Source: an optimization exercise on an open RTL-to-GDS flow (aim: small area and a short achievable clock period). Production flows keep margins and buffers that such runs may drop.
Where RTL was checked, it was by simulation tests only, not by an equivalence proof against the original.
Not every run is shown, and edits may drop behaviour that the tests do not exercise.
The RTL of run 1 was laid out without a check of its function.
Power is estimated from default activity; no workload was simulated.

[design/flow/config.mk]
export PLATFORM = sky130hd
export DESIGN_NAME = IntegratedSystem
export DESIGN_NICKNAME = IntegratedSystem
export VERILOG_FILES = /design/flow/design.v
export SDC_FILE = /design/flow/constraint.sdc
export NUM_CORES = 4
export LEC_CHECK = 0
export CAP_MARGIN = 20
export CORE_MARGIN = 2
export CORE_UTILIZATION = 40
export SETUP_SLACK_MARGIN = 3.9
export SLEW_MARGIN = 20
[design/flow/constraint.sdc]
create_clock -name core_clock -period 6.5 [get_ports {clk}]
set_input_delay 1.3000 -clock core_clock [delete_from_list [all_inputs] [get_ports {clk}]]
set_output_delay 1.3000 -clock core_clock [all_outputs]
set_load 0.01 [all_outputs]
[design/flow/design.v]
module IntegratedSystem (A, B, C, clk);
input clk;
input [15:0] A;
input [15:0] B;
output [30:0] C;
reg [30:0] C;
reg [15:0] r1_a;
reg [7:0] r1_one, r1_two, r1_neg;
wire [16:0] bx = {B, 1'b0};
wire [7:0] e_one, e_two, e_neg;
genvar g;
generate for (g = 0; g < 8; g = g + 1) begin : enc
  assign e_one[g] = bx[2*g+1] ^ bx[2*g];
  assign e_two[g] = (bx[2*g+2] & ~bx[2*g+1] & ~bx[2*g]) | (~bx[2*g+2] & bx[2*g+1] & bx[2*g]);
  assign e_neg[g] = bx[2*g+2];
end endgenerate
always @(posedge clk) begin
    r1_a <= A;
    r1_one <= e_one;
    r1_two <= e_two;
    r1_neg <= e_neg;
end
reg [85:0] r2;
wire pp_1;
wire pp_2;
wire pp_3;
wire pp_4;
wire pp_5;
wire pp_6;
wire pp_7;
wire pp_8;
wire pp_9;
wire pp_10;
wire pp_11;
wire pp_12;
wire pp_13;
wire pp_14;
wire pp_15;
wire pp_16;
wire pp_17;
wire pp_18;
wire pp_19;
wire pp_20;
wire pp_21;
wire pp_22;
wire pp_23;
wire pp_24;
wire pp_25;
wire pp_26;
wire pp_27;
wire pp_28;
wire pp_29;
wire pp_30;
wire pp_31;
wire pp_32;
wire pp_33;
wire pp_34;
wire pp_35;
wire pp_36;
wire pp_37;
wire pp_38;
wire pp_39;
wire pp_40;
wire pp_41;
wire pp_42;
wire pp_43;
wire pp_44;
wire pp_45;
wire pp_46;
wire pp_47;
wire pp_48;
wire pp_49;
wire pp_50;
wire pp_51;
wire pp_52;
wire pp_53;
wire pp_54;
wire pp_55;
wire pp_56;
wire pp_57;
wire pp_58;
wire pp_59;
wire pp_60;
wire pp_61;
wire pp_62;
wire pp_63;
wire pp_64;
wire pp_65;
wire pp_66;
wire pp_67;
wire pp_68;
wire pp_69;
wire pp_70;
wire pp_71;
wire pp_72;
wire pp_73;
wire pp_74;
wire pp_75;
wire pp_76;
wire pp_77;
wire pp_78;
wire pp_79;
wire pp_80;
wire pp_81;
wire pp_82;
wire pp_83;
wire pp_84;
wire pp_85;
wire pp_86;
wire pp_87;
wire pp_88;
wire pp_89;
wire pp_90;
wire pp_91;
wire pp_92;
wire pp_93;
wire pp_94;
wire pp_95;
wire pp_96;
wire pp_97;
wire pp_98;
wire pp_99;
wire pp_100;
wire pp_101;
wire pp_102;
wire pp_103;
wire pp_104;
wire pp_105;
wire pp_106;
wire pp_107;
wire pp_108;
wire pp_109;
wire pp_110;
wire pp_111;
wire pp_112;
wire pp_113;
wire pp_114;
wire pp_115;
wire pp_116;
wire pp_117;
wire pp_118;
wire pp_119;
wire pp_120;
wire pp_121;
wire pp_122;
wire pp_123;
wire pp_124;
wire pp_125;
wire pp_126;
wire pp_127;
wire pp_128;
wire pp_129;
wire pp_130;
wire pp_131;
wire pp_132;
wire pp_133;
wire pp_134;
wire pp_135;
wire pp_136;
wire s2_137;
wire c2_138;
wire s2_139;
wire c2_140;
wire s2_141;
wire c2_142;
wire s2_143;
wire c2_144;
wire s2_145;
wire c2_146;
wire s2_147;
wire c2_148;
wire s2_149;
wire c2_150;
wire s2_151;
wire c2_152;
wire s2_153;
wire c2_154;
wire s2_155;
wire c2_156;
wire s2_157;
wire c2_158;
wire s2_159;
wire c2_160;
wire s2_161;
wire c2_162;
wire s2_163;
wire c2_164;
wire s2_165;
wire c2_166;
wire s2_167;
wire c2_168;
wire s2_169;
wire c2_170;
wire s2_171;
wire c2_172;
wire s2_173;
wire c2_174;
wire s2_175;
wire c2_176;
wire s2_177;
wire c2_178;
wire s2_179;
wire c2_180;
wire s2_181;
wire c2_182;
wire s2_183;
wire c2_184;
wire s2_185;
wire c2_186;
wire s2_187;
wire c2_188;
wire s2_189;
wire c2_190;
wire s2_191;
wire c2_192;
wire s2_193;
wire c2_194;
wire s2_195;
wire c2_196;
wire s2_197;
wire c2_198;
wire s2_199;
wire c2_200;
wire s2_201;
wire c2_202;
wire s2_203;
wire c2_204;
wire s2_205;
wire c2_206;
wire s2_207;
wire c2_208;
wire s2_209;
wire c2_210;
wire s2_211;
wire c2_212;
wire s2_213;
wire c2_214;
wire s2_215;
wire c2_216;
wire s2_217;
wire c2_218;
wire s2_219;
wire c2_220;
wire s2_221;
wire c2_222;
wire s2_223;
wire c2_224;
wire s2_225;
wire c2_226;
wire s2_227;
wire c2_228;
wire s2_229;
wire c2_230;
wire s2_231;
wire c2_232;
wire s2_233;
wire c2_234;
wire s2_235;
wire c2_236;
wire s2_237;
wire c2_238;
wire s2_239;
wire c2_240;
wire s2_241;
wire c2_242;
wire s2_243;
wire c2_244;
wire s2_245;
wire c2_246;
wire s2_247;
wire c2_248;
wire s2_249;
wire c2_250;
wire s2_251;
wire c2_252;
wire s2_253;
wire c2_254;
wire s2_255;
wire c2_256;
wire s2_257;
wire c2_258;
wire s2_259;
wire c2_260;
wire s2_261;
wire c2_262;
wire s2_263;
wire c2_264;
wire s2_265;
wire c2_266;
wire s2_267;
wire c2_268;
wire s2_269;
wire c2_270;
wire s2_271;
wire c2_272;
wire s2_273;
wire c2_274;
wire s2_275;
wire c2_276;
wire s2_277;
wire c2_278;
wire s2_279;
wire c2_280;
wire s2_281;
wire c2_282;
wire s2_283;
wire c2_284;
wire s2_285;
wire c2_286;
wire s2_287;
wire c2_288;
wire s2_289;
wire c2_290;
wire s2_291;
wire c2_292;
wire s2_293;
wire c2_294;
wire s2_295;
wire c2_296;
wire s2_297;
wire c2_298;
wire s2_299;
wire c2_300;
wire s2_301;
wire c2_302;
wire s2_303;
wire c2_304;
wire s2_305;
wire c2_306;
wire s3_319;
wire c3_320;
wire s3_321;
wire c3_322;
wire s3_323;
wire c3_324;
wire s3_325;
wire c3_326;
wire s3_327;
wire c3_328;
wire s3_329;
wire c3_330;
wire s3_331;
wire c3_332;
wire s3_333;
wire c3_334;
wire s3_335;
wire c3_336;
wire s3_337;
wire c3_338;
wire s3_339;
wire c3_340;
wire s3_341;
wire c3_342;
wire s3_343;
wire c3_344;
wire s3_345;
wire c3_346;
wire s3_347;
wire c3_348;
wire s3_349;
wire c3_350;
wire s3_351;
wire c3_352;
wire s3_353;
wire c3_354;
wire s3_355;
wire c3_356;
wire s3_357;
wire c3_358;
wire s3_359;
wire c3_360;
wire s3_361;
wire c3_362;
wire s3_363;
wire c3_364;
wire s3_365;
wire c3_366;
wire s3_367;
wire c3_368;
wire s3_369;
wire c3_370;
wire s3_371;
wire c3_372;
wire s3_373;
wire c3_374;
wire g_375;
wire p_376;
wire g_377;
wire p_378;
wire g_379;
wire p_380;
wire g_381;
wire p_382;
wire g_383;
wire p_384;
wire g_385;
wire p_386;
wire g_387;
wire p_388;
wire g_389;
wire p_390;
wire g_391;
wire p_392;
wire g_393;
wire p_394;
wire g_395;
wire p_396;
wire g_397;
wire p_398;
wire g_399;
wire p_400;
wire g_401;
wire p_402;
wire g_403;
wire p_404;
wire g_405;
wire p_406;
wire g_407;
wire p_408;
wire g_409;
wire p_410;
wire g_411;
wire p_412;
wire g_413;
wire p_414;
wire g_415;
wire p_416;
wire g_417;
wire p_418;
wire g_419;
wire p_420;
wire g_421;
wire p_422;
wire g_423;
wire p_424;
wire g_425;
wire p_426;
wire g_427;
wire p_428;
wire g_429;
wire p_430;
wire g_431;
wire p_432;
wire g_433;
wire p_434;
wire G_435;
wire P_436;
wire G_437;
wire P_438;
wire G_439;
wire P_440;
wire G_441;
wire P_442;
wire G_443;
wire P_444;
wire G_445;
wire P_446;
wire G_447;
wire P_448;
wire G_449;
wire P_450;
wire G_451;
wire P_452;
wire G_453;
wire P_454;
wire G_455;
wire P_456;
wire G_457;
wire P_458;
wire G_459;
wire P_460;
wire G_461;
wire P_462;
wire G_463;
wire P_464;
wire G_465;
wire P_466;
wire G_467;
wire P_468;
wire G_469;
wire P_470;
wire G_471;
wire P_472;
wire G_473;
wire P_474;
wire G_475;
wire P_476;
wire G_477;
wire P_478;
wire G_479;
wire P_480;
wire G_481;
wire P_482;
wire G_483;
wire P_484;
wire G_485;
wire P_486;
wire G_487;
wire P_488;
wire G_489;
wire P_490;
wire G_491;
wire P_492;
wire G_493;
wire P_494;
wire G_495;
wire P_496;
wire G_497;
wire P_498;
wire G_499;
wire P_500;
wire G_501;
wire P_502;
wire G_503;
wire P_504;
wire G_505;
wire P_506;
wire G_507;
wire P_508;
wire G_509;
wire P_510;
wire G_511;
wire P_512;
wire G_513;
wire P_514;
wire G_515;
wire P_516;
wire G_517;
wire P_518;
wire G_519;
wire P_520;
wire G_521;
wire P_522;
wire G_523;
wire P_524;
wire G_525;
wire P_526;
wire G_527;
wire P_528;
wire G_529;
wire P_530;
wire G_531;
wire P_532;
wire G_533;
wire P_534;
wire G_535;
wire P_536;
wire G_537;
wire P_538;
wire G_539;
wire P_540;
wire G_541;
wire P_542;
wire G_543;
wire P_544;
wire G_545;
wire P_546;
wire G_547;
wire P_548;
wire G_549;
wire P_550;
wire G_551;
wire P_552;
wire G_553;
wire P_554;
wire G_555;
wire P_556;
wire G_557;
wire P_558;
wire G_559;
wire P_560;
wire G_561;
wire P_562;
wire G_563;
wire P_564;
wire G_565;
wire P_566;
wire G_567;
wire P_568;
wire G_569;
wire P_570;
wire G_571;
wire P_572;
wire G_573;
wire P_574;
wire G_575;
wire P_576;
wire sum_577;
wire sum_578;
wire sum_579;
wire sum_580;
wire sum_581;
wire sum_582;
wire sum_583;
wire sum_584;
wire sum_585;
wire sum_586;
wire sum_587;
wire sum_588;
wire sum_589;
wire sum_590;
wire sum_591;
wire sum_592;
wire sum_593;
wire sum_594;
wire sum_595;
wire sum_596;
wire sum_597;
wire sum_598;
wire sum_599;
wire sum_600;
wire sum_601;
wire sum_602;
wire sum_603;
wire sum_604;
wire sum_605;
assign pp_1 = (r1_one[0] & r1_a[0]) ^ r1_neg[0];
assign pp_2 = ((r1_one[0] & r1_a[1]) | (r1_two[0] & r1_a[0])) ^ r1_neg[0];
assign pp_3 = ((r1_one[0] & r1_a[2]) | (r1_two[0] & r1_a[1])) ^ r1_neg[0];
assign pp_4 = ((r1_one[0] & r1_a[3]) | (r1_two[0] & r1_a[2])) ^ r1_neg[0];
assign pp_5 = ((r1_one[0] & r1_a[4]) | (r1_two[0] & r1_a[3])) ^ r1_neg[0];
assign pp_6 = ((r1_one[0] & r1_a[5]) | (r1_two[0] & r1_a[4])) ^ r1_neg[0];
assign pp_7 = ((r1_one[0] & r1_a[6]) | (r1_two[0] & r1_a[5])) ^ r1_neg[0];
assign pp_8 = ((r1_one[0] & r1_a[7]) | (r1_two[0] & r1_a[6])) ^ r1_neg[0];
assign pp_9 = ((r1_one[0] & r1_a[8]) | (r1_two[0] & r1_a[7])) ^ r1_neg[0];
assign pp_10 = ((r1_one[0] & r1_a[9]) | (r1_two[0] & r1_a[8])) ^ r1_neg[0];
assign pp_11 = ((r1_one[0] & r1_a[10]) | (r1_two[0] & r1_a[9])) ^ r1_neg[0];
assign pp_12 = ((r1_one[0] & r1_a[11]) | (r1_two[0] & r1_a[10])) ^ r1_neg[0];
assign pp_13 = ((r1_one[0] & r1_a[12]) | (r1_two[0] & r1_a[11])) ^ r1_neg[0];
assign pp_14 = ((r1_one[0] & r1_a[13]) | (r1_two[0] & r1_a[12])) ^ r1_neg[0];
assign pp_15 = ((r1_one[0] & r1_a[14]) | (r1_two[0] & r1_a[13])) ^ r1_neg[0];
assign pp_16 = ((r1_one[0] & r1_a[15]) | (r1_two[0] & r1_a[14])) ^ r1_neg[0];
assign pp_17 = ((r1_one[0] & r1_a[15]) | (r1_two[0] & r1_a[15])) ^ r1_neg[0];
assign pp_18 = (r1_one[1] & r1_a[0]) ^ r1_neg[1];
assign pp_19 = ((r1_one[1] & r1_a[1]) | (r1_two[1] & r1_a[0])) ^ r1_neg[1];
assign pp_20 = ((r1_one[1] & r1_a[2]) | (r1_two[1] & r1_a[1])) ^ r1_neg[1];
assign pp_21 = ((r1_one[1] & r1_a[3]) | (r1_two[1] & r1_a[2])) ^ r1_neg[1];
assign pp_22 = ((r1_one[1] & r1_a[4]) | (r1_two[1] & r1_a[3])) ^ r1_neg[1];
assign pp_23 = ((r1_one[1] & r1_a[5]) | (r1_two[1] & r1_a[4])) ^ r1_neg[1];
assign pp_24 = ((r1_one[1] & r1_a[6]) | (r1_two[1] & r1_a[5])) ^ r1_neg[1];
assign pp_25 = ((r1_one[1] & r1_a[7]) | (r1_two[1] & r1_a[6])) ^ r1_neg[1];
assign pp_26 = ((r1_one[1] & r1_a[8]) | (r1_two[1] & r1_a[7])) ^ r1_neg[1];
assign pp_27 = ((r1_one[1] & r1_a[9]) | (r1_two[1] & r1_a[8])) ^ r1_neg[1];
assign pp_28 = ((r1_one[1] & r1_a[10]) | (r1_two[1] & r1_a[9])) ^ r1_neg[1];
assign pp_29 = ((r1_one[1] & r1_a[11]) | (r1_two[1] & r1_a[10])) ^ r1_neg[1];
assign pp_30 = ((r1_one[1] & r1_a[12]) | (r1_two[1] & r1_a[11])) ^ r1_neg[1];
assign pp_31 = ((r1_one[1] & r1_a[13]) | (r1_two[1] & r1_a[12])) ^ r1_neg[1];
assign pp_32 = ((r1_one[1] & r1_a[14]) | (r1_two[1] & r1_a[13])) ^ r1_neg[1];
assign pp_33 = ((r1_one[1] & r1_a[15]) | (r1_two[1] & r1_a[14])) ^ r1_neg[1];
assign pp_34 = ((r1_one[1] & r1_a[15]) | (r1_two[1] & r1_a[15])) ^ r1_neg[1];
assign pp_35 = (r1_one[2] & r1_a[0]) ^ r1_neg[2];
assign pp_36 = ((r1_one[2] & r1_a[1]) | (r1_two[2] & r1_a[0])) ^ r1_neg[2];
assign pp_37 = ((r1_one[2] & r1_a[2]) | (r1_two[2] & r1_a[1])) ^ r1_neg[2];
assign pp_38 = ((r1_one[2] & r1_a[3]) | (r1_two[2] & r1_a[2])) ^ r1_neg[2];
assign pp_39 = ((r1_one[2] & r1_a[4]) | (r1_two[2] & r1_a[3])) ^ r1_neg[2];
assign pp_40 = ((r1_one[2] & r1_a[5]) | (r1_two[2] & r1_a[4])) ^ r1_neg[2];
assign pp_41 = ((r1_one[2] & r1_a[6]) | (r1_two[2] & r1_a[5])) ^ r1_neg[2];
assign pp_42 = ((r1_one[2] & r1_a[7]) | (r1_two[2] & r1_a[6])) ^ r1_neg[2];
assign pp_43 = ((r1_one[2] & r1_a[8]) | (r1_two[2] & r1_a[7])) ^ r1_neg[2];
assign pp_44 = ((r1_one[2] & r1_a[9]) | (r1_two[2] & r1_a[8])) ^ r1_neg[2];
assign pp_45 = ((r1_one[2] & r1_a[10]) | (r1_two[2] & r1_a[9])) ^ r1_neg[2];
assign pp_46 = ((r1_one[2] & r1_a[11]) | (r1_two[2] & r1_a[10])) ^ r1_neg[2];
assign pp_47 = ((r1_one[2] & r1_a[12]) | (r1_two[2] & r1_a[11])) ^ r1_neg[2];
assign pp_48 = ((r1_one[2] & r1_a[13]) | (r1_two[2] & r1_a[12])) ^ r1_neg[2];
assign pp_49 = ((r1_one[2] & r1_a[14]) | (r1_two[2] & r1_a[13])) ^ r1_neg[2];
assign pp_50 = ((r1_one[2] & r1_a[15]) | (r1_two[2] & r1_a[14])) ^ r1_neg[2];
assign pp_51 = ((r1_one[2] & r1_a[15]) | (r1_two[2] & r1_a[15])) ^ r1_neg[2];
assign pp_52 = (r1_one[3] & r1_a[0]) ^ r1_neg[3];
assign pp_53 = ((r1_one[3] & r1_a[1]) | (r1_two[3] & r1_a[0])) ^ r1_neg[3];
assign pp_54 = ((r1_one[3] & r1_a[2]) | (r1_two[3] & r1_a[1])) ^ r1_neg[3];
assign pp_55 = ((r1_one[3] & r1_a[3]) | (r1_two[3] & r1_a[2])) ^ r1_neg[3];
assign pp_56 = ((r1_one[3] & r1_a[4]) | (r1_two[3] & r1_a[3])) ^ r1_neg[3];
assign pp_57 = ((r1_one[3] & r1_a[5]) | (r1_two[3] & r1_a[4])) ^ r1_neg[3];
assign pp_58 = ((r1_one[3] & r1_a[6]) | (r1_two[3] & r1_a[5])) ^ r1_neg[3];
assign pp_59 = ((r1_one[3] & r1_a[7]) | (r1_two[3] & r1_a[6])) ^ r1_neg[3];
assign pp_60 = ((r1_one[3] & r1_a[8]) | (r1_two[3] & r1_a[7])) ^ r1_neg[3];
assign pp_61 = ((r1_one[3] & r1_a[9]) | (r1_two[3] & r1_a[8])) ^ r1_neg[3];
assign pp_62 = ((r1_one[3] & r1_a[10]) | (r1_two[3] & r1_a[9])) ^ r1_neg[3];
assign pp_63 = ((r1_one[3] & r1_a[11]) | (r1_two[3] & r1_a[10])) ^ r1_neg[3];
assign pp_64 = ((r1_one[3] & r1_a[12]) | (r1_two[3] & r1_a[11])) ^ r1_neg[3];
assign pp_65 = ((r1_one[3] & r1_a[13]) | (r1_two[3] & r1_a[12])) ^ r1_neg[3];
assign pp_66 = ((r1_one[3] & r1_a[14]) | (r1_two[3] & r1_a[13])) ^ r1_neg[3];
assign pp_67 = ((r1_one[3] & r1_a[15]) | (r1_two[3] & r1_a[14])) ^ r1_neg[3];
assign pp_68 = ((r1_one[3] & r1_a[15]) | (r1_two[3] & r1_a[15])) ^ r1_neg[3];
assign pp_69 = (r1_one[4] & r1_a[0]) ^ r1_neg[4];
assign pp_70 = ((r1_one[4] & r1_a[1]) | (r1_two[4] & r1_a[0])) ^ r1_neg[4];
assign pp_71 = ((r1_one[4] & r1_a[2]) | (r1_two[4] & r1_a[1])) ^ r1_neg[4];
assign pp_72 = ((r1_one[4] & r1_a[3]) | (r1_two[4] & r1_a[2])) ^ r1_neg[4];
assign pp_73 = ((r1_one[4] & r1_a[4]) | (r1_two[4] & r1_a[3])) ^ r1_neg[4];
assign pp_74 = ((r1_one[4] & r1_a[5]) | (r1_two[4] & r1_a[4])) ^ r1_neg[4];
assign pp_75 = ((r1_one[4] & r1_a[6]) | (r1_two[4] & r1_a[5])) ^ r1_neg[4];
assign pp_76 = ((r1_one[4] & r1_a[7]) | (r1_two[4] & r1_a[6])) ^ r1_neg[4];
assign pp_77 = ((r1_one[4] & r1_a[8]) | (r1_two[4] & r1_a[7])) ^ r1_neg[4];
assign pp_78 = ((r1_one[4] & r1_a[9]) | (r1_two[4] & r1_a[8])) ^ r1_neg[4];
assign pp_79 = ((r1_one[4] & r1_a[10]) | (r1_two[4] & r1_a[9])) ^ r1_neg[4];
assign pp_80 = ((r1_one[4] & r1_a[11]) | (r1_two[4] & r1_a[10])) ^ r1_neg[4];
assign pp_81 = ((r1_one[4] & r1_a[12]) | (r1_two[4] & r1_a[11])) ^ r1_neg[4];
assign pp_82 = ((r1_one[4] & r1_a[13]) | (r1_two[4] & r1_a[12])) ^ r1_neg[4];
assign pp_83 = ((r1_one[4] & r1_a[14]) | (r1_two[4] & r1_a[13])) ^ r1_neg[4];
assign pp_84 = ((r1_one[4] & r1_a[15]) | (r1_two[4] & r1_a[14])) ^ r1_neg[4];
assign pp_85 = ((r1_one[4] & r1_a[15]) | (r1_two[4] & r1_a[15])) ^ r1_neg[4];
assign pp_86 = (r1_one[5] & r1_a[0]) ^ r1_neg[5];
assign pp_87 = ((r1_one[5] & r1_a[1]) | (r1_two[5] & r1_a[0])) ^ r1_neg[5];
assign pp_88 = ((r1_one[5] & r1_a[2]) | (r1_two[5] & r1_a[1])) ^ r1_neg[5];
assign pp_89 = ((r1_one[5] & r1_a[3]) | (r1_two[5] & r1_a[2])) ^ r1_neg[5];
assign pp_90 = ((r1_one[5] & r1_a[4]) | (r1_two[5] & r1_a[3])) ^ r1_neg[5];
assign pp_91 = ((r1_one[5] & r1_a[5]) | (r1_two[5] & r1_a[4])) ^ r1_neg[5];
assign pp_92 = ((r1_one[5] & r1_a[6]) | (r1_two[5] & r1_a[5])) ^ r1_neg[5];
assign pp_93 = ((r1_one[5] & r1_a[7]) | (r1_two[5] & r1_a[6])) ^ r1_neg[5];
assign pp_94 = ((r1_one[5] & r1_a[8]) | (r1_two[5] & r1_a[7])) ^ r1_neg[5];
assign pp_95 = ((r1_one[5] & r1_a[9]) | (r1_two[5] & r1_a[8])) ^ r1_neg[5];
assign pp_96 = ((r1_one[5] & r1_a[10]) | (r1_two[5] & r1_a[9])) ^ r1_neg[5];
assign pp_97 = ((r1_one[5] & r1_a[11]) | (r1_two[5] & r1_a[10])) ^ r1_neg[5];
assign pp_98 = ((r1_one[5] & r1_a[12]) | (r1_two[5] & r1_a[11])) ^ r1_neg[5];
assign pp_99 = ((r1_one[5] & r1_a[13]) | (r1_two[5] & r1_a[12])) ^ r1_neg[5];
assign pp_100 = ((r1_one[5] & r1_a[14]) | (r1_two[5] & r1_a[13])) ^ r1_neg[5];
assign pp_101 = ((r1_one[5] & r1_a[15]) | (r1_two[5] & r1_a[14])) ^ r1_neg[5];
assign pp_102 = ((r1_one[5] & r1_a[15]) | (r1_two[5] & r1_a[15])) ^ r1_neg[5];
assign pp_103 = (r1_one[6] & r1_a[0]) ^ r1_neg[6];
assign pp_104 = ((r1_one[6] & r1_a[1]) | (r1_two[6] & r1_a[0])) ^ r1_neg[6];
assign pp_105 = ((r1_one[6] & r1_a[2]) | (r1_two[6] & r1_a[1])) ^ r1_neg[6];
assign pp_106 = ((r1_one[6] & r1_a[3]) | (r1_two[6] & r1_a[2])) ^ r1_neg[6];
assign pp_107 = ((r1_one[6] & r1_a[4]) | (r1_two[6] & r1_a[3])) ^ r1_neg[6];
assign pp_108 = ((r1_one[6] & r1_a[5]) | (r1_two[6] & r1_a[4])) ^ r1_neg[6];
assign pp_109 = ((r1_one[6] & r1_a[6]) | (r1_two[6] & r1_a[5])) ^ r1_neg[6];
assign pp_110 = ((r1_one[6] & r1_a[7]) | (r1_two[6] & r1_a[6])) ^ r1_neg[6];
assign pp_111 = ((r1_one[6] & r1_a[8]) | (r1_two[6] & r1_a[7])) ^ r1_neg[6];
assign pp_112 = ((r1_one[6] & r1_a[9]) | (r1_two[6] & r1_a[8])) ^ r1_neg[6];
assign pp_113 = ((r1_one[6] & r1_a[10]) | (r1_two[6] & r1_a[9])) ^ r1_neg[6];
assign pp_114 = ((r1_one[6] & r1_a[11]) | (r1_two[6] & r1_a[10])) ^ r1_neg[6];
assign pp_115 = ((r1_one[6] & r1_a[12]) | (r1_two[6] & r1_a[11])) ^ r1_neg[6];
assign pp_116 = ((r1_one[6] & r1_a[13]) | (r1_two[6] & r1_a[12])) ^ r1_neg[6];
assign pp_117 = ((r1_one[6] & r1_a[14]) | (r1_two[6] & r1_a[13])) ^ r1_neg[6];
assign pp_118 = ((r1_one[6] & r1_a[15]) | (r1_two[6] & r1_a[14])) ^ r1_neg[6];
assign pp_119 = ((r1_one[6] & r1_a[15]) | (r1_two[6] & r1_a[15])) ^ r1_neg[6];
assign pp_120 = (r1_one[7] & r1_a[0]) ^ r1_neg[7];
assign pp_121 = ((r1_one[7] & r1_a[1]) | (r1_two[7] & r1_a[0])) ^ r1_neg[7];
assign pp_122 = ((r1_one[7] & r1_a[2]) | (r1_two[7] & r1_a[1])) ^ r1_neg[7];
assign pp_123 = ((r1_one[7] & r1_a[3]) | (r1_two[7] & r1_a[2])) ^ r1_neg[7];
assign pp_124 = ((r1_one[7] & r1_a[4]) | (r1_two[7] & r1_a[3])) ^ r1_neg[7];
assign pp_125 = ((r1_one[7] & r1_a[5]) | (r1_two[7] & r1_a[4])) ^ r1_neg[7];
assign pp_126 = ((r1_one[7] & r1_a[6]) | (r1_two[7] & r1_a[5])) ^ r1_neg[7];
assign pp_127 = ((r1_one[7] & r1_a[7]) | (r1_two[7] & r1_a[6])) ^ r1_neg[7];
assign pp_128 = ((r1_one[7] & r1_a[8]) | (r1_two[7] & r1_a[7])) ^ r1_neg[7];
assign pp_129 = ((r1_one[7] & r1_a[9]) | (r1_two[7] & r1_a[8])) ^ r1_neg[7];
assign pp_130 = ((r1_one[7] & r1_a[10]) | (r1_two[7] & r1_a[9])) ^ r1_neg[7];
assign pp_131 = ((r1_one[7] & r1_a[11]) | (r1_two[7] & r1_a[10])) ^ r1_neg[7];
assign pp_132 = ((r1_one[7] & r1_a[12]) | (r1_two[7] & r1_a[11])) ^ r1_neg[7];
assign pp_133 = ((r1_one[7] & r1_a[13]) | (r1_two[7] & r1_a[12])) ^ r1_neg[7];
assign pp_134 = ((r1_one[7] & r1_a[14]) | (r1_two[7] & r1_a[13])) ^ r1_neg[7];
assign pp_135 = ((r1_one[7] & r1_a[15]) | (r1_two[7] & r1_a[14])) ^ r1_neg[7];
assign pp_136 = ((r1_one[7] & r1_a[15]) | (r1_two[7] & r1_a[15])) ^ r1_neg[7];
assign s2_137 = r1_neg[5] ^ pp_11;
assign c2_138 = r1_neg[5] & pp_11;
assign s2_139 = pp_12 ^ pp_27;
assign c2_140 = pp_12 & pp_27;
assign s2_141 = r1_neg[6] ^ pp_13 ^ pp_28;
assign c2_142 = (r1_neg[6] & pp_13) | (r1_neg[6] & pp_28) | (pp_13 & pp_28);
assign s2_143 = pp_43 ^ pp_58;
assign c2_144 = pp_43 & pp_58;
assign s2_145 = pp_14 ^ pp_29 ^ pp_44;
assign c2_146 = (pp_14 & pp_29) | (pp_14 & pp_44) | (pp_29 & pp_44);
assign s2_147 = pp_59 ^ pp_74;
assign c2_148 = pp_59 & pp_74;
assign s2_149 = r1_neg[7] ^ pp_15 ^ pp_30;
assign c2_150 = (r1_neg[7] & pp_15) | (r1_neg[7] & pp_30) | (pp_15 & pp_30);
assign s2_151 = pp_45 ^ pp_60 ^ pp_75;
assign c2_152 = (pp_45 & pp_60) | (pp_45 & pp_75) | (pp_60 & pp_75);
assign s2_153 = pp_90 ^ pp_105;
assign c2_154 = pp_90 & pp_105;
assign s2_155 = pp_16 ^ pp_31 ^ pp_46;
assign c2_156 = (pp_16 & pp_31) | (pp_16 & pp_46) | (pp_31 & pp_46);
assign s2_157 = pp_61 ^ pp_76 ^ pp_91;
assign c2_158 = (pp_61 & pp_76) | (pp_61 & pp_91) | (pp_76 & pp_91);
assign s2_159 = pp_106 ^ pp_121;
assign c2_160 = pp_106 & pp_121;
assign s2_161 = 1'b1 ^ ~pp_17 ^ pp_32;
assign c2_162 = (1'b1 & ~pp_17) | (1'b1 & pp_32) | (~pp_17 & pp_32);
assign s2_163 = pp_47 ^ pp_62 ^ pp_77;
assign c2_164 = (pp_47 & pp_62) | (pp_47 & pp_77) | (pp_62 & pp_77);
assign s2_165 = pp_92 ^ pp_107 ^ pp_122;
assign c2_166 = (pp_92 & pp_107) | (pp_92 & pp_122) | (pp_107 & pp_122);
assign s2_167 = 1'b1 ^ pp_33 ^ pp_48;
assign c2_168 = (1'b1 & pp_33) | (1'b1 & pp_48) | (pp_33 & pp_48);
assign s2_169 = pp_63 ^ pp_78 ^ pp_93;
assign c2_170 = (pp_63 & pp_78) | (pp_63 & pp_93) | (pp_78 & pp_93);
assign s2_171 = pp_108 ^ pp_123;
assign c2_172 = pp_108 & pp_123;
assign s2_173 = ~pp_34 ^ pp_49 ^ pp_64;
assign c2_174 = (~pp_34 & pp_49) | (~pp_34 & pp_64) | (pp_49 & pp_64);
assign s2_175 = pp_79 ^ pp_94 ^ pp_109;
assign c2_176 = (pp_79 & pp_94) | (pp_79 & pp_109) | (pp_94 & pp_109);
assign s2_177 = 1'b1 ^ pp_50 ^ pp_65;
assign c2_178 = (1'b1 & pp_50) | (1'b1 & pp_65) | (pp_50 & pp_65);
assign s2_179 = pp_80 ^ pp_95;
assign c2_180 = pp_80 & pp_95;
assign s2_181 = ~pp_51 ^ pp_66 ^ pp_81;
assign c2_182 = (~pp_51 & pp_66) | (~pp_51 & pp_81) | (pp_66 & pp_81);
assign s2_183 = 1'b1 ^ pp_67;
assign c2_184 = 1'b1 & pp_67;
assign s2_185 = r1_neg[3] ^ pp_7;
assign c2_186 = r1_neg[3] & pp_7;
assign s2_187 = pp_8 ^ pp_23;
assign c2_188 = pp_8 & pp_23;
assign s2_189 = r1_neg[4] ^ pp_9 ^ pp_24;
assign c2_190 = (r1_neg[4] & pp_9) | (r1_neg[4] & pp_24) | (pp_9 & pp_24);
assign s2_191 = pp_39 ^ pp_54;
assign c2_192 = pp_39 & pp_54;
assign s2_193 = pp_10 ^ pp_25 ^ pp_40;
assign c2_194 = (pp_10 & pp_25) | (pp_10 & pp_40) | (pp_25 & pp_40);
assign s2_195 = pp_55 ^ pp_70;
assign c2_196 = pp_55 & pp_70;
assign s2_197 = pp_26 ^ pp_41 ^ pp_56;
assign c2_198 = (pp_26 & pp_41) | (pp_26 & pp_56) | (pp_41 & pp_56);
assign s2_199 = pp_71 ^ pp_86 ^ s2_137;
assign c2_200 = (pp_71 & pp_86) | (pp_71 & s2_137) | (pp_86 & s2_137);
assign s2_201 = pp_42 ^ pp_57 ^ pp_72;
assign c2_202 = (pp_42 & pp_57) | (pp_42 & pp_72) | (pp_57 & pp_72);
assign s2_203 = pp_87 ^ c2_138 ^ s2_139;
assign c2_204 = (pp_87 & c2_138) | (pp_87 & s2_139) | (c2_138 & s2_139);
assign s2_205 = pp_73 ^ pp_88 ^ pp_103;
assign c2_206 = (pp_73 & pp_88) | (pp_73 & pp_103) | (pp_88 & pp_103);
assign s2_207 = c2_140 ^ s2_143 ^ s2_141;
assign c2_208 = (c2_140 & s2_143) | (c2_140 & s2_141) | (s2_143 & s2_141);
assign s2_209 = pp_89 ^ pp_104 ^ c2_144;
assign c2_210 = (pp_89 & pp_104) | (pp_89 & c2_144) | (pp_104 & c2_144);
assign s2_211 = s2_147 ^ c2_142 ^ s2_145;
assign c2_212 = (s2_147 & c2_142) | (s2_147 & s2_145) | (c2_142 & s2_145);
assign s2_213 = pp_120 ^ c2_148 ^ s2_153;
assign c2_214 = (pp_120 & c2_148) | (pp_120 & s2_153) | (c2_148 & s2_153);
assign s2_215 = c2_146 ^ s2_149 ^ s2_151;
assign c2_216 = (c2_146 & s2_149) | (c2_146 & s2_151) | (s2_149 & s2_151);
assign s2_217 = c2_154 ^ s2_159 ^ c2_150;
assign c2_218 = (c2_154 & s2_159) | (c2_154 & c2_150) | (s2_159 & c2_150);
assign s2_219 = c2_152 ^ s2_155 ^ s2_157;
assign c2_220 = (c2_152 & s2_155) | (c2_152 & s2_157) | (s2_155 & s2_157);
assign s2_221 = c2_160 ^ c2_156 ^ c2_158;
assign c2_222 = (c2_160 & c2_156) | (c2_160 & c2_158) | (c2_156 & c2_158);
assign s2_223 = s2_161 ^ s2_163 ^ s2_165;
assign c2_224 = (s2_161 & s2_163) | (s2_161 & s2_165) | (s2_163 & s2_165);
assign s2_225 = s2_171 ^ c2_162 ^ c2_164;
assign c2_226 = (s2_171 & c2_162) | (s2_171 & c2_164) | (c2_162 & c2_164);
assign s2_227 = c2_166 ^ s2_167 ^ s2_169;
assign c2_228 = (c2_166 & s2_167) | (c2_166 & s2_169) | (s2_167 & s2_169);
assign s2_229 = pp_124 ^ c2_172 ^ c2_168;
assign c2_230 = (pp_124 & c2_172) | (pp_124 & c2_168) | (c2_172 & c2_168);
assign s2_231 = c2_170 ^ s2_173 ^ s2_175;
assign c2_232 = (c2_170 & s2_173) | (c2_170 & s2_175) | (s2_173 & s2_175);
assign s2_233 = pp_110 ^ pp_125 ^ s2_179;
assign c2_234 = (pp_110 & pp_125) | (pp_110 & s2_179) | (pp_125 & s2_179);
assign s2_235 = c2_174 ^ c2_176 ^ s2_177;
assign c2_236 = (c2_174 & c2_176) | (c2_174 & s2_177) | (c2_176 & s2_177);
assign s2_237 = pp_96 ^ pp_111 ^ pp_126;
assign c2_238 = (pp_96 & pp_111) | (pp_96 & pp_126) | (pp_111 & pp_126);
assign s2_239 = c2_180 ^ c2_178 ^ s2_181;
assign c2_240 = (c2_180 & c2_178) | (c2_180 & s2_181) | (c2_178 & s2_181);
assign s2_241 = pp_82 ^ pp_97 ^ pp_112;
assign c2_242 = (pp_82 & pp_97) | (pp_82 & pp_112) | (pp_97 & pp_112);
assign s2_243 = pp_127 ^ s2_183 ^ c2_182;
assign c2_244 = (pp_127 & s2_183) | (pp_127 & c2_182) | (s2_183 & c2_182);
assign s2_245 = ~pp_68 ^ pp_83 ^ pp_98;
assign c2_246 = (~pp_68 & pp_83) | (~pp_68 & pp_98) | (pp_83 & pp_98);
assign s2_247 = pp_113 ^ pp_128 ^ c2_184;
assign c2_248 = (pp_113 & pp_128) | (pp_113 & c2_184) | (pp_128 & c2_184);
assign s2_249 = 1'b1 ^ pp_84 ^ pp_99;
assign c2_250 = (1'b1 & pp_84) | (1'b1 & pp_99) | (pp_84 & pp_99);
assign s2_251 = pp_114 ^ pp_129;
assign c2_252 = pp_114 & pp_129;
assign s2_253 = ~pp_85 ^ pp_100 ^ pp_115;
assign c2_254 = (~pp_85 & pp_100) | (~pp_85 & pp_115) | (pp_100 & pp_115);
assign s2_255 = 1'b1 ^ pp_101;
assign c2_256 = 1'b1 & pp_101;
assign s2_257 = r1_neg[2] ^ pp_5;
assign c2_258 = r1_neg[2] & pp_5;
assign s2_259 = pp_6 ^ pp_21;
assign c2_260 = pp_6 & pp_21;
assign s2_261 = pp_22 ^ pp_37 ^ pp_52;
assign c2_262 = (pp_22 & pp_37) | (pp_22 & pp_52) | (pp_37 & pp_52);
assign s2_263 = pp_38 ^ pp_53 ^ c2_186;
assign c2_264 = (pp_38 & pp_53) | (pp_38 & c2_186) | (pp_53 & c2_186);
assign s2_265 = pp_69 ^ c2_188 ^ s2_191;
assign c2_266 = (pp_69 & c2_188) | (pp_69 & s2_191) | (c2_188 & s2_191);
assign s2_267 = c2_192 ^ s2_195 ^ c2_190;
assign c2_268 = (c2_192 & s2_195) | (c2_192 & c2_190) | (s2_195 & c2_190);
assign s2_269 = c2_196 ^ c2_194 ^ s2_197;
assign c2_270 = (c2_196 & c2_194) | (c2_196 & s2_197) | (c2_194 & s2_197);
assign s2_271 = c2_198 ^ s2_201 ^ c2_200;
assign c2_272 = (c2_198 & s2_201) | (c2_198 & c2_200) | (s2_201 & c2_200);
assign s2_273 = c2_202 ^ s2_205 ^ c2_204;
assign c2_274 = (c2_202 & s2_205) | (c2_202 & c2_204) | (s2_205 & c2_204);
assign s2_275 = c2_206 ^ s2_209 ^ c2_208;
assign c2_276 = (c2_206 & s2_209) | (c2_206 & c2_208) | (s2_209 & c2_208);
assign s2_277 = c2_210 ^ s2_213 ^ c2_212;
assign c2_278 = (c2_210 & s2_213) | (c2_210 & c2_212) | (s2_213 & c2_212);
assign s2_279 = c2_214 ^ s2_217 ^ c2_216;
assign c2_280 = (c2_214 & s2_217) | (c2_214 & c2_216) | (s2_217 & c2_216);
assign s2_281 = c2_218 ^ s2_221 ^ c2_220;
assign c2_282 = (c2_218 & s2_221) | (c2_218 & c2_220) | (s2_221 & c2_220);
assign s2_283 = c2_222 ^ s2_225 ^ c2_224;
assign c2_284 = (c2_222 & s2_225) | (c2_222 & c2_224) | (s2_225 & c2_224);
assign s2_285 = c2_226 ^ s2_229 ^ c2_228;
assign c2_286 = (c2_226 & s2_229) | (c2_226 & c2_228) | (s2_229 & c2_228);
assign s2_287 = s2_233 ^ c2_230 ^ c2_232;
assign c2_288 = (s2_233 & c2_230) | (s2_233 & c2_232) | (c2_230 & c2_232);
assign s2_289 = s2_237 ^ c2_234 ^ c2_236;
assign c2_290 = (s2_237 & c2_234) | (s2_237 & c2_236) | (c2_234 & c2_236);
assign s2_291 = c2_238 ^ s2_241 ^ s2_243;
assign c2_292 = (c2_238 & s2_241) | (c2_238 & s2_243) | (s2_241 & s2_243);
assign s2_293 = c2_242 ^ s2_245 ^ s2_247;
assign c2_294 = (c2_242 & s2_245) | (c2_242 & s2_247) | (s2_245 & s2_247);
assign s2_295 = s2_251 ^ c2_246 ^ s2_249;
assign c2_296 = (s2_251 & c2_246) | (s2_251 & s2_249) | (c2_246 & s2_249);
assign s2_297 = pp_130 ^ c2_252 ^ c2_250;
assign c2_298 = (pp_130 & c2_252) | (pp_130 & c2_250) | (c2_252 & c2_250);
assign s2_299 = pp_116 ^ pp_131 ^ s2_255;
assign c2_300 = (pp_116 & pp_131) | (pp_116 & s2_255) | (pp_131 & s2_255);
assign s2_301 = ~pp_102 ^ pp_117 ^ pp_132;
assign c2_302 = (~pp_102 & pp_117) | (~pp_102 & pp_132) | (pp_117 & pp_132);
assign s2_303 = 1'b1 ^ pp_118;
assign c2_304 = 1'b1 & pp_118;
assign s2_305 = r1_neg[0] ^ pp_1;
assign c2_306 = r1_neg[0] & pp_1;
assign s3_319 = r2[3] ^ r2[4];
assign c3_320 = r2[3] & r2[4];
assign s3_321 = r2[6] ^ r2[7];
assign c3_322 = r2[6] & r2[7];
assign s3_323 = r2[8] ^ r2[9] ^ r2[10];
assign c3_324 = (r2[8] & r2[9]) | (r2[8] & r2[10]) | (r2[9] & r2[10]);
assign s3_325 = r2[11] ^ r2[12] ^ r2[13];
assign c3_326 = (r2[11] & r2[12]) | (r2[11] & r2[13]) | (r2[12] & r2[13]);
assign s3_327 = r2[14] ^ r2[15] ^ r2[16];
assign c3_328 = (r2[14] & r2[15]) | (r2[14] & r2[16]) | (r2[15] & r2[16]);
assign s3_329 = r2[17] ^ r2[18] ^ r2[19];
assign c3_330 = (r2[17] & r2[18]) | (r2[17] & r2[19]) | (r2[18] & r2[19]);
assign s3_331 = r2[20] ^ r2[21] ^ r2[22];
assign c3_332 = (r2[20] & r2[21]) | (r2[20] & r2[22]) | (r2[21] & r2[22]);
assign s3_333 = r2[23] ^ r2[24] ^ r2[25];
assign c3_334 = (r2[23] & r2[24]) | (r2[23] & r2[25]) | (r2[24] & r2[25]);
assign s3_335 = r2[26] ^ r2[27] ^ r2[28];
assign c3_336 = (r2[26] & r2[27]) | (r2[26] & r2[28]) | (r2[27] & r2[28]);
assign s3_337 = r2[29] ^ r2[30] ^ r2[31];
assign c3_338 = (r2[29] & r2[30]) | (r2[29] & r2[31]) | (r2[30] & r2[31]);
assign s3_339 = r2[32] ^ r2[33] ^ r2[34];
assign c3_340 = (r2[32] & r2[33]) | (r2[32] & r2[34]) | (r2[33] & r2[34]);
assign s3_341 = r2[35] ^ r2[36] ^ r2[37];
assign c3_342 = (r2[35] & r2[36]) | (r2[35] & r2[37]) | (r2[36] & r2[37]);
assign s3_343 = r2[38] ^ r2[39] ^ r2[40];
assign c3_344 = (r2[38] & r2[39]) | (r2[38] & r2[40]) | (r2[39] & r2[40]);
assign s3_345 = r2[41] ^ r2[42] ^ r2[43];
assign c3_346 = (r2[41] & r2[42]) | (r2[41] & r2[43]) | (r2[42] & r2[43]);
assign s3_347 = r2[44] ^ r2[45] ^ r2[46];
assign c3_348 = (r2[44] & r2[45]) | (r2[44] & r2[46]) | (r2[45] & r2[46]);
assign s3_349 = r2[47] ^ r2[48] ^ r2[49];
assign c3_350 = (r2[47] & r2[48]) | (r2[47] & r2[49]) | (r2[48] & r2[49]);
assign s3_351 = r2[50] ^ r2[51] ^ r2[52];
assign c3_352 = (r2[50] & r2[51]) | (r2[50] & r2[52]) | (r2[51] & r2[52]);
assign s3_353 = r2[53] ^ r2[54] ^ r2[55];
assign c3_354 = (r2[53] & r2[54]) | (r2[53] & r2[55]) | (r2[54] & r2[55]);
assign s3_355 = r2[56] ^ r2[57] ^ r2[58];
assign c3_356 = (r2[56] & r2[57]) | (r2[56] & r2[58]) | (r2[57] & r2[58]);
assign s3_357 = r2[59] ^ r2[60] ^ r2[61];
assign c3_358 = (r2[59] & r2[60]) | (r2[59] & r2[61]) | (r2[60] & r2[61]);
assign s3_359 = r2[62] ^ r2[63] ^ r2[64];
assign c3_360 = (r2[62] & r2[63]) | (r2[62] & r2[64]) | (r2[63] & r2[64]);
assign s3_361 = r2[65] ^ r2[66] ^ r2[67];
assign c3_362 = (r2[65] & r2[66]) | (r2[65] & r2[67]) | (r2[66] & r2[67]);
assign s3_363 = r2[68] ^ r2[69] ^ r2[70];
assign c3_364 = (r2[68] & r2[69]) | (r2[68] & r2[70]) | (r2[69] & r2[70]);
assign s3_365 = r2[71] ^ r2[72] ^ r2[73];
assign c3_366 = (r2[71] & r2[72]) | (r2[71] & r2[73]) | (r2[72] & r2[73]);
assign s3_367 = r2[74] ^ r2[75] ^ r2[76];
assign c3_368 = (r2[74] & r2[75]) | (r2[74] & r2[76]) | (r2[75] & r2[76]);
assign s3_369 = r2[77] ^ r2[78] ^ r2[79];
assign c3_370 = (r2[77] & r2[78]) | (r2[77] & r2[79]) | (r2[78] & r2[79]);
assign s3_371 = r2[80] ^ r2[81] ^ r2[82];
assign c3_372 = (r2[80] & r2[81]) | (r2[80] & r2[82]) | (r2[81] & r2[82]);
assign s3_373 = 1'b1 ^ r2[84];
assign c3_374 = 1'b1 & r2[84];
assign g_375 = r2[1] & r2[2];
assign p_376 = r2[1] ^ r2[2];
assign g_377 = s3_319 & r2[5];
assign p_378 = s3_319 ^ r2[5];
assign g_379 = c3_320 & s3_321;
assign p_380 = c3_320 ^ s3_321;
assign g_381 = c3_322 & s3_323;
assign p_382 = c3_322 ^ s3_323;
assign g_383 = c3_324 & s3_325;
assign p_384 = c3_324 ^ s3_325;
assign g_385 = c3_326 & s3_327;
assign p_386 = c3_326 ^ s3_327;
assign g_387 = c3_328 & s3_329;
assign p_388 = c3_328 ^ s3_329;
assign g_389 = c3_330 & s3_331;
assign p_390 = c3_330 ^ s3_331;
assign g_391 = c3_332 & s3_333;
assign p_392 = c3_332 ^ s3_333;
assign g_393 = c3_334 & s3_335;
assign p_394 = c3_334 ^ s3_335;
assign g_395 = c3_336 & s3_337;
assign p_396 = c3_336 ^ s3_337;
assign g_397 = c3_338 & s3_339;
assign p_398 = c3_338 ^ s3_339;
assign g_399 = c3_340 & s3_341;
assign p_400 = c3_340 ^ s3_341;
assign g_401 = c3_342 & s3_343;
assign p_402 = c3_342 ^ s3_343;
assign g_403 = c3_344 & s3_345;
assign p_404 = c3_344 ^ s3_345;
assign g_405 = c3_346 & s3_347;
assign p_406 = c3_346 ^ s3_347;
assign g_407 = c3_348 & s3_349;
assign p_408 = c3_348 ^ s3_349;
assign g_409 = c3_350 & s3_351;
assign p_410 = c3_350 ^ s3_351;
assign g_411 = c3_352 & s3_353;
assign p_412 = c3_352 ^ s3_353;
assign g_413 = c3_354 & s3_355;
assign p_414 = c3_354 ^ s3_355;
assign g_415 = c3_356 & s3_357;
assign p_416 = c3_356 ^ s3_357;
assign g_417 = c3_358 & s3_359;
assign p_418 = c3_358 ^ s3_359;
assign g_419 = c3_360 & s3_361;
assign p_420 = c3_360 ^ s3_361;
assign g_421 = c3_362 & s3_363;
assign p_422 = c3_362 ^ s3_363;
assign g_423 = c3_364 & s3_365;
assign p_424 = c3_364 ^ s3_365;
assign g_425 = c3_366 & s3_367;
assign p_426 = c3_366 ^ s3_367;
assign g_427 = c3_368 & s3_369;
assign p_428 = c3_368 ^ s3_369;
assign g_429 = c3_370 & s3_371;
assign p_430 = c3_370 ^ s3_371;
assign g_431 = c3_372 & s3_373;
assign p_432 = c3_372 ^ s3_373;
assign g_433 = c3_374 & r2[85];
assign p_434 = c3_374 ^ r2[85];
assign G_435 = g_377 | (p_378 & g_375);
assign P_436 = p_378 & p_376;
assign G_437 = g_381 | (p_382 & g_379);
assign P_438 = p_382 & p_380;
assign G_439 = g_385 | (p_386 & g_383);
assign P_440 = p_386 & p_384;
assign G_441 = g_389 | (p_390 & g_387);
assign P_442 = p_390 & p_388;
assign G_443 = g_393 | (p_394 & g_391);
assign P_444 = p_394 & p_392;
assign G_445 = g_397 | (p_398 & g_395);
assign P_446 = p_398 & p_396;
assign G_447 = g_401 | (p_402 & g_399);
assign P_448 = p_402 & p_400;
assign G_449 = g_405 | (p_406 & g_403);
assign P_450 = p_406 & p_404;
assign G_451 = g_409 | (p_410 & g_407);
assign P_452 = p_410 & p_408;
assign G_453 = g_413 | (p_414 & g_411);
assign P_454 = p_414 & p_412;
assign G_455 = g_417 | (p_418 & g_415);
assign P_456 = p_418 & p_416;
assign G_457 = g_421 | (p_422 & g_419);
assign P_458 = p_422 & p_420;
assign G_459 = g_425 | (p_426 & g_423);
assign P_460 = p_426 & p_424;
assign G_461 = g_429 | (p_430 & g_427);
assign P_462 = p_430 & p_428;
assign G_463 = g_433 | (p_434 & g_431);
assign P_464 = p_434 & p_432;
assign G_465 = g_379 | (p_380 & G_435);
assign P_466 = p_380 & P_436;
assign G_467 = G_437 | (P_438 & G_435);
assign P_468 = P_438 & P_436;
assign G_469 = g_387 | (p_388 & G_439);
assign P_470 = p_388 & P_440;
assign G_471 = G_441 | (P_442 & G_439);
assign P_472 = P_442 & P_440;
assign G_473 = g_395 | (p_396 & G_443);
assign P_474 = p_396 & P_444;
assign G_475 = G_445 | (P_446 & G_443);
assign P_476 = P_446 & P_444;
assign G_477 = g_403 | (p_404 & G_447);
assign P_478 = p_404 & P_448;
assign G_479 = G_449 | (P_450 & G_447);
assign P_480 = P_450 & P_448;
assign G_481 = g_411 | (p_412 & G_451);
assign P_482 = p_412 & P_452;
assign G_483 = G_453 | (P_454 & G_451);
assign P_484 = P_454 & P_452;
assign G_485 = g_419 | (p_420 & G_455);
assign P_486 = p_420 & P_456;
assign G_487 = G_457 | (P_458 & G_455);
assign P_488 = P_458 & P_456;
assign G_489 = g_427 | (p_428 & G_459);
assign P_490 = p_428 & P_460;
assign G_491 = G_461 | (P_462 & G_459);
assign P_492 = P_462 & P_460;
assign G_493 = g_383 | (p_384 & G_467);
assign P_494 = p_384 & P_468;
assign G_495 = G_439 | (P_440 & G_467);
assign P_496 = P_440 & P_468;
assign G_497 = G_469 | (P_470 & G_467);
assign P_498 = P_470 & P_468;
assign G_499 = G_471 | (P_472 & G_467);
assign P_500 = P_472 & P_468;
assign G_501 = g_399 | (p_400 & G_475);
assign P_502 = p_400 & P_476;
assign G_503 = G_447 | (P_448 & G_475);
assign P_504 = P_448 & P_476;
assign G_505 = G_477 | (P_478 & G_475);
assign P_506 = P_478 & P_476;
assign G_507 = G_479 | (P_480 & G_475);
assign P_508 = P_480 & P_476;
assign G_509 = g_415 | (p_416 & G_483);
assign P_510 = p_416 & P_484;
assign G_511 = G_455 | (P_456 & G_483);
assign P_512 = P_456 & P_484;
assign G_513 = G_485 | (P_486 & G_483);
assign P_514 = P_486 & P_484;
assign G_515 = G_487 | (P_488 & G_483);
assign P_516 = P_488 & P_484;
assign G_517 = g_431 | (p_432 & G_491);
assign P_518 = p_432 & P_492;
assign G_519 = G_463 | (P_464 & G_491);
assign P_520 = P_464 & P_492;
assign G_521 = g_391 | (p_392 & G_499);
assign P_522 = p_392 & P_500;
assign G_523 = G_443 | (P_444 & G_499);
assign P_524 = P_444 & P_500;
assign G_525 = G_473 | (P_474 & G_499);
assign P_526 = P_474 & P_500;
assign G_527 = G_475 | (P_476 & G_499);
assign P_528 = P_476 & P_500;
assign G_529 = G_501 | (P_502 & G_499);
assign P_530 = P_502 & P_500;
assign G_531 = G_503 | (P_504 & G_499);
assign P_532 = P_504 & P_500;
assign G_533 = G_505 | (P_506 & G_499);
assign P_534 = P_506 & P_500;
assign G_535 = G_507 | (P_508 & G_499);
assign P_536 = P_508 & P_500;
assign G_537 = g_423 | (p_424 & G_515);
assign P_538 = p_424 & P_516;
assign G_539 = G_459 | (P_460 & G_515);
assign P_540 = P_460 & P_516;
assign G_541 = G_489 | (P_490 & G_515);
assign P_542 = P_490 & P_516;
assign G_543 = G_491 | (P_492 & G_515);
assign P_544 = P_492 & P_516;
assign G_545 = G_517 | (P_518 & G_515);
assign P_546 = P_518 & P_516;
assign G_547 = G_519 | (P_520 & G_515);
assign P_548 = P_520 & P_516;
assign G_549 = g_407 | (p_408 & G_535);
assign P_550 = p_408 & P_536;
assign G_551 = G_451 | (P_452 & G_535);
assign P_552 = P_452 & P_536;
assign G_553 = G_481 | (P_482 & G_535);
assign P_554 = P_482 & P_536;
assign G_555 = G_483 | (P_484 & G_535);
assign P_556 = P_484 & P_536;
assign G_557 = G_509 | (P_510 & G_535);
assign P_558 = P_510 & P_536;
assign G_559 = G_511 | (P_512 & G_535);
assign P_560 = P_512 & P_536;
assign G_561 = G_513 | (P_514 & G_535);
assign P_562 = P_514 & P_536;
assign G_563 = G_515 | (P_516 & G_535);
assign P_564 = P_516 & P_536;
assign G_565 = G_537 | (P_538 & G_535);
assign P_566 = P_538 & P_536;
assign G_567 = G_539 | (P_540 & G_535);
assign P_568 = P_540 & P_536;
assign G_569 = G_541 | (P_542 & G_535);
assign P_570 = P_542 & P_536;
assign G_571 = G_543 | (P_544 & G_535);
assign P_572 = P_544 & P_536;
assign G_573 = G_545 | (P_546 & G_535);
assign P_574 = P_546 & P_536;
assign G_575 = G_547 | (P_548 & G_535);
assign P_576 = P_548 & P_536;
assign sum_577 = p_378 ^ g_375;
assign sum_578 = p_380 ^ G_435;
assign sum_579 = p_382 ^ G_465;
assign sum_580 = p_384 ^ G_467;
assign sum_581 = p_386 ^ G_493;
assign sum_582 = p_388 ^ G_495;
assign sum_583 = p_390 ^ G_497;
assign sum_584 = p_392 ^ G_499;
assign sum_585 = p_394 ^ G_521;
assign sum_586 = p_396 ^ G_523;
assign sum_587 = p_398 ^ G_525;
assign sum_588 = p_400 ^ G_527;
assign sum_589 = p_402 ^ G_529;
assign sum_590 = p_404 ^ G_531;
assign sum_591 = p_406 ^ G_533;
assign sum_592 = p_408 ^ G_535;
assign sum_593 = p_410 ^ G_549;
assign sum_594 = p_412 ^ G_551;
assign sum_595 = p_414 ^ G_553;
assign sum_596 = p_416 ^ G_555;
assign sum_597 = p_418 ^ G_557;
assign sum_598 = p_420 ^ G_559;
assign sum_599 = p_422 ^ G_561;
assign sum_600 = p_424 ^ G_563;
assign sum_601 = p_426 ^ G_565;
assign sum_602 = p_428 ^ G_567;
assign sum_603 = p_430 ^ G_569;
assign sum_604 = p_432 ^ G_571;
assign sum_605 = p_434 ^ G_573;
wire [30:0] fsum = {sum_605, sum_604, sum_603, sum_602, sum_601, sum_600, sum_599, sum_598, sum_597, sum_596, sum_595, sum_594, sum_593, sum_592, sum_591, sum_590, sum_589, sum_588, sum_587, sum_586, sum_585, sum_584, sum_583, sum_582, sum_581, sum_580, sum_579, sum_578, sum_577, p_376, r2[0]};
always @(posedge clk) begin
    r2[0] <= s2_305;
    r2[1] <= pp_2;
    r2[2] <= c2_306;
    r2[3] <= r1_neg[1];
    r2[4] <= pp_3;
    r2[5] <= pp_18;
    r2[6] <= pp_4;
    r2[7] <= pp_19;
    r2[8] <= s2_257;
    r2[9] <= pp_20;
    r2[10] <= pp_35;
    r2[11] <= c2_258;
    r2[12] <= s2_259;
    r2[13] <= pp_36;
    r2[14] <= c2_260;
    r2[15] <= s2_261;
    r2[16] <= s2_185;
    r2[17] <= c2_262;
    r2[18] <= s2_263;
    r2[19] <= s2_187;
    r2[20] <= c2_264;
    r2[21] <= s2_265;
    r2[22] <= s2_189;
    r2[23] <= c2_266;
    r2[24] <= s2_267;
    r2[25] <= s2_193;
    r2[26] <= c2_268;
    r2[27] <= s2_269;
    r2[28] <= s2_199;
    r2[29] <= c2_270;
    r2[30] <= s2_271;
    r2[31] <= s2_203;
    r2[32] <= c2_272;
    r2[33] <= s2_273;
    r2[34] <= s2_207;
    r2[35] <= c2_274;
    r2[36] <= s2_275;
    r2[37] <= s2_211;
    r2[38] <= c2_276;
    r2[39] <= s2_277;
    r2[40] <= s2_215;
    r2[41] <= c2_278;
    r2[42] <= s2_279;
    r2[43] <= s2_219;
    r2[44] <= c2_280;
    r2[45] <= s2_281;
    r2[46] <= s2_223;
    r2[47] <= c2_282;
    r2[48] <= s2_283;
    r2[49] <= s2_227;
    r2[50] <= c2_284;
    r2[51] <= s2_285;
    r2[52] <= s2_231;
    r2[53] <= c2_286;
    r2[54] <= s2_287;
    r2[55] <= s2_235;
    r2[56] <= c2_288;
    r2[57] <= s2_289;
    r2[58] <= s2_239;
    r2[59] <= c2_290;
    r2[60] <= s2_291;
    r2[61] <= c2_240;
    r2[62] <= c2_292;
    r2[63] <= s2_293;
    r2[64] <= c2_244;
    r2[65] <= c2_294;
    r2[66] <= s2_295;
    r2[67] <= c2_248;
    r2[68] <= c2_296;
    r2[69] <= s2_297;
    r2[70] <= s2_253;
    r2[71] <= c2_298;
    r2[72] <= s2_299;
    r2[73] <= c2_254;
    r2[74] <= c2_300;
    r2[75] <= s2_301;
    r2[76] <= c2_256;
    r2[77] <= c2_302;
    r2[78] <= s2_303;
    r2[79] <= pp_133;
    r2[80] <= c2_304;
    r2[81] <= ~pp_119;
    r2[82] <= pp_134;
    r2[84] <= pp_135;
    r2[85] <= ~pp_136;
    C <= fsum;
end
endmodule
[design/flow/run.sh]
#!/bin/bash
# synth_recipe.tcl (not shown) runs the flow's synth.tcl, then flattens the netlist and writes it again
# the make line also repeats each setting of config.mk as NAME=value (left out here)
make -C /OpenROAD-flow-scripts/flow DESIGN_CONFIG=/design/flow/config.mk WORK_HOME=/design/flow/orfs CLKGATE_MAP_FILE= SYNTH_SCRIPT=/design/flow/synth_recipe.tcl finish
run_1/met1.png
Supply wires on this layer in gray. Cells faint in the background.
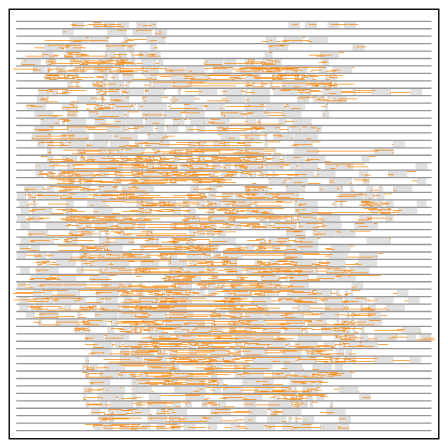
wire length on this layer: 9580 µm
nets with wire on the layer: 990
longest straight run: 52.9 µm
share of all routed wire: 45%

run_1/met2.png
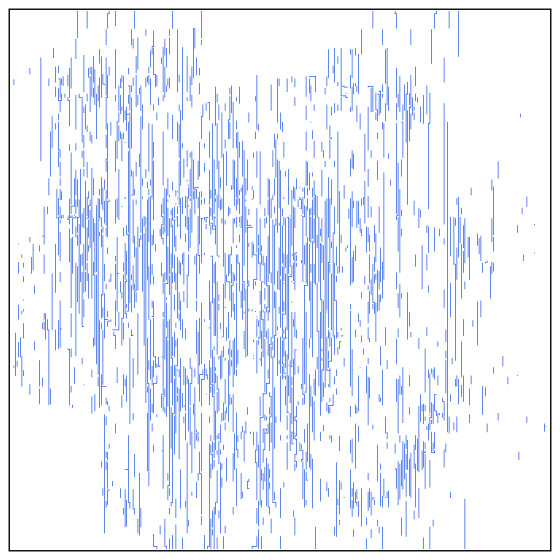
wire length on this layer: 10100 µm
nets with wire on the layer: 890
share of all routed wire: 48%
main direction: vertical
longest straight run: 89.8 µm
number of vias in the routed layout: 6337
overall routed net length: 21200 µm
met2 Resource Use GR: 29.4%

run_1/met3.png
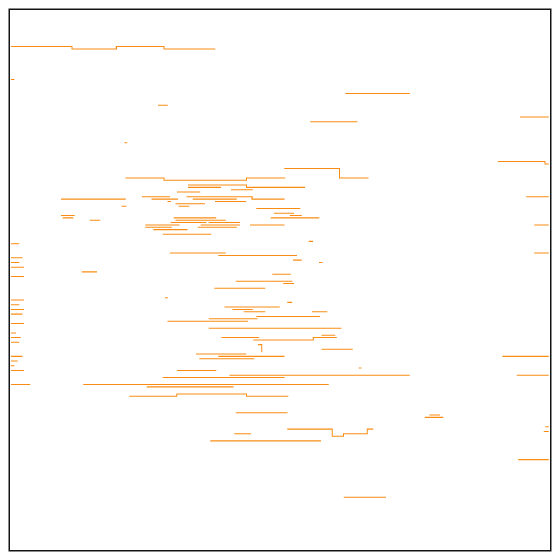
share of all routed wire: 5.9%
main direction: horizontal
wire length on this layer: 1250 µm
nets with wire on the layer: 77
fraction of met3 tracks used by global routing: 3.79%

run_1/met4.png
Supply wires on this layer in gray. Cells faint in the background.
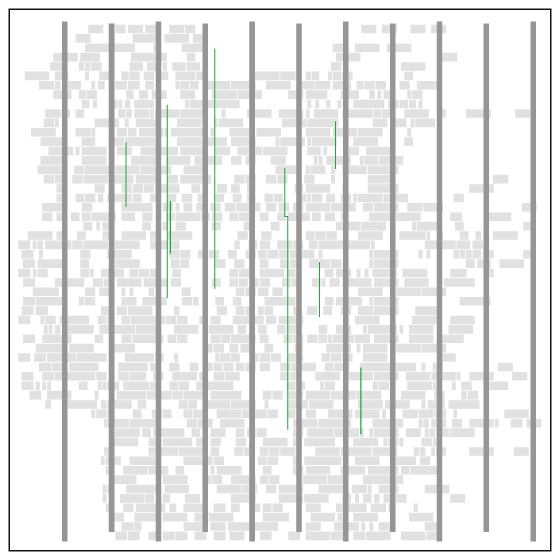
longest straight run: 69.4 µm
wire length on this layer: 283 µm

==> impl_results.html, run 1 <==
<table>
<tr><th>Metric</th><th>Value</th></tr>
<tr><th colspan="2">Run status</th></tr>
<tr><td>Status</td><td>timing/DRC/antenna clean</td></tr>
<tr><th colspan="2">Timing</th></tr>
<tr><td>Setup repair after global routing missed its margin</td><td>true</td></tr>
<tr><td>Worst clock skew</td><td>0.00817 ns</td></tr>
<tr><td>Worst Slack Setup Final</td><td>3.75 ns</td></tr>
<tr><td>Endpoints failing setup</td><td>0</td></tr>
<tr><td>Final period utilization</td><td>42.3%</td></tr>
<tr><td>Max-slew headroom at the worst pin</td><td>73.6%</td></tr>
<tr><td>Accumulated negative setup slack</td><td>0 ns</td></tr>
<tr><td>Number of max-slew violations in the final report</td><td>0</td></tr>
<tr><td>Transition time at the pin with the least slew margin</td><td>0.397 ns</td></tr>
<tr><td>Final-layout worst hold slack</td><td>0.324 ns</td></tr>
<tr><td>Tmin final</td><td>2.75 ns</td></tr>
<tr><th colspan="2">Place</th></tr>
<tr><td>Detailed-placement wirelength estimate</td><td>14400 µm</td></tr>
<tr><td>Placed Instance Area</td><td>10100 µm²</td></tr>
<tr><td>Cell Count Post-Placement</td><td>1169</td></tr>
<tr><td>Final weighted congestion in routability-driven placement</td><td>0.834</td></tr>
<tr><td>Count of buffers from port buffering</td><td>63</td></tr>
<tr><td>Pre-CTS worst setup slack</td><td>3.30 ns</td></tr>
<tr><th colspan="2">Finish</th></tr>
<tr><td>Proportion of cell area occupied by registers</td><td>28.4%</td></tr>
<tr><td>Post-layout net count</td><td>1096</td></tr>
<tr><td>Clock buffer and inverter area fraction after layout</td><td>5.73%</td></tr>
<tr><td>Layout cells sized above 1</td><td>14.4%</td></tr>
<tr><td>Layout Utilization</td><td>49.7%</td></tr>
<tr><td>Register bank with the most flops</td><td>r2</td></tr>
<tr><td>Storage element area</td><td>3210 µm²</td></tr>
<tr><td>Antenna diode count</td><td>0</td></tr>
<tr><td>Count of plain and timing-repair buffers</td><td>93</td></tr>
<tr><td>Fillers</td><td>2063</td></tr>
<tr><td>Number of clock buffers in the layout</td><td>18</td></tr>
<tr><td>Multi-input comb cells</td><td>565</td></tr>
<tr><td>Most frequent cells in the layout</td><td>129 x sky130_fd_sc_hd__xnor2_1, 125 x sky130_fd_sc_hd__dfxtp_1, 121 x sky130_fd_sc_hd__a22oi_1</td></tr>
<tr><td>Number of flip-flops and latches</td><td>156</td></tr>
<tr><td>Final instance count without filler cells</td><td>1220</td></tr>
<tr><td>Inverters</td><td>89</td></tr>
<tr><td>Top cell category</td><td>multi-input gates</td></tr>
<tr><td>Leading registers by flop count</td><td>r2: 85 flops, C: 31 flops, r1_a: 16 flops</td></tr>
<tr><td>Multi-input combinational area share</td><td>51.5%</td></tr>
<tr><td>Layout-stage area growth over the synthesis result</td><td>21.5%</td></tr>
<tr><th colspan="2">Power and ir drop</th></tr>
<tr><td>Total Power Consumption</td><td>6.43 mW</td></tr>
<tr><td>Top contributor to total power</td><td>combinational cells</td></tr>
<tr><td>Net Sw Power</td><td>2.52 mW</td></tr>
<tr><td>Peak ir drop on the vdd network</td><td>0.000288 V</td></tr>
<tr><td>Pwr Density</td><td>569 nW/µm²</td></tr>
<tr><td>Internal portion of total power</td><td>3.91 mW</td></tr>
<tr><td>Proportion of power drawn by flip-flops and latches</td><td>23.6%</td></tr>
<tr><td>Clock Power Share</td><td>16.9%</td></tr>
<tr><td>Leakage Power</td><td>4.81 nW</td></tr>
<tr><td>Switching Share</td><td>39.2%</td></tr>
<tr><td>Combinational Power Share</td><td>59.5%</td></tr>
<tr><td>Reported clock group power</td><td>1.09 mW</td></tr>
<tr><th colspan="2">Min path</th></tr>
<tr><td>Hold Path Cell Cnt</td><td>0</td></tr>
<tr><td>Class of the tightest hold or removal check</td><td>flip-flop to flip-flop</td></tr>
<tr><td>Worst hold path startpoint</td><td>r2[0]</td></tr>
<tr><th colspan="2">Clocking</th></tr>
<tr><td>Number of hold-repair buffers added at the cts stage</td><td>0</td></tr>
<tr><td>Clock net sink count</td><td>156</td></tr>
<tr><td>Clock buffer count from CTS</td><td>17</td></tr>
<tr><td>Clock buffer depth</td><td>2</td></tr>
<tr><td># H-tree levels</td><td>4</td></tr>
<tr><td>Setup bufs post-CTS</td><td>11</td></tr>
<tr><td>Root buffer selected by CTS</td><td>sky130_fd_sc_hd__clkbuf_16</td></tr>
<tr><td>Worst-Skew Late Latency</td><td>0.43 ns</td></tr>
<tr><td>CTS clk-pin slew, worst paths</td><td>0.07 ns</td></tr>
<tr><td>Count of cells resized by post-cts repair</td><td>62</td></tr>
<tr><th colspan="2">Yosys</th></tr>
<tr><td>Synth warnings</td><td>1</td></tr>
<tr><td>Number of synthesized flops with an enable pin</td><td>0</td></tr>
<tr><td>Share of synthesized area occupied by flip-flops and latches</td><td>33.6%</td></tr>
<tr><td>Post-synthesis average cell area</td><td>10.5 µm²</td></tr>
<tr><td>Count of different cell masters after synthesis</td><td>42</td></tr>
<tr><td>Post-synthesis share of cell area spent on and, or, nand and nor gates</td><td>3.61%</td></tr>
<tr><td>Multiplexer share of the synthesized area</td><td>0.121%</td></tr>
<tr><td>Post-Synthesis Net Count</td><td>1056</td></tr>
<tr><td>Most used standard cell by instance count after synthesis</td><td>sky130_fd_sc_hd__dfxtp_1</td></tr>
<tr><td>Largest cells by area after synthesis</td><td>sky130_fd_sc_hd__dfxtp_1 34%, sky130_fd_sc_hd__fa_1 20%, sky130_fd_sc_hd__xnor2_1 12%, sky130_fd_sc_hd__a22oi_1 9.8%, sky130_fd_sc_hd__ha_1 6.6%</td></tr>
<tr><td>Register bit total from synthesis</td><td>156</td></tr>
<tr><td>Commonest cells in the netlist</td><td>156 x sky130_fd_sc_hd__dfxtp_1, 130 x sky130_fd_sc_hd__xnor2_1, 121 x sky130_fd_sc_hd__a22oi_1</td></tr>
<tr><td>Synthesized-area fraction occupied by adder cells</td><td>26.4%</td></tr>
<tr><td>Synthesized netlist cell count</td><td>882</td></tr>
<tr><td>Async set or reset register ratio after synthesis</td><td>0%</td></tr>
<tr><th colspan="2">Floorplanning</th></tr>
<tr><td>Number of well taps</td><td>285</td></tr>
<tr><td>I/O pin count</td><td>64</td></tr>
<tr><td>Initial Utilization</td><td>40.9%</td></tr>
<tr><td>Core Rows</td><td>55</td></tr>
<tr><td>Die height</td><td>156 µm</td></tr>
<tr><td>Die W</td><td>156 µm</td></tr>
<tr><th colspan="2">Global route</th></tr>
<tr><td>Via count of the first global-routing pass</td><td>6564</td></tr>
<tr><td>First-pass GRT wire length</td><td>34900 µm</td></tr>
<tr><td>GR peak layer</td><td>met2</td></tr>
<tr><td>Final global-route overflow total</td><td>0</td></tr>
<tr><td>Largest net degree at the start of global routing</td><td>19</td></tr>
<tr><td>GR Util met1</td><td>25.2%</td></tr>
<tr><th colspan="2">Setup path</th></tr>
<tr><td>Largest stage delay on the critical path</td><td>0.52 ns</td></tr>
<tr><td>R2R cell count</td><td>10</td></tr>
<tr><td>Logic depth of the worst path, buffers included</td><td>10</td></tr>
<tr><td>CP Capture Point</td><td>C[27]</td></tr>
<tr><td>Crit Reg-Reg Startpoint</td><td>r2[16]</td></tr>
<tr><td>Slack of the worst reg-to-reg path</td><td>3.75 ns</td></tr>
<tr><td>Slowest-stage cell, CP</td><td>sky130_fd_sc_hd__fa_1</td></tr>
<tr><td>Crit-path leading delay family</td><td>compound AO/OA/AOI/OAI gates</td></tr>
<tr><td>Reg-to-reg critical path endpoint</td><td>C[27]</td></tr>
<tr><td>Start-to-end type of the worst setup path</td><td>flip-flop to flip-flop</td></tr>
<tr><td>Cell repeated most along the worst path</td><td>sky130_fd_sc_hd__o211ai_1</td></tr>
<tr><td>Worst endpoint data arrival time</td><td>3.06 ns</td></tr>
<tr><td>Category of the worst setup path launch point</td><td>flip-flop</td></tr>
<tr><td>Cell Chain, Critical Path</td><td>fa_1 -&gt; ha_4 -&gt; o211ai_1 -&gt; o211ai_1 -&gt; a21oi_2 -&gt; buf_6 -&gt; or2_4 -&gt; a21oi_4 -&gt; nor3_2 -&gt; a311o_1</td></tr>
<tr><td>Nature of the critical path endpoint</td><td>flip-flop</td></tr>
<tr><th colspan="2">Detailed routing</th></tr>
<tr><td>Number of DRC markers after the initial detailed-route iteration</td><td>538</td></tr>
<tr><td>Routed length on met3</td><td>1250 µm</td></tr>
<tr><td>M1 wire length</td><td>9580 µm</td></tr>
<tr><td>Met2 routed WL</td><td>10100 µm</td></tr>
<tr><td>Top routing layer used</td><td>met4</td></tr>
<tr><td>Final antenna-violating net count</td><td>0</td></tr>
<tr><td>WL per Instance</td><td>17.4 µm</td></tr>
<tr><td>Post-route DRC violation count</td><td>0</td></tr>
<tr><td>First-pass iteration count of the detailed router</td><td>5</td></tr>
</table>
run_1/final_ir_drop.png
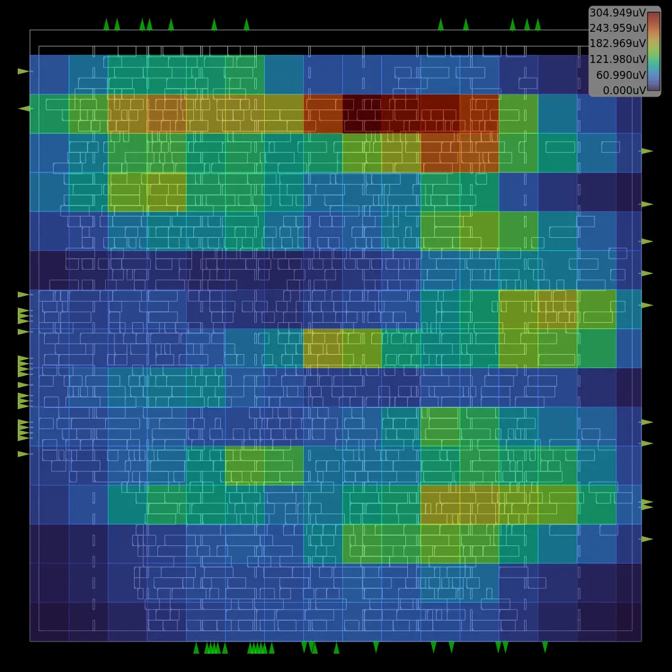

==> run 2: a larger rewrite; changed files in full <==
removed: design/flow/run.sh
==> design/flow/design.v <==
module IntegratedSystem (A, B, C, clk);
input clk;
input [15:0] A;
input [15:0] B;
output [30:0] C;
reg [30:0] C;
reg [15:0] r1_a;
reg [7:0] r1_one, r1_two, r1_neg;
wire [16:0] bx = {B, 1'b0};
wire [7:0] e_one, e_two, e_neg;
genvar g;
generate for (g = 0; g < 8; g = g + 1) begin : enc
  assign e_one[g] = bx[2*g+1] ^ bx[2*g];
  assign e_two[g] = (bx[2*g+2] & ~bx[2*g+1] & ~bx[2*g]) | (~bx[2*g+2] & bx[2*g+1] & bx[2*g]);
  assign e_neg[g] = bx[2*g+2];
end endgenerate
always @(posedge clk) begin
    r1_a <= A;
    r1_one <= e_one;
    r1_two <= e_two;
    r1_neg <= e_neg;
end
reg [71:0] r2;
wire pp_1;
wire pp_2;
wire pp_3;
wire pp_4;
wire pp_5;
wire pp_6;
wire pp_7;
wire pp_8;
wire pp_9;
wire pp_10;
wire pp_11;
wire pp_12;
wire pp_13;
wire pp_14;
wire pp_15;
wire pp_16;
wire pp_17;
wire pp_18;
wire pp_19;
wire pp_20;
wire pp_21;
wire pp_22;
wire pp_23;
wire pp_24;
wire pp_25;
wire pp_26;
wire pp_27;
wire pp_28;
wire pp_29;
wire pp_30;
wire pp_31;
wire pp_32;
wire pp_33;
wire pp_34;
wire pp_35;
wire pp_36;
wire pp_37;
wire pp_38;
wire pp_39;
wire pp_40;
wire pp_41;
wire pp_42;
wire pp_43;
wire pp_44;
wire pp_45;
wire pp_46;
wire pp_47;
wire pp_48;
wire pp_49;
wire pp_50;
wire pp_51;
wire pp_52;
wire pp_53;
wire pp_54;
wire pp_55;
wire pp_56;
wire pp_57;
wire pp_58;
wire pp_59;
wire pp_60;
wire pp_61;
wire pp_62;
wire pp_63;
wire pp_64;
wire pp_65;
wire pp_66;
wire pp_67;
wire pp_68;
wire pp_69;
wire pp_70;
wire pp_71;
wire pp_72;
wire pp_73;
wire pp_74;
wire pp_75;
wire pp_76;
wire pp_77;
wire pp_78;
wire pp_79;
wire pp_80;
wire pp_81;
wire pp_82;
wire pp_83;
wire pp_84;
wire pp_85;
wire pp_86;
wire pp_87;
wire pp_88;
wire pp_89;
wire pp_90;
wire pp_91;
wire pp_92;
wire pp_93;
wire pp_94;
wire pp_95;
wire pp_96;
wire pp_97;
wire pp_98;
wire pp_99;
wire pp_100;
wire pp_101;
wire pp_102;
wire pp_103;
wire pp_104;
wire pp_105;
wire pp_106;
wire pp_107;
wire pp_108;
wire pp_109;
wire pp_110;
wire pp_111;
wire pp_112;
wire pp_113;
wire pp_114;
wire pp_115;
wire pp_116;
wire pp_117;
wire pp_118;
wire pp_119;
wire pp_120;
wire pp_121;
wire pp_122;
wire pp_123;
wire pp_124;
wire pp_125;
wire pp_126;
wire pp_127;
wire pp_128;
wire pp_129;
wire pp_130;
wire pp_131;
wire pp_132;
wire pp_133;
wire pp_134;
wire pp_135;
wire pp_136;
wire s2_137;
wire c2_138;
wire s2_139;
wire c2_140;
wire s2_141;
wire c2_142;
wire s2_143;
wire c2_144;
wire s2_145;
wire c2_146;
wire s2_147;
wire c2_148;
wire s2_149;
wire c2_150;
wire s2_151;
wire c2_152;
wire s2_153;
wire c2_154;
wire s2_155;
wire c2_156;
wire s2_157;
wire c2_158;
wire s2_159;
wire c2_160;
wire s2_161;
wire c2_162;
wire s2_163;
wire c2_164;
wire s2_165;
wire c2_166;
wire s2_167;
wire c2_168;
wire s2_169;
wire c2_170;
wire s2_171;
wire c2_172;
wire s2_173;
wire c2_174;
wire s2_175;
wire c2_176;
wire s2_177;
wire c2_178;
wire s2_179;
wire c2_180;
wire s2_181;
wire c2_182;
wire s2_183;
wire c2_184;
wire s2_185;
wire c2_186;
wire s2_187;
wire c2_188;
wire s2_189;
wire c2_190;
wire s2_191;
wire c2_192;
wire s2_193;
wire c2_194;
wire s2_195;
wire c2_196;
wire s2_197;
wire c2_198;
wire s2_199;
wire c2_200;
wire s2_201;
wire c2_202;
wire s2_203;
wire c2_204;
wire s2_205;
wire c2_206;
wire s2_207;
wire c2_208;
wire s2_209;
wire c2_210;
wire s2_211;
wire c2_212;
wire s2_213;
wire c2_214;
wire s2_215;
wire c2_216;
wire s2_217;
wire c2_218;
wire s2_219;
wire c2_220;
wire s2_221;
wire c2_222;
wire s2_223;
wire c2_224;
wire s2_225;
wire c2_226;
wire s2_227;
wire c2_228;
wire s2_229;
wire c2_230;
wire s2_231;
wire c2_232;
wire s2_233;
wire c2_234;
wire s2_235;
wire c2_236;
wire s2_237;
wire c2_238;
wire s2_239;
wire c2_240;
wire s2_241;
wire c2_242;
wire s2_243;
wire c2_244;
wire s2_245;
wire c2_246;
wire s2_247;
wire c2_248;
wire s2_249;
wire c2_250;
wire s2_251;
wire c2_252;
wire s2_253;
wire c2_254;
wire s2_255;
wire c2_256;
wire s2_257;
wire c2_258;
wire s2_259;
wire c2_260;
wire s2_261;
wire c2_262;
wire s2_263;
wire c2_264;
wire s2_265;
wire c2_266;
wire s2_267;
wire c2_268;
wire s2_269;
wire c2_270;
wire s2_271;
wire c2_272;
wire s2_273;
wire c2_274;
wire s2_275;
wire c2_276;
wire s2_277;
wire c2_278;
wire s2_279;
wire c2_280;
wire s2_281;
wire c2_282;
wire s2_283;
wire c2_284;
wire s2_285;
wire c2_286;
wire s2_287;
wire c2_288;
wire s2_289;
wire c2_290;
wire s2_291;
wire c2_292;
wire s2_293;
wire c2_294;
wire s2_295;
wire c2_296;
wire s2_297;
wire c2_298;
wire s2_299;
wire c2_300;
wire s2_301;
wire c2_302;
wire s2_303;
wire c2_304;
wire s2_305;
wire c2_306;
wire s2_307;
wire c2_308;
wire s2_309;
wire c2_310;
wire s2_311;
wire c2_312;
wire s2_313;
wire c2_314;
wire s2_315;
wire c2_316;
wire s2_317;
wire c2_318;
wire s2_319;
wire c2_320;
wire s2_321;
wire c2_322;
wire s2_323;
wire c2_324;
wire s2_325;
wire c2_326;
wire s2_327;
wire c2_328;
wire s2_329;
wire c2_330;
wire s2_331;
wire c2_332;
wire s3_333;
wire c3_334;
wire s3_335;
wire c3_336;
wire s3_337;
wire c3_338;
wire s3_339;
wire c3_340;
wire s3_341;
wire c3_342;
wire s3_343;
wire c3_344;
wire s3_345;
wire c3_346;
wire s3_347;
wire c3_348;
wire s3_349;
wire c3_350;
wire s3_351;
wire c3_352;
wire s3_353;
wire c3_354;
wire s3_355;
wire c3_356;
wire s3_357;
wire c3_358;
wire s3_359;
wire c3_360;
wire g_361;
wire p_362;
wire g_363;
wire p_364;
wire g_365;
wire p_366;
wire g_367;
wire p_368;
wire g_369;
wire p_370;
wire g_371;
wire p_372;
wire g_373;
wire p_374;
wire g_375;
wire p_376;
wire g_377;
wire p_378;
wire g_379;
wire p_380;
wire g_381;
wire p_382;
wire g_383;
wire p_384;
wire g_385;
wire p_386;
wire g_387;
wire p_388;
wire g_389;
wire p_390;
wire g_391;
wire p_392;
wire g_393;
wire p_394;
wire g_395;
wire p_396;
wire g_397;
wire p_398;
wire g_399;
wire p_400;
wire g_401;
wire p_402;
wire g_403;
wire p_404;
wire g_405;
wire p_406;
wire g_407;
wire p_408;
wire g_409;
wire p_410;
wire g_411;
wire p_412;
wire g_413;
wire p_414;
wire g_415;
wire p_416;
wire g_417;
wire p_418;
wire g_419;
wire p_420;
wire g_421;
wire p_422;
wire G_423;
wire P_424;
wire G_425;
wire P_426;
wire G_427;
wire P_428;
wire G_429;
wire P_430;
wire G_431;
wire P_432;
wire G_433;
wire P_434;
wire G_435;
wire P_436;
wire G_437;
wire P_438;
wire G_439;
wire P_440;
wire G_441;
wire P_442;
wire G_443;
wire P_444;
wire G_445;
wire P_446;
wire G_447;
wire P_448;
wire G_449;
wire P_450;
wire G_451;
wire P_452;
wire G_453;
wire P_454;
wire G_455;
wire P_456;
wire G_457;
wire P_458;
wire G_459;
wire P_460;
wire G_461;
wire P_462;
wire G_463;
wire P_464;
wire G_465;
wire P_466;
wire G_467;
wire P_468;
wire G_469;
wire P_470;
wire G_471;
wire P_472;
wire G_473;
wire P_474;
wire G_475;
wire P_476;
wire G_477;
wire P_478;
wire G_479;
wire P_480;
wire G_481;
wire P_482;
wire G_483;
wire P_484;
wire G_485;
wire P_486;
wire G_487;
wire P_488;
wire G_489;
wire P_490;
wire G_491;
wire P_492;
wire G_493;
wire P_494;
wire G_495;
wire P_496;
wire G_497;
wire P_498;
wire G_499;
wire P_500;
wire G_501;
wire P_502;
wire G_503;
wire P_504;
wire G_505;
wire P_506;
wire G_507;
wire P_508;
wire G_509;
wire P_510;
wire G_511;
wire P_512;
wire G_513;
wire P_514;
wire G_515;
wire P_516;
wire G_517;
wire P_518;
wire G_519;
wire P_520;
wire G_521;
wire P_522;
wire G_523;
wire P_524;
wire G_525;
wire P_526;
wire G_527;
wire P_528;
wire G_529;
wire P_530;
wire G_531;
wire P_532;
wire G_533;
wire P_534;
wire G_535;
wire P_536;
wire G_537;
wire P_538;
wire G_539;
wire P_540;
wire G_541;
wire P_542;
wire G_543;
wire P_544;
wire G_545;
wire P_546;
wire G_547;
wire P_548;
wire G_549;
wire P_550;
wire G_551;
wire P_552;
wire G_553;
wire P_554;
wire G_555;
wire P_556;
wire G_557;
wire P_558;
wire G_559;
wire P_560;
wire G_561;
wire P_562;
wire G_563;
wire P_564;
wire G_565;
wire P_566;
wire G_567;
wire P_568;
wire G_569;
wire P_570;
wire G_571;
wire P_572;
wire sum_573;
wire sum_574;
wire sum_575;
wire sum_576;
wire sum_577;
wire sum_578;
wire sum_579;
wire sum_580;
wire sum_581;
wire sum_582;
wire sum_583;
wire sum_584;
wire sum_585;
wire sum_586;
wire sum_587;
wire sum_588;
wire sum_589;
wire sum_590;
wire sum_591;
wire sum_592;
wire sum_593;
wire sum_594;
wire sum_595;
wire sum_596;
wire sum_597;
wire sum_598;
wire sum_599;
wire sum_600;
wire sum_601;
wire sum_602;
assign pp_1 = (r1_one[0] & r1_a[0]) ^ r1_neg[0];
assign pp_2 = ((r1_one[0] & r1_a[1]) | (r1_two[0] & r1_a[0])) ^ r1_neg[0];
assign pp_3 = ((r1_one[0] & r1_a[2]) | (r1_two[0] & r1_a[1])) ^ r1_neg[0];
assign pp_4 = ((r1_one[0] & r1_a[3]) | (r1_two[0] & r1_a[2])) ^ r1_neg[0];
assign pp_5 = ((r1_one[0] & r1_a[4]) | (r1_two[0] & r1_a[3])) ^ r1_neg[0];
assign pp_6 = ((r1_one[0] & r1_a[5]) | (r1_two[0] & r1_a[4])) ^ r1_neg[0];
assign pp_7 = ((r1_one[0] & r1_a[6]) | (r1_two[0] & r1_a[5])) ^ r1_neg[0];
assign pp_8 = ((r1_one[0] & r1_a[7]) | (r1_two[0] & r1_a[6])) ^ r1_neg[0];
assign pp_9 = ((r1_one[0] & r1_a[8]) | (r1_two[0] & r1_a[7])) ^ r1_neg[0];
assign pp_10 = ((r1_one[0] & r1_a[9]) | (r1_two[0] & r1_a[8])) ^ r1_neg[0];
assign pp_11 = ((r1_one[0] & r1_a[10]) | (r1_two[0] & r1_a[9])) ^ r1_neg[0];
assign pp_12 = ((r1_one[0] & r1_a[11]) | (r1_two[0] & r1_a[10])) ^ r1_neg[0];
assign pp_13 = ((r1_one[0] & r1_a[12]) | (r1_two[0] & r1_a[11])) ^ r1_neg[0];
assign pp_14 = ((r1_one[0] & r1_a[13]) | (r1_two[0] & r1_a[12])) ^ r1_neg[0];
assign pp_15 = ((r1_one[0] & r1_a[14]) | (r1_two[0] & r1_a[13])) ^ r1_neg[0];
assign pp_16 = ((r1_one[0] & r1_a[15]) | (r1_two[0] & r1_a[14])) ^ r1_neg[0];
assign pp_17 = ((r1_one[0] & r1_a[15]) | (r1_two[0] & r1_a[15])) ^ r1_neg[0];
assign pp_18 = (r1_one[1] & r1_a[0]) ^ r1_neg[1];
assign pp_19 = ((r1_one[1] & r1_a[1]) | (r1_two[1] & r1_a[0])) ^ r1_neg[1];
assign pp_20 = ((r1_one[1] & r1_a[2]) | (r1_two[1] & r1_a[1])) ^ r1_neg[1];
assign pp_21 = ((r1_one[1] & r1_a[3]) | (r1_two[1] & r1_a[2])) ^ r1_neg[1];
assign pp_22 = ((r1_one[1] & r1_a[4]) | (r1_two[1] & r1_a[3])) ^ r1_neg[1];
assign pp_23 = ((r1_one[1] & r1_a[5]) | (r1_two[1] & r1_a[4])) ^ r1_neg[1];
assign pp_24 = ((r1_one[1] & r1_a[6]) | (r1_two[1] & r1_a[5])) ^ r1_neg[1];
assign pp_25 = ((r1_one[1] & r1_a[7]) | (r1_two[1] & r1_a[6])) ^ r1_neg[1];
assign pp_26 = ((r1_one[1] & r1_a[8]) | (r1_two[1] & r1_a[7])) ^ r1_neg[1];
assign pp_27 = ((r1_one[1] & r1_a[9]) | (r1_two[1] & r1_a[8])) ^ r1_neg[1];
assign pp_28 = ((r1_one[1] & r1_a[10]) | (r1_two[1] & r1_a[9])) ^ r1_neg[1];
assign pp_29 = ((r1_one[1] & r1_a[11]) | (r1_two[1] & r1_a[10])) ^ r1_neg[1];
assign pp_30 = ((r1_one[1] & r1_a[12]) | (r1_two[1] & r1_a[11])) ^ r1_neg[1];
assign pp_31 = ((r1_one[1] & r1_a[13]) | (r1_two[1] & r1_a[12])) ^ r1_neg[1];
assign pp_32 = ((r1_one[1] & r1_a[14]) | (r1_two[1] & r1_a[13])) ^ r1_neg[1];
assign pp_33 = ((r1_one[1] & r1_a[15]) | (r1_two[1] & r1_a[14])) ^ r1_neg[1];
assign pp_34 = ((r1_one[1] & r1_a[15]) | (r1_two[1] & r1_a[15])) ^ r1_neg[1];
assign pp_35 = (r1_one[2] & r1_a[0]) ^ r1_neg[2];
assign pp_36 = ((r1_one[2] & r1_a[1]) | (r1_two[2] & r1_a[0])) ^ r1_neg[2];
assign pp_37 = ((r1_one[2] & r1_a[2]) | (r1_two[2] & r1_a[1])) ^ r1_neg[2];
assign pp_38 = ((r1_one[2] & r1_a[3]) | (r1_two[2] & r1_a[2])) ^ r1_neg[2];
assign pp_39 = ((r1_one[2] & r1_a[4]) | (r1_two[2] & r1_a[3])) ^ r1_neg[2];
assign pp_40 = ((r1_one[2] & r1_a[5]) | (r1_two[2] & r1_a[4])) ^ r1_neg[2];
assign pp_41 = ((r1_one[2] & r1_a[6]) | (r1_two[2] & r1_a[5])) ^ r1_neg[2];
assign pp_42 = ((r1_one[2] & r1_a[7]) | (r1_two[2] & r1_a[6])) ^ r1_neg[2];
assign pp_43 = ((r1_one[2] & r1_a[8]) | (r1_two[2] & r1_a[7])) ^ r1_neg[2];
assign pp_44 = ((r1_one[2] & r1_a[9]) | (r1_two[2] & r1_a[8])) ^ r1_neg[2];
assign pp_45 = ((r1_one[2] & r1_a[10]) | (r1_two[2] & r1_a[9])) ^ r1_neg[2];
assign pp_46 = ((r1_one[2] & r1_a[11]) | (r1_two[2] & r1_a[10])) ^ r1_neg[2];
assign pp_47 = ((r1_one[2] & r1_a[12]) | (r1_two[2] & r1_a[11])) ^ r1_neg[2];
assign pp_48 = ((r1_one[2] & r1_a[13]) | (r1_two[2] & r1_a[12])) ^ r1_neg[2];
assign pp_49 = ((r1_one[2] & r1_a[14]) | (r1_two[2] & r1_a[13])) ^ r1_neg[2];
assign pp_50 = ((r1_one[2] & r1_a[15]) | (r1_two[2] & r1_a[14])) ^ r1_neg[2];
assign pp_51 = ((r1_one[2] & r1_a[15]) | (r1_two[2] & r1_a[15])) ^ r1_neg[2];
assign pp_52 = (r1_one[3] & r1_a[0]) ^ r1_neg[3];
assign pp_53 = ((r1_one[3] & r1_a[1]) | (r1_two[3] & r1_a[0])) ^ r1_neg[3];
assign pp_54 = ((r1_one[3] & r1_a[2]) | (r1_two[3] & r1_a[1])) ^ r1_neg[3];
assign pp_55 = ((r1_one[3] & r1_a[3]) | (r1_two[3] & r1_a[2])) ^ r1_neg[3];
assign pp_56 = ((r1_one[3] & r1_a[4]) | (r1_two[3] & r1_a[3])) ^ r1_neg[3];
assign pp_57 = ((r1_one[3] & r1_a[5]) | (r1_two[3] & r1_a[4])) ^ r1_neg[3];
assign pp_58 = ((r1_one[3] & r1_a[6]) | (r1_two[3] & r1_a[5])) ^ r1_neg[3];
assign pp_59 = ((r1_one[3] & r1_a[7]) | (r1_two[3] & r1_a[6])) ^ r1_neg[3];
assign pp_60 = ((r1_one[3] & r1_a[8]) | (r1_two[3] & r1_a[7])) ^ r1_neg[3];
assign pp_61 = ((r1_one[3] & r1_a[9]) | (r1_two[3] & r1_a[8])) ^ r1_neg[3];
assign pp_62 = ((r1_one[3] & r1_a[10]) | (r1_two[3] & r1_a[9])) ^ r1_neg[3];
assign pp_63 = ((r1_one[3] & r1_a[11]) | (r1_two[3] & r1_a[10])) ^ r1_neg[3];
assign pp_64 = ((r1_one[3] & r1_a[12]) | (r1_two[3] & r1_a[11])) ^ r1_neg[3];
assign pp_65 = ((r1_one[3] & r1_a[13]) | (r1_two[3] & r1_a[12])) ^ r1_neg[3];
assign pp_66 = ((r1_one[3] & r1_a[14]) | (r1_two[3] & r1_a[13])) ^ r1_neg[3];
assign pp_67 = ((r1_one[3] & r1_a[15]) | (r1_two[3] & r1_a[14])) ^ r1_neg[3];
assign pp_68 = ((r1_one[3] & r1_a[15]) | (r1_two[3] & r1_a[15])) ^ r1_neg[3];
assign pp_69 = (r1_one[4] & r1_a[0]) ^ r1_neg[4];
assign pp_70 = ((r1_one[4] & r1_a[1]) | (r1_two[4] & r1_a[0])) ^ r1_neg[4];
assign pp_71 = ((r1_one[4] & r1_a[2]) | (r1_two[4] & r1_a[1])) ^ r1_neg[4];
assign pp_72 = ((r1_one[4] & r1_a[3]) | (r1_two[4] & r1_a[2])) ^ r1_neg[4];
assign pp_73 = ((r1_one[4] & r1_a[4]) | (r1_two[4] & r1_a[3])) ^ r1_neg[4];
assign pp_74 = ((r1_one[4] & r1_a[5]) | (r1_two[4] & r1_a[4])) ^ r1_neg[4];
assign pp_75 = ((r1_one[4] & r1_a[6]) | (r1_two[4] & r1_a[5])) ^ r1_neg[4];
assign pp_76 = ((r1_one[4] & r1_a[7]) | (r1_two[4] & r1_a[6])) ^ r1_neg[4];
assign pp_77 = ((r1_one[4] & r1_a[8]) | (r1_two[4] & r1_a[7])) ^ r1_neg[4];
assign pp_78 = ((r1_one[4] & r1_a[9]) | (r1_two[4] & r1_a[8])) ^ r1_neg[4];
assign pp_79 = ((r1_one[4] & r1_a[10]) | (r1_two[4] & r1_a[9])) ^ r1_neg[4];
assign pp_80 = ((r1_one[4] & r1_a[11]) | (r1_two[4] & r1_a[10])) ^ r1_neg[4];
assign pp_81 = ((r1_one[4] & r1_a[12]) | (r1_two[4] & r1_a[11])) ^ r1_neg[4];
assign pp_82 = ((r1_one[4] & r1_a[13]) | (r1_two[4] & r1_a[12])) ^ r1_neg[4];
assign pp_83 = ((r1_one[4] & r1_a[14]) | (r1_two[4] & r1_a[13])) ^ r1_neg[4];
assign pp_84 = ((r1_one[4] & r1_a[15]) | (r1_two[4] & r1_a[14])) ^ r1_neg[4];
assign pp_85 = ((r1_one[4] & r1_a[15]) | (r1_two[4] & r1_a[15])) ^ r1_neg[4];
assign pp_86 = (r1_one[5] & r1_a[0]) ^ r1_neg[5];
assign pp_87 = ((r1_one[5] & r1_a[1]) | (r1_two[5] & r1_a[0])) ^ r1_neg[5];
assign pp_88 = ((r1_one[5] & r1_a[2]) | (r1_two[5] & r1_a[1])) ^ r1_neg[5];
assign pp_89 = ((r1_one[5] & r1_a[3]) | (r1_two[5] & r1_a[2])) ^ r1_neg[5];
assign pp_90 = ((r1_one[5] & r1_a[4]) | (r1_two[5] & r1_a[3])) ^ r1_neg[5];
assign pp_91 = ((r1_one[5] & r1_a[5]) | (r1_two[5] & r1_a[4])) ^ r1_neg[5];
assign pp_92 = ((r1_one[5] & r1_a[6]) | (r1_two[5] & r1_a[5])) ^ r1_neg[5];
assign pp_93 = ((r1_one[5] & r1_a[7]) | (r1_two[5] & r1_a[6])) ^ r1_neg[5];
assign pp_94 = ((r1_one[5] & r1_a[8]) | (r1_two[5] & r1_a[7])) ^ r1_neg[5];
assign pp_95 = ((r1_one[5] & r1_a[9]) | (r1_two[5] & r1_a[8])) ^ r1_neg[5];
assign pp_96 = ((r1_one[5] & r1_a[10]) | (r1_two[5] & r1_a[9])) ^ r1_neg[5];
assign pp_97 = ((r1_one[5] & r1_a[11]) | (r1_two[5] & r1_a[10])) ^ r1_neg[5];
assign pp_98 = ((r1_one[5] & r1_a[12]) | (r1_two[5] & r1_a[11])) ^ r1_neg[5];
assign pp_99 = ((r1_one[5] & r1_a[13]) | (r1_two[5] & r1_a[12])) ^ r1_neg[5];
assign pp_100 = ((r1_one[5] & r1_a[14]) | (r1_two[5] & r1_a[13])) ^ r1_neg[5];
assign pp_101 = ((r1_one[5] & r1_a[15]) | (r1_two[5] & r1_a[14])) ^ r1_neg[5];
assign pp_102 = ((r1_one[5] & r1_a[15]) | (r1_two[5] & r1_a[15])) ^ r1_neg[5];
assign pp_103 = (r1_one[6] & r1_a[0]) ^ r1_neg[6];
assign pp_104 = ((r1_one[6] & r1_a[1]) | (r1_two[6] & r1_a[0])) ^ r1_neg[6];
assign pp_105 = ((r1_one[6] & r1_a[2]) | (r1_two[6] & r1_a[1])) ^ r1_neg[6];
assign pp_106 = ((r1_one[6] & r1_a[3]) | (r1_two[6] & r1_a[2])) ^ r1_neg[6];
assign pp_107 = ((r1_one[6] & r1_a[4]) | (r1_two[6] & r1_a[3])) ^ r1_neg[6];
assign pp_108 = ((r1_one[6] & r1_a[5]) | (r1_two[6] & r1_a[4])) ^ r1_neg[6];
assign pp_109 = ((r1_one[6] & r1_a[6]) | (r1_two[6] & r1_a[5])) ^ r1_neg[6];
assign pp_110 = ((r1_one[6] & r1_a[7]) | (r1_two[6] & r1_a[6])) ^ r1_neg[6];
assign pp_111 = ((r1_one[6] & r1_a[8]) | (r1_two[6] & r1_a[7])) ^ r1_neg[6];
assign pp_112 = ((r1_one[6] & r1_a[9]) | (r1_two[6] & r1_a[8])) ^ r1_neg[6];
assign pp_113 = ((r1_one[6] & r1_a[10]) | (r1_two[6] & r1_a[9])) ^ r1_neg[6];
assign pp_114 = ((r1_one[6] & r1_a[11]) | (r1_two[6] & r1_a[10])) ^ r1_neg[6];
assign pp_115 = ((r1_one[6] & r1_a[12]) | (r1_two[6] & r1_a[11])) ^ r1_neg[6];
assign pp_116 = ((r1_one[6] & r1_a[13]) | (r1_two[6] & r1_a[12])) ^ r1_neg[6];
assign pp_117 = ((r1_one[6] & r1_a[14]) | (r1_two[6] & r1_a[13])) ^ r1_neg[6];
assign pp_118 = ((r1_one[6] & r1_a[15]) | (r1_two[6] & r1_a[14])) ^ r1_neg[6];
assign pp_119 = ((r1_one[6] & r1_a[15]) | (r1_two[6] & r1_a[15])) ^ r1_neg[6];
assign pp_120 = (r1_one[7] & r1_a[0]) ^ r1_neg[7];
assign pp_121 = ((r1_one[7] & r1_a[1]) | (r1_two[7] & r1_a[0])) ^ r1_neg[7];
assign pp_122 = ((r1_one[7] & r1_a[2]) | (r1_two[7] & r1_a[1])) ^ r1_neg[7];
assign pp_123 = ((r1_one[7] & r1_a[3]) | (r1_two[7] & r1_a[2])) ^ r1_neg[7];
assign pp_124 = ((r1_one[7] & r1_a[4]) | (r1_two[7] & r1_a[3])) ^ r1_neg[7];
assign pp_125 = ((r1_one[7] & r1_a[5]) | (r1_two[7] & r1_a[4])) ^ r1_neg[7];
assign pp_126 = ((r1_one[7] & r1_a[6]) | (r1_two[7] & r1_a[5])) ^ r1_neg[7];
assign pp_127 = ((r1_one[7] & r1_a[7]) | (r1_two[7] & r1_a[6])) ^ r1_neg[7];
assign pp_128 = ((r1_one[7] & r1_a[8]) | (r1_two[7] & r1_a[7])) ^ r1_neg[7];
assign pp_129 = ((r1_one[7] & r1_a[9]) | (r1_two[7] & r1_a[8])) ^ r1_neg[7];
assign pp_130 = ((r1_one[7] & r1_a[10]) | (r1_two[7] & r1_a[9])) ^ r1_neg[7];
assign pp_131 = ((r1_one[7] & r1_a[11]) | (r1_two[7] & r1_a[10])) ^ r1_neg[7];
assign pp_132 = ((r1_one[7] & r1_a[12]) | (r1_two[7] & r1_a[11])) ^ r1_neg[7];
assign pp_133 = ((r1_one[7] & r1_a[13]) | (r1_two[7] & r1_a[12])) ^ r1_neg[7];
assign pp_134 = ((r1_one[7] & r1_a[14]) | (r1_two[7] & r1_a[13])) ^ r1_neg[7];
assign pp_135 = ((r1_one[7] & r1_a[15]) | (r1_two[7] & r1_a[14])) ^ r1_neg[7];
assign pp_136 = ((r1_one[7] & r1_a[15]) | (r1_two[7] & r1_a[15])) ^ r1_neg[7];
assign s2_137 = r1_neg[5] ^ pp_11;
assign c2_138 = r1_neg[5] & pp_11;
assign s2_139 = pp_12 ^ pp_27;
assign c2_140 = pp_12 & pp_27;
assign s2_141 = r1_neg[6] ^ pp_13 ^ pp_28;
assign c2_142 = (r1_neg[6] & pp_13) | (r1_neg[6] & pp_28) | (pp_13 & pp_28);
assign s2_143 = pp_43 ^ pp_58;
assign c2_144 = pp_43 & pp_58;
assign s2_145 = pp_14 ^ pp_29 ^ pp_44;
assign c2_146 = (pp_14 & pp_29) | (pp_14 & pp_44) | (pp_29 & pp_44);
assign s2_147 = pp_59 ^ pp_74;
assign c2_148 = pp_59 & pp_74;
assign s2_149 = r1_neg[7] ^ pp_15 ^ pp_30;
assign c2_150 = (r1_neg[7] & pp_15) | (r1_neg[7] & pp_30) | (pp_15 & pp_30);
assign s2_151 = pp_45 ^ pp_60 ^ pp_75;
assign c2_152 = (pp_45 & pp_60) | (pp_45 & pp_75) | (pp_60 & pp_75);
assign s2_153 = pp_90 ^ pp_105;
assign c2_154 = pp_90 & pp_105;
assign s2_155 = pp_16 ^ pp_31 ^ pp_46;
assign c2_156 = (pp_16 & pp_31) | (pp_16 & pp_46) | (pp_31 & pp_46);
assign s2_157 = pp_61 ^ pp_76 ^ pp_91;
assign c2_158 = (pp_61 & pp_76) | (pp_61 & pp_91) | (pp_76 & pp_91);
assign s2_159 = pp_106 ^ pp_121;
assign c2_160 = pp_106 & pp_121;
assign s2_161 = 1'b1 ^ ~pp_17 ^ pp_32;
assign c2_162 = (1'b1 & ~pp_17) | (1'b1 & pp_32) | (~pp_17 & pp_32);
assign s2_163 = pp_47 ^ pp_62 ^ pp_77;
assign c2_164 = (pp_47 & pp_62) | (pp_47 & pp_77) | (pp_62 & pp_77);
assign s2_165 = pp_92 ^ pp_107 ^ pp_122;
assign c2_166 = (pp_92 & pp_107) | (pp_92 & pp_122) | (pp_107 & pp_122);
assign s2_167 = 1'b1 ^ pp_33 ^ pp_48;
assign c2_168 = (1'b1 & pp_33) | (1'b1 & pp_48) | (pp_33 & pp_48);
assign s2_169 = pp_63 ^ pp_78 ^ pp_93;
assign c2_170 = (pp_63 & pp_78) | (pp_63 & pp_93) | (pp_78 & pp_93);
assign s2_171 = pp_108 ^ pp_123;
assign c2_172 = pp_108 & pp_123;
assign s2_173 = ~pp_34 ^ pp_49 ^ pp_64;
assign c2_174 = (~pp_34 & pp_49) | (~pp_34 & pp_64) | (pp_49 & pp_64);
assign s2_175 = pp_79 ^ pp_94 ^ pp_109;
assign c2_176 = (pp_79 & pp_94) | (pp_79 & pp_109) | (pp_94 & pp_109);
assign s2_177 = 1'b1 ^ pp_50 ^ pp_65;
assign c2_178 = (1'b1 & pp_50) | (1'b1 & pp_65) | (pp_50 & pp_65);
assign s2_179 = pp_80 ^ pp_95;
assign c2_180 = pp_80 & pp_95;
assign s2_181 = ~pp_51 ^ pp_66 ^ pp_81;
assign c2_182 = (~pp_51 & pp_66) | (~pp_51 & pp_81) | (pp_66 & pp_81);
assign s2_183 = 1'b1 ^ pp_67;
assign c2_184 = 1'b1 & pp_67;
assign s2_185 = r1_neg[3] ^ pp_7;
assign c2_186 = r1_neg[3] & pp_7;
assign s2_187 = pp_8 ^ pp_23;
assign c2_188 = pp_8 & pp_23;
assign s2_189 = r1_neg[4] ^ pp_9 ^ pp_24;
assign c2_190 = (r1_neg[4] & pp_9) | (r1_neg[4] & pp_24) | (pp_9 & pp_24);
assign s2_191 = pp_39 ^ pp_54;
assign c2_192 = pp_39 & pp_54;
assign s2_193 = pp_10 ^ pp_25 ^ pp_40;
assign c2_194 = (pp_10 & pp_25) | (pp_10 & pp_40) | (pp_25 & pp_40);
assign s2_195 = pp_55 ^ pp_70;
assign c2_196 = pp_55 & pp_70;
assign s2_197 = pp_26 ^ pp_41 ^ pp_56;
assign c2_198 = (pp_26 & pp_41) | (pp_26 & pp_56) | (pp_41 & pp_56);
assign s2_199 = pp_71 ^ pp_86 ^ s2_137;
assign c2_200 = (pp_71 & pp_86) | (pp_71 & s2_137) | (pp_86 & s2_137);
assign s2_201 = pp_42 ^ pp_57 ^ pp_72;
assign c2_202 = (pp_42 & pp_57) | (pp_42 & pp_72) | (pp_57 & pp_72);
assign s2_203 = pp_87 ^ c2_138 ^ s2_139;
assign c2_204 = (pp_87 & c2_138) | (pp_87 & s2_139) | (c2_138 & s2_139);
assign s2_205 = pp_73 ^ pp_88 ^ pp_103;
assign c2_206 = (pp_73 & pp_88) | (pp_73 & pp_103) | (pp_88 & pp_103);
assign s2_207 = c2_140 ^ s2_143 ^ s2_141;
assign c2_208 = (c2_140 & s2_143) | (c2_140 & s2_141) | (s2_143 & s2_141);
assign s2_209 = pp_89 ^ pp_104 ^ c2_144;
assign c2_210 = (pp_89 & pp_104) | (pp_89 & c2_144) | (pp_104 & c2_144);
assign s2_211 = s2_147 ^ c2_142 ^ s2_145;
assign c2_212 = (s2_147 & c2_142) | (s2_147 & s2_145) | (c2_142 & s2_145);
assign s2_213 = pp_120 ^ c2_148 ^ s2_153;
assign c2_214 = (pp_120 & c2_148) | (pp_120 & s2_153) | (c2_148 & s2_153);
assign s2_215 = c2_146 ^ s2_149 ^ s2_151;
assign c2_216 = (c2_146 & s2_149) | (c2_146 & s2_151) | (s2_149 & s2_151);
assign s2_217 = c2_154 ^ s2_159 ^ c2_150;
assign c2_218 = (c2_154 & s2_159) | (c2_154 & c2_150) | (s2_159 & c2_150);
assign s2_219 = c2_152 ^ s2_155 ^ s2_157;
assign c2_220 = (c2_152 & s2_155) | (c2_152 & s2_157) | (s2_155 & s2_157);
assign s2_221 = c2_160 ^ c2_156 ^ c2_158;
assign c2_222 = (c2_160 & c2_156) | (c2_160 & c2_158) | (c2_156 & c2_158);
assign s2_223 = s2_161 ^ s2_163 ^ s2_165;
assign c2_224 = (s2_161 & s2_163) | (s2_161 & s2_165) | (s2_163 & s2_165);
assign s2_225 = s2_171 ^ c2_162 ^ c2_164;
assign c2_226 = (s2_171 & c2_162) | (s2_171 & c2_164) | (c2_162 & c2_164);
assign s2_227 = c2_166 ^ s2_167 ^ s2_169;
assign c2_228 = (c2_166 & s2_167) | (c2_166 & s2_169) | (s2_167 & s2_169);
assign s2_229 = pp_124 ^ c2_172 ^ c2_168;
assign c2_230 = (pp_124 & c2_172) | (pp_124 & c2_168) | (c2_172 & c2_168);
assign s2_231 = c2_170 ^ s2_173 ^ s2_175;
assign c2_232 = (c2_170 & s2_173) | (c2_170 & s2_175) | (s2_173 & s2_175);
assign s2_233 = pp_110 ^ pp_125 ^ s2_179;
assign c2_234 = (pp_110 & pp_125) | (pp_110 & s2_179) | (pp_125 & s2_179);
assign s2_235 = c2_174 ^ c2_176 ^ s2_177;
assign c2_236 = (c2_174 & c2_176) | (c2_174 & s2_177) | (c2_176 & s2_177);
assign s2_237 = pp_96 ^ pp_111 ^ pp_126;
assign c2_238 = (pp_96 & pp_111) | (pp_96 & pp_126) | (pp_111 & pp_126);
assign s2_239 = c2_180 ^ c2_178 ^ s2_181;
assign c2_240 = (c2_180 & c2_178) | (c2_180 & s2_181) | (c2_178 & s2_181);
assign s2_241 = pp_82 ^ pp_97 ^ pp_112;
assign c2_242 = (pp_82 & pp_97) | (pp_82 & pp_112) | (pp_97 & pp_112);
assign s2_243 = pp_127 ^ s2_183 ^ c2_182;
assign c2_244 = (pp_127 & s2_183) | (pp_127 & c2_182) | (s2_183 & c2_182);
assign s2_245 = ~pp_68 ^ pp_83 ^ pp_98;
assign c2_246 = (~pp_68 & pp_83) | (~pp_68 & pp_98) | (pp_83 & pp_98);
assign s2_247 = pp_113 ^ pp_128 ^ c2_184;
assign c2_248 = (pp_113 & pp_128) | (pp_113 & c2_184) | (pp_128 & c2_184);
assign s2_249 = 1'b1 ^ pp_84 ^ pp_99;
assign c2_250 = (1'b1 & pp_84) | (1'b1 & pp_99) | (pp_84 & pp_99);
assign s2_251 = pp_114 ^ pp_129;
assign c2_252 = pp_114 & pp_129;
assign s2_253 = ~pp_85 ^ pp_100 ^ pp_115;
assign c2_254 = (~pp_85 & pp_100) | (~pp_85 & pp_115) | (pp_100 & pp_115);
assign s2_255 = 1'b1 ^ pp_101;
assign c2_256 = 1'b1 & pp_101;
assign s2_257 = r1_neg[2] ^ pp_5;
assign c2_258 = r1_neg[2] & pp_5;
assign s2_259 = pp_6 ^ pp_21;
assign c2_260 = pp_6 & pp_21;
assign s2_261 = pp_22 ^ pp_37 ^ pp_52;
assign c2_262 = (pp_22 & pp_37) | (pp_22 & pp_52) | (pp_37 & pp_52);
assign s2_263 = pp_38 ^ pp_53 ^ c2_186;
assign c2_264 = (pp_38 & pp_53) | (pp_38 & c2_186) | (pp_53 & c2_186);
assign s2_265 = pp_69 ^ c2_188 ^ s2_191;
assign c2_266 = (pp_69 & c2_188) | (pp_69 & s2_191) | (c2_188 & s2_191);
assign s2_267 = c2_192 ^ s2_195 ^ c2_190;
assign c2_268 = (c2_192 & s2_195) | (c2_192 & c2_190) | (s2_195 & c2_190);
assign s2_269 = c2_196 ^ c2_194 ^ s2_197;
assign c2_270 = (c2_196 & c2_194) | (c2_196 & s2_197) | (c2_194 & s2_197);
assign s2_271 = c2_198 ^ s2_201 ^ c2_200;
assign c2_272 = (c2_198 & s2_201) | (c2_198 & c2_200) | (s2_201 & c2_200);
assign s2_273 = c2_202 ^ s2_205 ^ c2_204;
assign c2_274 = (c2_202 & s2_205) | (c2_202 & c2_204) | (s2_205 & c2_204);
assign s2_275 = c2_206 ^ s2_209 ^ c2_208;
assign c2_276 = (c2_206 & s2_209) | (c2_206 & c2_208) | (s2_209 & c2_208);
assign s2_277 = c2_210 ^ s2_213 ^ c2_212;
assign c2_278 = (c2_210 & s2_213) | (c2_210 & c2_212) | (s2_213 & c2_212);
assign s2_279 = c2_214 ^ c2_216 ^ s2_217;
assign c2_280 = (c2_214 & c2_216) | (c2_214 & s2_217) | (c2_216 & s2_217);
assign s2_281 = c2_218 ^ c2_220 ^ s2_221;
assign c2_282 = (c2_218 & c2_220) | (c2_218 & s2_221) | (c2_220 & s2_221);
assign s2_283 = c2_222 ^ c2_224 ^ s2_225;
assign c2_284 = (c2_222 & c2_224) | (c2_222 & s2_225) | (c2_224 & s2_225);
assign s2_285 = c2_226 ^ c2_228 ^ s2_229;
assign c2_286 = (c2_226 & c2_228) | (c2_226 & s2_229) | (c2_228 & s2_229);
assign s2_287 = s2_233 ^ c2_230 ^ c2_232;
assign c2_288 = (s2_233 & c2_230) | (s2_233 & c2_232) | (c2_230 & c2_232);
assign s2_289 = s2_237 ^ c2_234 ^ c2_236;
assign c2_290 = (s2_237 & c2_234) | (s2_237 & c2_236) | (c2_234 & c2_236);
assign s2_291 = c2_238 ^ s2_241 ^ c2_240;
assign c2_292 = (c2_238 & s2_241) | (c2_238 & c2_240) | (s2_241 & c2_240);
assign s2_293 = c2_242 ^ s2_245 ^ s2_247;
assign c2_294 = (c2_242 & s2_245) | (c2_242 & s2_247) | (s2_245 & s2_247);
assign s2_295 = s2_251 ^ c2_246 ^ s2_249;
assign c2_296 = (s2_251 & c2_246) | (s2_251 & s2_249) | (c2_246 & s2_249);
assign s2_297 = pp_130 ^ c2_252 ^ c2_250;
assign c2_298 = (pp_130 & c2_252) | (pp_130 & c2_250) | (c2_252 & c2_250);
assign s2_299 = pp_116 ^ pp_131 ^ s2_255;
assign c2_300 = (pp_116 & pp_131) | (pp_116 & s2_255) | (pp_131 & s2_255);
assign s2_301 = ~pp_102 ^ pp_117 ^ pp_132;
assign c2_302 = (~pp_102 & pp_117) | (~pp_102 & pp_132) | (pp_117 & pp_132);
assign s2_303 = 1'b1 ^ pp_118;
assign c2_304 = 1'b1 & pp_118;
assign s2_305 = r1_neg[1] ^ pp_3 ^ pp_18;
assign c2_306 = (r1_neg[1] & pp_3) | (r1_neg[1] & pp_18) | (pp_3 & pp_18);
assign s2_307 = ~pp_119 ^ pp_134 ^ c2_304;
assign c2_308 = (~pp_119 & pp_134) | (~pp_119 & c2_304) | (pp_134 & c2_304);
assign s2_309 = pp_20 ^ pp_35 ^ s2_257;
assign c2_310 = (pp_20 & pp_35) | (pp_20 & s2_257) | (pp_35 & s2_257);
assign s2_311 = pp_4 ^ pp_19 ^ c2_306;
assign c2_312 = (pp_4 & pp_19) | (pp_4 & c2_306) | (pp_19 & c2_306);
assign s2_313 = pp_133 ^ s2_303 ^ c2_302;
assign c2_314 = (pp_133 & s2_303) | (pp_133 & c2_302) | (s2_303 & c2_302);
assign s2_315 = c2_260 ^ s2_185 ^ s2_261;
assign c2_316 = (c2_260 & s2_185) | (c2_260 & s2_261) | (s2_185 & s2_261);
assign s2_317 = 1'b1 ^ pp_135 ^ c2_308;
assign c2_318 = (1'b1 & pp_135) | (1'b1 & c2_308) | (pp_135 & c2_308);
assign s2_319 = pp_36 ^ c2_258 ^ s2_259;
assign c2_320 = (pp_36 & c2_258) | (pp_36 & s2_259) | (c2_258 & s2_259);
assign s2_321 = c2_256 ^ s2_301 ^ c2_300;
assign c2_322 = (c2_256 & s2_301) | (c2_256 & c2_300) | (s2_301 & c2_300);
assign s2_323 = s2_189 ^ c2_264 ^ s2_265;
assign c2_324 = (s2_189 & c2_264) | (s2_189 & s2_265) | (c2_264 & s2_265);
assign s2_325 = c2_254 ^ s2_299 ^ c2_298;
assign c2_326 = (c2_254 & s2_299) | (c2_254 & c2_298) | (s2_299 & c2_298);
assign s2_327 = s2_187 ^ c2_262 ^ s2_263;
assign c2_328 = (s2_187 & c2_262) | (s2_187 & s2_263) | (c2_262 & s2_263);
assign s2_329 = s2_253 ^ c2_296 ^ s2_297;
assign c2_330 = (s2_253 & c2_296) | (s2_253 & s2_297) | (c2_296 & s2_297);
assign s2_331 = s2_193 ^ c2_266 ^ s2_267;
assign c2_332 = (s2_193 & c2_266) | (s2_193 & s2_267) | (c2_266 & s2_267);
assign s3_333 = r2[17] ^ r2[18] ^ r2[19];
assign c3_334 = (r2[17] & r2[18]) | (r2[17] & r2[19]) | (r2[18] & r2[19]);
assign s3_335 = r2[21] ^ r2[22] ^ r2[23];
assign c3_336 = (r2[21] & r2[22]) | (r2[21] & r2[23]) | (r2[22] & r2[23]);
assign s3_337 = r2[24] ^ r2[25] ^ r2[26];
assign c3_338 = (r2[24] & r2[25]) | (r2[24] & r2[26]) | (r2[25] & r2[26]);
assign s3_339 = r2[27] ^ r2[28] ^ r2[29];
assign c3_340 = (r2[27] & r2[28]) | (r2[27] & r2[29]) | (r2[28] & r2[29]);
assign s3_341 = r2[30] ^ r2[31] ^ r2[32];
assign c3_342 = (r2[30] & r2[31]) | (r2[30] & r2[32]) | (r2[31] & r2[32]);
assign s3_343 = r2[33] ^ r2[34] ^ r2[35];
assign c3_344 = (r2[33] & r2[34]) | (r2[33] & r2[35]) | (r2[34] & r2[35]);
assign s3_345 = r2[36] ^ r2[37] ^ r2[38];
assign c3_346 = (r2[36] & r2[37]) | (r2[36] & r2[38]) | (r2[37] & r2[38]);
assign s3_347 = r2[39] ^ r2[40] ^ r2[41];
assign c3_348 = (r2[39] & r2[40]) | (r2[39] & r2[41]) | (r2[40] & r2[41]);
assign s3_349 = r2[42] ^ r2[43] ^ r2[44];
assign c3_350 = (r2[42] & r2[43]) | (r2[42] & r2[44]) | (r2[43] & r2[44]);
assign s3_351 = r2[45] ^ r2[46] ^ r2[47];
assign c3_352 = (r2[45] & r2[46]) | (r2[45] & r2[47]) | (r2[46] & r2[47]);
assign s3_353 = r2[48] ^ r2[49] ^ r2[50];
assign c3_354 = (r2[48] & r2[49]) | (r2[48] & r2[50]) | (r2[49] & r2[50]);
assign s3_355 = r2[51] ^ r2[52] ^ r2[53];
assign c3_356 = (r2[51] & r2[52]) | (r2[51] & r2[53]) | (r2[52] & r2[53]);
assign s3_357 = r2[54] ^ r2[55] ^ r2[56];
assign c3_358 = (r2[54] & r2[55]) | (r2[54] & r2[56]) | (r2[55] & r2[56]);
assign s3_359 = r2[57] ^ r2[58] ^ r2[59];
assign c3_360 = (r2[57] & r2[58]) | (r2[57] & r2[59]) | (r2[58] & r2[59]);
assign g_361 = r2[0] & r2[1];
assign p_362 = r2[0] ^ r2[1];
assign g_363 = r2[2] & 1'b0;
assign p_364 = r2[2] ^ 1'b0;
assign g_365 = r2[3] & 1'b0;
assign p_366 = r2[3] ^ 1'b0;
assign g_367 = r2[4] & 1'b0;
assign p_368 = r2[4] ^ 1'b0;
assign g_369 = r2[5] & r2[6];
assign p_370 = r2[5] ^ r2[6];
assign g_371 = r2[7] & r2[8];
assign p_372 = r2[7] ^ r2[8];
assign g_373 = r2[9] & r2[10];
assign p_374 = r2[9] ^ r2[10];
assign g_375 = r2[11] & r2[12];
assign p_376 = r2[11] ^ r2[12];
assign g_377 = r2[13] & r2[14];
assign p_378 = r2[13] ^ r2[14];
assign g_379 = r2[15] & r2[16];
assign p_380 = r2[15] ^ r2[16];
assign g_381 = s3_333 & r2[20];
assign p_382 = s3_333 ^ r2[20];
assign g_383 = c3_334 & s3_335;
assign p_384 = c3_334 ^ s3_335;
assign g_385 = c3_336 & s3_337;
assign p_386 = c3_336 ^ s3_337;
assign g_387 = c3_338 & s3_339;
assign p_388 = c3_338 ^ s3_339;
assign g_389 = c3_340 & s3_341;
assign p_390 = c3_340 ^ s3_341;
assign g_391 = c3_342 & s3_343;
assign p_392 = c3_342 ^ s3_343;
assign g_393 = c3_344 & s3_345;
assign p_394 = c3_344 ^ s3_345;
assign g_395 = c3_346 & s3_347;
assign p_396 = c3_346 ^ s3_347;
assign g_397 = c3_348 & s3_349;
assign p_398 = c3_348 ^ s3_349;
assign g_399 = c3_350 & s3_351;
assign p_400 = c3_350 ^ s3_351;
assign g_401 = c3_352 & s3_353;
assign p_402 = c3_352 ^ s3_353;
assign g_403 = c3_354 & s3_355;
assign p_404 = c3_354 ^ s3_355;
assign g_405 = c3_356 & s3_357;
assign p_406 = c3_356 ^ s3_357;
assign g_407 = c3_358 & s3_359;
assign p_408 = c3_358 ^ s3_359;
assign g_409 = c3_360 & r2[60];
assign p_410 = c3_360 ^ r2[60];
assign g_411 = r2[61] & r2[62];
assign p_412 = r2[61] ^ r2[62];
assign g_413 = r2[63] & r2[64];
assign p_414 = r2[63] ^ r2[64];
assign g_415 = r2[65] & r2[66];
assign p_416 = r2[65] ^ r2[66];
assign g_417 = r2[67] & r2[68];
assign p_418 = r2[67] ^ r2[68];
assign g_419 = r2[69] & 1'b0;
assign p_420 = r2[69] ^ 1'b0;
assign g_421 = r2[70] & r2[71];
assign p_422 = r2[70] ^ r2[71];
assign G_423 = g_363 | (p_364 & g_361);
assign P_424 = p_364 & p_362;
assign G_425 = g_367 | (p_368 & g_365);
assign P_426 = p_368 & p_366;
assign G_427 = g_371 | (p_372 & g_369);
assign P_428 = p_372 & p_370;
assign G_429 = g_375 | (p_376 & g_373);
assign P_430 = p_376 & p_374;
assign G_431 = g_379 | (p_380 & g_377);
assign P_432 = p_380 & p_378;
assign G_433 = g_383 | (p_384 & g_381);
assign P_434 = p_384 & p_382;
assign G_435 = g_387 | (p_388 & g_385);
assign P_436 = p_388 & p_386;
assign G_437 = g_391 | (p_392 & g_389);
assign P_438 = p_392 & p_390;
assign G_439 = g_395 | (p_396 & g_393);
assign P_440 = p_396 & p_394;
assign G_441 = g_399 | (p_400 & g_397);
assign P_442 = p_400 & p_398;
assign G_443 = g_403 | (p_404 & g_401);
assign P_444 = p_404 & p_402;
assign G_445 = g_407 | (p_408 & g_405);
assign P_446 = p_408 & p_406;
assign G_447 = g_411 | (p_412 & g_409);
assign P_448 = p_412 & p_410;
assign G_449 = g_415 | (p_416 & g_413);
assign P_450 = p_416 & p_414;
assign G_451 = g_419 | (p_420 & g_417);
assign P_452 = p_420 & p_418;
assign G_453 = g_365 | (p_366 & G_423);
assign P_454 = p_366 & P_424;
assign G_455 = G_425 | (P_426 & G_423);
assign P_456 = P_426 & P_424;
assign G_457 = g_373 | (p_374 & G_427);
assign P_458 = p_374 & P_428;
assign G_459 = G_429 | (P_430 & G_427);
assign P_460 = P_430 & P_428;
assign G_461 = g_381 | (p_382 & G_431);
assign P_462 = p_382 & P_432;
assign G_463 = G_433 | (P_434 & G_431);
assign P_464 = P_434 & P_432;
assign G_465 = g_389 | (p_390 & G_435);
assign P_466 = p_390 & P_436;
assign G_467 = G_437 | (P_438 & G_435);
assign P_468 = P_438 & P_436;
assign G_469 = g_397 | (p_398 & G_439);
assign P_470 = p_398 & P_440;
assign G_471 = G_441 | (P_442 & G_439);
assign P_472 = P_442 & P_440;
assign G_473 = g_405 | (p_406 & G_443);
assign P_474 = p_406 & P_444;
assign G_475 = G_445 | (P_446 & G_443);
assign P_476 = P_446 & P_444;
assign G_477 = g_413 | (p_414 & G_447);
assign P_478 = p_414 & P_448;
assign G_479 = G_449 | (P_450 & G_447);
assign P_480 = P_450 & P_448;
assign G_481 = g_421 | (p_422 & G_451);
assign P_482 = p_422 & P_452;
assign G_483 = g_369 | (p_370 & G_455);
assign P_484 = p_370 & P_456;
assign G_485 = G_427 | (P_428 & G_455);
assign P_486 = P_428 & P_456;
assign G_487 = G_457 | (P_458 & G_455);
assign P_488 = P_458 & P_456;
assign G_489 = G_459 | (P_460 & G_455);
assign P_490 = P_460 & P_456;
assign G_491 = g_385 | (p_386 & G_463);
assign P_492 = p_386 & P_464;
assign G_493 = G_435 | (P_436 & G_463);
assign P_494 = P_436 & P_464;
assign G_495 = G_465 | (P_466 & G_463);
assign P_496 = P_466 & P_464;
assign G_497 = G_467 | (P_468 & G_463);
assign P_498 = P_468 & P_464;
assign G_499 = g_401 | (p_402 & G_471);
assign P_500 = p_402 & P_472;
assign G_501 = G_443 | (P_444 & G_471);
assign P_502 = P_444 & P_472;
assign G_503 = G_473 | (P_474 & G_471);
assign P_504 = P_474 & P_472;
assign G_505 = G_475 | (P_476 & G_471);
assign P_506 = P_476 & P_472;
assign G_507 = g_417 | (p_418 & G_479);
assign P_508 = p_418 & P_480;
assign G_509 = G_451 | (P_452 & G_479);
assign P_510 = P_452 & P_480;
assign G_511 = G_481 | (P_482 & G_479);
assign P_512 = P_482 & P_480;
assign G_513 = g_377 | (p_378 & G_489);
assign P_514 = p_378 & P_490;
assign G_515 = G_431 | (P_432 & G_489);
assign P_516 = P_432 & P_490;
assign G_517 = G_461 | (P_462 & G_489);
assign P_518 = P_462 & P_490;
assign G_519 = G_463 | (P_464 & G_489);
assign P_520 = P_464 & P_490;
assign G_521 = G_491 | (P_492 & G_489);
assign P_522 = P_492 & P_490;
assign G_523 = G_493 | (P_494 & G_489);
assign P_524 = P_494 & P_490;
assign G_525 = G_495 | (P_496 & G_489);
assign P_526 = P_496 & P_490;
assign G_527 = G_497 | (P_498 & G_489);
assign P_528 = P_498 & P_490;
assign G_529 = g_409 | (p_410 & G_505);
assign P_530 = p_410 & P_506;
assign G_531 = G_447 | (P_448 & G_505);
assign P_532 = P_448 & P_506;
assign G_533 = G_477 | (P_478 & G_505);
assign P_534 = P_478 & P_506;
assign G_535 = G_479 | (P_480 & G_505);
assign P_536 = P_480 & P_506;
assign G_537 = G_507 | (P_508 & G_505);
assign P_538 = P_508 & P_506;
assign G_539 = G_509 | (P_510 & G_505);
assign P_540 = P_510 & P_506;
assign G_541 = G_511 | (P_512 & G_505);
assign P_542 = P_512 & P_506;
assign G_543 = g_393 | (p_394 & G_527);
assign P_544 = p_394 & P_528;
assign G_545 = G_439 | (P_440 & G_527);
assign P_546 = P_440 & P_528;
assign G_547 = G_469 | (P_470 & G_527);
assign P_548 = P_470 & P_528;
assign G_549 = G_471 | (P_472 & G_527);
assign P_550 = P_472 & P_528;
assign G_551 = G_499 | (P_500 & G_527);
assign P_552 = P_500 & P_528;
assign G_553 = G_501 | (P_502 & G_527);
assign P_554 = P_502 & P_528;
assign G_555 = G_503 | (P_504 & G_527);
assign P_556 = P_504 & P_528;
assign G_557 = G_505 | (P_506 & G_527);
assign P_558 = P_506 & P_528;
assign G_559 = G_529 | (P_530 & G_527);
assign P_560 = P_530 & P_528;
assign G_561 = G_531 | (P_532 & G_527);
assign P_562 = P_532 & P_528;
assign G_563 = G_533 | (P_534 & G_527);
assign P_564 = P_534 & P_528;
assign G_565 = G_535 | (P_536 & G_527);
assign P_566 = P_536 & P_528;
assign G_567 = G_537 | (P_538 & G_527);
assign P_568 = P_538 & P_528;
assign G_569 = G_539 | (P_540 & G_527);
assign P_570 = P_540 & P_528;
assign G_571 = G_541 | (P_542 & G_527);
assign P_572 = P_542 & P_528;
assign sum_573 = p_364 ^ g_361;
assign sum_574 = p_366 ^ G_423;
assign sum_575 = p_368 ^ G_453;
assign sum_576 = p_370 ^ G_455;
assign sum_577 = p_372 ^ G_483;
assign sum_578 = p_374 ^ G_485;
assign sum_579 = p_376 ^ G_487;
assign sum_580 = p_378 ^ G_489;
assign sum_581 = p_380 ^ G_513;
assign sum_582 = p_382 ^ G_515;
assign sum_583 = p_384 ^ G_517;
assign sum_584 = p_386 ^ G_519;
assign sum_585 = p_388 ^ G_521;
assign sum_586 = p_390 ^ G_523;
assign sum_587 = p_392 ^ G_525;
assign sum_588 = p_394 ^ G_527;
assign sum_589 = p_396 ^ G_543;
assign sum_590 = p_398 ^ G_545;
assign sum_591 = p_400 ^ G_547;
assign sum_592 = p_402 ^ G_549;
assign sum_593 = p_404 ^ G_551;
assign sum_594 = p_406 ^ G_553;
assign sum_595 = p_408 ^ G_555;
assign sum_596 = p_410 ^ G_557;
assign sum_597 = p_412 ^ G_559;
assign sum_598 = p_414 ^ G_561;
assign sum_599 = p_416 ^ G_563;
assign sum_600 = p_418 ^ G_565;
assign sum_601 = p_420 ^ G_567;
assign sum_602 = p_422 ^ G_569;
wire [30:0] fsum = {sum_602, sum_601, sum_600, sum_599, sum_598, sum_597, sum_596, sum_595, sum_594, sum_593, sum_592, sum_591, sum_590, sum_589, sum_588, sum_587, sum_586, sum_585, sum_584, sum_583, sum_582, sum_581, sum_580, sum_579, sum_578, sum_577, sum_576, sum_575, sum_574, sum_573, p_362};
always @(posedge clk) begin
    r2[0] <= r1_neg[0];
    r2[1] <= pp_1;
    r2[2] <= pp_2;
    r2[3] <= s2_305;
    r2[4] <= s2_311;
    r2[5] <= s2_309;
    r2[6] <= c2_312;
    r2[7] <= c2_310;
    r2[8] <= s2_319;
    r2[9] <= c2_320;
    r2[10] <= s2_315;
    r2[11] <= c2_316;
    r2[12] <= s2_327;
    r2[13] <= c2_328;
    r2[14] <= s2_323;
    r2[15] <= c2_324;
    r2[16] <= s2_331;
    r2[17] <= s2_199;
    r2[18] <= c2_268;
    r2[19] <= s2_269;
    r2[20] <= c2_332;
    r2[21] <= s2_203;
    r2[22] <= c2_270;
    r2[23] <= s2_271;
    r2[24] <= s2_207;
    r2[25] <= c2_272;
    r2[26] <= s2_273;
    r2[27] <= s2_211;
    r2[28] <= c2_274;
    r2[29] <= s2_275;
    r2[30] <= s2_215;
    r2[31] <= c2_276;
    r2[32] <= s2_277;
    r2[33] <= s2_219;
    r2[34] <= c2_278;
    r2[35] <= s2_279;
    r2[36] <= s2_223;
    r2[37] <= c2_280;
    r2[38] <= s2_281;
    r2[39] <= s2_227;
    r2[40] <= c2_282;
    r2[41] <= s2_283;
    r2[42] <= s2_231;
    r2[43] <= c2_284;
    r2[44] <= s2_285;
    r2[45] <= s2_235;
    r2[46] <= c2_286;
    r2[47] <= s2_287;
    r2[48] <= s2_239;
    r2[49] <= c2_288;
    r2[50] <= s2_289;
    r2[51] <= s2_243;
    r2[52] <= c2_290;
    r2[53] <= s2_291;
    r2[54] <= c2_244;
    r2[55] <= s2_293;
    r2[56] <= c2_292;
    r2[57] <= c2_248;
    r2[58] <= s2_295;
    r2[59] <= c2_294;
    r2[60] <= s2_329;
    r2[61] <= s2_325;
    r2[62] <= c2_330;
    r2[63] <= s2_321;
    r2[64] <= c2_326;
    r2[65] <= s2_313;
    r2[66] <= c2_322;
    r2[67] <= s2_307;
    r2[68] <= c2_314;
    r2[69] <= s2_317;
    r2[70] <= ~pp_136;
    r2[71] <= c2_318;
    C <= fsum;
end
endmodule
==> design/flow/flow/run.sh <==
#!/bin/bash
export BUFFER_PORTS_ARGS="-buffer_cell sky130_fd_sc_hd__buf_2"
bash standard.sh > standard.log 2>&1
==> design/flow/standard.sh <==
#!/bin/bash
# synth_recipe.tcl (not shown) runs the flow's synth.tcl, then flattens the netlist and writes it again
# the make line also repeats each setting of config.mk as NAME=value (left out here)
make -C /OpenROAD-flow-scripts/flow DESIGN_CONFIG=/design/flow/config.mk WORK_HOME=/design/flow/orfs CLKGATE_MAP_FILE= SYNTH_SCRIPT=/design/flow/synth_recipe.tcl "${@:-finish}"
==> design/flow/config.mk <==
export PLATFORM = sky130hd
export DESIGN_NAME = IntegratedSystem
export DESIGN_NICKNAME = IntegratedSystem
export VERILOG_FILES = /design/flow/design.v
export SDC_FILE = /design/flow/constraint.sdc
export NUM_CORES = 4
export LEC_CHECK = 0
export CAP_MARGIN = 20
export CORE_MARGIN = 2
export CORE_UTILIZATION = 40
export CTS_BUF_LIST = sky130_fd_sc_hd__clkbuf_8
export CTS_CLUSTER_SIZE = 30
export SETUP_SLACK_MARGIN = 4.1
export SLEW_MARGIN = 20
run_2/final_ir_drop.png
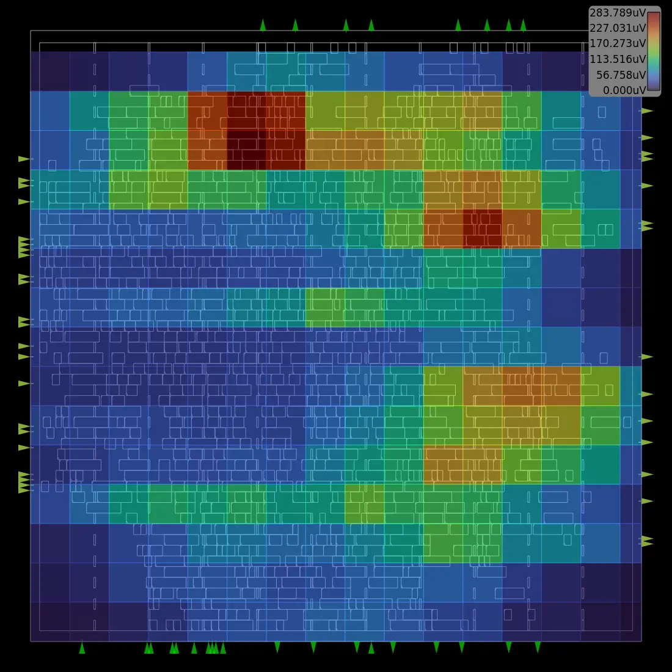
internal portion of total power: 3.48 mW
Net Sw Power: 2.64 mW
Pwr Density: 542 nW/µm²
Total Power Consumption: 6.12 mW

run_2/met2.png
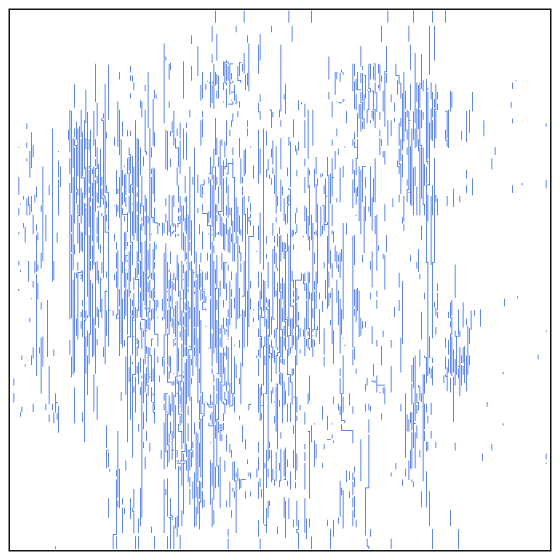
main direction: vertical
share of all routed wire: 45%
longest straight run: 58.8 µm
number of vias in the routed layout: 6742
met2 Resource Use GR: 28.6%
overall routed net length: 22100 µm

==> run 2 against run 1 <==
Global-route usage is 0.65 points lower; die area down 1.3%; final area decreased by 0.14%; sequential cell count shrank 13; power fell by 4.9%; setup slack improved by 0.083 ns; worst hold slack better by 0.13 ns; largest cell class unchanged.
==> impl_results.html, run 2 <==
<table>
<tr><th>Metric</th><th>Value</th></tr>
<tr><th colspan="2">Run status</th></tr>
<tr><td>Status</td><td>timing/DRC/antenna clean (unchanged)</td></tr>
<tr><th colspan="2">Timing</th></tr>
<tr><td>Tmin final</td><td>2.66 ns (was 2.75 ns)</td></tr>
<tr><td>Final-layout worst hold slack</td><td>0.451 ns (was 0.324 ns)</td></tr>
<tr><td>Worst Slack Setup Final</td><td>3.84 ns (was 3.75 ns)</td></tr>
<tr><td>Setup repair after global routing missed its margin</td><td>true (unchanged)</td></tr>
<tr><td>Endpoints failing setup</td><td>0 (unchanged)</td></tr>
<tr><td>Number of max-slew violations in the final report</td><td>0 (unchanged)</td></tr>
<tr><td>Final period utilization</td><td>41.0% (was 42.3%)</td></tr>
<tr><td>Max-slew headroom at the worst pin</td><td>74.0% (was 73.6%)</td></tr>
<tr><td>Worst clock skew</td><td>0.0129 ns (was 0.00817 ns)</td></tr>
<tr><td>Transition time at the pin with the least slew margin</td><td>0.387 ns (was 0.397 ns)</td></tr>
<tr><td>Accumulated negative setup slack</td><td>0 ns (unchanged)</td></tr>
<tr><th colspan="2">Finish</th></tr>
<tr><td>Post-layout net count</td><td>1162 (was 1096)</td></tr>
<tr><td>Clock buffer and inverter area fraction after layout</td><td>3.21% (was 5.73%)</td></tr>
<tr><td>Storage element area</td><td>3010 µm² (was 3210 µm²)</td></tr>
<tr><td>Leading registers by flop count</td><td>r2: 72 flops, C: 31 flops, r1_a: 16 flops (was r2: 85 flops, C: 31 flops, r1_a: 16 flops)</td></tr>
<tr><td>Proportion of cell area occupied by registers</td><td>26.7% (was 28.4%)</td></tr>
<tr><td>Most frequent cells in the layout</td><td>112 x sky130_fd_sc_hd__xnor2_1, 104 x sky130_fd_sc_hd__dfxtp_1, 95 x sky130_fd_sc_hd__a22oi_1 (was 129 x sky130_fd_sc_hd__xnor2_1, 125 x sky130_fd_sc_hd__dfxtp_1, 121 x sky130_fd_sc_hd__a22oi_1)</td></tr>
<tr><td>Antenna diode count</td><td>0 (unchanged)</td></tr>
<tr><td>Final instance count without filler cells</td><td>1287 (was 1220)</td></tr>
<tr><td>Top cell category</td><td>multi-input gates (unchanged)</td></tr>
<tr><td>Inverters</td><td>94 (was 89)</td></tr>
<tr><td>Most frequent standard cell in the layout excluding fill and tap cells</td><td>sky130_fd_sc_hd__xnor2_1 (unchanged)</td></tr>
<tr><td>Layout Utilization</td><td>50.0% (was 49.7%)</td></tr>
<tr><td>Number of flip-flops and latches</td><td>143 (was 156)</td></tr>
<tr><td>Fillers</td><td>2057 (was 2063)</td></tr>
<tr><td>Layout cells sized above 1</td><td>32.1% (was 14.4%)</td></tr>
<tr><td>Register bank with the most flops</td><td>r2 (unchanged)</td></tr>
<tr><td>Multi-input combinational area share</td><td>54.1% (was 51.5%)</td></tr>
<tr><td>Multi-input comb cells</td><td>577 (was 565)</td></tr>
<tr><td>Count of plain and timing-repair buffers</td><td>157 (was 93)</td></tr>
<tr><td>Layout-stage area growth over the synthesis result</td><td>23.0% (was 21.5%)</td></tr>
<tr><td>Number of clock buffers in the layout</td><td>18 (unchanged)</td></tr>
<tr><th colspan="2">Yosys</th></tr>
<tr><td>Largest cells by area after synthesis</td><td>sky130_fd_sc_hd__dfxtp_1 31%, sky130_fd_sc_hd__fa_1 20%, sky130_fd_sc_hd__xnor2_1 11%, sky130_fd_sc_hd__a22oi_1 9.9%, sky130_fd_sc_hd__ha_1 6.5% (was sky130_fd_sc_hd__dfxtp_1 34%, sky130_fd_sc_hd__fa_1 20%, sky130_fd_sc_hd__xnor2_1 12%, sky130_fd_sc_hd__a22oi_1 9.8%, sky130_fd_sc_hd__ha_1 6.6%)</td></tr>
<tr><td>Most used standard cell by instance count after synthesis</td><td>sky130_fd_sc_hd__dfxtp_1 (unchanged)</td></tr>
<tr><td>Async set or reset register ratio after synthesis</td><td>0% (unchanged)</td></tr>
<tr><td>Share of synthesized area occupied by flip-flops and latches</td><td>31.2% (was 33.6%)</td></tr>
<tr><td>Post-Synthesis Net Count</td><td>1059 (was 1056)</td></tr>
<tr><td>Number of synthesized flops with an enable pin</td><td>0 (unchanged)</td></tr>
<tr><td>Synthesized-area fraction occupied by adder cells</td><td>26.4% (about the same)</td></tr>
<tr><td>Post-synthesis average cell area</td><td>10.3 µm² (was 10.5 µm²)</td></tr>
<tr><td>Cell area after technology mapping</td><td>9170 µm² (was 9300 µm²)</td></tr>
<tr><td>Synthesized netlist cell count</td><td>887 (was 882)</td></tr>
<tr><td>Multiplexer share of the synthesized area</td><td>0.232% (was 0.121%)</td></tr>
<tr><td>Fraction of the mapped netlist area in compound gates</td><td>15.4% (was 14.5%)</td></tr>
<tr><td>Count of different cell masters after synthesis</td><td>54 (was 42)</td></tr>
<tr><td>Post-synthesis share of cell area spent on and, or, nand and nor gates</td><td>4.28% (was 3.61%)</td></tr>
<tr><td>Synth warnings</td><td>1 (unchanged)</td></tr>
<tr><td>Commonest cells in the netlist</td><td>143 x sky130_fd_sc_hd__dfxtp_1, 121 x sky130_fd_sc_hd__a22oi_1, 119 x sky130_fd_sc_hd__xnor2_1 (was 156 x sky130_fd_sc_hd__dfxtp_1, 130 x sky130_fd_sc_hd__xnor2_1, 121 x sky130_fd_sc_hd__a22oi_1)</td></tr>
<tr><td>Register bit total from synthesis</td><td>143 (was 156)</td></tr>
<tr><th colspan="2">Global route</th></tr>
<tr><td>Largest net degree at the start of global routing</td><td>19 (unchanged)</td></tr>
<tr><td>GR peak layer</td><td>met2 (unchanged)</td></tr>
<tr><td>GR Util met1</td><td>24.5% (was 25.2%)</td></tr>
<tr><td>First-pass GRT wire length</td><td>33600 µm (was 34900 µm)</td></tr>
<tr><td>Final global-route overflow total</td><td>0 (unchanged)</td></tr>
<tr><th colspan="2">Clocking</th></tr>
<tr><td>Setup bufs post-CTS</td><td>3 (was 11)</td></tr>
<tr><td>CTS clk-pin slew, worst paths</td><td>0.09 ns (was 0.07 ns)</td></tr>
<tr><td>Clock buffer count from CTS</td><td>17 (unchanged)</td></tr>
<tr><td># H-tree levels</td><td>4 (unchanged)</td></tr>
<tr><td>Number of hold-repair buffers added at the cts stage</td><td>0 (unchanged)</td></tr>
<tr><td>Clock net sink count</td><td>143 (was 156)</td></tr>
<tr><td>Worst-Skew Late Latency</td><td>0.44 ns (was 0.43 ns)</td></tr>
<tr><td>Clock buffer depth</td><td>2 (unchanged)</td></tr>
<tr><th colspan="2">Floorplanning</th></tr>
<tr><td>Die W</td><td>155 µm (was 156 µm)</td></tr>
<tr><td>Initial Utilization</td><td>40.6% (was 40.9%)</td></tr>
<tr><td>Number of well taps</td><td>285 (unchanged)</td></tr>
<tr><td>Die height</td><td>155 µm (was 156 µm)</td></tr>
<tr><th colspan="2">Setup path</th></tr>
<tr><td>Crit-path leading delay family</td><td>compound AO/OA/AOI/OAI gates (unchanged)</td></tr>
<tr><td>Nature of the critical path endpoint</td><td>flip-flop (unchanged)</td></tr>
<tr><td>Logic depth of the worst path, buffers included</td><td>8 (was 10)</td></tr>
<tr><td>Crit Reg-Reg Startpoint</td><td>r2[41] (was r2[16])</td></tr>
<tr><td>Slowest-stage cell, CP</td><td>sky130_fd_sc_hd__fa_1 (unchanged)</td></tr>
<tr><td>Largest stage delay on the critical path</td><td>0.42 ns (was 0.52 ns)</td></tr>
<tr><td>Worst endpoint data arrival time</td><td>3.00 ns (was 3.06 ns)</td></tr>
<tr><td>R2R cell count</td><td>8 (was 10)</td></tr>
<tr><td>Start-to-end type of the worst setup path</td><td>flip-flop to flip-flop (unchanged)</td></tr>
<tr><td>CP Capture Point</td><td>C[28] (was C[27])</td></tr>
<tr><td>Slack of the worst reg-to-reg path</td><td>3.84 ns (was 3.75 ns)</td></tr>
<tr><td>Reg-to-reg critical path endpoint</td><td>C[28] (was C[27])</td></tr>
<tr><td>Cell Chain, Critical Path</td><td>fa_1 -&gt; ha_1 -&gt; a211oi_2 -&gt; o211ai_1 -&gt; nand2_1 -&gt; o21a_1 -&gt; o21ai_0 -&gt; or3b_1 (was fa_1 -&gt; ha_4 -&gt; o211ai_1 -&gt; o211ai_1 -&gt; a21oi_2 -&gt; buf_6 -&gt; or2_4 -&gt; a21oi_4 -&gt; nor3_2 -&gt; a311o_1)</td></tr>
<tr><td>Category of the worst setup path launch point</td><td>flip-flop (unchanged)</td></tr>
<tr><th colspan="2">Place</th></tr>
<tr><td>Detailed-placement wirelength estimate</td><td>14300 µm (was 14400 µm)</td></tr>
<tr><td>Count of buffers from port buffering</td><td>63 (unchanged)</td></tr>
<tr><td>Final weighted congestion in routability-driven placement</td><td>0.815 (was 0.834)</td></tr>
<tr><td>Cell Count Post-Placement</td><td>1164 (was 1169)</td></tr>
<tr><td>Pre-CTS worst setup slack</td><td>3.54 ns (was 3.30 ns)</td></tr>
<tr><td>Placed Instance Area</td><td>9650 µm² (was 10100 µm²)</td></tr>
<tr><th colspan="2">Min path</th></tr>
<tr><td>Hold Path Cell Cnt</td><td>1 (was 0)</td></tr>
<tr><td>Class of the tightest hold or removal check</td><td>flip-flop to flip-flop (unchanged)</td></tr>
<tr><td>Worst hold path startpoint</td><td>r2[4] (was r2[0])</td></tr>
<tr><th colspan="2">Detailed routing</th></tr>
<tr><td>Met2 routed WL</td><td>10100 µm (about the same)</td></tr>
<tr><td>M1 wire length</td><td>9930 µm (was 9580 µm)</td></tr>
<tr><td>WL per Instance</td><td>17.2 µm (was 17.4 µm)</td></tr>
<tr><td>Top routing layer used</td><td>met4 (unchanged)</td></tr>
<tr><td>Final antenna-violating net count</td><td>0 (unchanged)</td></tr>
<tr><td>First-pass iteration count of the detailed router</td><td>6 (was 5)</td></tr>
<tr><td>Routed length on met3</td><td>1630 µm (was 1250 µm)</td></tr>
<tr><td>Number of DRC markers after the initial detailed-route iteration</td><td>539 (was 538)</td></tr>
<tr><th colspan="2">Power and ir drop</th></tr>
<tr><td>Reported clock group power</td><td>0.659 mW (was 1.09 mW)</td></tr>
<tr><td>Proportion of power drawn by flip-flops and latches</td><td>23.7% (was 23.6%)</td></tr>
<tr><td>Top contributor to total power</td><td>combinational cells (unchanged)</td></tr>
<tr><td>Clock Power Share</td><td>10.8% (was 16.9%)</td></tr>
<tr><td>Peak ir drop on the vdd network</td><td>0.000289 V (was 0.000288 V)</td></tr>
<tr><td>Combinational Power Share</td><td>65.6% (was 59.5%)</td></tr>
<tr><td>Leakage Power</td><td>4.73 nW (was 4.81 nW)</td></tr>
<tr><td>Switching Share</td><td>43.2% (was 39.2%)</td></tr>
</table>
run_2/met3.png
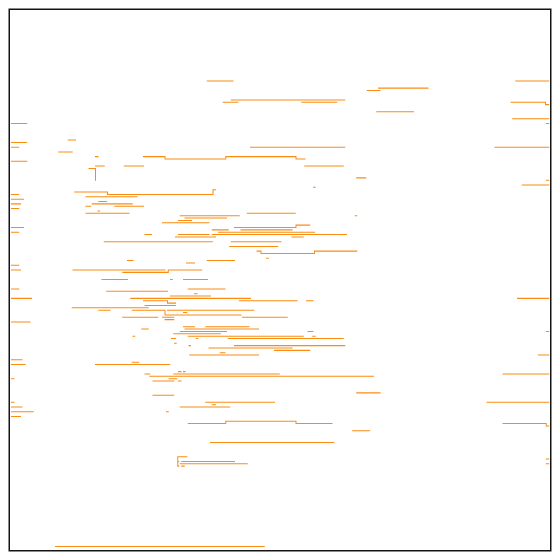
fraction of met3 tracks used by global routing: 4.15%

run_2/met4.png
Supply wires on this layer in gray. Cells faint in the background.
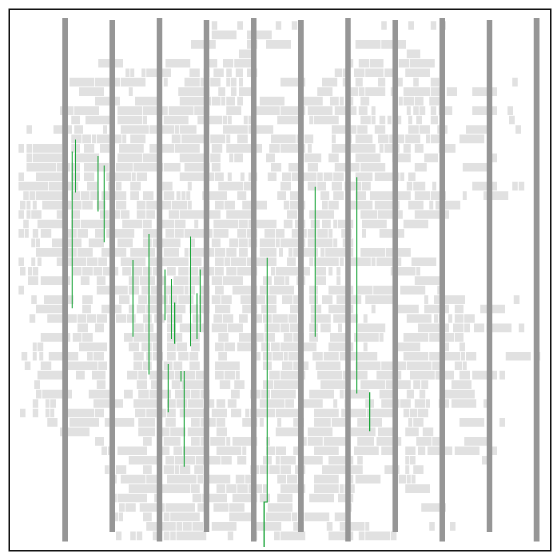
longest straight run: 70.2 µm
main direction: vertical
share of all routed wire: 2.3%
wire length on this layer: 507 µm

run_2/final_clocks.png
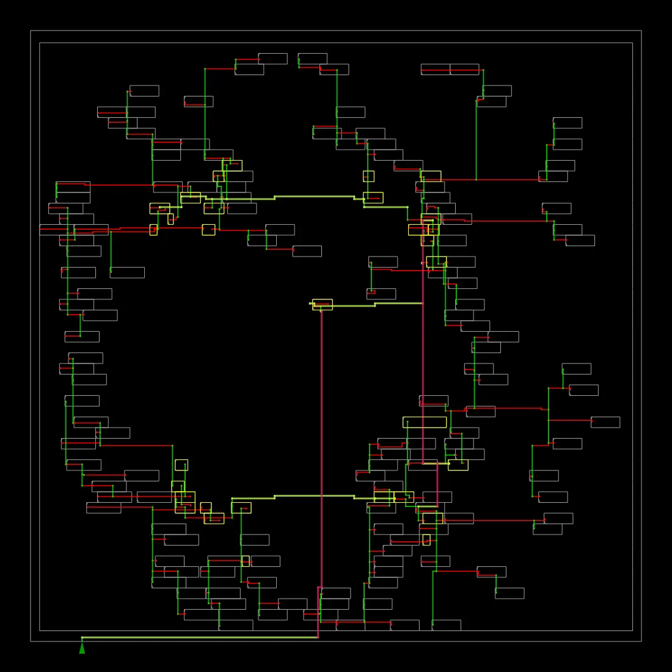

==> run 3, diff against run 2 <==
--- a/design/flow/config.mk
+++ b/design/flow/config.mk
@@ -10,5 +10,5 @@
 export CORE_UTILIZATION = 40
 export CTS_BUF_LIST = sky130_fd_sc_hd__clkbuf_8
 export CTS_CLUSTER_SIZE = 30
-export SETUP_SLACK_MARGIN = 4.1
+export SETUP_SLACK_MARGIN = 3.9
 export SLEW_MARGIN = 20
run_3/final_clocks.png
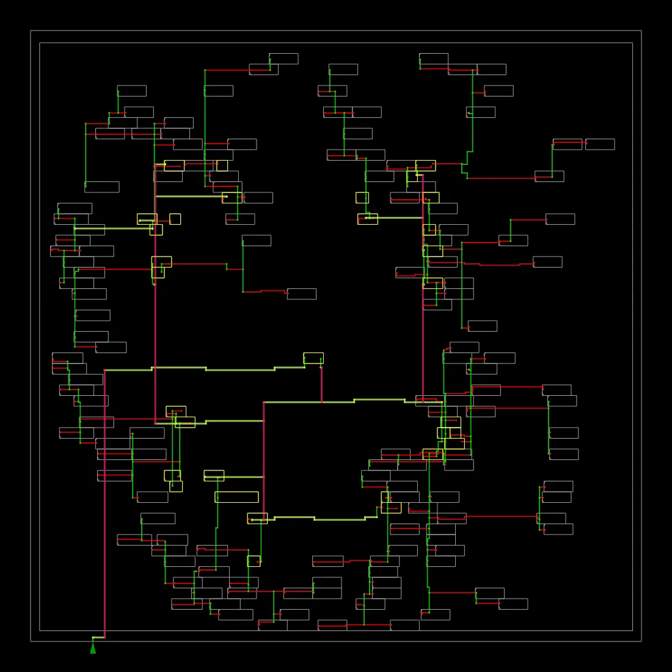
clock net sink count: 143
number of flip-flops and latches: 143
reported clock group power: 0.702 mW
Worst-Skew Late Latency: 0.47 ns
clock buffer count from CTS: 17

run_3/met4.png
Supply wires on this layer in gray. Cells faint in the background.
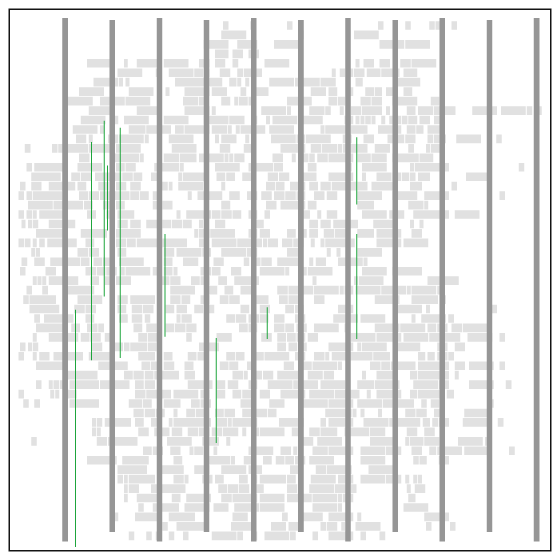
overall routed net length: 20600 µm
number of vias in the routed layout: 6297

run_3/met1.png
Supply wires on this layer in gray. Cells faint in the background.
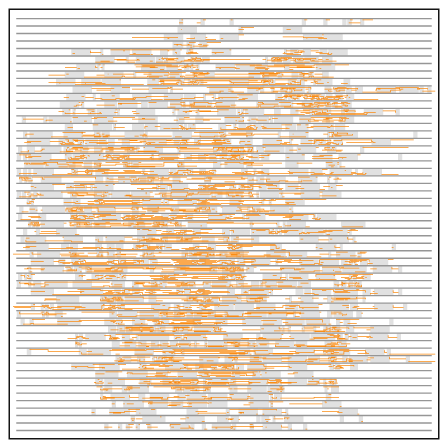
nets with wire on the layer: 940
wire length on this layer: 9740 µm
GR Util met1: 25.3%

run_3/met3.png
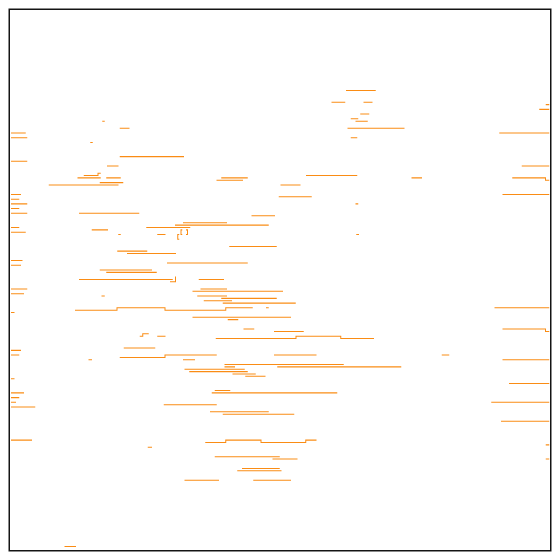
share of all routed wire: 5.7%
nets with wire on the layer: 93

==> run 3 against run 2 <==
Critical path type unchanged; sequential share of layout area increased by 2.1 points; largest power group unchanged; sequential cell count stayed put; highest routed layer unchanged; combinational power decreased by 4%.
==> impl_results.html, run 3 <==
<table>
<tr><th>Metric</th><th>Value</th></tr>
<tr><th colspan="2">Run status</th></tr>
<tr><td>Status</td><td>timing/DRC/antenna clean (unchanged)</td></tr>
<tr><th colspan="2">Yosys</th></tr>
<tr><td>Count of different cell masters after synthesis</td><td>54 (unchanged)</td></tr>
<tr><td>Synthesized netlist cell count</td><td>887 (unchanged)</td></tr>
<tr><td>Register bit total from synthesis</td><td>143 (unchanged)</td></tr>
<tr><td>Synth warnings</td><td>1 (unchanged)</td></tr>
<tr><td>Synthesized-area fraction occupied by adder cells</td><td>26.4% (unchanged)</td></tr>
<tr><td>Post-synthesis average cell area</td><td>10.3 µm² (unchanged)</td></tr>
<tr><td>Post-synthesis share of cell area spent on and, or, nand and nor gates</td><td>4.28% (unchanged)</td></tr>
<tr><td>Async set or reset register ratio after synthesis</td><td>0% (unchanged)</td></tr>
<tr><td>Cell area after technology mapping</td><td>9170 µm² (unchanged)</td></tr>
<tr><td>Multiplexer share of the synthesized area</td><td>0.232% (unchanged)</td></tr>
<tr><td>Most used standard cell by instance count after synthesis</td><td>sky130_fd_sc_hd__dfxtp_1 (unchanged)</td></tr>
<tr><td>Largest cells by area after synthesis</td><td>sky130_fd_sc_hd__dfxtp_1 31%, sky130_fd_sc_hd__fa_1 20%, sky130_fd_sc_hd__xnor2_1 11%, sky130_fd_sc_hd__a22oi_1 9.9%, sky130_fd_sc_hd__ha_1 6.5% (unchanged)</td></tr>
<tr><th colspan="2">Detailed routing</th></tr>
<tr><td>Top routing layer used</td><td>met4 (unchanged)</td></tr>
<tr><td>Met2 routed WL</td><td>9290 µm (was 10100 µm)</td></tr>
<tr><td>Routed length on met3</td><td>1170 µm (was 1630 µm)</td></tr>
<tr><td>Final antenna-violating net count</td><td>0 (unchanged)</td></tr>
<tr><td>Number of DRC markers after the initial detailed-route iteration</td><td>387 (was 539)</td></tr>
<tr><td>Post-route DRC violation count</td><td>0 (unchanged)</td></tr>
<tr><td>M1 wire length</td><td>9740 µm (was 9930 µm)</td></tr>
<tr><th colspan="2">Min path</th></tr>
<tr><td>Class of the tightest hold or removal check</td><td>flip-flop to flip-flop (unchanged)</td></tr>
<tr><td>Worst hold path startpoint</td><td>r2[1] (was r2[4])</td></tr>
<tr><th colspan="2">Global route</th></tr>
<tr><td>Fraction of met3 tracks used by global routing</td><td>3.31% (was 4.15%)</td></tr>
<tr><td>Met2 Resource Use GR</td><td>27.5% (was 28.6%)</td></tr>
<tr><td>GR peak layer</td><td>met2 (unchanged)</td></tr>
<tr><td>First-pass GRT wire length</td><td>33700 µm (was 33600 µm)</td></tr>
<tr><td>Largest net degree at the start of global routing</td><td>19 (unchanged)</td></tr>
<tr><td>Via count of the first global-routing pass</td><td>6340 (was 6495)</td></tr>
<tr><td>Final global-route overflow total</td><td>0 (unchanged)</td></tr>
<tr><th colspan="2">Floorplanning</th></tr>
<tr><td>I/O pin count</td><td>64 (unchanged)</td></tr>
<tr><td>Die height</td><td>155 µm (unchanged)</td></tr>
<tr><td>Core Rows</td><td>55 (unchanged)</td></tr>
<tr><th colspan="2">Timing</th></tr>
<tr><td>Transition time at the pin with the least slew margin</td><td>0.557 ns (was 0.387 ns)</td></tr>
<tr><td>Number of max-slew violations in the final report</td><td>0 (unchanged)</td></tr>
<tr><td>Final period utilization</td><td>41.2% (was 41.0%)</td></tr>
<tr><td>Max-slew headroom at the worst pin</td><td>62.8% (was 74.0%)</td></tr>
<tr><td>Endpoints failing setup</td><td>0 (unchanged)</td></tr>
<tr><td>Setup repair after global routing missed its margin</td><td>true (unchanged)</td></tr>
<tr><td>Worst Slack Setup Final</td><td>3.82 ns (was 3.84 ns)</td></tr>
<tr><td>Accumulated negative setup slack</td><td>0 ns (unchanged)</td></tr>
<tr><td>Final-layout worst hold slack</td><td>0.453 ns (was 0.451 ns)</td></tr>
<tr><td>Tmin final</td><td>2.68 ns (was 2.66 ns)</td></tr>
<tr><th colspan="2">Finish</th></tr>
<tr><td>Most frequent cells in the layout</td><td>121 x sky130_fd_sc_hd__a22oi_1, 119 x sky130_fd_sc_hd__xnor2_1, 102 x sky130_fd_sc_hd__dfxtp_1 (was 112 x sky130_fd_sc_hd__xnor2_1, 104 x sky130_fd_sc_hd__dfxtp_1, 95 x sky130_fd_sc_hd__a22oi_1)</td></tr>
<tr><td>Final instance count without filler cells</td><td>1206 (was 1287)</td></tr>
<tr><td>Layout Utilization</td><td>45.8% (was 50.0%)</td></tr>
<tr><td>Layout cells sized above 1</td><td>20.6% (was 32.1%)</td></tr>
<tr><td>Antenna diode count</td><td>0 (unchanged)</td></tr>
<tr><td>Leading registers by flop count</td><td>r2: 72 flops, C: 31 flops, r1_a: 16 flops (unchanged)</td></tr>
<tr><td>Proportion of cell area occupied by registers</td><td>28.7% (was 26.7%)</td></tr>
<tr><td>Multi-input comb cells</td><td>577 (unchanged)</td></tr>
<tr><td>Fillers</td><td>2143 (was 2057)</td></tr>
<tr><td>Inverters</td><td>94 (unchanged)</td></tr>
<tr><td>Post-layout net count</td><td>1080 (was 1162)</td></tr>
<tr><td>Top cell category</td><td>multi-input gates (unchanged)</td></tr>
<tr><td>Count of plain and timing-repair buffers</td><td>75 (was 157)</td></tr>
<tr><th colspan="2">Power and ir drop</th></tr>
<tr><td>Switching Share</td><td>44.0% (was 43.2%)</td></tr>
<tr><td>Combinational Power Share</td><td>63.9% (was 65.6%)</td></tr>
<tr><td>Total Power Consumption</td><td>6.01 mW (was 6.12 mW)</td></tr>
<tr><td>Proportion of power drawn by flip-flops and latches</td><td>24.4% (was 23.7%)</td></tr>
<tr><td>Peak ir drop on the vdd network</td><td>0.000252 V (was 0.000289 V)</td></tr>
<tr><td>Pwr Density</td><td>581 nW/µm² (was 542 nW/µm²)</td></tr>
<tr><td>Clock Power Share</td><td>11.7% (was 10.8%)</td></tr>
<tr><td>Internal portion of total power</td><td>3.37 mW (was 3.48 mW)</td></tr>
<tr><th colspan="2">Place</th></tr>
<tr><td>Count of buffers from port buffering</td><td>63 (unchanged)</td></tr>
<tr><td>Placed Instance Area</td><td>9580 µm² (was 9650 µm²)</td></tr>
<tr><td>Detailed-placement wirelength estimate</td><td>14500 µm (was 14300 µm)</td></tr>
<tr><td>Pre-CTS worst setup slack</td><td>3.56 ns (was 3.54 ns)</td></tr>
<tr><th colspan="2">Setup path</th></tr>
<tr><td>R2R cell count</td><td>11 (was 8)</td></tr>
<tr><td>Crit Reg-Reg Startpoint</td><td>r2[32] (was r2[41])</td></tr>
<tr><td>Slack of the worst reg-to-reg path</td><td>3.82 ns (was 3.84 ns)</td></tr>
<tr><td>Cell repeated most along the worst path</td><td>sky130_fd_sc_hd__inv_2</td></tr>
<tr><td>CP Capture Point</td><td>C[29] (was C[28])</td></tr>
<tr><td>Reg-to-reg critical path endpoint</td><td>C[29] (was C[28])</td></tr>
<tr><td>Largest stage delay on the critical path</td><td>0.54 ns (was 0.42 ns)</td></tr>
<tr><td>Cell Chain, Critical Path</td><td>inv_2 -&gt; fa_1 -&gt; inv_2 -&gt; ha_4 -&gt; nand4_1 -&gt; nor2_2 -&gt; a211oi_4 -&gt; buf_4 -&gt; a21oi_4 -&gt; o21a_1 -&gt; o31a_1 (was fa_1 -&gt; ha_1 -&gt; a211oi_2 -&gt; o211ai_1 -&gt; nand2_1 -&gt; o21a_1 -&gt; o21ai_0 -&gt; or3b_1)</td></tr>
<tr><td>Worst endpoint data arrival time</td><td>3.05 ns (was 3.00 ns)</td></tr>
<tr><td>Start-to-end type of the worst setup path</td><td>flip-flop to flip-flop (unchanged)</td></tr>
<tr><td>Logic depth of the worst path, buffers included</td><td>11 (was 8)</td></tr>
<tr><th colspan="2">Clocking</th></tr>
<tr><td>Clock buffer depth</td><td>2 (unchanged)</td></tr>
<tr><td>CTS clk-pin slew, worst paths</td><td>0.09 ns (about the same)</td></tr>
<tr><td>Count of cells resized by post-cts repair</td><td>54 (was 92)</td></tr>
<tr><td>Number of hold-repair buffers added at the cts stage</td><td>0 (unchanged)</td></tr>
<tr><td>Root buffer selected by CTS</td><td>sky130_fd_sc_hd__clkbuf_8 (unchanged)</td></tr>
</table>
run_3/final_ir_drop.png
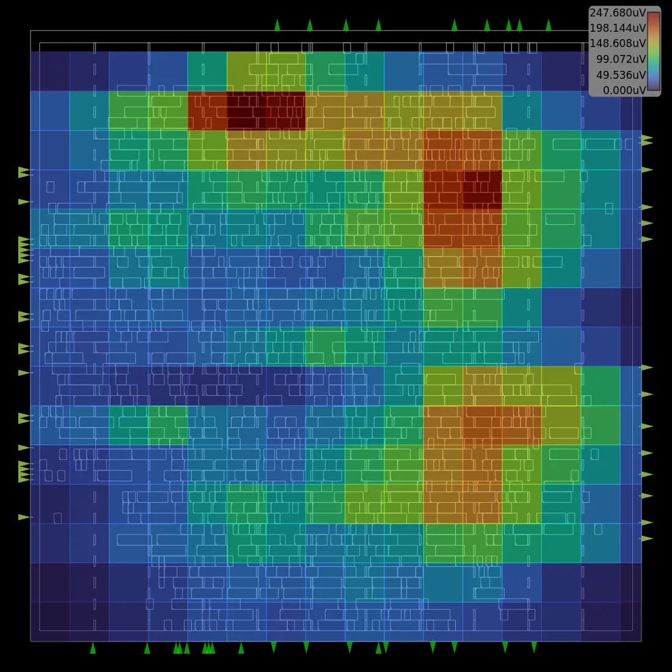

==> run 4, diff against run 3 <==
==> design/flow/flow/run.sh (replaced) <==
#!/bin/bash
set -e
export BUFFER_PORTS_ARGS="-buffer_cell sky130_fd_sc_hd__buf_1"
WH=$(grep -o 'WORK_HOME=[^ ]*' standard.sh | head -1 | cut -d= -f2)
R=$WH/results/sky130hd/IntegratedSystem/base
bash standard.sh $R/1_2_yosys.v > synth.log 2>&1
cp $R/1_2_yosys.v standard_synth.v
python3 flow/fixpol.py $R/1_2_yosys.v > fixpol.log 2>&1
bash standard.sh > standard.log 2>&1
==> design/flow/flow/fixpol.py (new file) <==
#!/usr/bin/env python3
"""Remove inverters around full-adder cells in a Yosys netlist.

A full adder is self-dual: FA(~a, ~b, ~c) = (~sum, ~cout).  Yosys's adder
extraction leaves many inverters between full adders; flipping the polarity
of a full adder (inverting its three inputs and both outputs) removes the
inverters on its pins when that lowers the inverter count.  Registers and
every other cell are left as they are.

usage: fixpol.py NETLIST.v   (rewrites the file in place)
"""
import re
import sys

path = sys.argv[1]
text = open(path).read()

m = re.search(r'^module\s+(\S+)\s*\((.*?)\);', text, re.S | re.M)
head_end = m.end()
endm = text.rindex('endmodule')
body = re.sub(r'\(\*.*?\*\)', '', text[head_end:endm], flags=re.S)

# split body into statements
stmts = []
for st in re.finditer(r'(\(\*.*?\*\)\s*)*([^;]*?;)', body, re.S):
    s = st.group(2).strip()
    if s:
        stmts.append(s)

decls = []
insts = {}      # name -> [type, {pin: net}, order]
order = []
other = []
inst_re = re.compile(r'^(\S+)\s+(\\\S+\s|\S+)\s*\((.*)\)\s*;$', re.S)
for s in stmts:
    if re.match(r'^(input|output|inout|wire|reg)\b', s):
        decls.append(s)
        continue
    if s.startswith('assign'):
        other.append(s)
        continue
    mm = inst_re.match(s)
    if not mm:
        other.append(s)
        continue
    typ, name, conns = mm.group(1), mm.group(2).strip(), mm.group(3)
    pins = {}
    for pm in re.finditer(r'\.(\w+)\s*\(\s*(.*?)\s*\)\s*(,|$)', conns, re.S):
        pins[pm.group(1)] = pm.group(2)
    insts[name] = [typ, pins]
    order.append(name)

OUTPINS = {'X', 'Y', 'Q', 'Q_N', 'SUM', 'COUT', 'HI', 'LO'}
PORTS = set(x.strip() for x in m.group(2).split(','))


def is_inv(n):
    return insts[n][0].startswith('sky130_fd_sc_hd__inv_')


def is_fa(n):
    return insts[n][0].startswith('sky130_fd_sc_hd__fa_')


def build():
    drv, lds = {}, {}
    for n in order:
        if n not in insts:
            continue
        for p, net in insts[n][1].items():
            if not net:
                continue
            if p in OUTPINS:
                drv[net] = (n, p)
            else:
                lds.setdefault(net, []).append((n, p))
    return drv, lds


def base(net):
    return net.split('[')[0].lstrip('\\').strip()


def is_port(net):
    return base(net) in PORTS


cnt = [0]


def new_net():
    cnt[0] += 1
    n = f'_fixpol_n{cnt[0]}_'
    decls.append(f'wire {n};')
    return n


def new_inv(a):
    cnt[0] += 1
    name = f'_fixpol_i{cnt[0]}_'
    y = new_net()
    insts[name] = ['sky130_fd_sc_hd__inv_1', {'A': a, 'Y': y}]
    order.append(name)
    return y


def delta(fa, drv, lds):
    d = 0
    typ, pins = insts[fa]
    for p in ('A', 'B', 'CIN'):
        net = pins[p]
        dv = drv.get(net)
        if dv and is_inv(dv[0]):
            if len(lds.get(net, [])) == 1 and not is_port(net):
                d -= 1
        else:
            if not any(is_inv(i) for i, _ in lds.get(net, [])):
                d += 1
    for p in ('SUM', 'COUT'):
        net = pins.get(p)
        if not net:
            continue
        L = lds.get(net, [])
        if not L:
            continue
        plain = False
        for i, q in L:
            if is_inv(i) and not is_port(insts[i][1]['Y']):
                d -= 1
            else:
                plain = True
        if plain or is_port(net):
            d += 1
    return d


def flip(fa, drv, lds):
    typ, pins = insts[fa]
    for p in ('A', 'B', 'CIN'):
        net = pins[p]
        dv = drv.get(net)
        if dv and is_inv(dv[0]):
            pins[p] = insts[dv[0]][1]['A']
            if len(lds.get(net, [])) == 1 and not is_port(net):
                del insts[dv[0]]
        else:
            invs = [i for i, _ in lds.get(net, []) if is_inv(i)]
            if invs:
                pins[p] = insts[invs[0]][1]['Y']
            else:
                pins[p] = new_inv(net)
    for p in ('SUM', 'COUT'):
        net = pins.get(p)
        if not net:
            continue
        L = lds.get(net, [])
        if not L:
            continue
        plain = []
        for i, q in L:
            if is_inv(i) and not is_port(insts[i][1]['Y']):
                y = insts[i][1]['Y']
                for j, r in lds.get(y, []):
                    insts[j][1][r] = net
                del insts[i]
            else:
                plain.append((i, q))
        if plain:
            y = new_inv(net)
            for i, q in plain:
                insts[i][1][q] = y


before = sum(1 for n in insts if is_inv(n))
flips = 0
for it in range(50):
    changed = False
    for fa in [n for n in order if n in insts and is_fa(n)]:
        if fa not in insts:
            continue
        drv, lds = build()
        if delta(fa, drv, lds) < 0:
            flip(fa, drv, lds)
            flips += 1
            changed = True
    if not changed:
        break
after = sum(1 for n in insts if is_inv(n))

out = [text[:head_end]]
for d in decls:
    out.append('  ' + d)
for n in order:
    if n not in insts:
        continue
    typ, pins = insts[n]
    conn = ',\n'.join(f'    .{p}({v}{" " if v.startswith(chr(92)) else ""})' for p, v in pins.items())
    nm = n if not n.startswith('\\') else n + ' '
    out.append(f'  {typ} {nm} (\n{conn}\n  );')
for s in other:
    out.append('  ' + s)
out.append('endmodule\n')
open(path, 'w').write('\n'.join(out))
print(f'fixpol: {flips} full adders flipped, inverters {before} -> {after}')
--- a/design/flow/config.mk
+++ b/design/flow/config.mk
@@ -7,7 +7,7 @@
 export LEC_CHECK = 0
 export CAP_MARGIN = 20
 export CORE_MARGIN = 2
-export CORE_UTILIZATION = 40
+export CORE_UTILIZATION = 55
 export CTS_BUF_LIST = sky130_fd_sc_hd__clkbuf_8
 export CTS_CLUSTER_SIZE = 30
 export SETUP_SLACK_MARGIN = 3.9
run_4/final_ir_drop.png
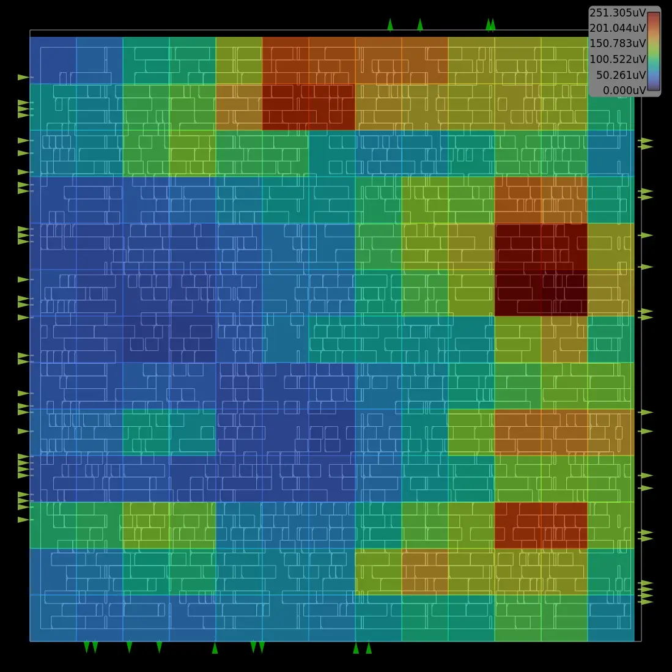
internal portion of total power: 3.27 mW
Pwr Density: 577 nW/µm²

run_4/met1.png
Supply wires on this layer in gray. Cells faint in the background.
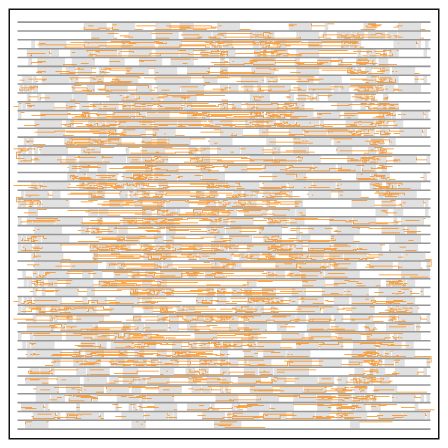
share of all routed wire: 45%
longest straight run: 49.2 µm

run_4/met4.png
Supply wires on this layer in gray. Cells faint in the background.
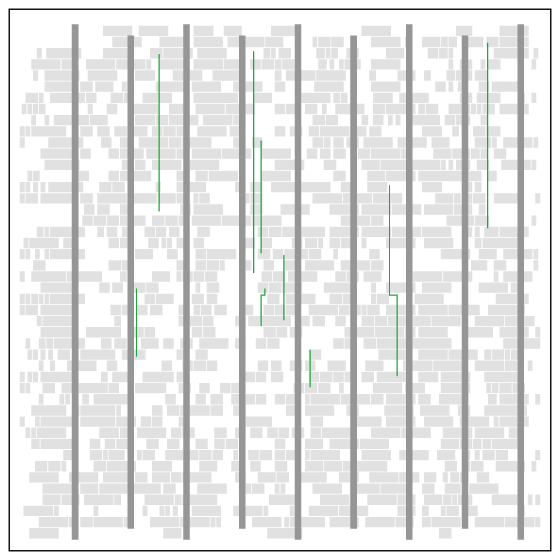
share of all routed wire: 1.3%
longest straight run: 53.7 µm
wire length on this layer: 263 µm
overall routed net length: 20500 µm
number of vias in the routed layout: 6095

run_4/final_clocks.png
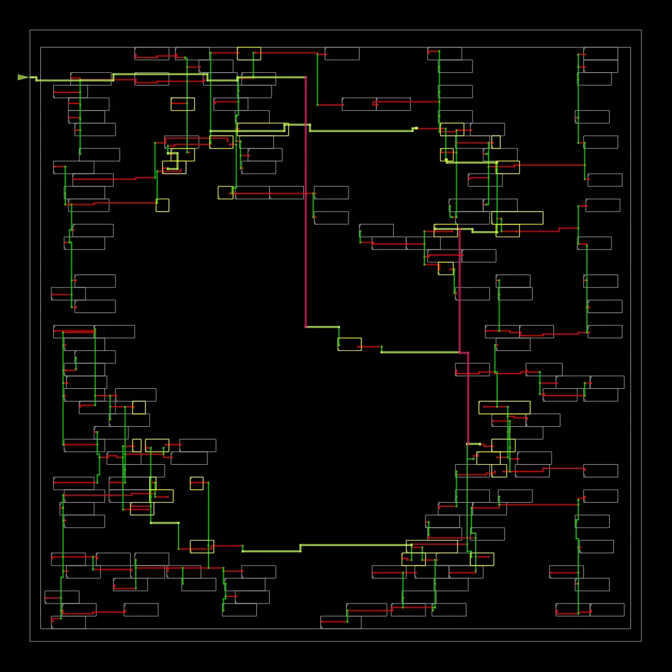
Worst-Skew Late Latency: 0.45 ns
worst clock skew: 0.0123 ns
number of clock buffers in the layout: 18

==> run 4 against run 3 <==
Non-clock buffer count is 6 lower; maximum frequency is 2.9% higher; global-route usage is 6.8 points higher; final area is 4.2% lower; clock power is 9.8% higher; largest cell class unchanged; final cell count is 11% lower; sequential share of layout area is 1.4 points higher; synthesized area is 2.4% lower; worst hold slack better by 0.0012 ns; still clean on timing, DRC and antenna; critical path depth is 3 lower.
==> impl_results.html, run 4 <==
<table>
<tr><th>Metric</th><th>Value</th></tr>
<tr><th colspan="2">Setup path</th></tr>
<tr><td>Largest stage delay on the critical path</td><td>0.52 ns (was 0.54 ns)</td></tr>
<tr><td>Nature of the critical path endpoint</td><td>flip-flop (unchanged)</td></tr>
<tr><td>Start-to-end type of the worst setup path</td><td>flip-flop to flip-flop (unchanged)</td></tr>
<tr><td>Crit Reg-Reg Startpoint</td><td>r2[30] (was r2[32])</td></tr>
<tr><td>Logic depth of the worst path, buffers included</td><td>8 (was 11)</td></tr>
<tr><td>Slack of the worst reg-to-reg path</td><td>3.90 ns (was 3.82 ns)</td></tr>
<tr><td>Required arrival time at the worst endpoint</td><td>6.83 ns (was 6.87 ns)</td></tr>
<tr><td>Reg-to-reg critical path endpoint</td><td>C[28] (was C[29])</td></tr>
<tr><td>Slowest-stage cell, CP</td><td>sky130_fd_sc_hd__fa_1 (unchanged)</td></tr>
<tr><td>CP Capture Point</td><td>C[28] (was C[29])</td></tr>
<tr><td>Category of the worst setup path launch point</td><td>flip-flop (unchanged)</td></tr>
<tr><td>CP Launch Point</td><td>r2[30] (was r2[32])</td></tr>
<tr><td>Worst endpoint data arrival time</td><td>2.93 ns (was 3.05 ns)</td></tr>
<tr><td>R2R cell count</td><td>8 (was 11)</td></tr>
<tr><td>Cell Chain, Critical Path</td><td>fa_1 -&gt; ha_4 -&gt; nand4_1 -&gt; buf_4 -&gt; nand3b_4 -&gt; a211oi_2 -&gt; nand4bb_1 -&gt; or3b_1 (was inv_2 -&gt; fa_1 -&gt; inv_2 -&gt; ha_4 -&gt; nand4_1 -&gt; nor2_2 -&gt; a211oi_4 -&gt; buf_4 -&gt; a21oi_4 -&gt; o21a_1 -&gt; o31a_1)</td></tr>
<tr><td>Peak fanout along the critical path</td><td>6 (unchanged)</td></tr>
<tr><td>Crit-path leading delay family</td><td>simple AND/OR/NAND/NOR gates (was compound AO/OA/AOI/OAI gates)</td></tr>
<tr><td>WP buf/inv</td><td>1 (was 3)</td></tr>
<tr><th colspan="2">Timing</th></tr>
<tr><td>Number of max-slew violations in the final report</td><td>0 (unchanged)</td></tr>
<tr><td>Endpoints failing setup</td><td>0 (unchanged)</td></tr>
<tr><td>Worst Slack Setup Final</td><td>3.90 ns (was 3.82 ns)</td></tr>
<tr><td>Final-layout worst hold slack</td><td>0.454 ns (was 0.453 ns)</td></tr>
<tr><td>Transition time at the pin with the least slew margin</td><td>0.615 ns (was 0.557 ns)</td></tr>
<tr><td>Max-slew headroom at the worst pin</td><td>58.9% (was 62.8%)</td></tr>
<tr><td>Final period utilization</td><td>40.0% (was 41.2%)</td></tr>
<tr><td>Maximum clock rate</td><td>0.384 GHz (was 0.373 GHz)</td></tr>
<tr><td>Tmin final</td><td>2.60 ns (was 2.68 ns)</td></tr>
<tr><td>Setup repair after global routing missed its margin</td><td>true (unchanged)</td></tr>
<tr><td>Final hold viol count</td><td>0 (unchanged)</td></tr>
<tr><td>Accumulated negative setup slack</td><td>0 ns (unchanged)</td></tr>
<tr><th colspan="2">Global route</th></tr>
<tr><td>First-pass GRT wire length</td><td>33600 µm (was 33700 µm)</td></tr>
<tr><td>Met2 Resource Use GR</td><td>37.8% (was 27.5%)</td></tr>
<tr><td>Global-route usage over all layers</td><td>24.7% (was 17.9%)</td></tr>
<tr><td>Fraction of met3 tracks used by global routing</td><td>5.36% (was 3.31%)</td></tr>
<tr><td>GR peak layer</td><td>met2 (unchanged)</td></tr>
<tr><td>Number of antenna violations at the first check in global routing</td><td>0 (unchanged)</td></tr>
<tr><td>Largest net degree at the start of global routing</td><td>19 (unchanged)</td></tr>
<tr><td>Final global-route overflow total</td><td>0 (unchanged)</td></tr>
<tr><td>GR Util met1</td><td>35.1% (was 25.3%)</td></tr>
<tr><td>Via count of the first global-routing pass</td><td>6288 (was 6340)</td></tr>
<tr><th colspan="2">Clocking</th></tr>
<tr><td># H-tree levels</td><td>4 (unchanged)</td></tr>
<tr><td>Clock buffer count from CTS</td><td>17 (unchanged)</td></tr>
<tr><td>CTS tree</td><td>built (unchanged)</td></tr>
<tr><td>Clock buffer depth</td><td>2 (unchanged)</td></tr>
<tr><td>Clock net sink count</td><td>143 (unchanged)</td></tr>
<tr><td>CTS clk-pin slew, worst paths</td><td>0.08 ns (was 0.09 ns)</td></tr>
<tr><td>Number of hold-repair buffers added at the cts stage</td><td>0 (unchanged)</td></tr>
<tr><td>Root buffer selected by CTS</td><td>sky130_fd_sc_hd__clkbuf_8 (unchanged)</td></tr>
<tr><td>Count of cells resized by post-cts repair</td><td>46 (was 54)</td></tr>
<tr><td>Setup bufs post-CTS</td><td>1 (unchanged)</td></tr>
<tr><th colspan="2">Power and ir drop</th></tr>
<tr><td>Proportion of power drawn by flip-flops and latches</td><td>25.9% (was 24.4%)</td></tr>
<tr><td>Net Sw Power</td><td>2.46 mW (was 2.64 mW)</td></tr>
<tr><td>Reported clock group power</td><td>0.771 mW (was 0.702 mW)</td></tr>
<tr><td>Combinational Power Share</td><td>60.7% (was 63.9%)</td></tr>
<tr><td>Total Power Consumption</td><td>5.72 mW (was 6.01 mW)</td></tr>
<tr><td>Top contributor to total power</td><td>combinational cells (unchanged)</td></tr>
<tr><td>Flop+latch power</td><td>1.48 mW (was 1.47 mW)</td></tr>
<tr><td>Power dissipated in combinational cells</td><td>3.47 mW (was 3.84 mW)</td></tr>
<tr><td>Peak ir drop on the vdd network</td><td>0.000369 V (was 0.000252 V)</td></tr>
<tr><td>Switching Share</td><td>42.9% (was 44.0%)</td></tr>
<tr><td>Leakage Power</td><td>3.80 nW (was 4.27 nW)</td></tr>
<tr><td>Clock Power Share</td><td>13.5% (was 11.7%)</td></tr>
<tr><th colspan="2">Floorplanning</th></tr>
<tr><td>I/O pin count</td><td>64 (unchanged)</td></tr>
<tr><td>Area of the core region</td><td>15900 µm² (was 22600 µm²)</td></tr>
<tr><td>Total Die Area</td><td>17300 µm² (was 24200 µm²)</td></tr>
<tr><td>Number of well taps</td><td>216 (was 285)</td></tr>
<tr><td>Core Rows</td><td>46 (was 55)</td></tr>
<tr><td>Initial Utilization</td><td>56.3% (was 40.6%)</td></tr>
<tr><td>Die W</td><td>132 µm (was 155 µm)</td></tr>
<tr><td>Die height</td><td>132 µm (was 155 µm)</td></tr>
<tr><th colspan="2">Yosys</th></tr>
<tr><td>Synthesized netlist cell count</td><td>828 (was 887)</td></tr>
<tr><td>Cell area after technology mapping</td><td>8950 µm² (was 9170 µm²)</td></tr>
<tr><td>Synth warnings</td><td>1 (unchanged)</td></tr>
<tr><td>Post-synthesis average cell area</td><td>10.8 µm² (was 10.3 µm²)</td></tr>
<tr><td>Post-Synthesis Net Count</td><td>1000 (was 1059)</td></tr>
<tr><th colspan="2">Finish</th></tr>
<tr><td>Multi-input comb cells</td><td>577 (unchanged)</td></tr>
<tr><td>Antenna diode count</td><td>0 (unchanged)</td></tr>
<tr><td>Proportion of cell area occupied by registers</td><td>30.1% (was 28.7%)</td></tr>
<tr><td>Layout cells sized above 1</td><td>12.4% (was 20.6%)</td></tr>
<tr><td>Leading registers by flop count</td><td>r2: 72 flops, C: 31 flops, r1_a: 16 flops (unchanged)</td></tr>
<tr><td>Register bank with the most flops</td><td>r2 (unchanged)</td></tr>
<tr><td>Count of plain and timing-repair buffers</td><td>69 (was 75)</td></tr>
<tr><td>Inverters</td><td>35 (was 94)</td></tr>
<tr><td>Flip-flop count of the largest register, all copies and words added</td><td>72 (unchanged)</td></tr>
<tr><td>Layout-stage area growth over the synthesis result</td><td>10.8% (was 12.8%)</td></tr>
<tr><td>Final non-filler cell area</td><td>9910 µm² (was 10300 µm²)</td></tr>
<tr><td>Fillers</td><td>1313 (was 2143)</td></tr>
<tr><td>Multi-input combinational area share</td><td>58.6% (was 56.7%)</td></tr>
<tr><td>Storage element area</td><td>2990 µm² (was 2970 µm²)</td></tr>
<tr><td>Layout Utilization</td><td>62.4% (was 45.8%)</td></tr>
<tr><td>Top cell category</td><td>multi-input gates (unchanged)</td></tr>
<tr><td>Post-layout net count</td><td>1015 (was 1080)</td></tr>
<tr><td>Most frequent standard cell in the layout excluding fill and tap cells</td><td>sky130_fd_sc_hd__a22oi_1 (unchanged)</td></tr>
<tr><td>Most frequent cells in the layout</td><td>120 x sky130_fd_sc_hd__a22oi_1, 119 x sky130_fd_sc_hd__xnor2_1, 107 x sky130_fd_sc_hd__dfxtp_1 (was 121 x sky130_fd_sc_hd__a22oi_1, 119 x sky130_fd_sc_hd__xnor2_1, 102 x sky130_fd_sc_hd__dfxtp_1)</td></tr>
<tr><td>Number of flip-flops and latches</td><td>143 (unchanged)</td></tr>
<tr><td>Area taken by multi-input logic gates</td><td>5810 µm² (was 5870 µm²)</td></tr>
<tr><td>Fraction of area in non-clock buffers</td><td>2.84% (was 3.99%)</td></tr>
<tr><td>Clock buffer and inverter area fraction after layout</td><td>4.42% (was 3.70%)</td></tr>
<tr><td>Final instance count without filler cells</td><td>1072 (was 1206)</td></tr>
<tr><th colspan="2">Job</th></tr>
<tr><td>Number of max-cap violations</td><td>0 (unchanged)</td></tr>
<tr><th colspan="2">Min path</th></tr>
<tr><td>Hold Path Cell Cnt</td><td>1 (unchanged)</td></tr>
<tr><td>Class of the tightest hold or removal check</td><td>flip-flop to flip-flop (unchanged)</td></tr>
<tr><td>Worst hold path startpoint</td><td>r2[1] (unchanged)</td></tr>
<tr><td>Endpoint of the worst hold-timing path</td><td>C[0] (unchanged)</td></tr>
<tr><th colspan="2">Place</th></tr>
<tr><td>Pre-CTS worst setup slack</td><td>3.60 ns (was 3.56 ns)</td></tr>
<tr><td>Cell Count Post-Placement</td><td>1038 (was 1165)</td></tr>
<tr><td>Detailed-placement wirelength estimate</td><td>14700 µm (was 14500 µm)</td></tr>
<tr><td>Count of buffers from port buffering</td><td>63 (unchanged)</td></tr>
<tr><td>Final weighted congestion in routability-driven placement</td><td>0.871 (was 0.872)</td></tr>
<tr><td>Placed Instance Area</td><td>9200 µm² (was 9580 µm²)</td></tr>
<tr><th colspan="2">Detailed routing</th></tr>
<tr><td>Final antenna-violating net count</td><td>0 (unchanged)</td></tr>
<tr><td>Met2 routed WL</td><td>9420 µm (was 9290 µm)</td></tr>
<tr><td>WL per Instance</td><td>19.1 µm (was 17.1 µm)</td></tr>
<tr><td>Top routing layer used</td><td>met4 (unchanged)</td></tr>
<tr><td>Routed length on met3</td><td>1490 µm (was 1170 µm)</td></tr>
<tr><td>First-pass iteration count of the detailed router</td><td>6 (was 5)</td></tr>
<tr><td>Post-route DRC violation count</td><td>0 (unchanged)</td></tr>
<tr><td>Number of DRC markers after the initial detailed-route iteration</td><td>427 (was 387)</td></tr>
<tr><td>Number of vias per cell</td><td>5.69 (was 5.22)</td></tr>
<tr><td>M1 wire length</td><td>9310 µm (was 9740 µm)</td></tr>
<tr><th colspan="2">Run status</th></tr>
<tr><td>Status</td><td>timing/DRC/antenna clean (unchanged)</td></tr>
</table>
run_4/met2.png
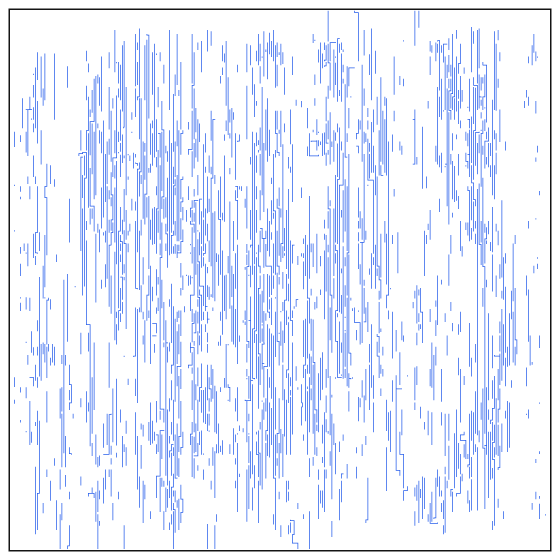

==> run 5, diff against run 4 <==
--- a/design/flow/config.mk
+++ b/design/flow/config.mk
@@ -7,7 +7,7 @@
 export LEC_CHECK = 0
 export CAP_MARGIN = 20
 export CORE_MARGIN = 2
-export CORE_UTILIZATION = 55
+export CORE_UTILIZATION = 40
 export CTS_BUF_LIST = sky130_fd_sc_hd__clkbuf_8
 export CTS_CLUSTER_SIZE = 30
 export SETUP_SLACK_MARGIN = 3.9
run_5/met2.png
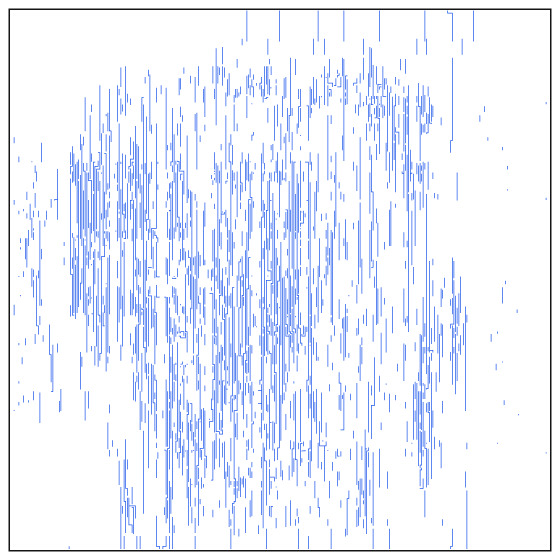
main direction: vertical
share of all routed wire: 46%
nets with wire on the layer: 819

run_5/met1.png
Supply wires on this layer in gray. Cells faint in the background.
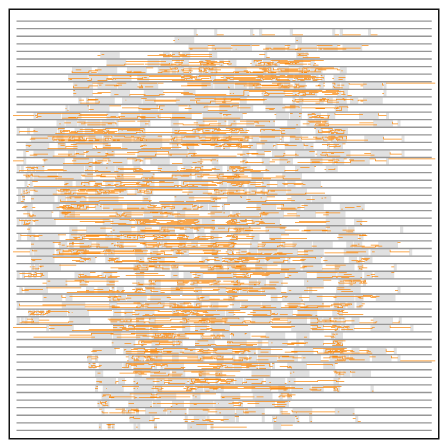
number of vias in the routed layout: 6062
overall routed net length: 20200 µm

==> run 5 against run 4 <==
Wire length shrank 1.4%; highest routed layer unchanged; count of clock-buffer cells in the layout increased by 1; sequential cell count unchanged; sequential share of layout area fell by 0.20 points; worst hold slack lost 0.011 ns; largest power group unchanged; non-clock buffer count grew 2; utilization decreased by 17 points; register-to-register slack improved by 0.02 ns; critical path depth unchanged; maximum frequency increased by 0.88%; sequential power is essentially flat.
==> impl_results.html, run 5 <==
<table>
<tr><th>Metric</th><th>Value</th></tr>
<tr><th colspan="2">Finish</th></tr>
<tr><td>Most frequent cells in the layout</td><td>121 x sky130_fd_sc_hd__a22oi_1, 119 x sky130_fd_sc_hd__xnor2_1, 105 x sky130_fd_sc_hd__dfxtp_1 (was 120 x sky130_fd_sc_hd__a22oi_1, 119 x sky130_fd_sc_hd__xnor2_1, 107 x sky130_fd_sc_hd__dfxtp_1)</td></tr>
<tr><td>Most frequent standard cell in the layout excluding fill and tap cells</td><td>sky130_fd_sc_hd__a22oi_1 (unchanged)</td></tr>
<tr><td>Top cell category</td><td>multi-input gates (unchanged)</td></tr>
<tr><td>Layout cells sized above 1</td><td>12.4% (about the same)</td></tr>
<tr><td>Number of flip-flops and latches</td><td>143 (unchanged)</td></tr>
<tr><td>Count of plain and timing-repair buffers</td><td>71 (was 69)</td></tr>
<tr><td>Layout-stage area growth over the synthesis result</td><td>10.4% (was 10.8%)</td></tr>
<tr><td>Fillers</td><td>2144 (was 1313)</td></tr>
<tr><td>Register bank with the most flops</td><td>r2 (unchanged)</td></tr>
<tr><td>Flip-flop count of the largest register, all copies and words added</td><td>72 (unchanged)</td></tr>
<tr><td>Layout Utilization</td><td>45.1% (was 62.4%)</td></tr>
<tr><td>Final non-filler cell area</td><td>9880 µm² (was 9910 µm²)</td></tr>
<tr><td>Area taken by multi-input logic gates</td><td>5770 µm² (was 5810 µm²)</td></tr>
<tr><th colspan="2">Setup path</th></tr>
<tr><td>Peak fanout along the critical path</td><td>6 (unchanged)</td></tr>
<tr><td>Nature of the critical path endpoint</td><td>flip-flop (unchanged)</td></tr>
<tr><td>Worst endpoint data arrival time</td><td>2.91 ns (was 2.93 ns)</td></tr>
<tr><td>Category of the worst setup path launch point</td><td>flip-flop (unchanged)</td></tr>
<tr><td>CP Capture Point</td><td>C[29] (was C[28])</td></tr>
<tr><td>WP buf/inv</td><td>0 (was 1)</td></tr>
<tr><td>Slack of the worst reg-to-reg path</td><td>3.92 ns (was 3.90 ns)</td></tr>
<tr><td>Crit-path leading delay family</td><td>compound AO/OA/AOI/OAI gates (was simple AND/OR/NAND/NOR gates)</td></tr>
<tr><th colspan="2">Power and ir drop</th></tr>
<tr><td>Flop+latch power</td><td>1.48 mW (about the same)</td></tr>
<tr><td>Switching Share</td><td>43.1% (was 42.9%)</td></tr>
<tr><td>Reported clock group power</td><td>0.671 mW (was 0.771 mW)</td></tr>
<tr><td>Top contributor to total power</td><td>combinational cells (unchanged)</td></tr>
<tr><td>Power dissipated in combinational cells</td><td>3.43 mW (was 3.47 mW)</td></tr>
<tr><td>Combinational Power Share</td><td>61.4% (was 60.7%)</td></tr>
<tr><th colspan="2">Floorplanning</th></tr>
<tr><td>Die height</td><td>154 µm (was 132 µm)</td></tr>
<tr><td>Total Die Area</td><td>23600 µm² (was 17300 µm²)</td></tr>
<tr><td>Area of the core region</td><td>21900 µm² (was 15900 µm²)</td></tr>
<tr><td>Die W</td><td>154 µm (was 132 µm)</td></tr>
<tr><td>Core Rows</td><td>54 (was 46)</td></tr>
<tr><th colspan="2">Timing</th></tr>
<tr><td>Worst clock skew</td><td>0.0166 ns (was 0.0123 ns)</td></tr>
<tr><td>Tmin final</td><td>2.58 ns (was 2.60 ns)</td></tr>
<tr><td>Final hold viol count</td><td>0 (unchanged)</td></tr>
<tr><td>Endpoints failing setup</td><td>0 (unchanged)</td></tr>
<tr><td>Worst Slack Setup Final</td><td>3.92 ns (was 3.90 ns)</td></tr>
<tr><td>Setup repair after global routing missed its margin</td><td>true (unchanged)</td></tr>
<tr><td>Max-slew headroom at the worst pin</td><td>60.3% (was 58.9%)</td></tr>
<tr><td>Number of max-slew violations in the final report</td><td>0 (unchanged)</td></tr>
<tr><th colspan="2">Place</th></tr>
<tr><td>Cell Count Post-Placement</td><td>1101 (was 1038)</td></tr>
<tr><td>Placed Instance Area</td><td>9280 µm² (was 9200 µm²)</td></tr>
<tr><td>Count of buffers from port buffering</td><td>63 (unchanged)</td></tr>
<tr><th colspan="2">Run status</th></tr>
<tr><td>Status</td><td>timing/DRC/antenna clean (unchanged)</td></tr>
<tr><th colspan="2">Min path</th></tr>
<tr><td>Worst hold path startpoint</td><td>r2[1] (unchanged)</td></tr>
<tr><th colspan="2">Detailed routing</th></tr>
<tr><td>M1 wire length</td><td>9320 µm (was 9310 µm)</td></tr>
<tr><td>Met2 routed WL</td><td>9250 µm (was 9420 µm)</td></tr>
<tr><td>Routed length on met3</td><td>1290 µm (was 1490 µm)</td></tr>
<tr><td>Final antenna-violating net count</td><td>0 (unchanged)</td></tr>
<tr><td>Number of DRC markers after the initial detailed-route iteration</td><td>480 (was 427)</td></tr>
<tr><td>Post-route DRC violation count</td><td>0 (unchanged)</td></tr>
<tr><th colspan="2">Clocking</th></tr>
<tr><td>Count of cells resized by post-cts repair</td><td>46 (unchanged)</td></tr>
<tr><td>Clock net sink count</td><td>143 (unchanged)</td></tr>
<tr><td>CTS tree</td><td>built (unchanged)</td></tr>
<tr><td>Clock buffer depth</td><td>2 (unchanged)</td></tr>
<tr><td># H-tree levels</td><td>4 (unchanged)</td></tr>
<tr><td>Number of hold-repair buffers added at the cts stage</td><td>0 (unchanged)</td></tr>
<tr><td>Clock buffer count from CTS</td><td>17 (unchanged)</td></tr>
<tr><td>Root buffer selected by CTS</td><td>sky130_fd_sc_hd__clkbuf_8 (unchanged)</td></tr>
<tr><th colspan="2">Yosys</th></tr>
<tr><td>Post-synthesis average cell area</td><td>10.8 µm² (unchanged)</td></tr>
<tr><td>Post-Synthesis Net Count</td><td>1000 (unchanged)</td></tr>
<tr><td>Cell area after technology mapping</td><td>8950 µm² (unchanged)</td></tr>
<tr><td>Synth warnings</td><td>1 (unchanged)</td></tr>
<tr><th colspan="2">Job</th></tr>
<tr><td>Number of max-cap violations</td><td>0 (unchanged)</td></tr>
<tr><th colspan="2">Global route</th></tr>
<tr><td>GR Util met1</td><td>24.9% (was 35.1%)</td></tr>
<tr><td>Final global-route overflow total</td><td>0 (unchanged)</td></tr>
<tr><td>Global-route usage over all layers</td><td>17.6% (was 24.7%)</td></tr>
</table>
run_5/met4.png
Supply wires on this layer in gray. Cells faint in the background.
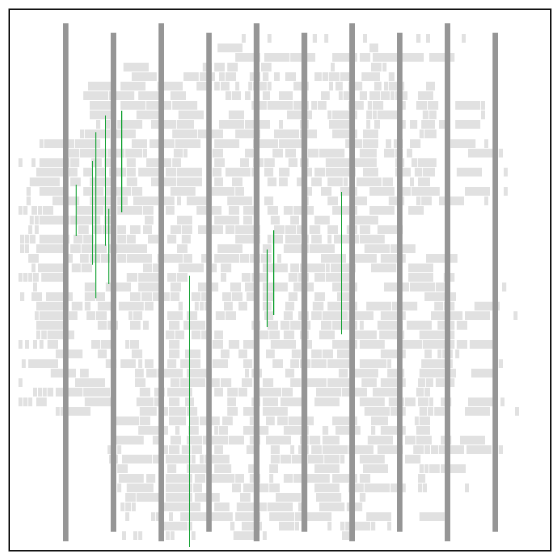
share of all routed wire: 1.7%
main direction: vertical
nets with wire on the layer: 10
longest straight run: 76.8 µm

run_5/final_ir_drop.png
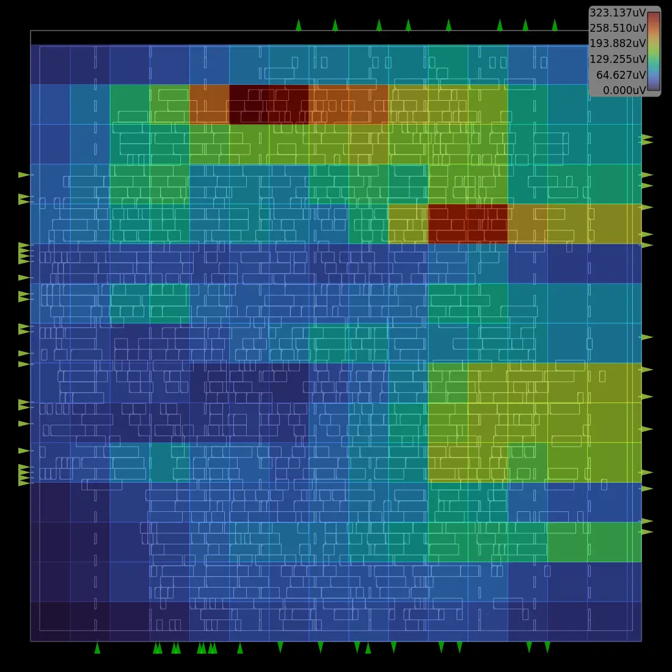
Net Sw Power: 2.41 mW
internal portion of total power: 3.17 mW
Pwr Density: 565 nW/µm²
Total Power Consumption: 5.58 mW

run_5/met3.png
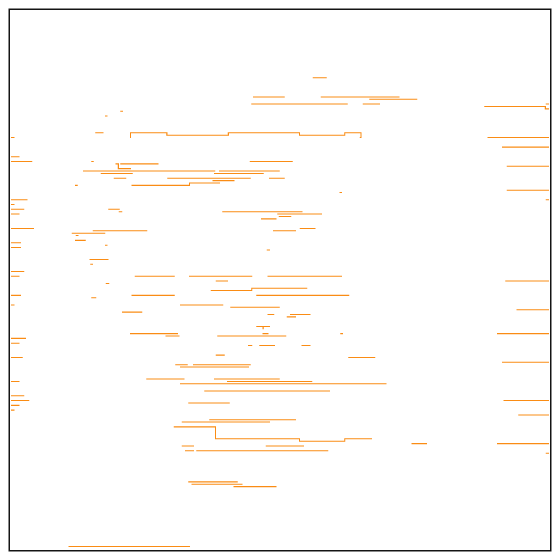

## Run 6: files that changed since run 5, shown whole
==> design/flow/flow/run.sh <==
#!/bin/bash
# Layout flow: the standard flow (standard.sh) with these changes.
#  1. Plain buffers (buf_1) instead of the default delay cells on the ports.
#  2. After the standard synthesis, the netlist is replaced by a gate-level
#     netlist that flow/gen.py writes from the same structure as the RTL
#     (same registers, same names and cell type; the combinational logic is
#     mapped by hand: full adders in one polarity, no stray inverters,
#     a Sklansky adder in alternating AOI/OAI cells).  If the register lists
#     differ, the standard netlist is kept (with fixpol.py's inverter cleanup).
set -e
export BUFFER_PORTS_ARGS="-buffer_cell sky130_fd_sc_hd__buf_1"
WH=$(grep -o 'WORK_HOME=[^ ]*' standard.sh | head -1 | cut -d= -f2)
R=$WH/results/sky130hd/IntegratedSystem/base
bash standard.sh $R/1_2_yosys.v > synth.log 2>&1
cp $R/1_2_yosys.v standard_synth.v
python3 flow/gen.py $(cat flow/gen_args.txt) -o gen_rtl.v --netlist gen_netlist.v > gen.log 2>&1
grep -o '\\[^ ]*\$_DFF_P_' standard_synth.v | sort > regs_standard.txt
grep -o '\\[^ ]*\$_DFF_P_' gen_netlist.v | sort > regs_gen.txt
strip() { grep -v '^\s*//' "$1" | sed 's://.*$::' | grep -v '^\s*$'; }
if cmp -s regs_standard.txt regs_gen.txt && cmp -s <(strip gen_rtl.v) <(strip design.v); then
  echo "using the generated netlist" > netlist_choice.log
  cp gen_netlist.v $R/1_2_yosys.v
else
  echo "using the standard netlist with fixpol" > netlist_choice.log
  python3 flow/fixpol.py $R/1_2_yosys.v > fixpol.log 2>&1
fi
bash standard.sh > standard.log 2>&1
==> design/flow/flow/gen.py <==
#!/usr/bin/env python3
"""Generate rtl/multiplier.v: 3-stage radix-4 Booth signed 16x16 multiplier.

Stage 1 (input -> R1): register A and the Booth digit encoding of B.
Stage 2 (R1 -> R2): partial products and timing-driven carry-save reduction,
  stopped at an estimated arrival-time budget; live bits are registered.
Stage 3 (R2 -> R3): remaining reduction to two rows and the final adder.
"""
import argparse
import re

ap = argparse.ArgumentParser()
ap.add_argument('--tcut', type=float, default=2.0)
ap.add_argument('--tpp', type=float, default=0.85)
ap.add_argument('--tq', type=float, default=0.40)
ap.add_argument('--ds', type=float, default=0.45)
ap.add_argument('--dc', type=float, default=0.40)
ap.add_argument('--hs', type=float, default=0.30)
ap.add_argument('--hc', type=float, default=0.25)
ap.add_argument('--ha2', type=int, default=0, help='allow ripple HA/FA final add in stage 2')
ap.add_argument('--sumsel', type=int, default=0)
ap.add_argument('--tree2', default='dadda')
ap.add_argument('--fastyle', type=int, default=0)
ap.add_argument('--adder', default='sk')
ap.add_argument('--extra', type=int, default=1)
ap.add_argument('--levels2', type=int, default=3)
ap.add_argument('--netlist', default='')
ap.add_argument('-o', default='multiplier.v')
args = ap.parse_args()

W = 31
lines = []
wires = []
cnt = [0]
ops = []

def new(prefix):
    cnt[0] += 1
    n = f'{prefix}{cnt[0]}'
    wires.append(n)
    return n

def reduce(cols, tlimit, stage, final_ok):
    """cols: list of lists of (expr, t). Greedy per column, LSB first."""
    done_low = True  # all lower columns have <= 1 dot
    for k in range(W):
        col = cols[k]
        while True:
            col.sort(key=lambda d: d[1])
            if len(col) >= 3 and (done_low or not final_ok):
                a, b, c = col[0], col[1], col[2]
                tm = max(a[1], b[1], c[1])
                if tm + args.ds > tlimit:
                    break
                s = new(f's{stage}_')
                lines.append(f'assign {s} = {a[0]} ^ {b[0]} ^ {c[0]};')
                del col[0:3]
                col.append((s, tm + args.ds))
                if k + 1 < W:
                    co = new(f'c{stage}_')
                    lines.append(f'assign {co} = ({a[0]} & {b[0]}) | ({a[0]} & {c[0]}) | ({b[0]} & {c[0]});')
                    cols[k + 1].append((co, tm + args.dc))
            elif len(col) == 2 and final_ok and done_low:
                a, b = col[0], col[1]
                tm = max(a[1], b[1])
                if tm + args.hs > tlimit:
                    break
                s = new(f's{stage}_')
                lines.append(f'assign {s} = {a[0]} ^ {b[0]};')
                del col[0:2]
                col.append((s, tm + args.hs))
                if k + 1 < W:
                    co = new(f'c{stage}_')
                    lines.append(f'assign {co} = {a[0]} & {b[0]};')
                    cols[k + 1].append((co, tm + args.hc))
            else:
                break
        if len(col) > 1:
            done_low = False
    return cols

def fa(cols, k, a, b, c, stage, nxt):
    tm = max(a[1], b[1], c[1])
    s = new(f's{stage}_')
    ops.append(['fa', a, b, c, s, None])
    if args.fastyle == 1 and k + 1 < W:
        co = new(f'c{stage}_')
        lines.append(f'assign {{{co}, {s}}} = {a[0]} + {b[0]} + {c[0]};')
        nxt[k].append((s, tm + args.ds))
        nxt[k + 1].append((co, tm + args.dc))
        return
    lines.append(f'assign {s} = {a[0]} ^ {b[0]} ^ {c[0]};')
    nxt[k].append((s, tm + args.ds))
    if k + 1 < W:
        co = new(f'c{stage}_')
        ops[-1][5] = co
        if args.fastyle == 2:
            lines.append(f'assign {co} = ({a[0]} & {b[0]}) | ({c[0]} & ({a[0]} ^ {b[0]}));')
        else:
            lines.append(f'assign {co} = ({a[0]} & {b[0]}) | ({a[0]} & {c[0]}) | ({b[0]} & {c[0]});')
        nxt[k + 1].append((co, tm + args.dc))

def ha(cols, k, a, b, stage, nxt):
    tm = max(a[1], b[1])
    s = new(f's{stage}_')
    ops.append(['ha', a, b, s, None])
    lines.append(f'assign {s} = {a[0]} ^ {b[0]};')
    nxt[k].append((s, tm + args.hs))
    if k + 1 < W:
        co = new(f'c{stage}_')
        ops[-1][4] = co
        lines.append(f'assign {co} = {a[0]} & {b[0]};')
        nxt[k + 1].append((co, tm + args.hc))

def dadda_level(cols, target, stage):
    nxt = [[] for _ in range(W)]
    for k in range(W):
        old = sorted(cols[k], key=lambda d: d[1])
        while len(old) + len(nxt[k]) > target:
            excess = len(old) + len(nxt[k]) - target
            if excess >= 2 and len(old) >= 3:
                fa(cols, k, old[0], old[1], old[2], stage, nxt); del old[0:3]
            elif len(old) >= 2:
                ha(cols, k, old[0], old[1], stage, nxt); del old[0:2]
            else:
                raise Exception('cannot reduce')
        nxt[k].extend(old)
    return nxt

def tdm(cols, target, stage):
    for k in range(W):
        col = cols[k]
        while len(col) > target:
            col.sort(key=lambda d: d[1])
            if len(col) - target >= 2:
                a, b, c = col[0], col[1], col[2]
                del col[0:3]
                fa(cols, k, a, b, c, stage, cols)
            else:
                a, b = col[0], col[1]
                del col[0:2]
                ha(cols, k, a, b, stage, cols)
    return cols

def one_level_plan(hs):
    """Plan a single reduction level (FA/HA on the given dots only) that
    leaves every column with at most two dots. Returns [(f, e)] or None."""
    plan = []
    cin = 0
    for k in range(W):
        h = hs[k]
        best = None
        for f in range(h // 3 + 1):
            for e in range((h - 3 * f) // 2 + 1):
                if h + cin - 2 * f - e <= 2:
                    if best is None or f + e < best[0] + best[1]:
                        best = (f, e)
        if best is None:
            return None
        plan.append(best)
        cin = best[0] + best[1] if k + 1 < W else 0
    return plan

def one_level(cols, stage):
    plan = one_level_plan([len(c) for c in cols])
    assert plan is not None
    nxt = [[] for _ in range(W)]
    for k in range(W):
        old = sorted(cols[k], key=lambda d: d[1])
        f, e = plan[k]
        for _ in range(f):
            fa(cols, k, old[0], old[1], old[2], stage, nxt); del old[0:3]
        for _ in range(e):
            ha(cols, k, old[0], old[1], stage, nxt); del old[0:2]
        nxt[k].extend(old)
    return nxt

def targets(h):
    seq = [2]
    while seq[-1] < h:
        seq.append(seq[-1] * 3 // 2)
    return [t for t in reversed(seq) if t < h]

# ---- stage 2 partial products
cols = [[] for _ in range(W)]
for i in range(8):
    for j in range(17):
        pos = 2 * i + j
        if pos >= W:
            continue
        aj = f'r1_a[{j}]' if j < 16 else 'r1_a[15]'
        ajm = f'r1_a[{j-1}]' if j >= 1 else "1'b0"
        p = new('pp_')
        ops.append(['pp', p, i, j])
        if j >= 1:
            lines.append(f'assign {p} = ((r1_one[{i}] & {aj}) | (r1_two[{i}] & {ajm})) ^ r1_neg[{i}];')
        else:
            lines.append(f'assign {p} = (r1_one[{i}] & {aj}) ^ r1_neg[{i}];')
        if j == 16:
            cols[pos].append((f'~{p}', args.tpp))
        else:
            cols[pos].append((p, args.tpp))
    cols[2 * i].append((f'r1_neg[{i}]', args.tq))
K = (-sum(1 << (16 + 2 * i) for i in range(8))) % (1 << W)
for k in range(W):
    if (K >> k) & 1:
        cols[k].append(("1'b1", 0.0))

hmax = max(len(c) for c in cols)
tl = targets(hmax)
print('heights', [len(c) for c in cols], 'targets', tl)
if args.tree2 == 'tdm':
    cols = tdm(cols, 3, 2)
else:
    for t in tl[:args.levels2]:
        cols = dadda_level(cols, t, 2)
print('stage2 max arrival %.3f' % max(d[1] for c in cols for d in c))
print('col arrivals', ' '.join('%d:%.2f/%d' % (k, max([d[1] for d in cols[k]] + [0]), len(cols[k])) for k in range(W)))
if args.extra == 2:
    changed = True
    while changed:
        changed = False
        order = sorted(range(W), key=lambda k: max([d[1] for d in cols[k]] + [0]))
        for k in order:
            col = cols[k]
            col.sort(key=lambda d: d[1])
            if len(col) < 3 or max(d[1] for d in col[:3]) + args.ds > args.tcut:
                continue
            hs = [len(c) for c in cols]
            hs[k] -= 2
            if k + 1 < W:
                hs[k + 1] += 1
            if one_level_plan(hs) is None:
                continue
            a, b, c = col[0], col[1], col[2]
            del col[0:3]
            fa(cols, k, a, b, c, 2, cols)
            changed = True
            break
if args.extra == 1:
    # extra full adders where time allows and heights stay <= 3
    changed = True
    while changed:
        changed = False
        for k in reversed(range(W)):
            col = cols[k]
            col.sort(key=lambda d: d[1])
            if len(col) >= 3 and max(d[1] for d in col[:3]) + args.ds <= args.tcut \
                    and (k + 1 >= W or len(cols[k + 1]) + 1 <= 3):
                a, b, c = col[0], col[1], col[2]
                del col[0:3]
                fa(cols, k, a, b, c, 2, cols)
                changed = True
if args.ha2:
    # ripple-add the low columns while each one can be finished in time
    import copy
    saves = []
    for k in range(W):
        if len(cols[k]) <= 1:
            continue
        save = (copy.deepcopy(cols), len(lines), len(wires))
        col = cols[k]
        ok = True
        while len(col) > 1:
            col.sort(key=lambda d: d[1])
            if len(col) >= 3:
                a, b, c = col[0], col[1], col[2]
                if max(a[1], b[1], c[1]) + args.ds > args.tcut:
                    ok = False; break
                del col[0:3]
                fa(cols, k, a, b, c, 2, cols)
            else:
                a, b = col[0], col[1]
                if max(a[1], b[1]) + args.hs > args.tcut:
                    ok = False; break
                del col[0:2]
                ha(cols, k, a, b, 2, cols)
        if not ok:
            cols = save[0]; del lines[save[1]:]; del wires[save[2]:]
            while saves and len(cols[k]) > 3:
                k, sv = saves.pop()
                cols = sv[0]; del lines[sv[1]:]; del wires[sv[2]:]
            break
        saves.append((k, save))
# registers R2
r2 = []
for k in range(W):
    for d in cols[k]:
        r2.append((k, d[0]))
n2 = len(r2)
cols3 = [[] for _ in range(W)]
reg2_lines = []
for idx, (k, e) in enumerate(r2):
    if e == "1'b1":
        cols3[k].append(("1'b1", 0.0))
    else:
        reg2_lines.append(f'    r2[{idx}] <= {e};')
        cols3[k].append((f'r2[{idx}]', args.tq))
if one_level_plan([len(c) for c in cols3]) is not None:
    cols3 = one_level(cols3, 3)
else:
    hmax = max(len(c) for c in cols3)
    for t in targets(hmax):
        cols3 = dadda_level(cols3, t, 3)
xs, ys = [], []
for k in range(W):
    c = cols3[k]
    assert len(c) <= 2
    xs.append(c[0][0] if len(c) > 0 else "1'b0")
    ys.append(c[1][0] if len(c) > 1 else "1'b0")

# final adder: explicit Sklansky prefix adder over the two-row columns
lo = 0
while lo < W and len(cols3[lo]) <= 1:
    lo += 1
sum_bits = [xs[k] for k in range(lo)]
if lo < W and args.adder == 'plus':
    n = W - lo
    lines.append('wire [%d:0] fpx = {%s};' % (n-1, ', '.join(reversed(xs[lo:]))))
    lines.append('wire [%d:0] fpy = {%s};' % (n-1, ', '.join(reversed(ys[lo:]))))
    lines.append('wire [%d:0] fps = fpx + fpy;' % (n-1))
    sum_bits += ['fps[%d]' % i for i in range(n)]
elif lo < W:
    n = W - lo
    g = []; p = []
    for k in range(lo, W):
        gk = new('g_'); pk = new('p_')
        lines.append(f'assign {gk} = {xs[k]} & {ys[k]};')
        lines.append(f'assign {pk} = {xs[k]} ^ {ys[k]};')
        g.append(gk); p.append(pk)
    G = list(g); P = list(p)
    d = 1
    if args.adder == 'bk':
        # Brent-Kung: up-sweep then down-sweep
        def op(i, j):
            gn = new('G_'); pn = new('P_')
            lines.append(f'assign {gn} = {G[i]} | ({P[i]} & {G[j]});')
            lines.append(f'assign {pn} = {P[i]} & {P[j]};')
            G[i] = gn; P[i] = pn
        d = 1
        while d < n:
            for i in range(2 * d - 1, n, 2 * d):
                op(i, i - d)
            d *= 2
        d //= 2
        while d >= 1:
            for i in range(3 * d - 1, n, 2 * d):
                op(i, i - d)
            d //= 2
        d = n
    while d < n:
        G2 = list(G); P2 = list(P)
        for i in range(n):
            if args.adder == 'ks':
                j = i - d if i - d >= 0 else None
            else:
                j = (i // d) * d - 1 if (i // d) % 2 == 1 else None
            if j is not None:
                gn = new('G_')
                lines.append(f'assign {gn} = {G[i]} | ({P[i]} & {G[j]});')
                G2[i] = gn
                if True:
                    pn = new('P_')
                    lines.append(f'assign {pn} = {P[i]} & {P[j]};')
                    P2[i] = pn
        G, P = G2, P2
        d *= 2
    for i in range(n):
        if i == 0:
            sum_bits.append(p[0])
        else:
            sb = new('sum_')
            if args.sumsel:
                lines.append(f'assign {sb} = {G[i-1]} ? ~{p[i]} : {p[i]};')
            else:
                lines.append(f'assign {sb} = {p[i]} ^ {G[i-1]};')
            sum_bits.append(sb)
out = []
out.append('// Generated by gen/gen.py: three-stage radix-4 Booth signed multiplier.')
out.append('module IntegratedSystem (A, B, C, clk);')
out.append('input clk;\ninput [15:0] A;\ninput [15:0] B;\noutput [30:0] C;')
out.append('reg [30:0] C;')
out.append('// stage 1: operand A and Booth digits of B')
out.append('reg [15:0] r1_a;\nreg [7:0] r1_one, r1_two, r1_neg;')
out.append('wire [16:0] bx = {B, 1\'b0};')
out.append('wire [7:0] e_one, e_two, e_neg;')
out.append('genvar g;')
out.append('generate for (g = 0; g < 8; g = g + 1) begin : enc')
out.append('  assign e_one[g] = bx[2*g+1] ^ bx[2*g];')
out.append('  assign e_two[g] = (bx[2*g+2] & ~bx[2*g+1] & ~bx[2*g]) | (~bx[2*g+2] & bx[2*g+1] & bx[2*g]);')
out.append('  assign e_neg[g] = bx[2*g+2];')
out.append('end endgenerate')
out.append('always @(posedge clk) begin\n    r1_a <= A;\n    r1_one <= e_one;\n    r1_two <= e_two;\n    r1_neg <= e_neg;\nend')
out.append(f'// stage 2: partial products, partial reduction ({n2} bits registered)')
out.append(f'reg [{n2-1}:0] r2;')
for w in wires:
    out.append(f'wire {w};')
out.extend(lines)
out.append('wire [30:0] fsum = {' + ', '.join(reversed(sum_bits)) + '};')
out.append('always @(posedge clk) begin')
out.extend(reg2_lines)
out.append('    C <= fsum;')
out.append('end')
out.append('endmodule')
open(args.o, 'w').write('\n'.join(out) + '\n')
print(f'R2 bits: {n2}; col heights at cut:', [len(c) for c in cols])

# ---------------------------------------------------------------------------
# Optional gate-level netlist of the same structure, in sky130_fd_sc_hd cells.
if args.netlist:
    P_ = 'sky130_fd_sc_hd__'
    cells = []          # (type, name, {pin: net})
    nid = [0]
    alias = {}

    def nn(prefix='n'):
        nid[0] += 1
        return f'{prefix}_{nid[0]}'

    def cell(typ, pins):
        nid[0] += 1
        cells.append((P_ + typ, f'g_{nid[0]}', pins))

    def net(e):
        e = alias.get(e, e)
        if e.startswith('~pp_'):
            return 'ppn_' + e[4:]
        m = re.match(r'^(r1_a|r1_one|r1_two|r1_neg|r2)\[(\d+)\]$', e)
        if m:
            return f'{m.group(1)}_{m.group(2)}'
        assert re.match(r'^[A-Za-z_][A-Za-z0-9_]*$', e), e
        return e

    signbits = set()
    for op in ops:
        for d in (op[1:4] if op[0] == 'fa' else op[1:3] if op[0] == 'ha' else []):
            if d[0].startswith('~pp_'):
                signbits.add(d[0][1:])
    for d in r2:
        if d[1].startswith('~pp_'):
            signbits.add(d[1][1:])
    for op in ops:
        if op[0] == 'pp':
            _, p, i, j = op
            y = nn('ppy')
            if j == 0:
                cell('nand2_1', {'A': f'r1_one_{i}', 'B': 'r1_a_0', 'Y': y})
            else:
                aj = f'r1_a_{min(j, 15)}'
                cell('a22oi_1', {'A1': f'r1_one_{i}', 'A2': aj, 'B1': f'r1_two_{i}', 'B2': f'r1_a_{j-1}', 'Y': y})
            if p in signbits:
                cell('xor2_1', {'A': y, 'B': f'r1_neg_{i}', 'X': 'ppn_' + p[3:]})
            else:
                cell('xnor2_1', {'A': y, 'B': f'r1_neg_{i}', 'Y': p})
        elif op[0] == 'fa':
            _, a, b, c, s, co = op
            ins = [a, b, c]
            consts = [d for d in ins if d[0] == "1'b1"]
            vs = [d for d in ins if d[0] != "1'b1"]
            if consts:
                assert len(consts) == 1
                cell('xnor2_1', {'A': net(vs[0][0]), 'B': net(vs[1][0]), 'Y': s})
                if co:
                    cell('or2_1', {'A': net(vs[0][0]), 'B': net(vs[1][0]), 'X': co})
                continue
            vs.sort(key=lambda d: d[1])
            pins = {'A': net(vs[0][0]), 'B': net(vs[1][0]), 'CIN': net(vs[2][0]), 'SUM': s}
            if co:
                pins['COUT'] = co
                cell('fa_1', pins)
            else:
                cell('xor3_1', {'A': pins['A'], 'B': pins['B'], 'C': pins['CIN'], 'X': s})
        elif op[0] == 'ha':
            _, a, b, s, co = op
            if a[0] == "1'b1" or b[0] == "1'b1":
                x = b if a[0] == "1'b1" else a
                cell('inv_1', {'A': net(x[0]), 'Y': s})
                if co:
                    alias[co] = x[0]
                continue
            if co:
                cell('ha_1', {'A': net(a[0]), 'B': net(b[0]), 'SUM': s, 'COUT': co})
            else:
                cell('xor2_1', {'A': net(a[0]), 'B': net(b[0]), 'X': s})

    # final adder: Sklansky prefix with alternating-polarity AOI/OAI cells
    class S:
        def __init__(self, n, inv=False, const=None):
            self.n, self.inv, self.const = n, inv, const

    def inv_of(x):
        y = nn('iv')
        cell('inv_1', {'A': x.n, 'Y': y})
        return S(y, not x.inv)

    def norm(sigs):
        ninv = sum(1 for x in sigs if x.inv)
        want = ninv * 2 > len(sigs)
        return [x if x.inv == want else inv_of(x) for x in sigs], want

    def ao21(gi, pi, gj):      # gi | pi & gj
        if gj.const == 0:
            return gi
        if gi.const == 0:
            return and2(pi, gj)
        (gi, pi, gj), inv = norm([gi, pi, gj])
        y = nn('pg')
        if not inv:
            cell('a21oi_1', {'A1': pi.n, 'A2': gj.n, 'B1': gi.n, 'Y': y})
            return S(y, True)
        cell('o21ai_0', {'A1': pi.n, 'A2': gj.n, 'B1': gi.n, 'Y': y})
        return S(y, False)

    def and2(a, b):
        if a.const == 0 or b.const == 0:
            return S('', const=0)
        (a, b), inv = norm([a, b])
        y = nn('pp2')
        if not inv:
            cell('nand2_1', {'A': a.n, 'B': b.n, 'Y': y})
            return S(y, True)
        cell('nor2_1', {'A': a.n, 'B': b.n, 'Y': y})
        return S(y, False)

    xn = [net(x) if x != "1'b0" else None for x in xs]
    yn = [net(y) if y != "1'b0" else None for y in ys]
    sumn = []
    for k in range(lo):
        sumn.append(xn[k])
    if lo < W:
        n = W - lo
        g, p = [], []
        for k in range(lo, W):
            if yn[k] is None:
                g.append(S('', const=0)); p.append(S(xn[k]))
            else:
                gk, pk = nn('g'), nn('p')
                cell('ha_1', {'A': xn[k], 'B': yn[k], 'SUM': pk, 'COUT': gk})
                g.append(S(gk)); p.append(S(pk))
        G, Pp = list(g), list(p)
        d = 1
        while d < n:
            G2, P2 = list(G), list(Pp)
            for i in range(n):
                if (i // d) % 2 == 1:
                    j = (i // d) * d - 1
                    G2[i] = ao21(G[i], Pp[i], G[j])
                    P2[i] = and2(Pp[i], Pp[j])
            G, Pp = G2, P2
            d *= 2
        for i in range(n):
            if i == 0:
                sumn.append(p[0].n)
                continue
            c = G[i - 1]
            sb = nn('sum')
            if c.const == 0:
                sumn.append(p[i].n)
                continue
            if c.inv:
                cell('xnor2_1', {'A': p[i].n, 'B': c.n, 'Y': sb})
            else:
                cell('xor2_1', {'A': p[i].n, 'B': c.n, 'X': sb})
            sumn.append(sb)

    # registers, named as the standard synthesis names them
    regs = []
    for j in range(16):
        regs.append((f'r1_a[{j}]', f'A[{j}]', f'r1_a_{j}'))
    for i in range(8):
        regs.append((f'r1_neg[{i}]', f'B[{2*i+1}]', f'r1_neg_{i}'))
        if i == 0:
            regs.append((f'r1_one[0]', 'B[0]', 'r1_one_0'))
            e2 = nn('enc')
            cell('and2b_1', {'A_N': 'B[0]', 'B': 'B[1]', 'X': e2})
            regs.append((f'r1_two[0]', e2, 'r1_two_0'))
        else:
            e1, xn2, e2 = nn('enc'), nn('enc'), nn('enc')
            cell('xor2_1', {'A': f'B[{2*i}]', 'B': f'B[{2*i-1}]', 'X': e1})
            cell('xnor2_1', {'A': f'B[{2*i+1}]', 'B': f'B[{2*i}]', 'Y': xn2})
            cell('nor2_1', {'A': xn2, 'B': e1, 'Y': e2})
            regs.append((f'r1_one[{i}]', e1, f'r1_one_{i}'))
            regs.append((f'r1_two[{i}]', e2, f'r1_two_{i}'))
    for idx, (k, e) in enumerate(r2):
        if e != "1'b1":
            regs.append((f'r2[{idx}]', net(e), f'r2_{idx}'))
    for k in range(W):
        regs.append((f'C[{k}]', sumn[k], f'C[{k}]'))

    # drop unused cells (e.g. prefix P terms nobody reads)
    while True:
        used = set(d for _, d, _ in regs)
        for typ, nm, pins in cells:
            for pn, v in pins.items():
                if pn not in ('X', 'Y', 'SUM', 'COUT'):
                    used.add(v)
        keep = []
        for c in cells:
            outs = [v for pn, v in c[2].items() if pn in ('X', 'Y', 'SUM', 'COUT')]
            if any(o in used for o in outs):
                keep.append(c)
        if len(keep) == len(cells):
            break
        cells = keep
    for typ, nm, pins in cells:
        for pn in list(pins):
            if pn in ('SUM', 'COUT') and pins[pn] not in used and typ.endswith(('fa_1', 'ha_1')):
                pins[pn] = ''

    wires = set()
    for typ, nm, pins in cells:
        wires.update(v for v in pins.values() if v and '[' not in v)
    for _, d, q in regs:
        if '[' not in d:
            wires.add(d)
        if '[' not in q:
            wires.add(q)
    o = ['// Gate-level netlist generated by gen.py from the same structure as rtl/multiplier.v',
         'module IntegratedSystem(A, B, C, clk);',
         '  input [15:0] A;', '  input [15:0] B;', '  output [30:0] C;', '  input clk;']
    for w in sorted(wires):
        o.append(f'  wire {w};')
    for typ, nm, pins in cells:
        o.append(f'  {typ} {nm} (' + ', '.join(f'.{pn}({v})' for pn, v in pins.items()) + ');')
    for rn, d, q in regs:
        o.append(f'  {P_}dfxtp_1 \\{rn}$_DFF_P_  (.CLK(clk), .D({d}), .Q({q}));')
    o.append('endmodule')
    open(args.netlist, 'w').write('\n'.join(o) + '\n')
==> design/flow/flow/gen_args.txt <==
--tpp 0.95 --tq 0.35 --ds 0.53 --dc 0.45 --tcut 2.46 --extra 2 --adder sk
==> design/flow/config.mk <==
export PLATFORM = sky130hd
export DESIGN_NAME = IntegratedSystem
export DESIGN_NICKNAME = IntegratedSystem
export VERILOG_FILES = /design/flow/design.v
export SDC_FILE = /design/flow/constraint.sdc
export NUM_CORES = 4
export LEC_CHECK = 0
export CAP_MARGIN = 20
export CORE_MARGIN = 2
export CORE_UTILIZATION = 40
export CTS_BUF_LIST = sky130_fd_sc_hd__clkbuf_8
export CTS_CLUSTER_SIZE = 30
export SETUP_SLACK_MARGIN = 4.2
export SLEW_MARGIN = 20
run_6/met3.png
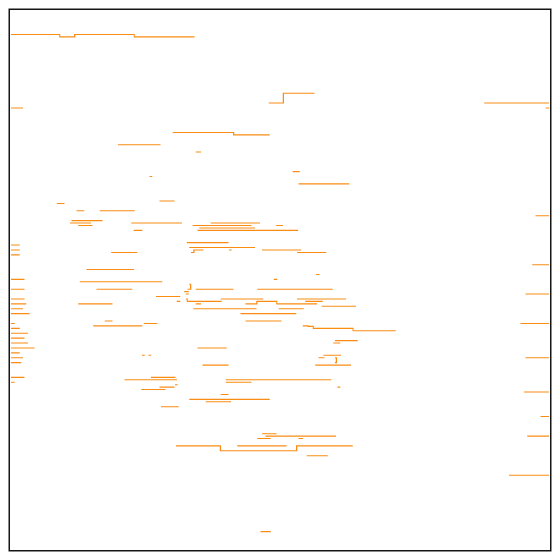
wire length on this layer: 947 µm
longest straight run: 29.0 µm
share of all routed wire: 4.7%
nets with wire on the layer: 84
main direction: horizontal

run_6/met4.png
Supply wires on this layer in gray. Cells faint in the background.
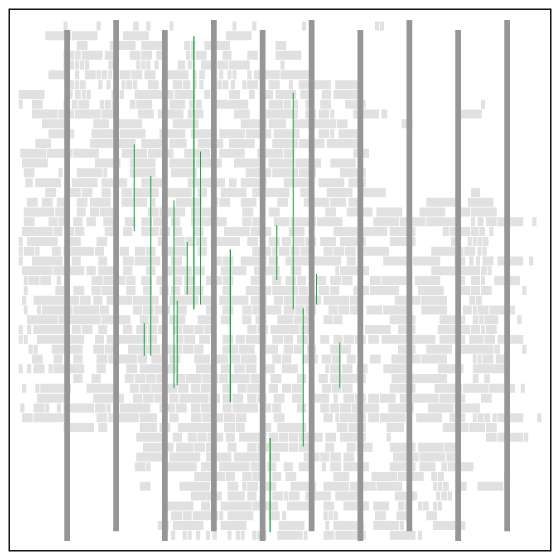
number of vias in the routed layout: 6271
overall routed net length: 20100 µm

run_6/met1.png
Supply wires on this layer in gray. Cells faint in the background.
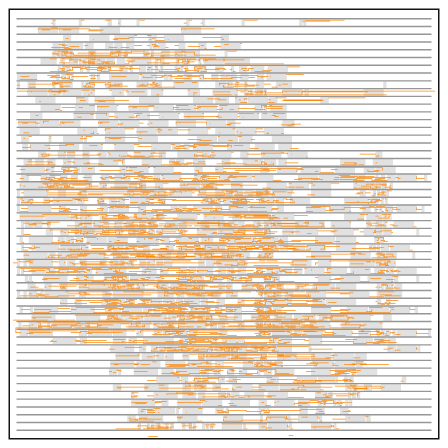
longest straight run: 49.2 µm
nets with wire on the layer: 977
main direction: horizontal

run_6/final_clocks.png
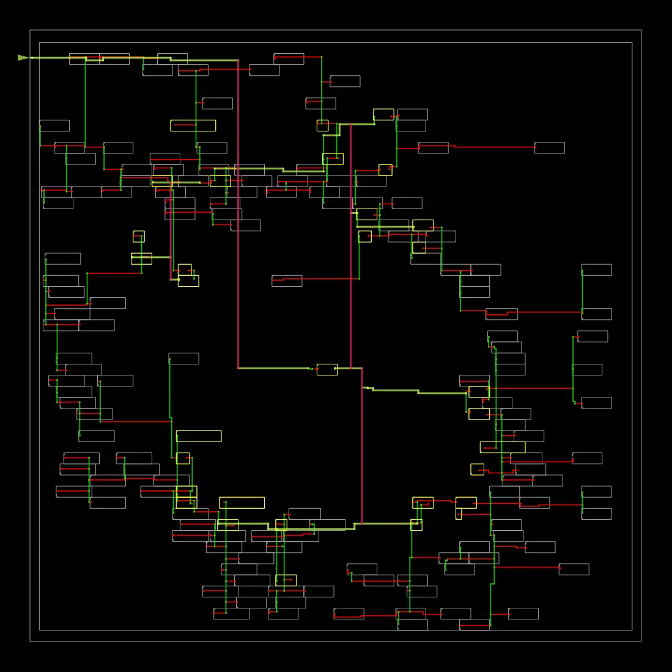
number of clock buffers in the layout: 17
reported clock group power: 0.788 mW

==> run 6 against run 5 <==
Via count up 3.4%; sequential share of layout area is 2.2 points lower; register-to-register slack better by 0.26 ns; sequential power hardly changed.
==> impl_results.html, run 6 <==
<table>
<tr><th>Metric</th><th>Value</th></tr>
<tr><th colspan="2">Run status</th></tr>
<tr><td>Status</td><td>timing/DRC/antenna clean (unchanged)</td></tr>
<tr><th colspan="2">Power and ir drop</th></tr>
<tr><td>Top contributor to total power</td><td>combinational cells (unchanged)</td></tr>
<tr><td>Leakage Power</td><td>4.18 nW (was 3.78 nW)</td></tr>
<tr><td>Internal portion of total power</td><td>3.73 mW (was 3.17 mW)</td></tr>
<tr><td>Clock Power Share</td><td>12.2% (was 12.0%)</td></tr>
<tr><th colspan="2">Setup path</th></tr>
<tr><td>Worst endpoint data arrival time</td><td>2.65 ns (was 2.91 ns)</td></tr>
<tr><td>Cell Chain, Critical Path</td><td>buf_6 -&gt; a22oi_2 -&gt; xor2_1 -&gt; fa_1 -&gt; fa_2 -&gt; fa_1 (was fa_1 -&gt; ha_4 -&gt; a21oi_2 -&gt; o21ai_2 -&gt; a211oi_4 -&gt; a21oi_1 -&gt; o21a_1 -&gt; o31a_1)</td></tr>
<tr><td>CP Launch Point</td><td>r1_a[15] (was r2[28])</td></tr>
<tr><td>Nature of the critical path endpoint</td><td>flip-flop (unchanged)</td></tr>
<tr><td>R2R cell count</td><td>6 (was 8)</td></tr>
<tr><td>Category of the worst setup path launch point</td><td>flip-flop (unchanged)</td></tr>
<tr><td>Logic depth of the worst path, buffers included</td><td>6 (was 8)</td></tr>
<tr><td>Slowest-stage cell, CP</td><td>sky130_fd_sc_hd__fa_1 (unchanged)</td></tr>
<tr><th colspan="2">Timing</th></tr>
<tr><td>Accumulated negative setup slack</td><td>0 ns (unchanged)</td></tr>
<tr><td>Final period utilization</td><td>35.7% (was 39.7%)</td></tr>
<tr><td>Setup repair after global routing missed its margin</td><td>true (unchanged)</td></tr>
<tr><td>Max-slew headroom at the worst pin</td><td>74.8% (was 60.3%)</td></tr>
<tr><td>Maximum clock rate</td><td>0.431 GHz (was 0.388 GHz)</td></tr>
<tr><td>Endpoints failing setup</td><td>0 (unchanged)</td></tr>
<tr><td>Worst clock skew</td><td>0.0155 ns (was 0.0166 ns)</td></tr>
<tr><td>Final-layout worst hold slack</td><td>0.451 ns (was 0.443 ns)</td></tr>
<tr><td>Transition time at the pin with the least slew margin</td><td>0.373 ns (was 0.595 ns)</td></tr>
<tr><th colspan="2">Clocking</th></tr>
<tr><td>CTS clk-pin slew, worst paths</td><td>0.09 ns (was 0.08 ns)</td></tr>
<tr><td>Number of hold-repair buffers added at the cts stage</td><td>0 (unchanged)</td></tr>
<tr><td>Root buffer selected by CTS</td><td>sky130_fd_sc_hd__clkbuf_8 (unchanged)</td></tr>
<tr><td>Clock buffer count from CTS</td><td>17 (unchanged)</td></tr>
<tr><td>Clock net sink count</td><td>143 (unchanged)</td></tr>
<tr><th colspan="2">Finish</th></tr>
<tr><td>Count of plain and timing-repair buffers</td><td>139 (was 71)</td></tr>
<tr><td>Leading registers by flop count</td><td>r2: 72 flops, C: 31 flops, r1_a: 16 flops (unchanged)</td></tr>
<tr><td>Register bank with the most flops</td><td>r2 (unchanged)</td></tr>
<tr><td>Multi-input combinational area share</td><td>55.4% (was 58.4%)</td></tr>
<tr><td>Top cell category</td><td>multi-input gates (unchanged)</td></tr>
<tr><td>Post-layout net count</td><td>1086 (was 1017)</td></tr>
<tr><td>Fraction of area in non-clock buffers</td><td>8.14% (was 3.00%)</td></tr>
<tr><td>Clock buffer and inverter area fraction after layout</td><td>4.05% (was 3.82%)</td></tr>
<tr><td>Inverters</td><td>45 (was 35)</td></tr>
<tr><td>Antenna diode count</td><td>0 (unchanged)</td></tr>
<tr><td>Layout Utilization</td><td>51.8% (was 45.1%)</td></tr>
<tr><td>Fillers</td><td>1878 (was 2144)</td></tr>
<tr><td>Layout cells sized above 1</td><td>26.1% (was 12.4%)</td></tr>
<tr><td>Area taken by multi-input logic gates</td><td>6020 µm² (was 5770 µm²)</td></tr>
<tr><td>Multi-input comb cells</td><td>577 (unchanged)</td></tr>
<tr><td>Number of flip-flops and latches</td><td>143 (unchanged)</td></tr>
<tr><th colspan="2">Min path</th></tr>
<tr><td>Worst hold path startpoint</td><td>r2[2] (was r2[1])</td></tr>
<tr><th colspan="2">Detailed routing</th></tr>
<tr><td>Met2 routed WL</td><td>9850 µm (was 9250 µm)</td></tr>
<tr><td>First-pass iteration count of the detailed router</td><td>5 (unchanged)</td></tr>
<tr><td>Number of DRC markers after the initial detailed-route iteration</td><td>419 (was 480)</td></tr>
<tr><td>WL per Instance</td><td>16.6 µm (was 17.8 µm)</td></tr>
<tr><td>Post-route DRC violation count</td><td>0 (unchanged)</td></tr>
<tr><td>M1 wire length</td><td>8800 µm (was 9320 µm)</td></tr>
<tr><th colspan="2">Job</th></tr>
<tr><td>Number of max-cap violations</td><td>0 (unchanged)</td></tr>
<tr><th colspan="2">Floorplanning</th></tr>
<tr><td>Number of well taps</td><td>275 (was 280)</td></tr>
<tr><td>Area of the core region</td><td>21000 µm² (was 21900 µm²)</td></tr>
<tr><td>Initial Utilization</td><td>40.6% (was 40.9%)</td></tr>
<tr><th colspan="2">Place</th></tr>
<tr><td>Placed Instance Area</td><td>9180 µm² (was 9280 µm²)</td></tr>
<tr><td>Pre-CTS worst setup slack</td><td>3.85 ns (was 3.58 ns)</td></tr>
<tr><td>Detailed-placement wirelength estimate</td><td>13200 µm (was 14200 µm)</td></tr>
<tr><td>Cell Count Post-Placement</td><td>1105 (was 1101)</td></tr>
<tr><th colspan="2">Global route</th></tr>
<tr><td>Global-route usage over all layers</td><td>18.5% (was 17.6%)</td></tr>
<tr><td>Largest net degree at the start of global routing</td><td>19 (unchanged)</td></tr>
<tr><td>Met2 Resource Use GR</td><td>30.0% (was 27.3%)</td></tr>
<tr><th colspan="2">Yosys</th></tr>
<tr><td>Synthesized netlist cell count</td><td>765 (was 828)</td></tr>
</table>
run_6/final_ir_drop.png
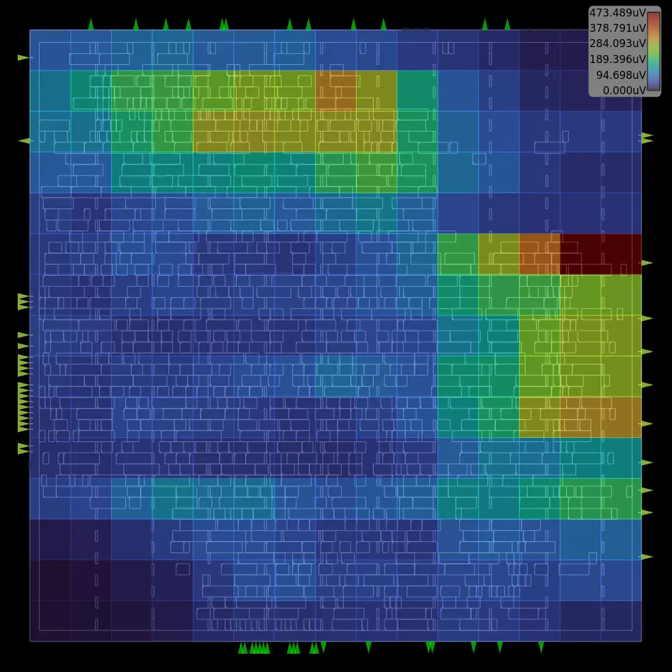

==> run 7, diff against run 6 <==
--- a/design/flow/flow/run.sh
+++ b/design/flow/flow/run.sh
@@ -9,6 +9,7 @@
 #     differ, the standard netlist is kept (with fixpol.py's inverter cleanup).
 set -e
 export BUFFER_PORTS_ARGS="-buffer_cell sky130_fd_sc_hd__buf_1"
+export RECOVER_POWER=100
 WH=$(grep -o 'WORK_HOME=[^ ]*' standard.sh | head -1 | cut -d= -f2)
 R=$WH/results/sky130hd/IntegratedSystem/base
 bash standard.sh $R/1_2_yosys.v > synth.log 2>&1
--- a/design/flow/config.mk
+++ b/design/flow/config.mk
@@ -10,5 +10,5 @@
 export CORE_UTILIZATION = 40
 export CTS_BUF_LIST = sky130_fd_sc_hd__clkbuf_8
 export CTS_CLUSTER_SIZE = 30
-export SETUP_SLACK_MARGIN = 4.2
+export SETUP_SLACK_MARGIN = 4.1
 export SLEW_MARGIN = 20
run_7/final_ir_drop.png
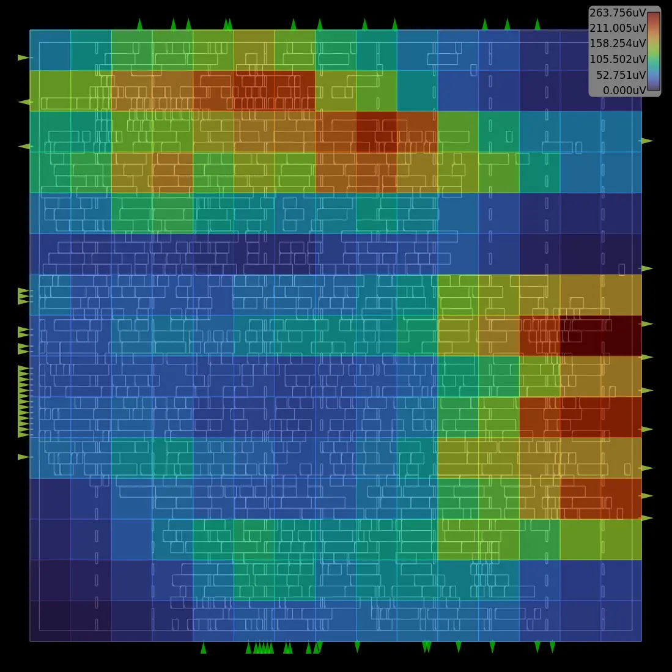
Net Sw Power: 2.33 mW
Pwr Density: 550 nW/µm²
Total Power Consumption: 5.51 mW
internal portion of total power: 3.18 mW

run_7/met4.png
Supply wires on this layer in gray. Cells faint in the background.
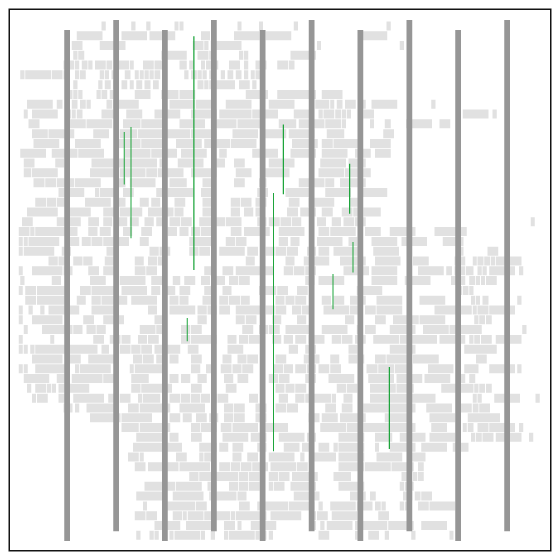
nets with wire on the layer: 6
longest straight run: 71.4 µm
share of all routed wire: 1.4%
wire length on this layer: 260 µm
main direction: vertical
overall routed net length: 19100 µm
number of vias in the routed layout: 5968

run_7/met2.png
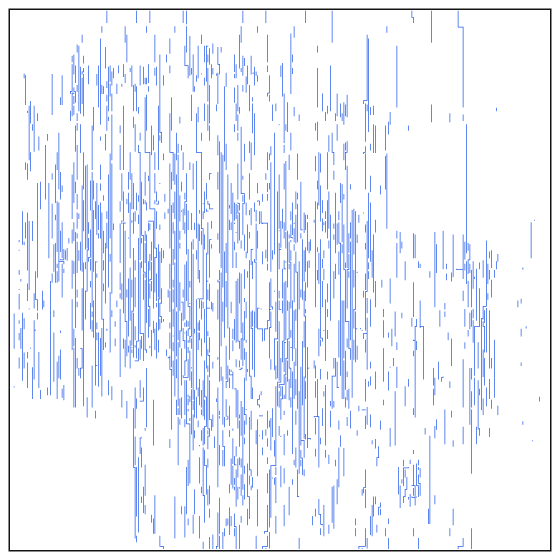
longest straight run: 52.0 µm
main direction: vertical
wire length on this layer: 9140 µm
share of all routed wire: 48%
met2 Resource Use GR: 29.6%

run_7/met1.png
Supply wires on this layer in gray. Cells faint in the background.
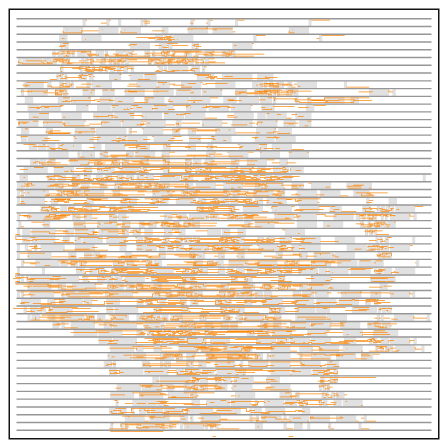
wire length on this layer: 8550 µm
main direction: horizontal
longest straight run: 32.2 µm

==> run 7 against run 6 <==
Sequential power hardly changed; die area stayed put; global-route usage decreased by 0.67 points; final cell count fell by 4.3%; worst hold slack got worse by 0.00092 ns; utilization decreased by 4.0 points; count of clock-buffer cells in the layout rose by 2; critical path type unchanged.
==> impl_results.html, run 7 <==
<table>
<tr><th>Metric</th><th>Value</th></tr>
<tr><th colspan="2">Run status</th></tr>
<tr><td>Status</td><td>timing/DRC/antenna clean (unchanged)</td></tr>
<tr><th colspan="2">Detailed routing</th></tr>
<tr><td>Top routing layer used</td><td>met4 (unchanged)</td></tr>
<tr><td>Final antenna-violating net count</td><td>0 (unchanged)</td></tr>
<tr><td>Routed length on met3</td><td>1140 µm (was 947 µm)</td></tr>
<tr><td>Post-route DRC violation count</td><td>0 (unchanged)</td></tr>
<tr><td>Number of DRC markers after the initial detailed-route iteration</td><td>342 (was 419)</td></tr>
<tr><td>Met2 routed WL</td><td>9140 µm (was 9850 µm)</td></tr>
<tr><td>WL per Instance</td><td>16.5 µm (was 16.6 µm)</td></tr>
<tr><td>First-pass iteration count of the detailed router</td><td>5 (unchanged)</td></tr>
<tr><td>Number of vias per cell</td><td>5.15 (was 5.18)</td></tr>
<tr><th colspan="2">Place</th></tr>
<tr><td>Final weighted congestion in routability-driven placement</td><td>0.803 (was 0.791)</td></tr>
<tr><td>Count of buffers from port buffering</td><td>63 (unchanged)</td></tr>
<tr><td>Pre-CTS worst setup slack</td><td>3.64 ns (was 3.85 ns)</td></tr>
<tr><td>Placed Instance Area</td><td>9110 µm² (was 9180 µm²)</td></tr>
<tr><td>Detailed-placement wirelength estimate</td><td>13000 µm (was 13200 µm)</td></tr>
<tr><th colspan="2">Timing</th></tr>
<tr><td>Setup repair after global routing missed its margin</td><td>true (unchanged)</td></tr>
<tr><td>Max-slew headroom at the worst pin</td><td>35.1% (was 74.8%)</td></tr>
<tr><td>Maximum clock rate</td><td>0.316 GHz (was 0.431 GHz)</td></tr>
<tr><td>Final-layout worst hold slack</td><td>0.450 ns (was 0.451 ns)</td></tr>
<tr><td>Final period utilization</td><td>48.7% (was 35.7%)</td></tr>
<tr><td>Number of max-slew violations in the final report</td><td>0 (unchanged)</td></tr>
<tr><td>Endpoints failing setup</td><td>0 (unchanged)</td></tr>
<tr><td>Accumulated negative setup slack</td><td>0 ns (unchanged)</td></tr>
<tr><td>Tmin final</td><td>3.16 ns (was 2.32 ns)</td></tr>
<tr><td>Worst Slack Setup Final</td><td>3.34 ns (was 4.18 ns)</td></tr>
<tr><th colspan="2">Power and ir drop</th></tr>
<tr><td>Reported clock group power</td><td>0.783 mW (was 0.788 mW)</td></tr>
<tr><td>Clock Power Share</td><td>14.2% (was 12.2%)</td></tr>
<tr><td>Top contributor to total power</td><td>combinational cells (unchanged)</td></tr>
<tr><td>Peak ir drop on the vdd network</td><td>0.000256 V (was 0.000351 V)</td></tr>
<tr><td>Combinational Power Share</td><td>58.8% (was 65.0%)</td></tr>
<tr><td>Switching Share</td><td>42.3% (was 42.5%)</td></tr>
<tr><td>Flop+latch power</td><td>1.49 mW (was 1.48 mW)</td></tr>
<tr><td>Leakage Power</td><td>3.83 nW (was 4.18 nW)</td></tr>
<tr><td>Power dissipated in combinational cells</td><td>3.24 mW (was 4.22 mW)</td></tr>
<tr><th colspan="2">Floorplanning</th></tr>
<tr><td>Initial Utilization</td><td>40.6% (unchanged)</td></tr>
<tr><td>Core Rows</td><td>53 (unchanged)</td></tr>
<tr><td>Die height</td><td>150 µm (unchanged)</td></tr>
<tr><td>I/O pin count</td><td>64 (unchanged)</td></tr>
<tr><td>Number of well taps</td><td>275 (unchanged)</td></tr>
<tr><td>Die W</td><td>150 µm (unchanged)</td></tr>
<tr><td>Area of the core region</td><td>21000 µm² (unchanged)</td></tr>
<tr><th colspan="2">Finish</th></tr>
<tr><td>Multi-input combinational area share</td><td>56.4% (was 55.4%)</td></tr>
<tr><td>Final instance count without filler cells</td><td>1159 (was 1211)</td></tr>
<tr><td>Multi-input comb cells</td><td>577 (unchanged)</td></tr>
<tr><td>Leading registers by flop count</td><td>r2: 72 flops, C: 31 flops, r1_a: 16 flops (unchanged)</td></tr>
<tr><td>Most frequent cells in the layout</td><td>154 x sky130_fd_sc_hd__xnor2_1, 126 x sky130_fd_sc_hd__a22oi_1, 105 x sky130_fd_sc_hd__dfxtp_1 (was 148 x sky130_fd_sc_hd__xnor2_1, 103 x sky130_fd_sc_hd__a22oi_1, 102 x sky130_fd_sc_hd__dfxtp_1)</td></tr>
<tr><td>Area taken by multi-input logic gates</td><td>5650 µm² (was 6020 µm²)</td></tr>
<tr><td>Number of clock buffers in the layout</td><td>19 (was 17)</td></tr>
<tr><td>Fraction of area in non-clock buffers</td><td>4.08% (was 8.14%)</td></tr>
<tr><td>Flip-flop count of the largest register, all copies and words added</td><td>72 (unchanged)</td></tr>
<tr><td>Count of plain and timing-repair buffers</td><td>87 (was 139)</td></tr>
<tr><td>Final non-filler cell area</td><td>10000 µm² (was 10900 µm²)</td></tr>
<tr><td>Antenna diode count</td><td>0 (unchanged)</td></tr>
<tr><td>Layout cells sized above 1</td><td>12.7% (was 26.1%)</td></tr>
<tr><td>Top cell category</td><td>multi-input gates (unchanged)</td></tr>
<tr><td>Most frequent standard cell in the layout excluding fill and tap cells</td><td>sky130_fd_sc_hd__xnor2_1 (unchanged)</td></tr>
<tr><td>Layout Utilization</td><td>47.8% (was 51.8%)</td></tr>
<tr><th colspan="2">Global route</th></tr>
<tr><td>Fraction of met3 tracks used by global routing</td><td>4.05% (was 3.72%)</td></tr>
<tr><td>Number of antenna violations at the first check in global routing</td><td>0 (unchanged)</td></tr>
<tr><td>Final global-route overflow total</td><td>0 (unchanged)</td></tr>
<tr><td>GR Util met1</td><td>23.2% (was 24.0%)</td></tr>
<tr><td>Global-route usage over all layers</td><td>17.9% (was 18.5%)</td></tr>
<tr><td>First-pass GRT wire length</td><td>31300 µm (was 32100 µm)</td></tr>
<tr><td>Largest net degree at the start of global routing</td><td>19 (unchanged)</td></tr>
<tr><td>Via count of the first global-routing pass</td><td>6034 (was 6311)</td></tr>
<tr><th colspan="2">Clocking</th></tr>
<tr><td>Worst-Skew Late Latency</td><td>0.45 ns (was 0.46 ns)</td></tr>
<tr><td>CTS tree</td><td>built (unchanged)</td></tr>
<tr><td>CTS clk-pin slew, worst paths</td><td>0.08 ns (was 0.09 ns)</td></tr>
<tr><td>Number of hold-repair buffers added at the cts stage</td><td>0 (unchanged)</td></tr>
<tr><td>Clock buffer count from CTS</td><td>17 (unchanged)</td></tr>
<tr><td>Setup bufs post-CTS</td><td>3 (was 30)</td></tr>
<tr><td># H-tree levels</td><td>4 (unchanged)</td></tr>
<tr><td>Clock buffer depth</td><td>2 (unchanged)</td></tr>
<tr><td>Count of cells resized by post-cts repair</td><td>70 (was 58)</td></tr>
<tr><td>Root buffer selected by CTS</td><td>sky130_fd_sc_hd__clkbuf_8 (unchanged)</td></tr>
<tr><th colspan="2">Yosys</th></tr>
<tr><td>Cell area after technology mapping</td><td>8520 µm² (unchanged)</td></tr>
<tr><td>Synth warnings</td><td>1 (unchanged)</td></tr>
<tr><td>Synthesized netlist cell count</td><td>765 (unchanged)</td></tr>
<tr><td>Post-Synthesis Net Count</td><td>928 (unchanged)</td></tr>
<tr><td>Post-synthesis average cell area</td><td>11.1 µm² (unchanged)</td></tr>
<tr><th colspan="2">Setup path</th></tr>
<tr><td>CP Launch Point</td><td>r2[19] (was r1_a[15])</td></tr>
<tr><td>Worst endpoint data arrival time</td><td>3.54 ns (was 2.65 ns)</td></tr>
<tr><td>Largest stage delay on the critical path</td><td>0.60 ns (was 0.49 ns)</td></tr>
<tr><td>CP Capture Point</td><td>C[19] (was r2[53])</td></tr>
<tr><td>Cell repeated most along the worst path</td><td>sky130_fd_sc_hd__o21ai_0 (was sky130_fd_sc_hd__fa_1)</td></tr>
<tr><td>Category of the worst setup path launch point</td><td>flip-flop (unchanged)</td></tr>
<tr><td>Required arrival time at the worst endpoint</td><td>6.88 ns (was 6.83 ns)</td></tr>
<tr><td>Logic depth of the worst path, buffers included</td><td>10 (was 6)</td></tr>
<tr><td>R2R cell count</td><td>10 (was 6)</td></tr>
<tr><td>Peak fanout along the critical path</td><td>15 (was 7)</td></tr>
<tr><td>Cell Chain, Critical Path</td><td>fa_1 -&gt; ha_4 -&gt; nand2_2 -&gt; o21ai_0 -&gt; a21oi_2 -&gt; o21ai_4 -&gt; clkbuf_1 -&gt; inv_1 -&gt; o21ai_0 -&gt; xor2_1 (was buf_6 -&gt; a22oi_2 -&gt; xor2_1 -&gt; fa_1 -&gt; fa_2 -&gt; fa_1)</td></tr>
<tr><td>Slack of the worst reg-to-reg path</td><td>3.34 ns (was 4.18 ns)</td></tr>
<tr><td>Nature of the critical path endpoint</td><td>flip-flop (unchanged)</td></tr>
<tr><td>Start-to-end type of the worst setup path</td><td>flip-flop to flip-flop (unchanged)</td></tr>
<tr><td>Slowest-stage cell, CP</td><td>sky130_fd_sc_hd__clkbuf_1 (was sky130_fd_sc_hd__fa_1)</td></tr>
<tr><td>Crit-path leading delay family</td><td>compound AO/OA/AOI/OAI gates (was adder cells)</td></tr>
<tr><th colspan="2">Min path</th></tr>
<tr><td>Hold Path Cell Cnt</td><td>1 (unchanged)</td></tr>
<tr><td>Worst hold path startpoint</td><td>r2[2] (unchanged)</td></tr>
<tr><td>Endpoint of the worst hold-timing path</td><td>C[1] (unchanged)</td></tr>
</table>
run_7/met3.png
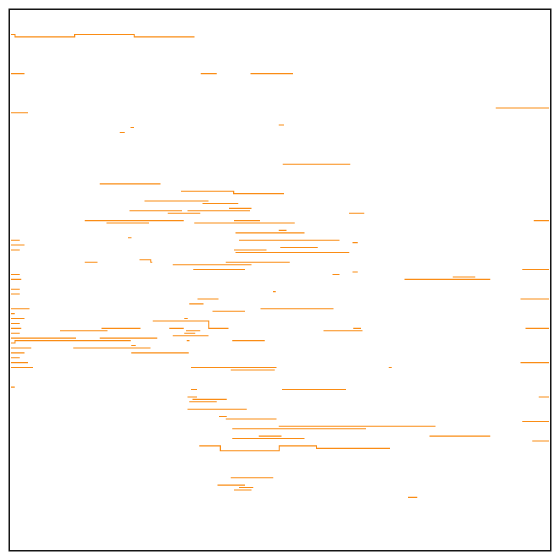

==> run 8, diff against run 7 <==
--- a/design/flow/flow/run.sh
+++ b/design/flow/flow/run.sh
@@ -9,7 +9,6 @@
 #     differ, the standard netlist is kept (with fixpol.py's inverter cleanup).
 set -e
 export BUFFER_PORTS_ARGS="-buffer_cell sky130_fd_sc_hd__buf_1"
-export RECOVER_POWER=100
 WH=$(grep -o 'WORK_HOME=[^ ]*' standard.sh | head -1 | cut -d= -f2)
 R=$WH/results/sky130hd/IntegratedSystem/base
 bash standard.sh $R/1_2_yosys.v > synth.log 2>&1
run_8/met3.png
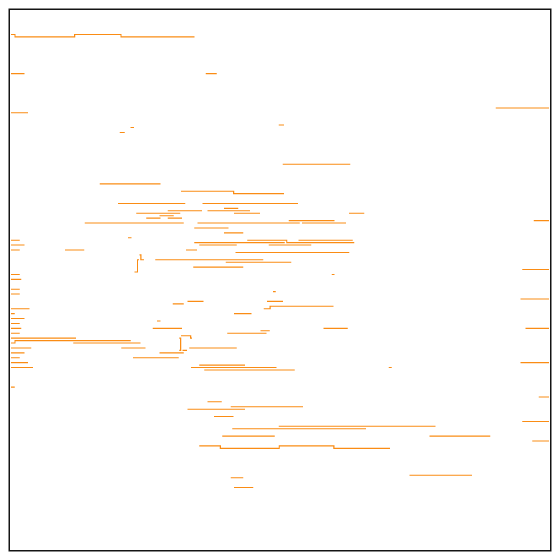
fraction of met3 tracks used by global routing: 4.05%
number of vias in the routed layout: 6008

run_8/met4.png
Supply wires on this layer in gray. Cells faint in the background.
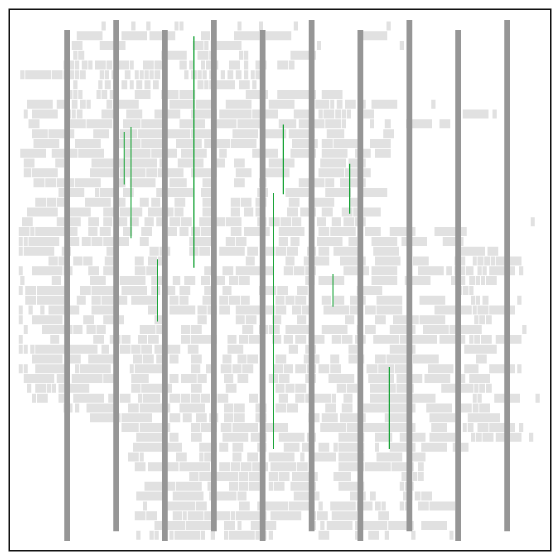
share of all routed wire: 1.4%
main direction: vertical
longest straight run: 70.7 µm
nets with wire on the layer: 5
wire length on this layer: 260 µm

==> run 8 against run 7 <==
Still clean on timing, DRC and antenna; utilization is 0.29 points higher; global-route usage did not move; synthesized area stayed put; wire length decreased by 0.25%; synthesized cell count is the same; sequential share of layout area shrank 0.10 points; largest power group unchanged.
==> impl_results.html, run 8 <==
<table>
<tr><th>Metric</th><th>Value</th></tr>
<tr><th colspan="2">Finish</th></tr>
<tr><td>Flip-flop count of the largest register, all copies and words added</td><td>72 (unchanged)</td></tr>
<tr><td>Final non-filler cell area</td><td>10100 µm² (was 10000 µm²)</td></tr>
<tr><td>Clock buffer and inverter area fraction after layout</td><td>4.44% (was 4.47%)</td></tr>
<tr><td>Area taken by multi-input logic gates</td><td>5680 µm² (was 5650 µm²)</td></tr>
<tr><td>Number of flip-flops and latches</td><td>143 (unchanged)</td></tr>
<tr><td>Storage element area</td><td>3010 µm² (was 3000 µm²)</td></tr>
<tr><td>Count of plain and timing-repair buffers</td><td>87 (unchanged)</td></tr>
<tr><td>Final instance count without filler cells</td><td>1159 (unchanged)</td></tr>
<tr><td>Multi-input comb cells</td><td>577 (unchanged)</td></tr>
<tr><td>Inverters</td><td>45 (unchanged)</td></tr>
<tr><td>Multi-input combinational area share</td><td>56.4% (about the same)</td></tr>
<tr><td>Fraction of area in non-clock buffers</td><td>4.26% (was 4.08%)</td></tr>
<tr><td>Top cell category</td><td>multi-input gates (unchanged)</td></tr>
<tr><td>Antenna diode count</td><td>0 (unchanged)</td></tr>
<tr><td>Proportion of cell area occupied by registers</td><td>29.9% (was 30.0%)</td></tr>
<tr><td>Number of clock buffers in the layout</td><td>19 (unchanged)</td></tr>
<tr><td>Most frequent cells in the layout</td><td>154 x sky130_fd_sc_hd__xnor2_1, 125 x sky130_fd_sc_hd__a22oi_1, 103 x sky130_fd_sc_hd__dfxtp_1 (was 154 x sky130_fd_sc_hd__xnor2_1, 126 x sky130_fd_sc_hd__a22oi_1, 105 x sky130_fd_sc_hd__dfxtp_1)</td></tr>
<tr><td>Register bank with the most flops</td><td>r2 (unchanged)</td></tr>
<tr><td>Post-layout net count</td><td>1034 (unchanged)</td></tr>
<tr><td>Layout Utilization</td><td>48.1% (was 47.8%)</td></tr>
<tr><td>Layout cells sized above 1</td><td>13.9% (was 12.7%)</td></tr>
<tr><td>Most frequent standard cell in the layout excluding fill and tap cells</td><td>sky130_fd_sc_hd__xnor2_1 (unchanged)</td></tr>
<tr><td>Leading registers by flop count</td><td>r2: 72 flops, C: 31 flops, r1_a: 16 flops (unchanged)</td></tr>
<tr><td>Layout-stage area growth over the synthesis result</td><td>18.4% (was 17.7%)</td></tr>
<tr><td>Fillers</td><td>1974 (was 1983)</td></tr>
<tr><th colspan="2">Clocking</th></tr>
<tr><td>Count of cells resized by post-cts repair</td><td>70 (unchanged)</td></tr>
<tr><td>Clock buffer depth</td><td>2 (unchanged)</td></tr>
<tr><td>CTS tree</td><td>built (unchanged)</td></tr>
<tr><td>CTS clk-pin slew, worst paths</td><td>0.08 ns (about the same)</td></tr>
<tr><td>Number of hold-repair buffers added at the cts stage</td><td>0 (unchanged)</td></tr>
<tr><td>Clock net sink count</td><td>143 (unchanged)</td></tr>
<tr><td>Clock buffer count from CTS</td><td>17 (unchanged)</td></tr>
<tr><td>Setup bufs post-CTS</td><td>3 (unchanged)</td></tr>
<tr><td>Worst-Skew Late Latency</td><td>0.45 ns (about the same)</td></tr>
<tr><td>Root buffer selected by CTS</td><td>sky130_fd_sc_hd__clkbuf_8 (unchanged)</td></tr>
<tr><td># H-tree levels</td><td>4 (unchanged)</td></tr>
<tr><th colspan="2">Timing</th></tr>
<tr><td>Tmin final</td><td>2.33 ns (was 3.16 ns)</td></tr>
<tr><td>Endpoints failing setup</td><td>0 (unchanged)</td></tr>
<tr><td>Transition time at the pin with the least slew margin</td><td>0.517 ns (was 0.972 ns)</td></tr>
<tr><td>Accumulated negative setup slack</td><td>0 ns (unchanged)</td></tr>
<tr><td>Final hold viol count</td><td>0 (unchanged)</td></tr>
<tr><td>Setup repair after global routing missed its margin</td><td>true (unchanged)</td></tr>
<tr><td>Number of max-slew violations in the final report</td><td>0 (unchanged)</td></tr>
<tr><td>Max-slew headroom at the worst pin</td><td>65.5% (was 35.1%)</td></tr>
<tr><td>Worst Slack Setup Final</td><td>4.17 ns (was 3.34 ns)</td></tr>
<tr><td>Worst clock skew</td><td>0.00920 ns (was 0.00977 ns)</td></tr>
<tr><td>Final-layout worst hold slack</td><td>0.450 ns (about the same)</td></tr>
<tr><td>Final period utilization</td><td>35.8% (was 48.7%)</td></tr>
<tr><td>Maximum clock rate</td><td>0.430 GHz (was 0.316 GHz)</td></tr>
<tr><th colspan="2">Setup path</th></tr>
<tr><td>CP Capture Point</td><td>r2[47] (was C[19])</td></tr>
<tr><td>Largest stage delay on the critical path</td><td>0.49 ns (was 0.60 ns)</td></tr>
<tr><td>Slowest-stage cell, CP</td><td>sky130_fd_sc_hd__fa_1 (was sky130_fd_sc_hd__clkbuf_1)</td></tr>
<tr><td>Nature of the critical path endpoint</td><td>flip-flop (unchanged)</td></tr>
<tr><td>Start-to-end type of the worst setup path</td><td>flip-flop to flip-flop (unchanged)</td></tr>
<tr><td>CP Launch Point</td><td>r1_a[15] (was r2[19])</td></tr>
<tr><td>Cell Chain, Critical Path</td><td>a22oi_2 -&gt; xor2_1 -&gt; fa_1 -&gt; fa_1 -&gt; fa_1 (was fa_1 -&gt; ha_4 -&gt; nand2_2 -&gt; o21ai_0 -&gt; a21oi_2 -&gt; o21ai_4 -&gt; clkbuf_1 -&gt; inv_1 -&gt; o21ai_0 -&gt; xor2_1)</td></tr>
<tr><td>Cell repeated most along the worst path</td><td>sky130_fd_sc_hd__fa_1 (was sky130_fd_sc_hd__o21ai_0)</td></tr>
<tr><td>Crit-path leading delay family</td><td>adder cells (was compound AO/OA/AOI/OAI gates)</td></tr>
<tr><td>Required arrival time at the worst endpoint</td><td>6.83 ns (was 6.88 ns)</td></tr>
<tr><td>Logic depth of the worst path, buffers included</td><td>5 (was 10)</td></tr>
<tr><td>Peak fanout along the critical path</td><td>13 (was 15)</td></tr>
<tr><td>R2R cell count</td><td>5 (was 10)</td></tr>
<tr><td>Category of the worst setup path launch point</td><td>flip-flop (unchanged)</td></tr>
<tr><td>Crit Reg-Reg Startpoint</td><td>r1_a[15] (was r2[19])</td></tr>
<tr><td>Slack of the worst reg-to-reg path</td><td>4.17 ns (was 3.34 ns)</td></tr>
<tr><td>WP buf/inv</td><td>0 (was 2)</td></tr>
<tr><td>Reg-to-reg critical path endpoint</td><td>r2[47] (was C[19])</td></tr>
<tr><td>Worst endpoint data arrival time</td><td>2.66 ns (was 3.54 ns)</td></tr>
<tr><th colspan="2">Detailed routing</th></tr>
<tr><td>Routed length on met3</td><td>1120 µm (was 1140 µm)</td></tr>
<tr><td>Top routing layer used</td><td>met4 (unchanged)</td></tr>
<tr><td>M1 wire length</td><td>8570 µm (was 8550 µm)</td></tr>
<tr><td>Number of DRC markers after the initial detailed-route iteration</td><td>387 (was 342)</td></tr>
<tr><td>Post-route DRC violation count</td><td>0 (unchanged)</td></tr>
<tr><td>Number of vias per cell</td><td>5.18 (was 5.15)</td></tr>
<tr><td>Met2 routed WL</td><td>9100 µm (was 9140 µm)</td></tr>
<tr><td>Overall routed net length</td><td>19000 µm (was 19100 µm)</td></tr>
<tr><td>Final antenna-violating net count</td><td>0 (unchanged)</td></tr>
<tr><td>First-pass iteration count of the detailed router</td><td>5 (unchanged)</td></tr>
<tr><td>WL per Instance</td><td>16.4 µm (was 16.5 µm)</td></tr>
<tr><th colspan="2">Power and ir drop</th></tr>
<tr><td>Flop+latch power</td><td>1.49 mW (about the same)</td></tr>
<tr><td>Switching Share</td><td>42.2% (was 42.3%)</td></tr>
<tr><td>Clock Power Share</td><td>13.9% (was 14.2%)</td></tr>
<tr><td>Top contributor to total power</td><td>combinational cells (unchanged)</td></tr>
<tr><td>Power dissipated in combinational cells</td><td>3.36 mW (was 3.24 mW)</td></tr>
<tr><td>Reported clock group power</td><td>0.782 mW (was 0.783 mW)</td></tr>
<tr><td>Leakage Power</td><td>3.85 nW (was 3.83 nW)</td></tr>
<tr><td>Peak ir drop on the vdd network</td><td>0.000346 V (was 0.000256 V)</td></tr>
<tr><td>Proportion of power drawn by flip-flops and latches</td><td>26.4% (was 27.0%)</td></tr>
<tr><td>Combinational Power Share</td><td>59.7% (was 58.8%)</td></tr>
<tr><th colspan="2">Yosys</th></tr>
<tr><td>Post-synthesis average cell area</td><td>11.1 µm² (unchanged)</td></tr>
<tr><td>Synthesized netlist cell count</td><td>765 (unchanged)</td></tr>
<tr><td>Post-Synthesis Net Count</td><td>928 (unchanged)</td></tr>
<tr><td>Synth warnings</td><td>1 (unchanged)</td></tr>
<tr><td>Cell area after technology mapping</td><td>8520 µm² (unchanged)</td></tr>
<tr><th colspan="2">Place</th></tr>
<tr><td>Placed Instance Area</td><td>9110 µm² (unchanged)</td></tr>
<tr><td>Pre-CTS worst setup slack</td><td>3.64 ns (unchanged)</td></tr>
<tr><td>Count of buffers from port buffering</td><td>63 (unchanged)</td></tr>
<tr><td>Detailed-placement wirelength estimate</td><td>13000 µm (unchanged)</td></tr>
<tr><td>Final weighted congestion in routability-driven placement</td><td>0.803 (unchanged)</td></tr>
<tr><td>Cell Count Post-Placement</td><td>1103 (unchanged)</td></tr>
<tr><th colspan="2">Global route</th></tr>
<tr><td>Number of antenna violations at the first check in global routing</td><td>0 (unchanged)</td></tr>
<tr><td>GR peak layer</td><td>met2 (unchanged)</td></tr>
<tr><td>Met2 Resource Use GR</td><td>29.6% (unchanged)</td></tr>
<tr><td>Largest net degree at the start of global routing</td><td>19 (unchanged)</td></tr>
<tr><td>Final global-route overflow total</td><td>0 (unchanged)</td></tr>
<tr><td>GR Util met1</td><td>23.2% (unchanged)</td></tr>
<tr><td>Via count of the first global-routing pass</td><td>6034 (unchanged)</td></tr>
<tr><td>First-pass GRT wire length</td><td>31300 µm (unchanged)</td></tr>
<tr><td>Global-route usage over all layers</td><td>17.9% (unchanged)</td></tr>
<tr><th colspan="2">Floorplanning</th></tr>
<tr><td>Core Rows</td><td>53 (unchanged)</td></tr>
<tr><td>Total Die Area</td><td>22500 µm² (unchanged)</td></tr>
<tr><td>I/O pin count</td><td>64 (unchanged)</td></tr>
<tr><td>Initial Utilization</td><td>40.6% (unchanged)</td></tr>
<tr><td>Area of the core region</td><td>21000 µm² (unchanged)</td></tr>
<tr><td>Die height</td><td>150 µm (unchanged)</td></tr>
<tr><td>Number of well taps</td><td>275 (unchanged)</td></tr>
<tr><td>Die W</td><td>150 µm (unchanged)</td></tr>
<tr><th colspan="2">Min path</th></tr>
<tr><td>Endpoint of the worst hold-timing path</td><td>C[1] (unchanged)</td></tr>
<tr><td>Class of the tightest hold or removal check</td><td>flip-flop to flip-flop (unchanged)</td></tr>
<tr><td>Worst hold path startpoint</td><td>r2[2] (unchanged)</td></tr>
<tr><td>Hold Path Cell Cnt</td><td>1 (unchanged)</td></tr>
<tr><th colspan="2">Job</th></tr>
<tr><td>Number of max-cap violations</td><td>0 (unchanged)</td></tr>
<tr><th colspan="2">Run status</th></tr>
<tr><td>Status</td><td>timing/DRC/antenna clean (unchanged)</td></tr>
</table>
run_8/final_ir_drop.png
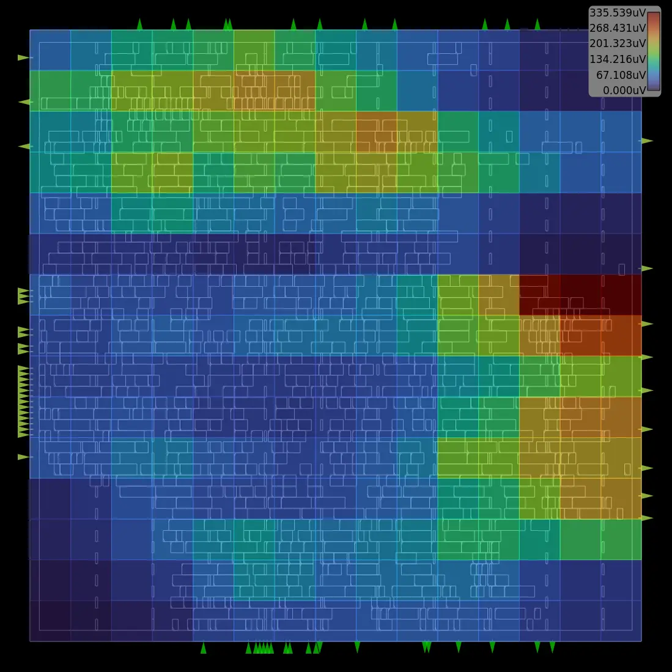
internal portion of total power: 3.25 mW
Pwr Density: 558 nW/µm²
Total Power Consumption: 5.63 mW
Net Sw Power: 2.37 mW

run_8/met1.png
Supply wires on this layer in gray. Cells faint in the background.
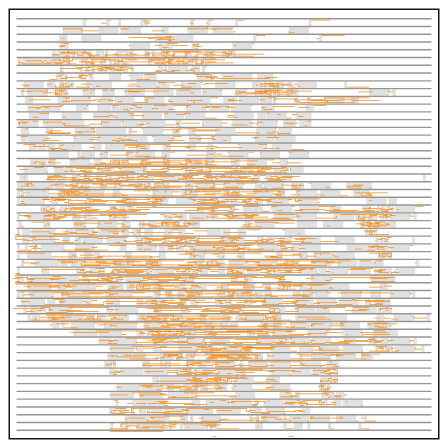
nets with wire on the layer: 907
wire length on this layer: 8570 µm
share of all routed wire: 45%
main direction: horizontal


==> notes/layouts.md <==
Pictures saved along the way, in no particular order.

Metal 2.
Plate I
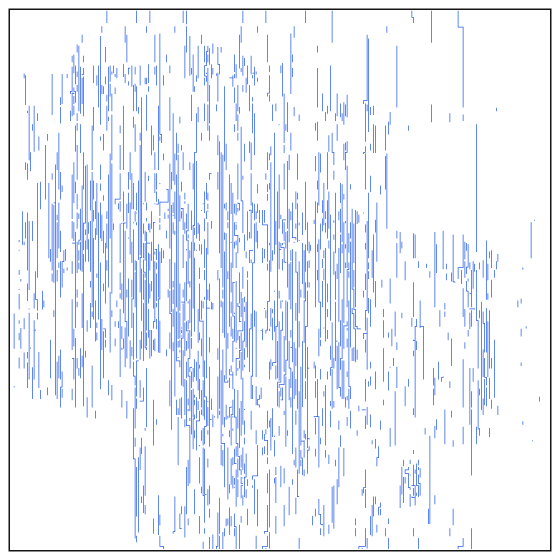
Plate II
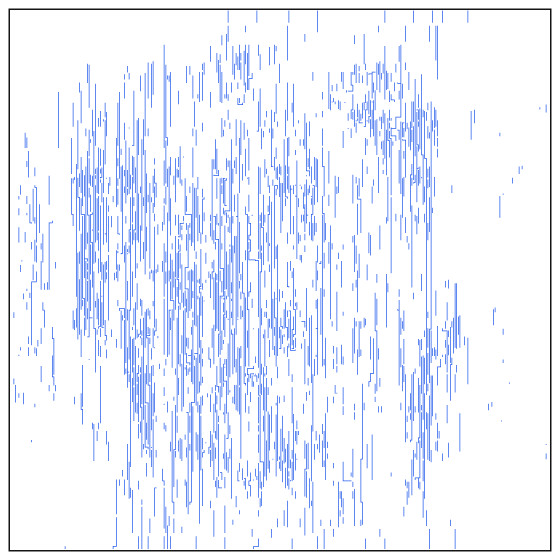
| picture | from |
|---|---|
| Plate I | run 8 |
| Plate II | run 3 |

Key to Plate II:
longest straight run: 68.0 µm
share of all routed wire: 45%
main direction: vertical
nets with wire on the layer: 875
wire length on this layer: 9290 µm

==> separate check: timing with driven ports <==
The results above use ideal ports. As a check the final layouts listed here were re-extracted and re-timed, cells and wires unchanged.
Step 1 (the two cells are an assumption about what drives the block):
set clk [get_ports {clk}]
set_driving_cell -lib_cell sky130_fd_sc_hd__clkbuf_16 $clk
set_driving_cell -lib_cell sky130_fd_sc_hd__buf_2 [delete_from_list [all_inputs] $clk]
Step 2 times the ports against the registers' clock, not the clock port: input delays grow and output delays shrink by t, the midpoint of the rising clock arrivals with the driver on.
Three values: no drivers, after step 1, after step 2; two values: the first two.
| run | t (ns) | setup WS [ns] | clock arrival spread, ns | worst register clock-pin slew, ns | worst data-port slew with drivers (ns) |
|---|---|---|---|---|---|
| run 1 | 0.470 | 3.752 / 3.752 / 3.752 | 0.008 / 0.009 | 0.07 / 0.07 | 0.06 |
| run 2 | 0.479 | 3.835 / 3.835 / 3.835 | 0.013 / 0.013 | 0.09 / 0.09 | 0.03 |
| run 3 | 0.506 | 3.821 / 3.821 / 3.821 | 0.012 / 0.011 | 0.09 / 0.09 | 0.03 |
| run 4 | 0.479 | 3.897 / 3.897 / 3.897 | 0.012 / 0.013 | 0.08 / 0.08 | 0.03 |
| run 5 | 0.475 | 3.920 / 3.920 / 3.920 | 0.016 / 0.017 | 0.09 / 0.09 | 0.03 |
| run 6 | 0.496 | 4.179 / 4.179 / 4.179 | 0.016 / 0.016 | 0.09 / 0.09 | 0.04 |
| run 7 | 0.489 | 3.338 / 3.338 / 3.338 | 0.009 / 0.009 | 0.08 / 0.08 | 0.06 |
| run 8 | 0.487 | 4.172 / 4.172 / 4.172 | 0.010 / 0.009 | 0.08 / 0.08 | 0.06 |
After both steps every run listed still meets setup and hold.
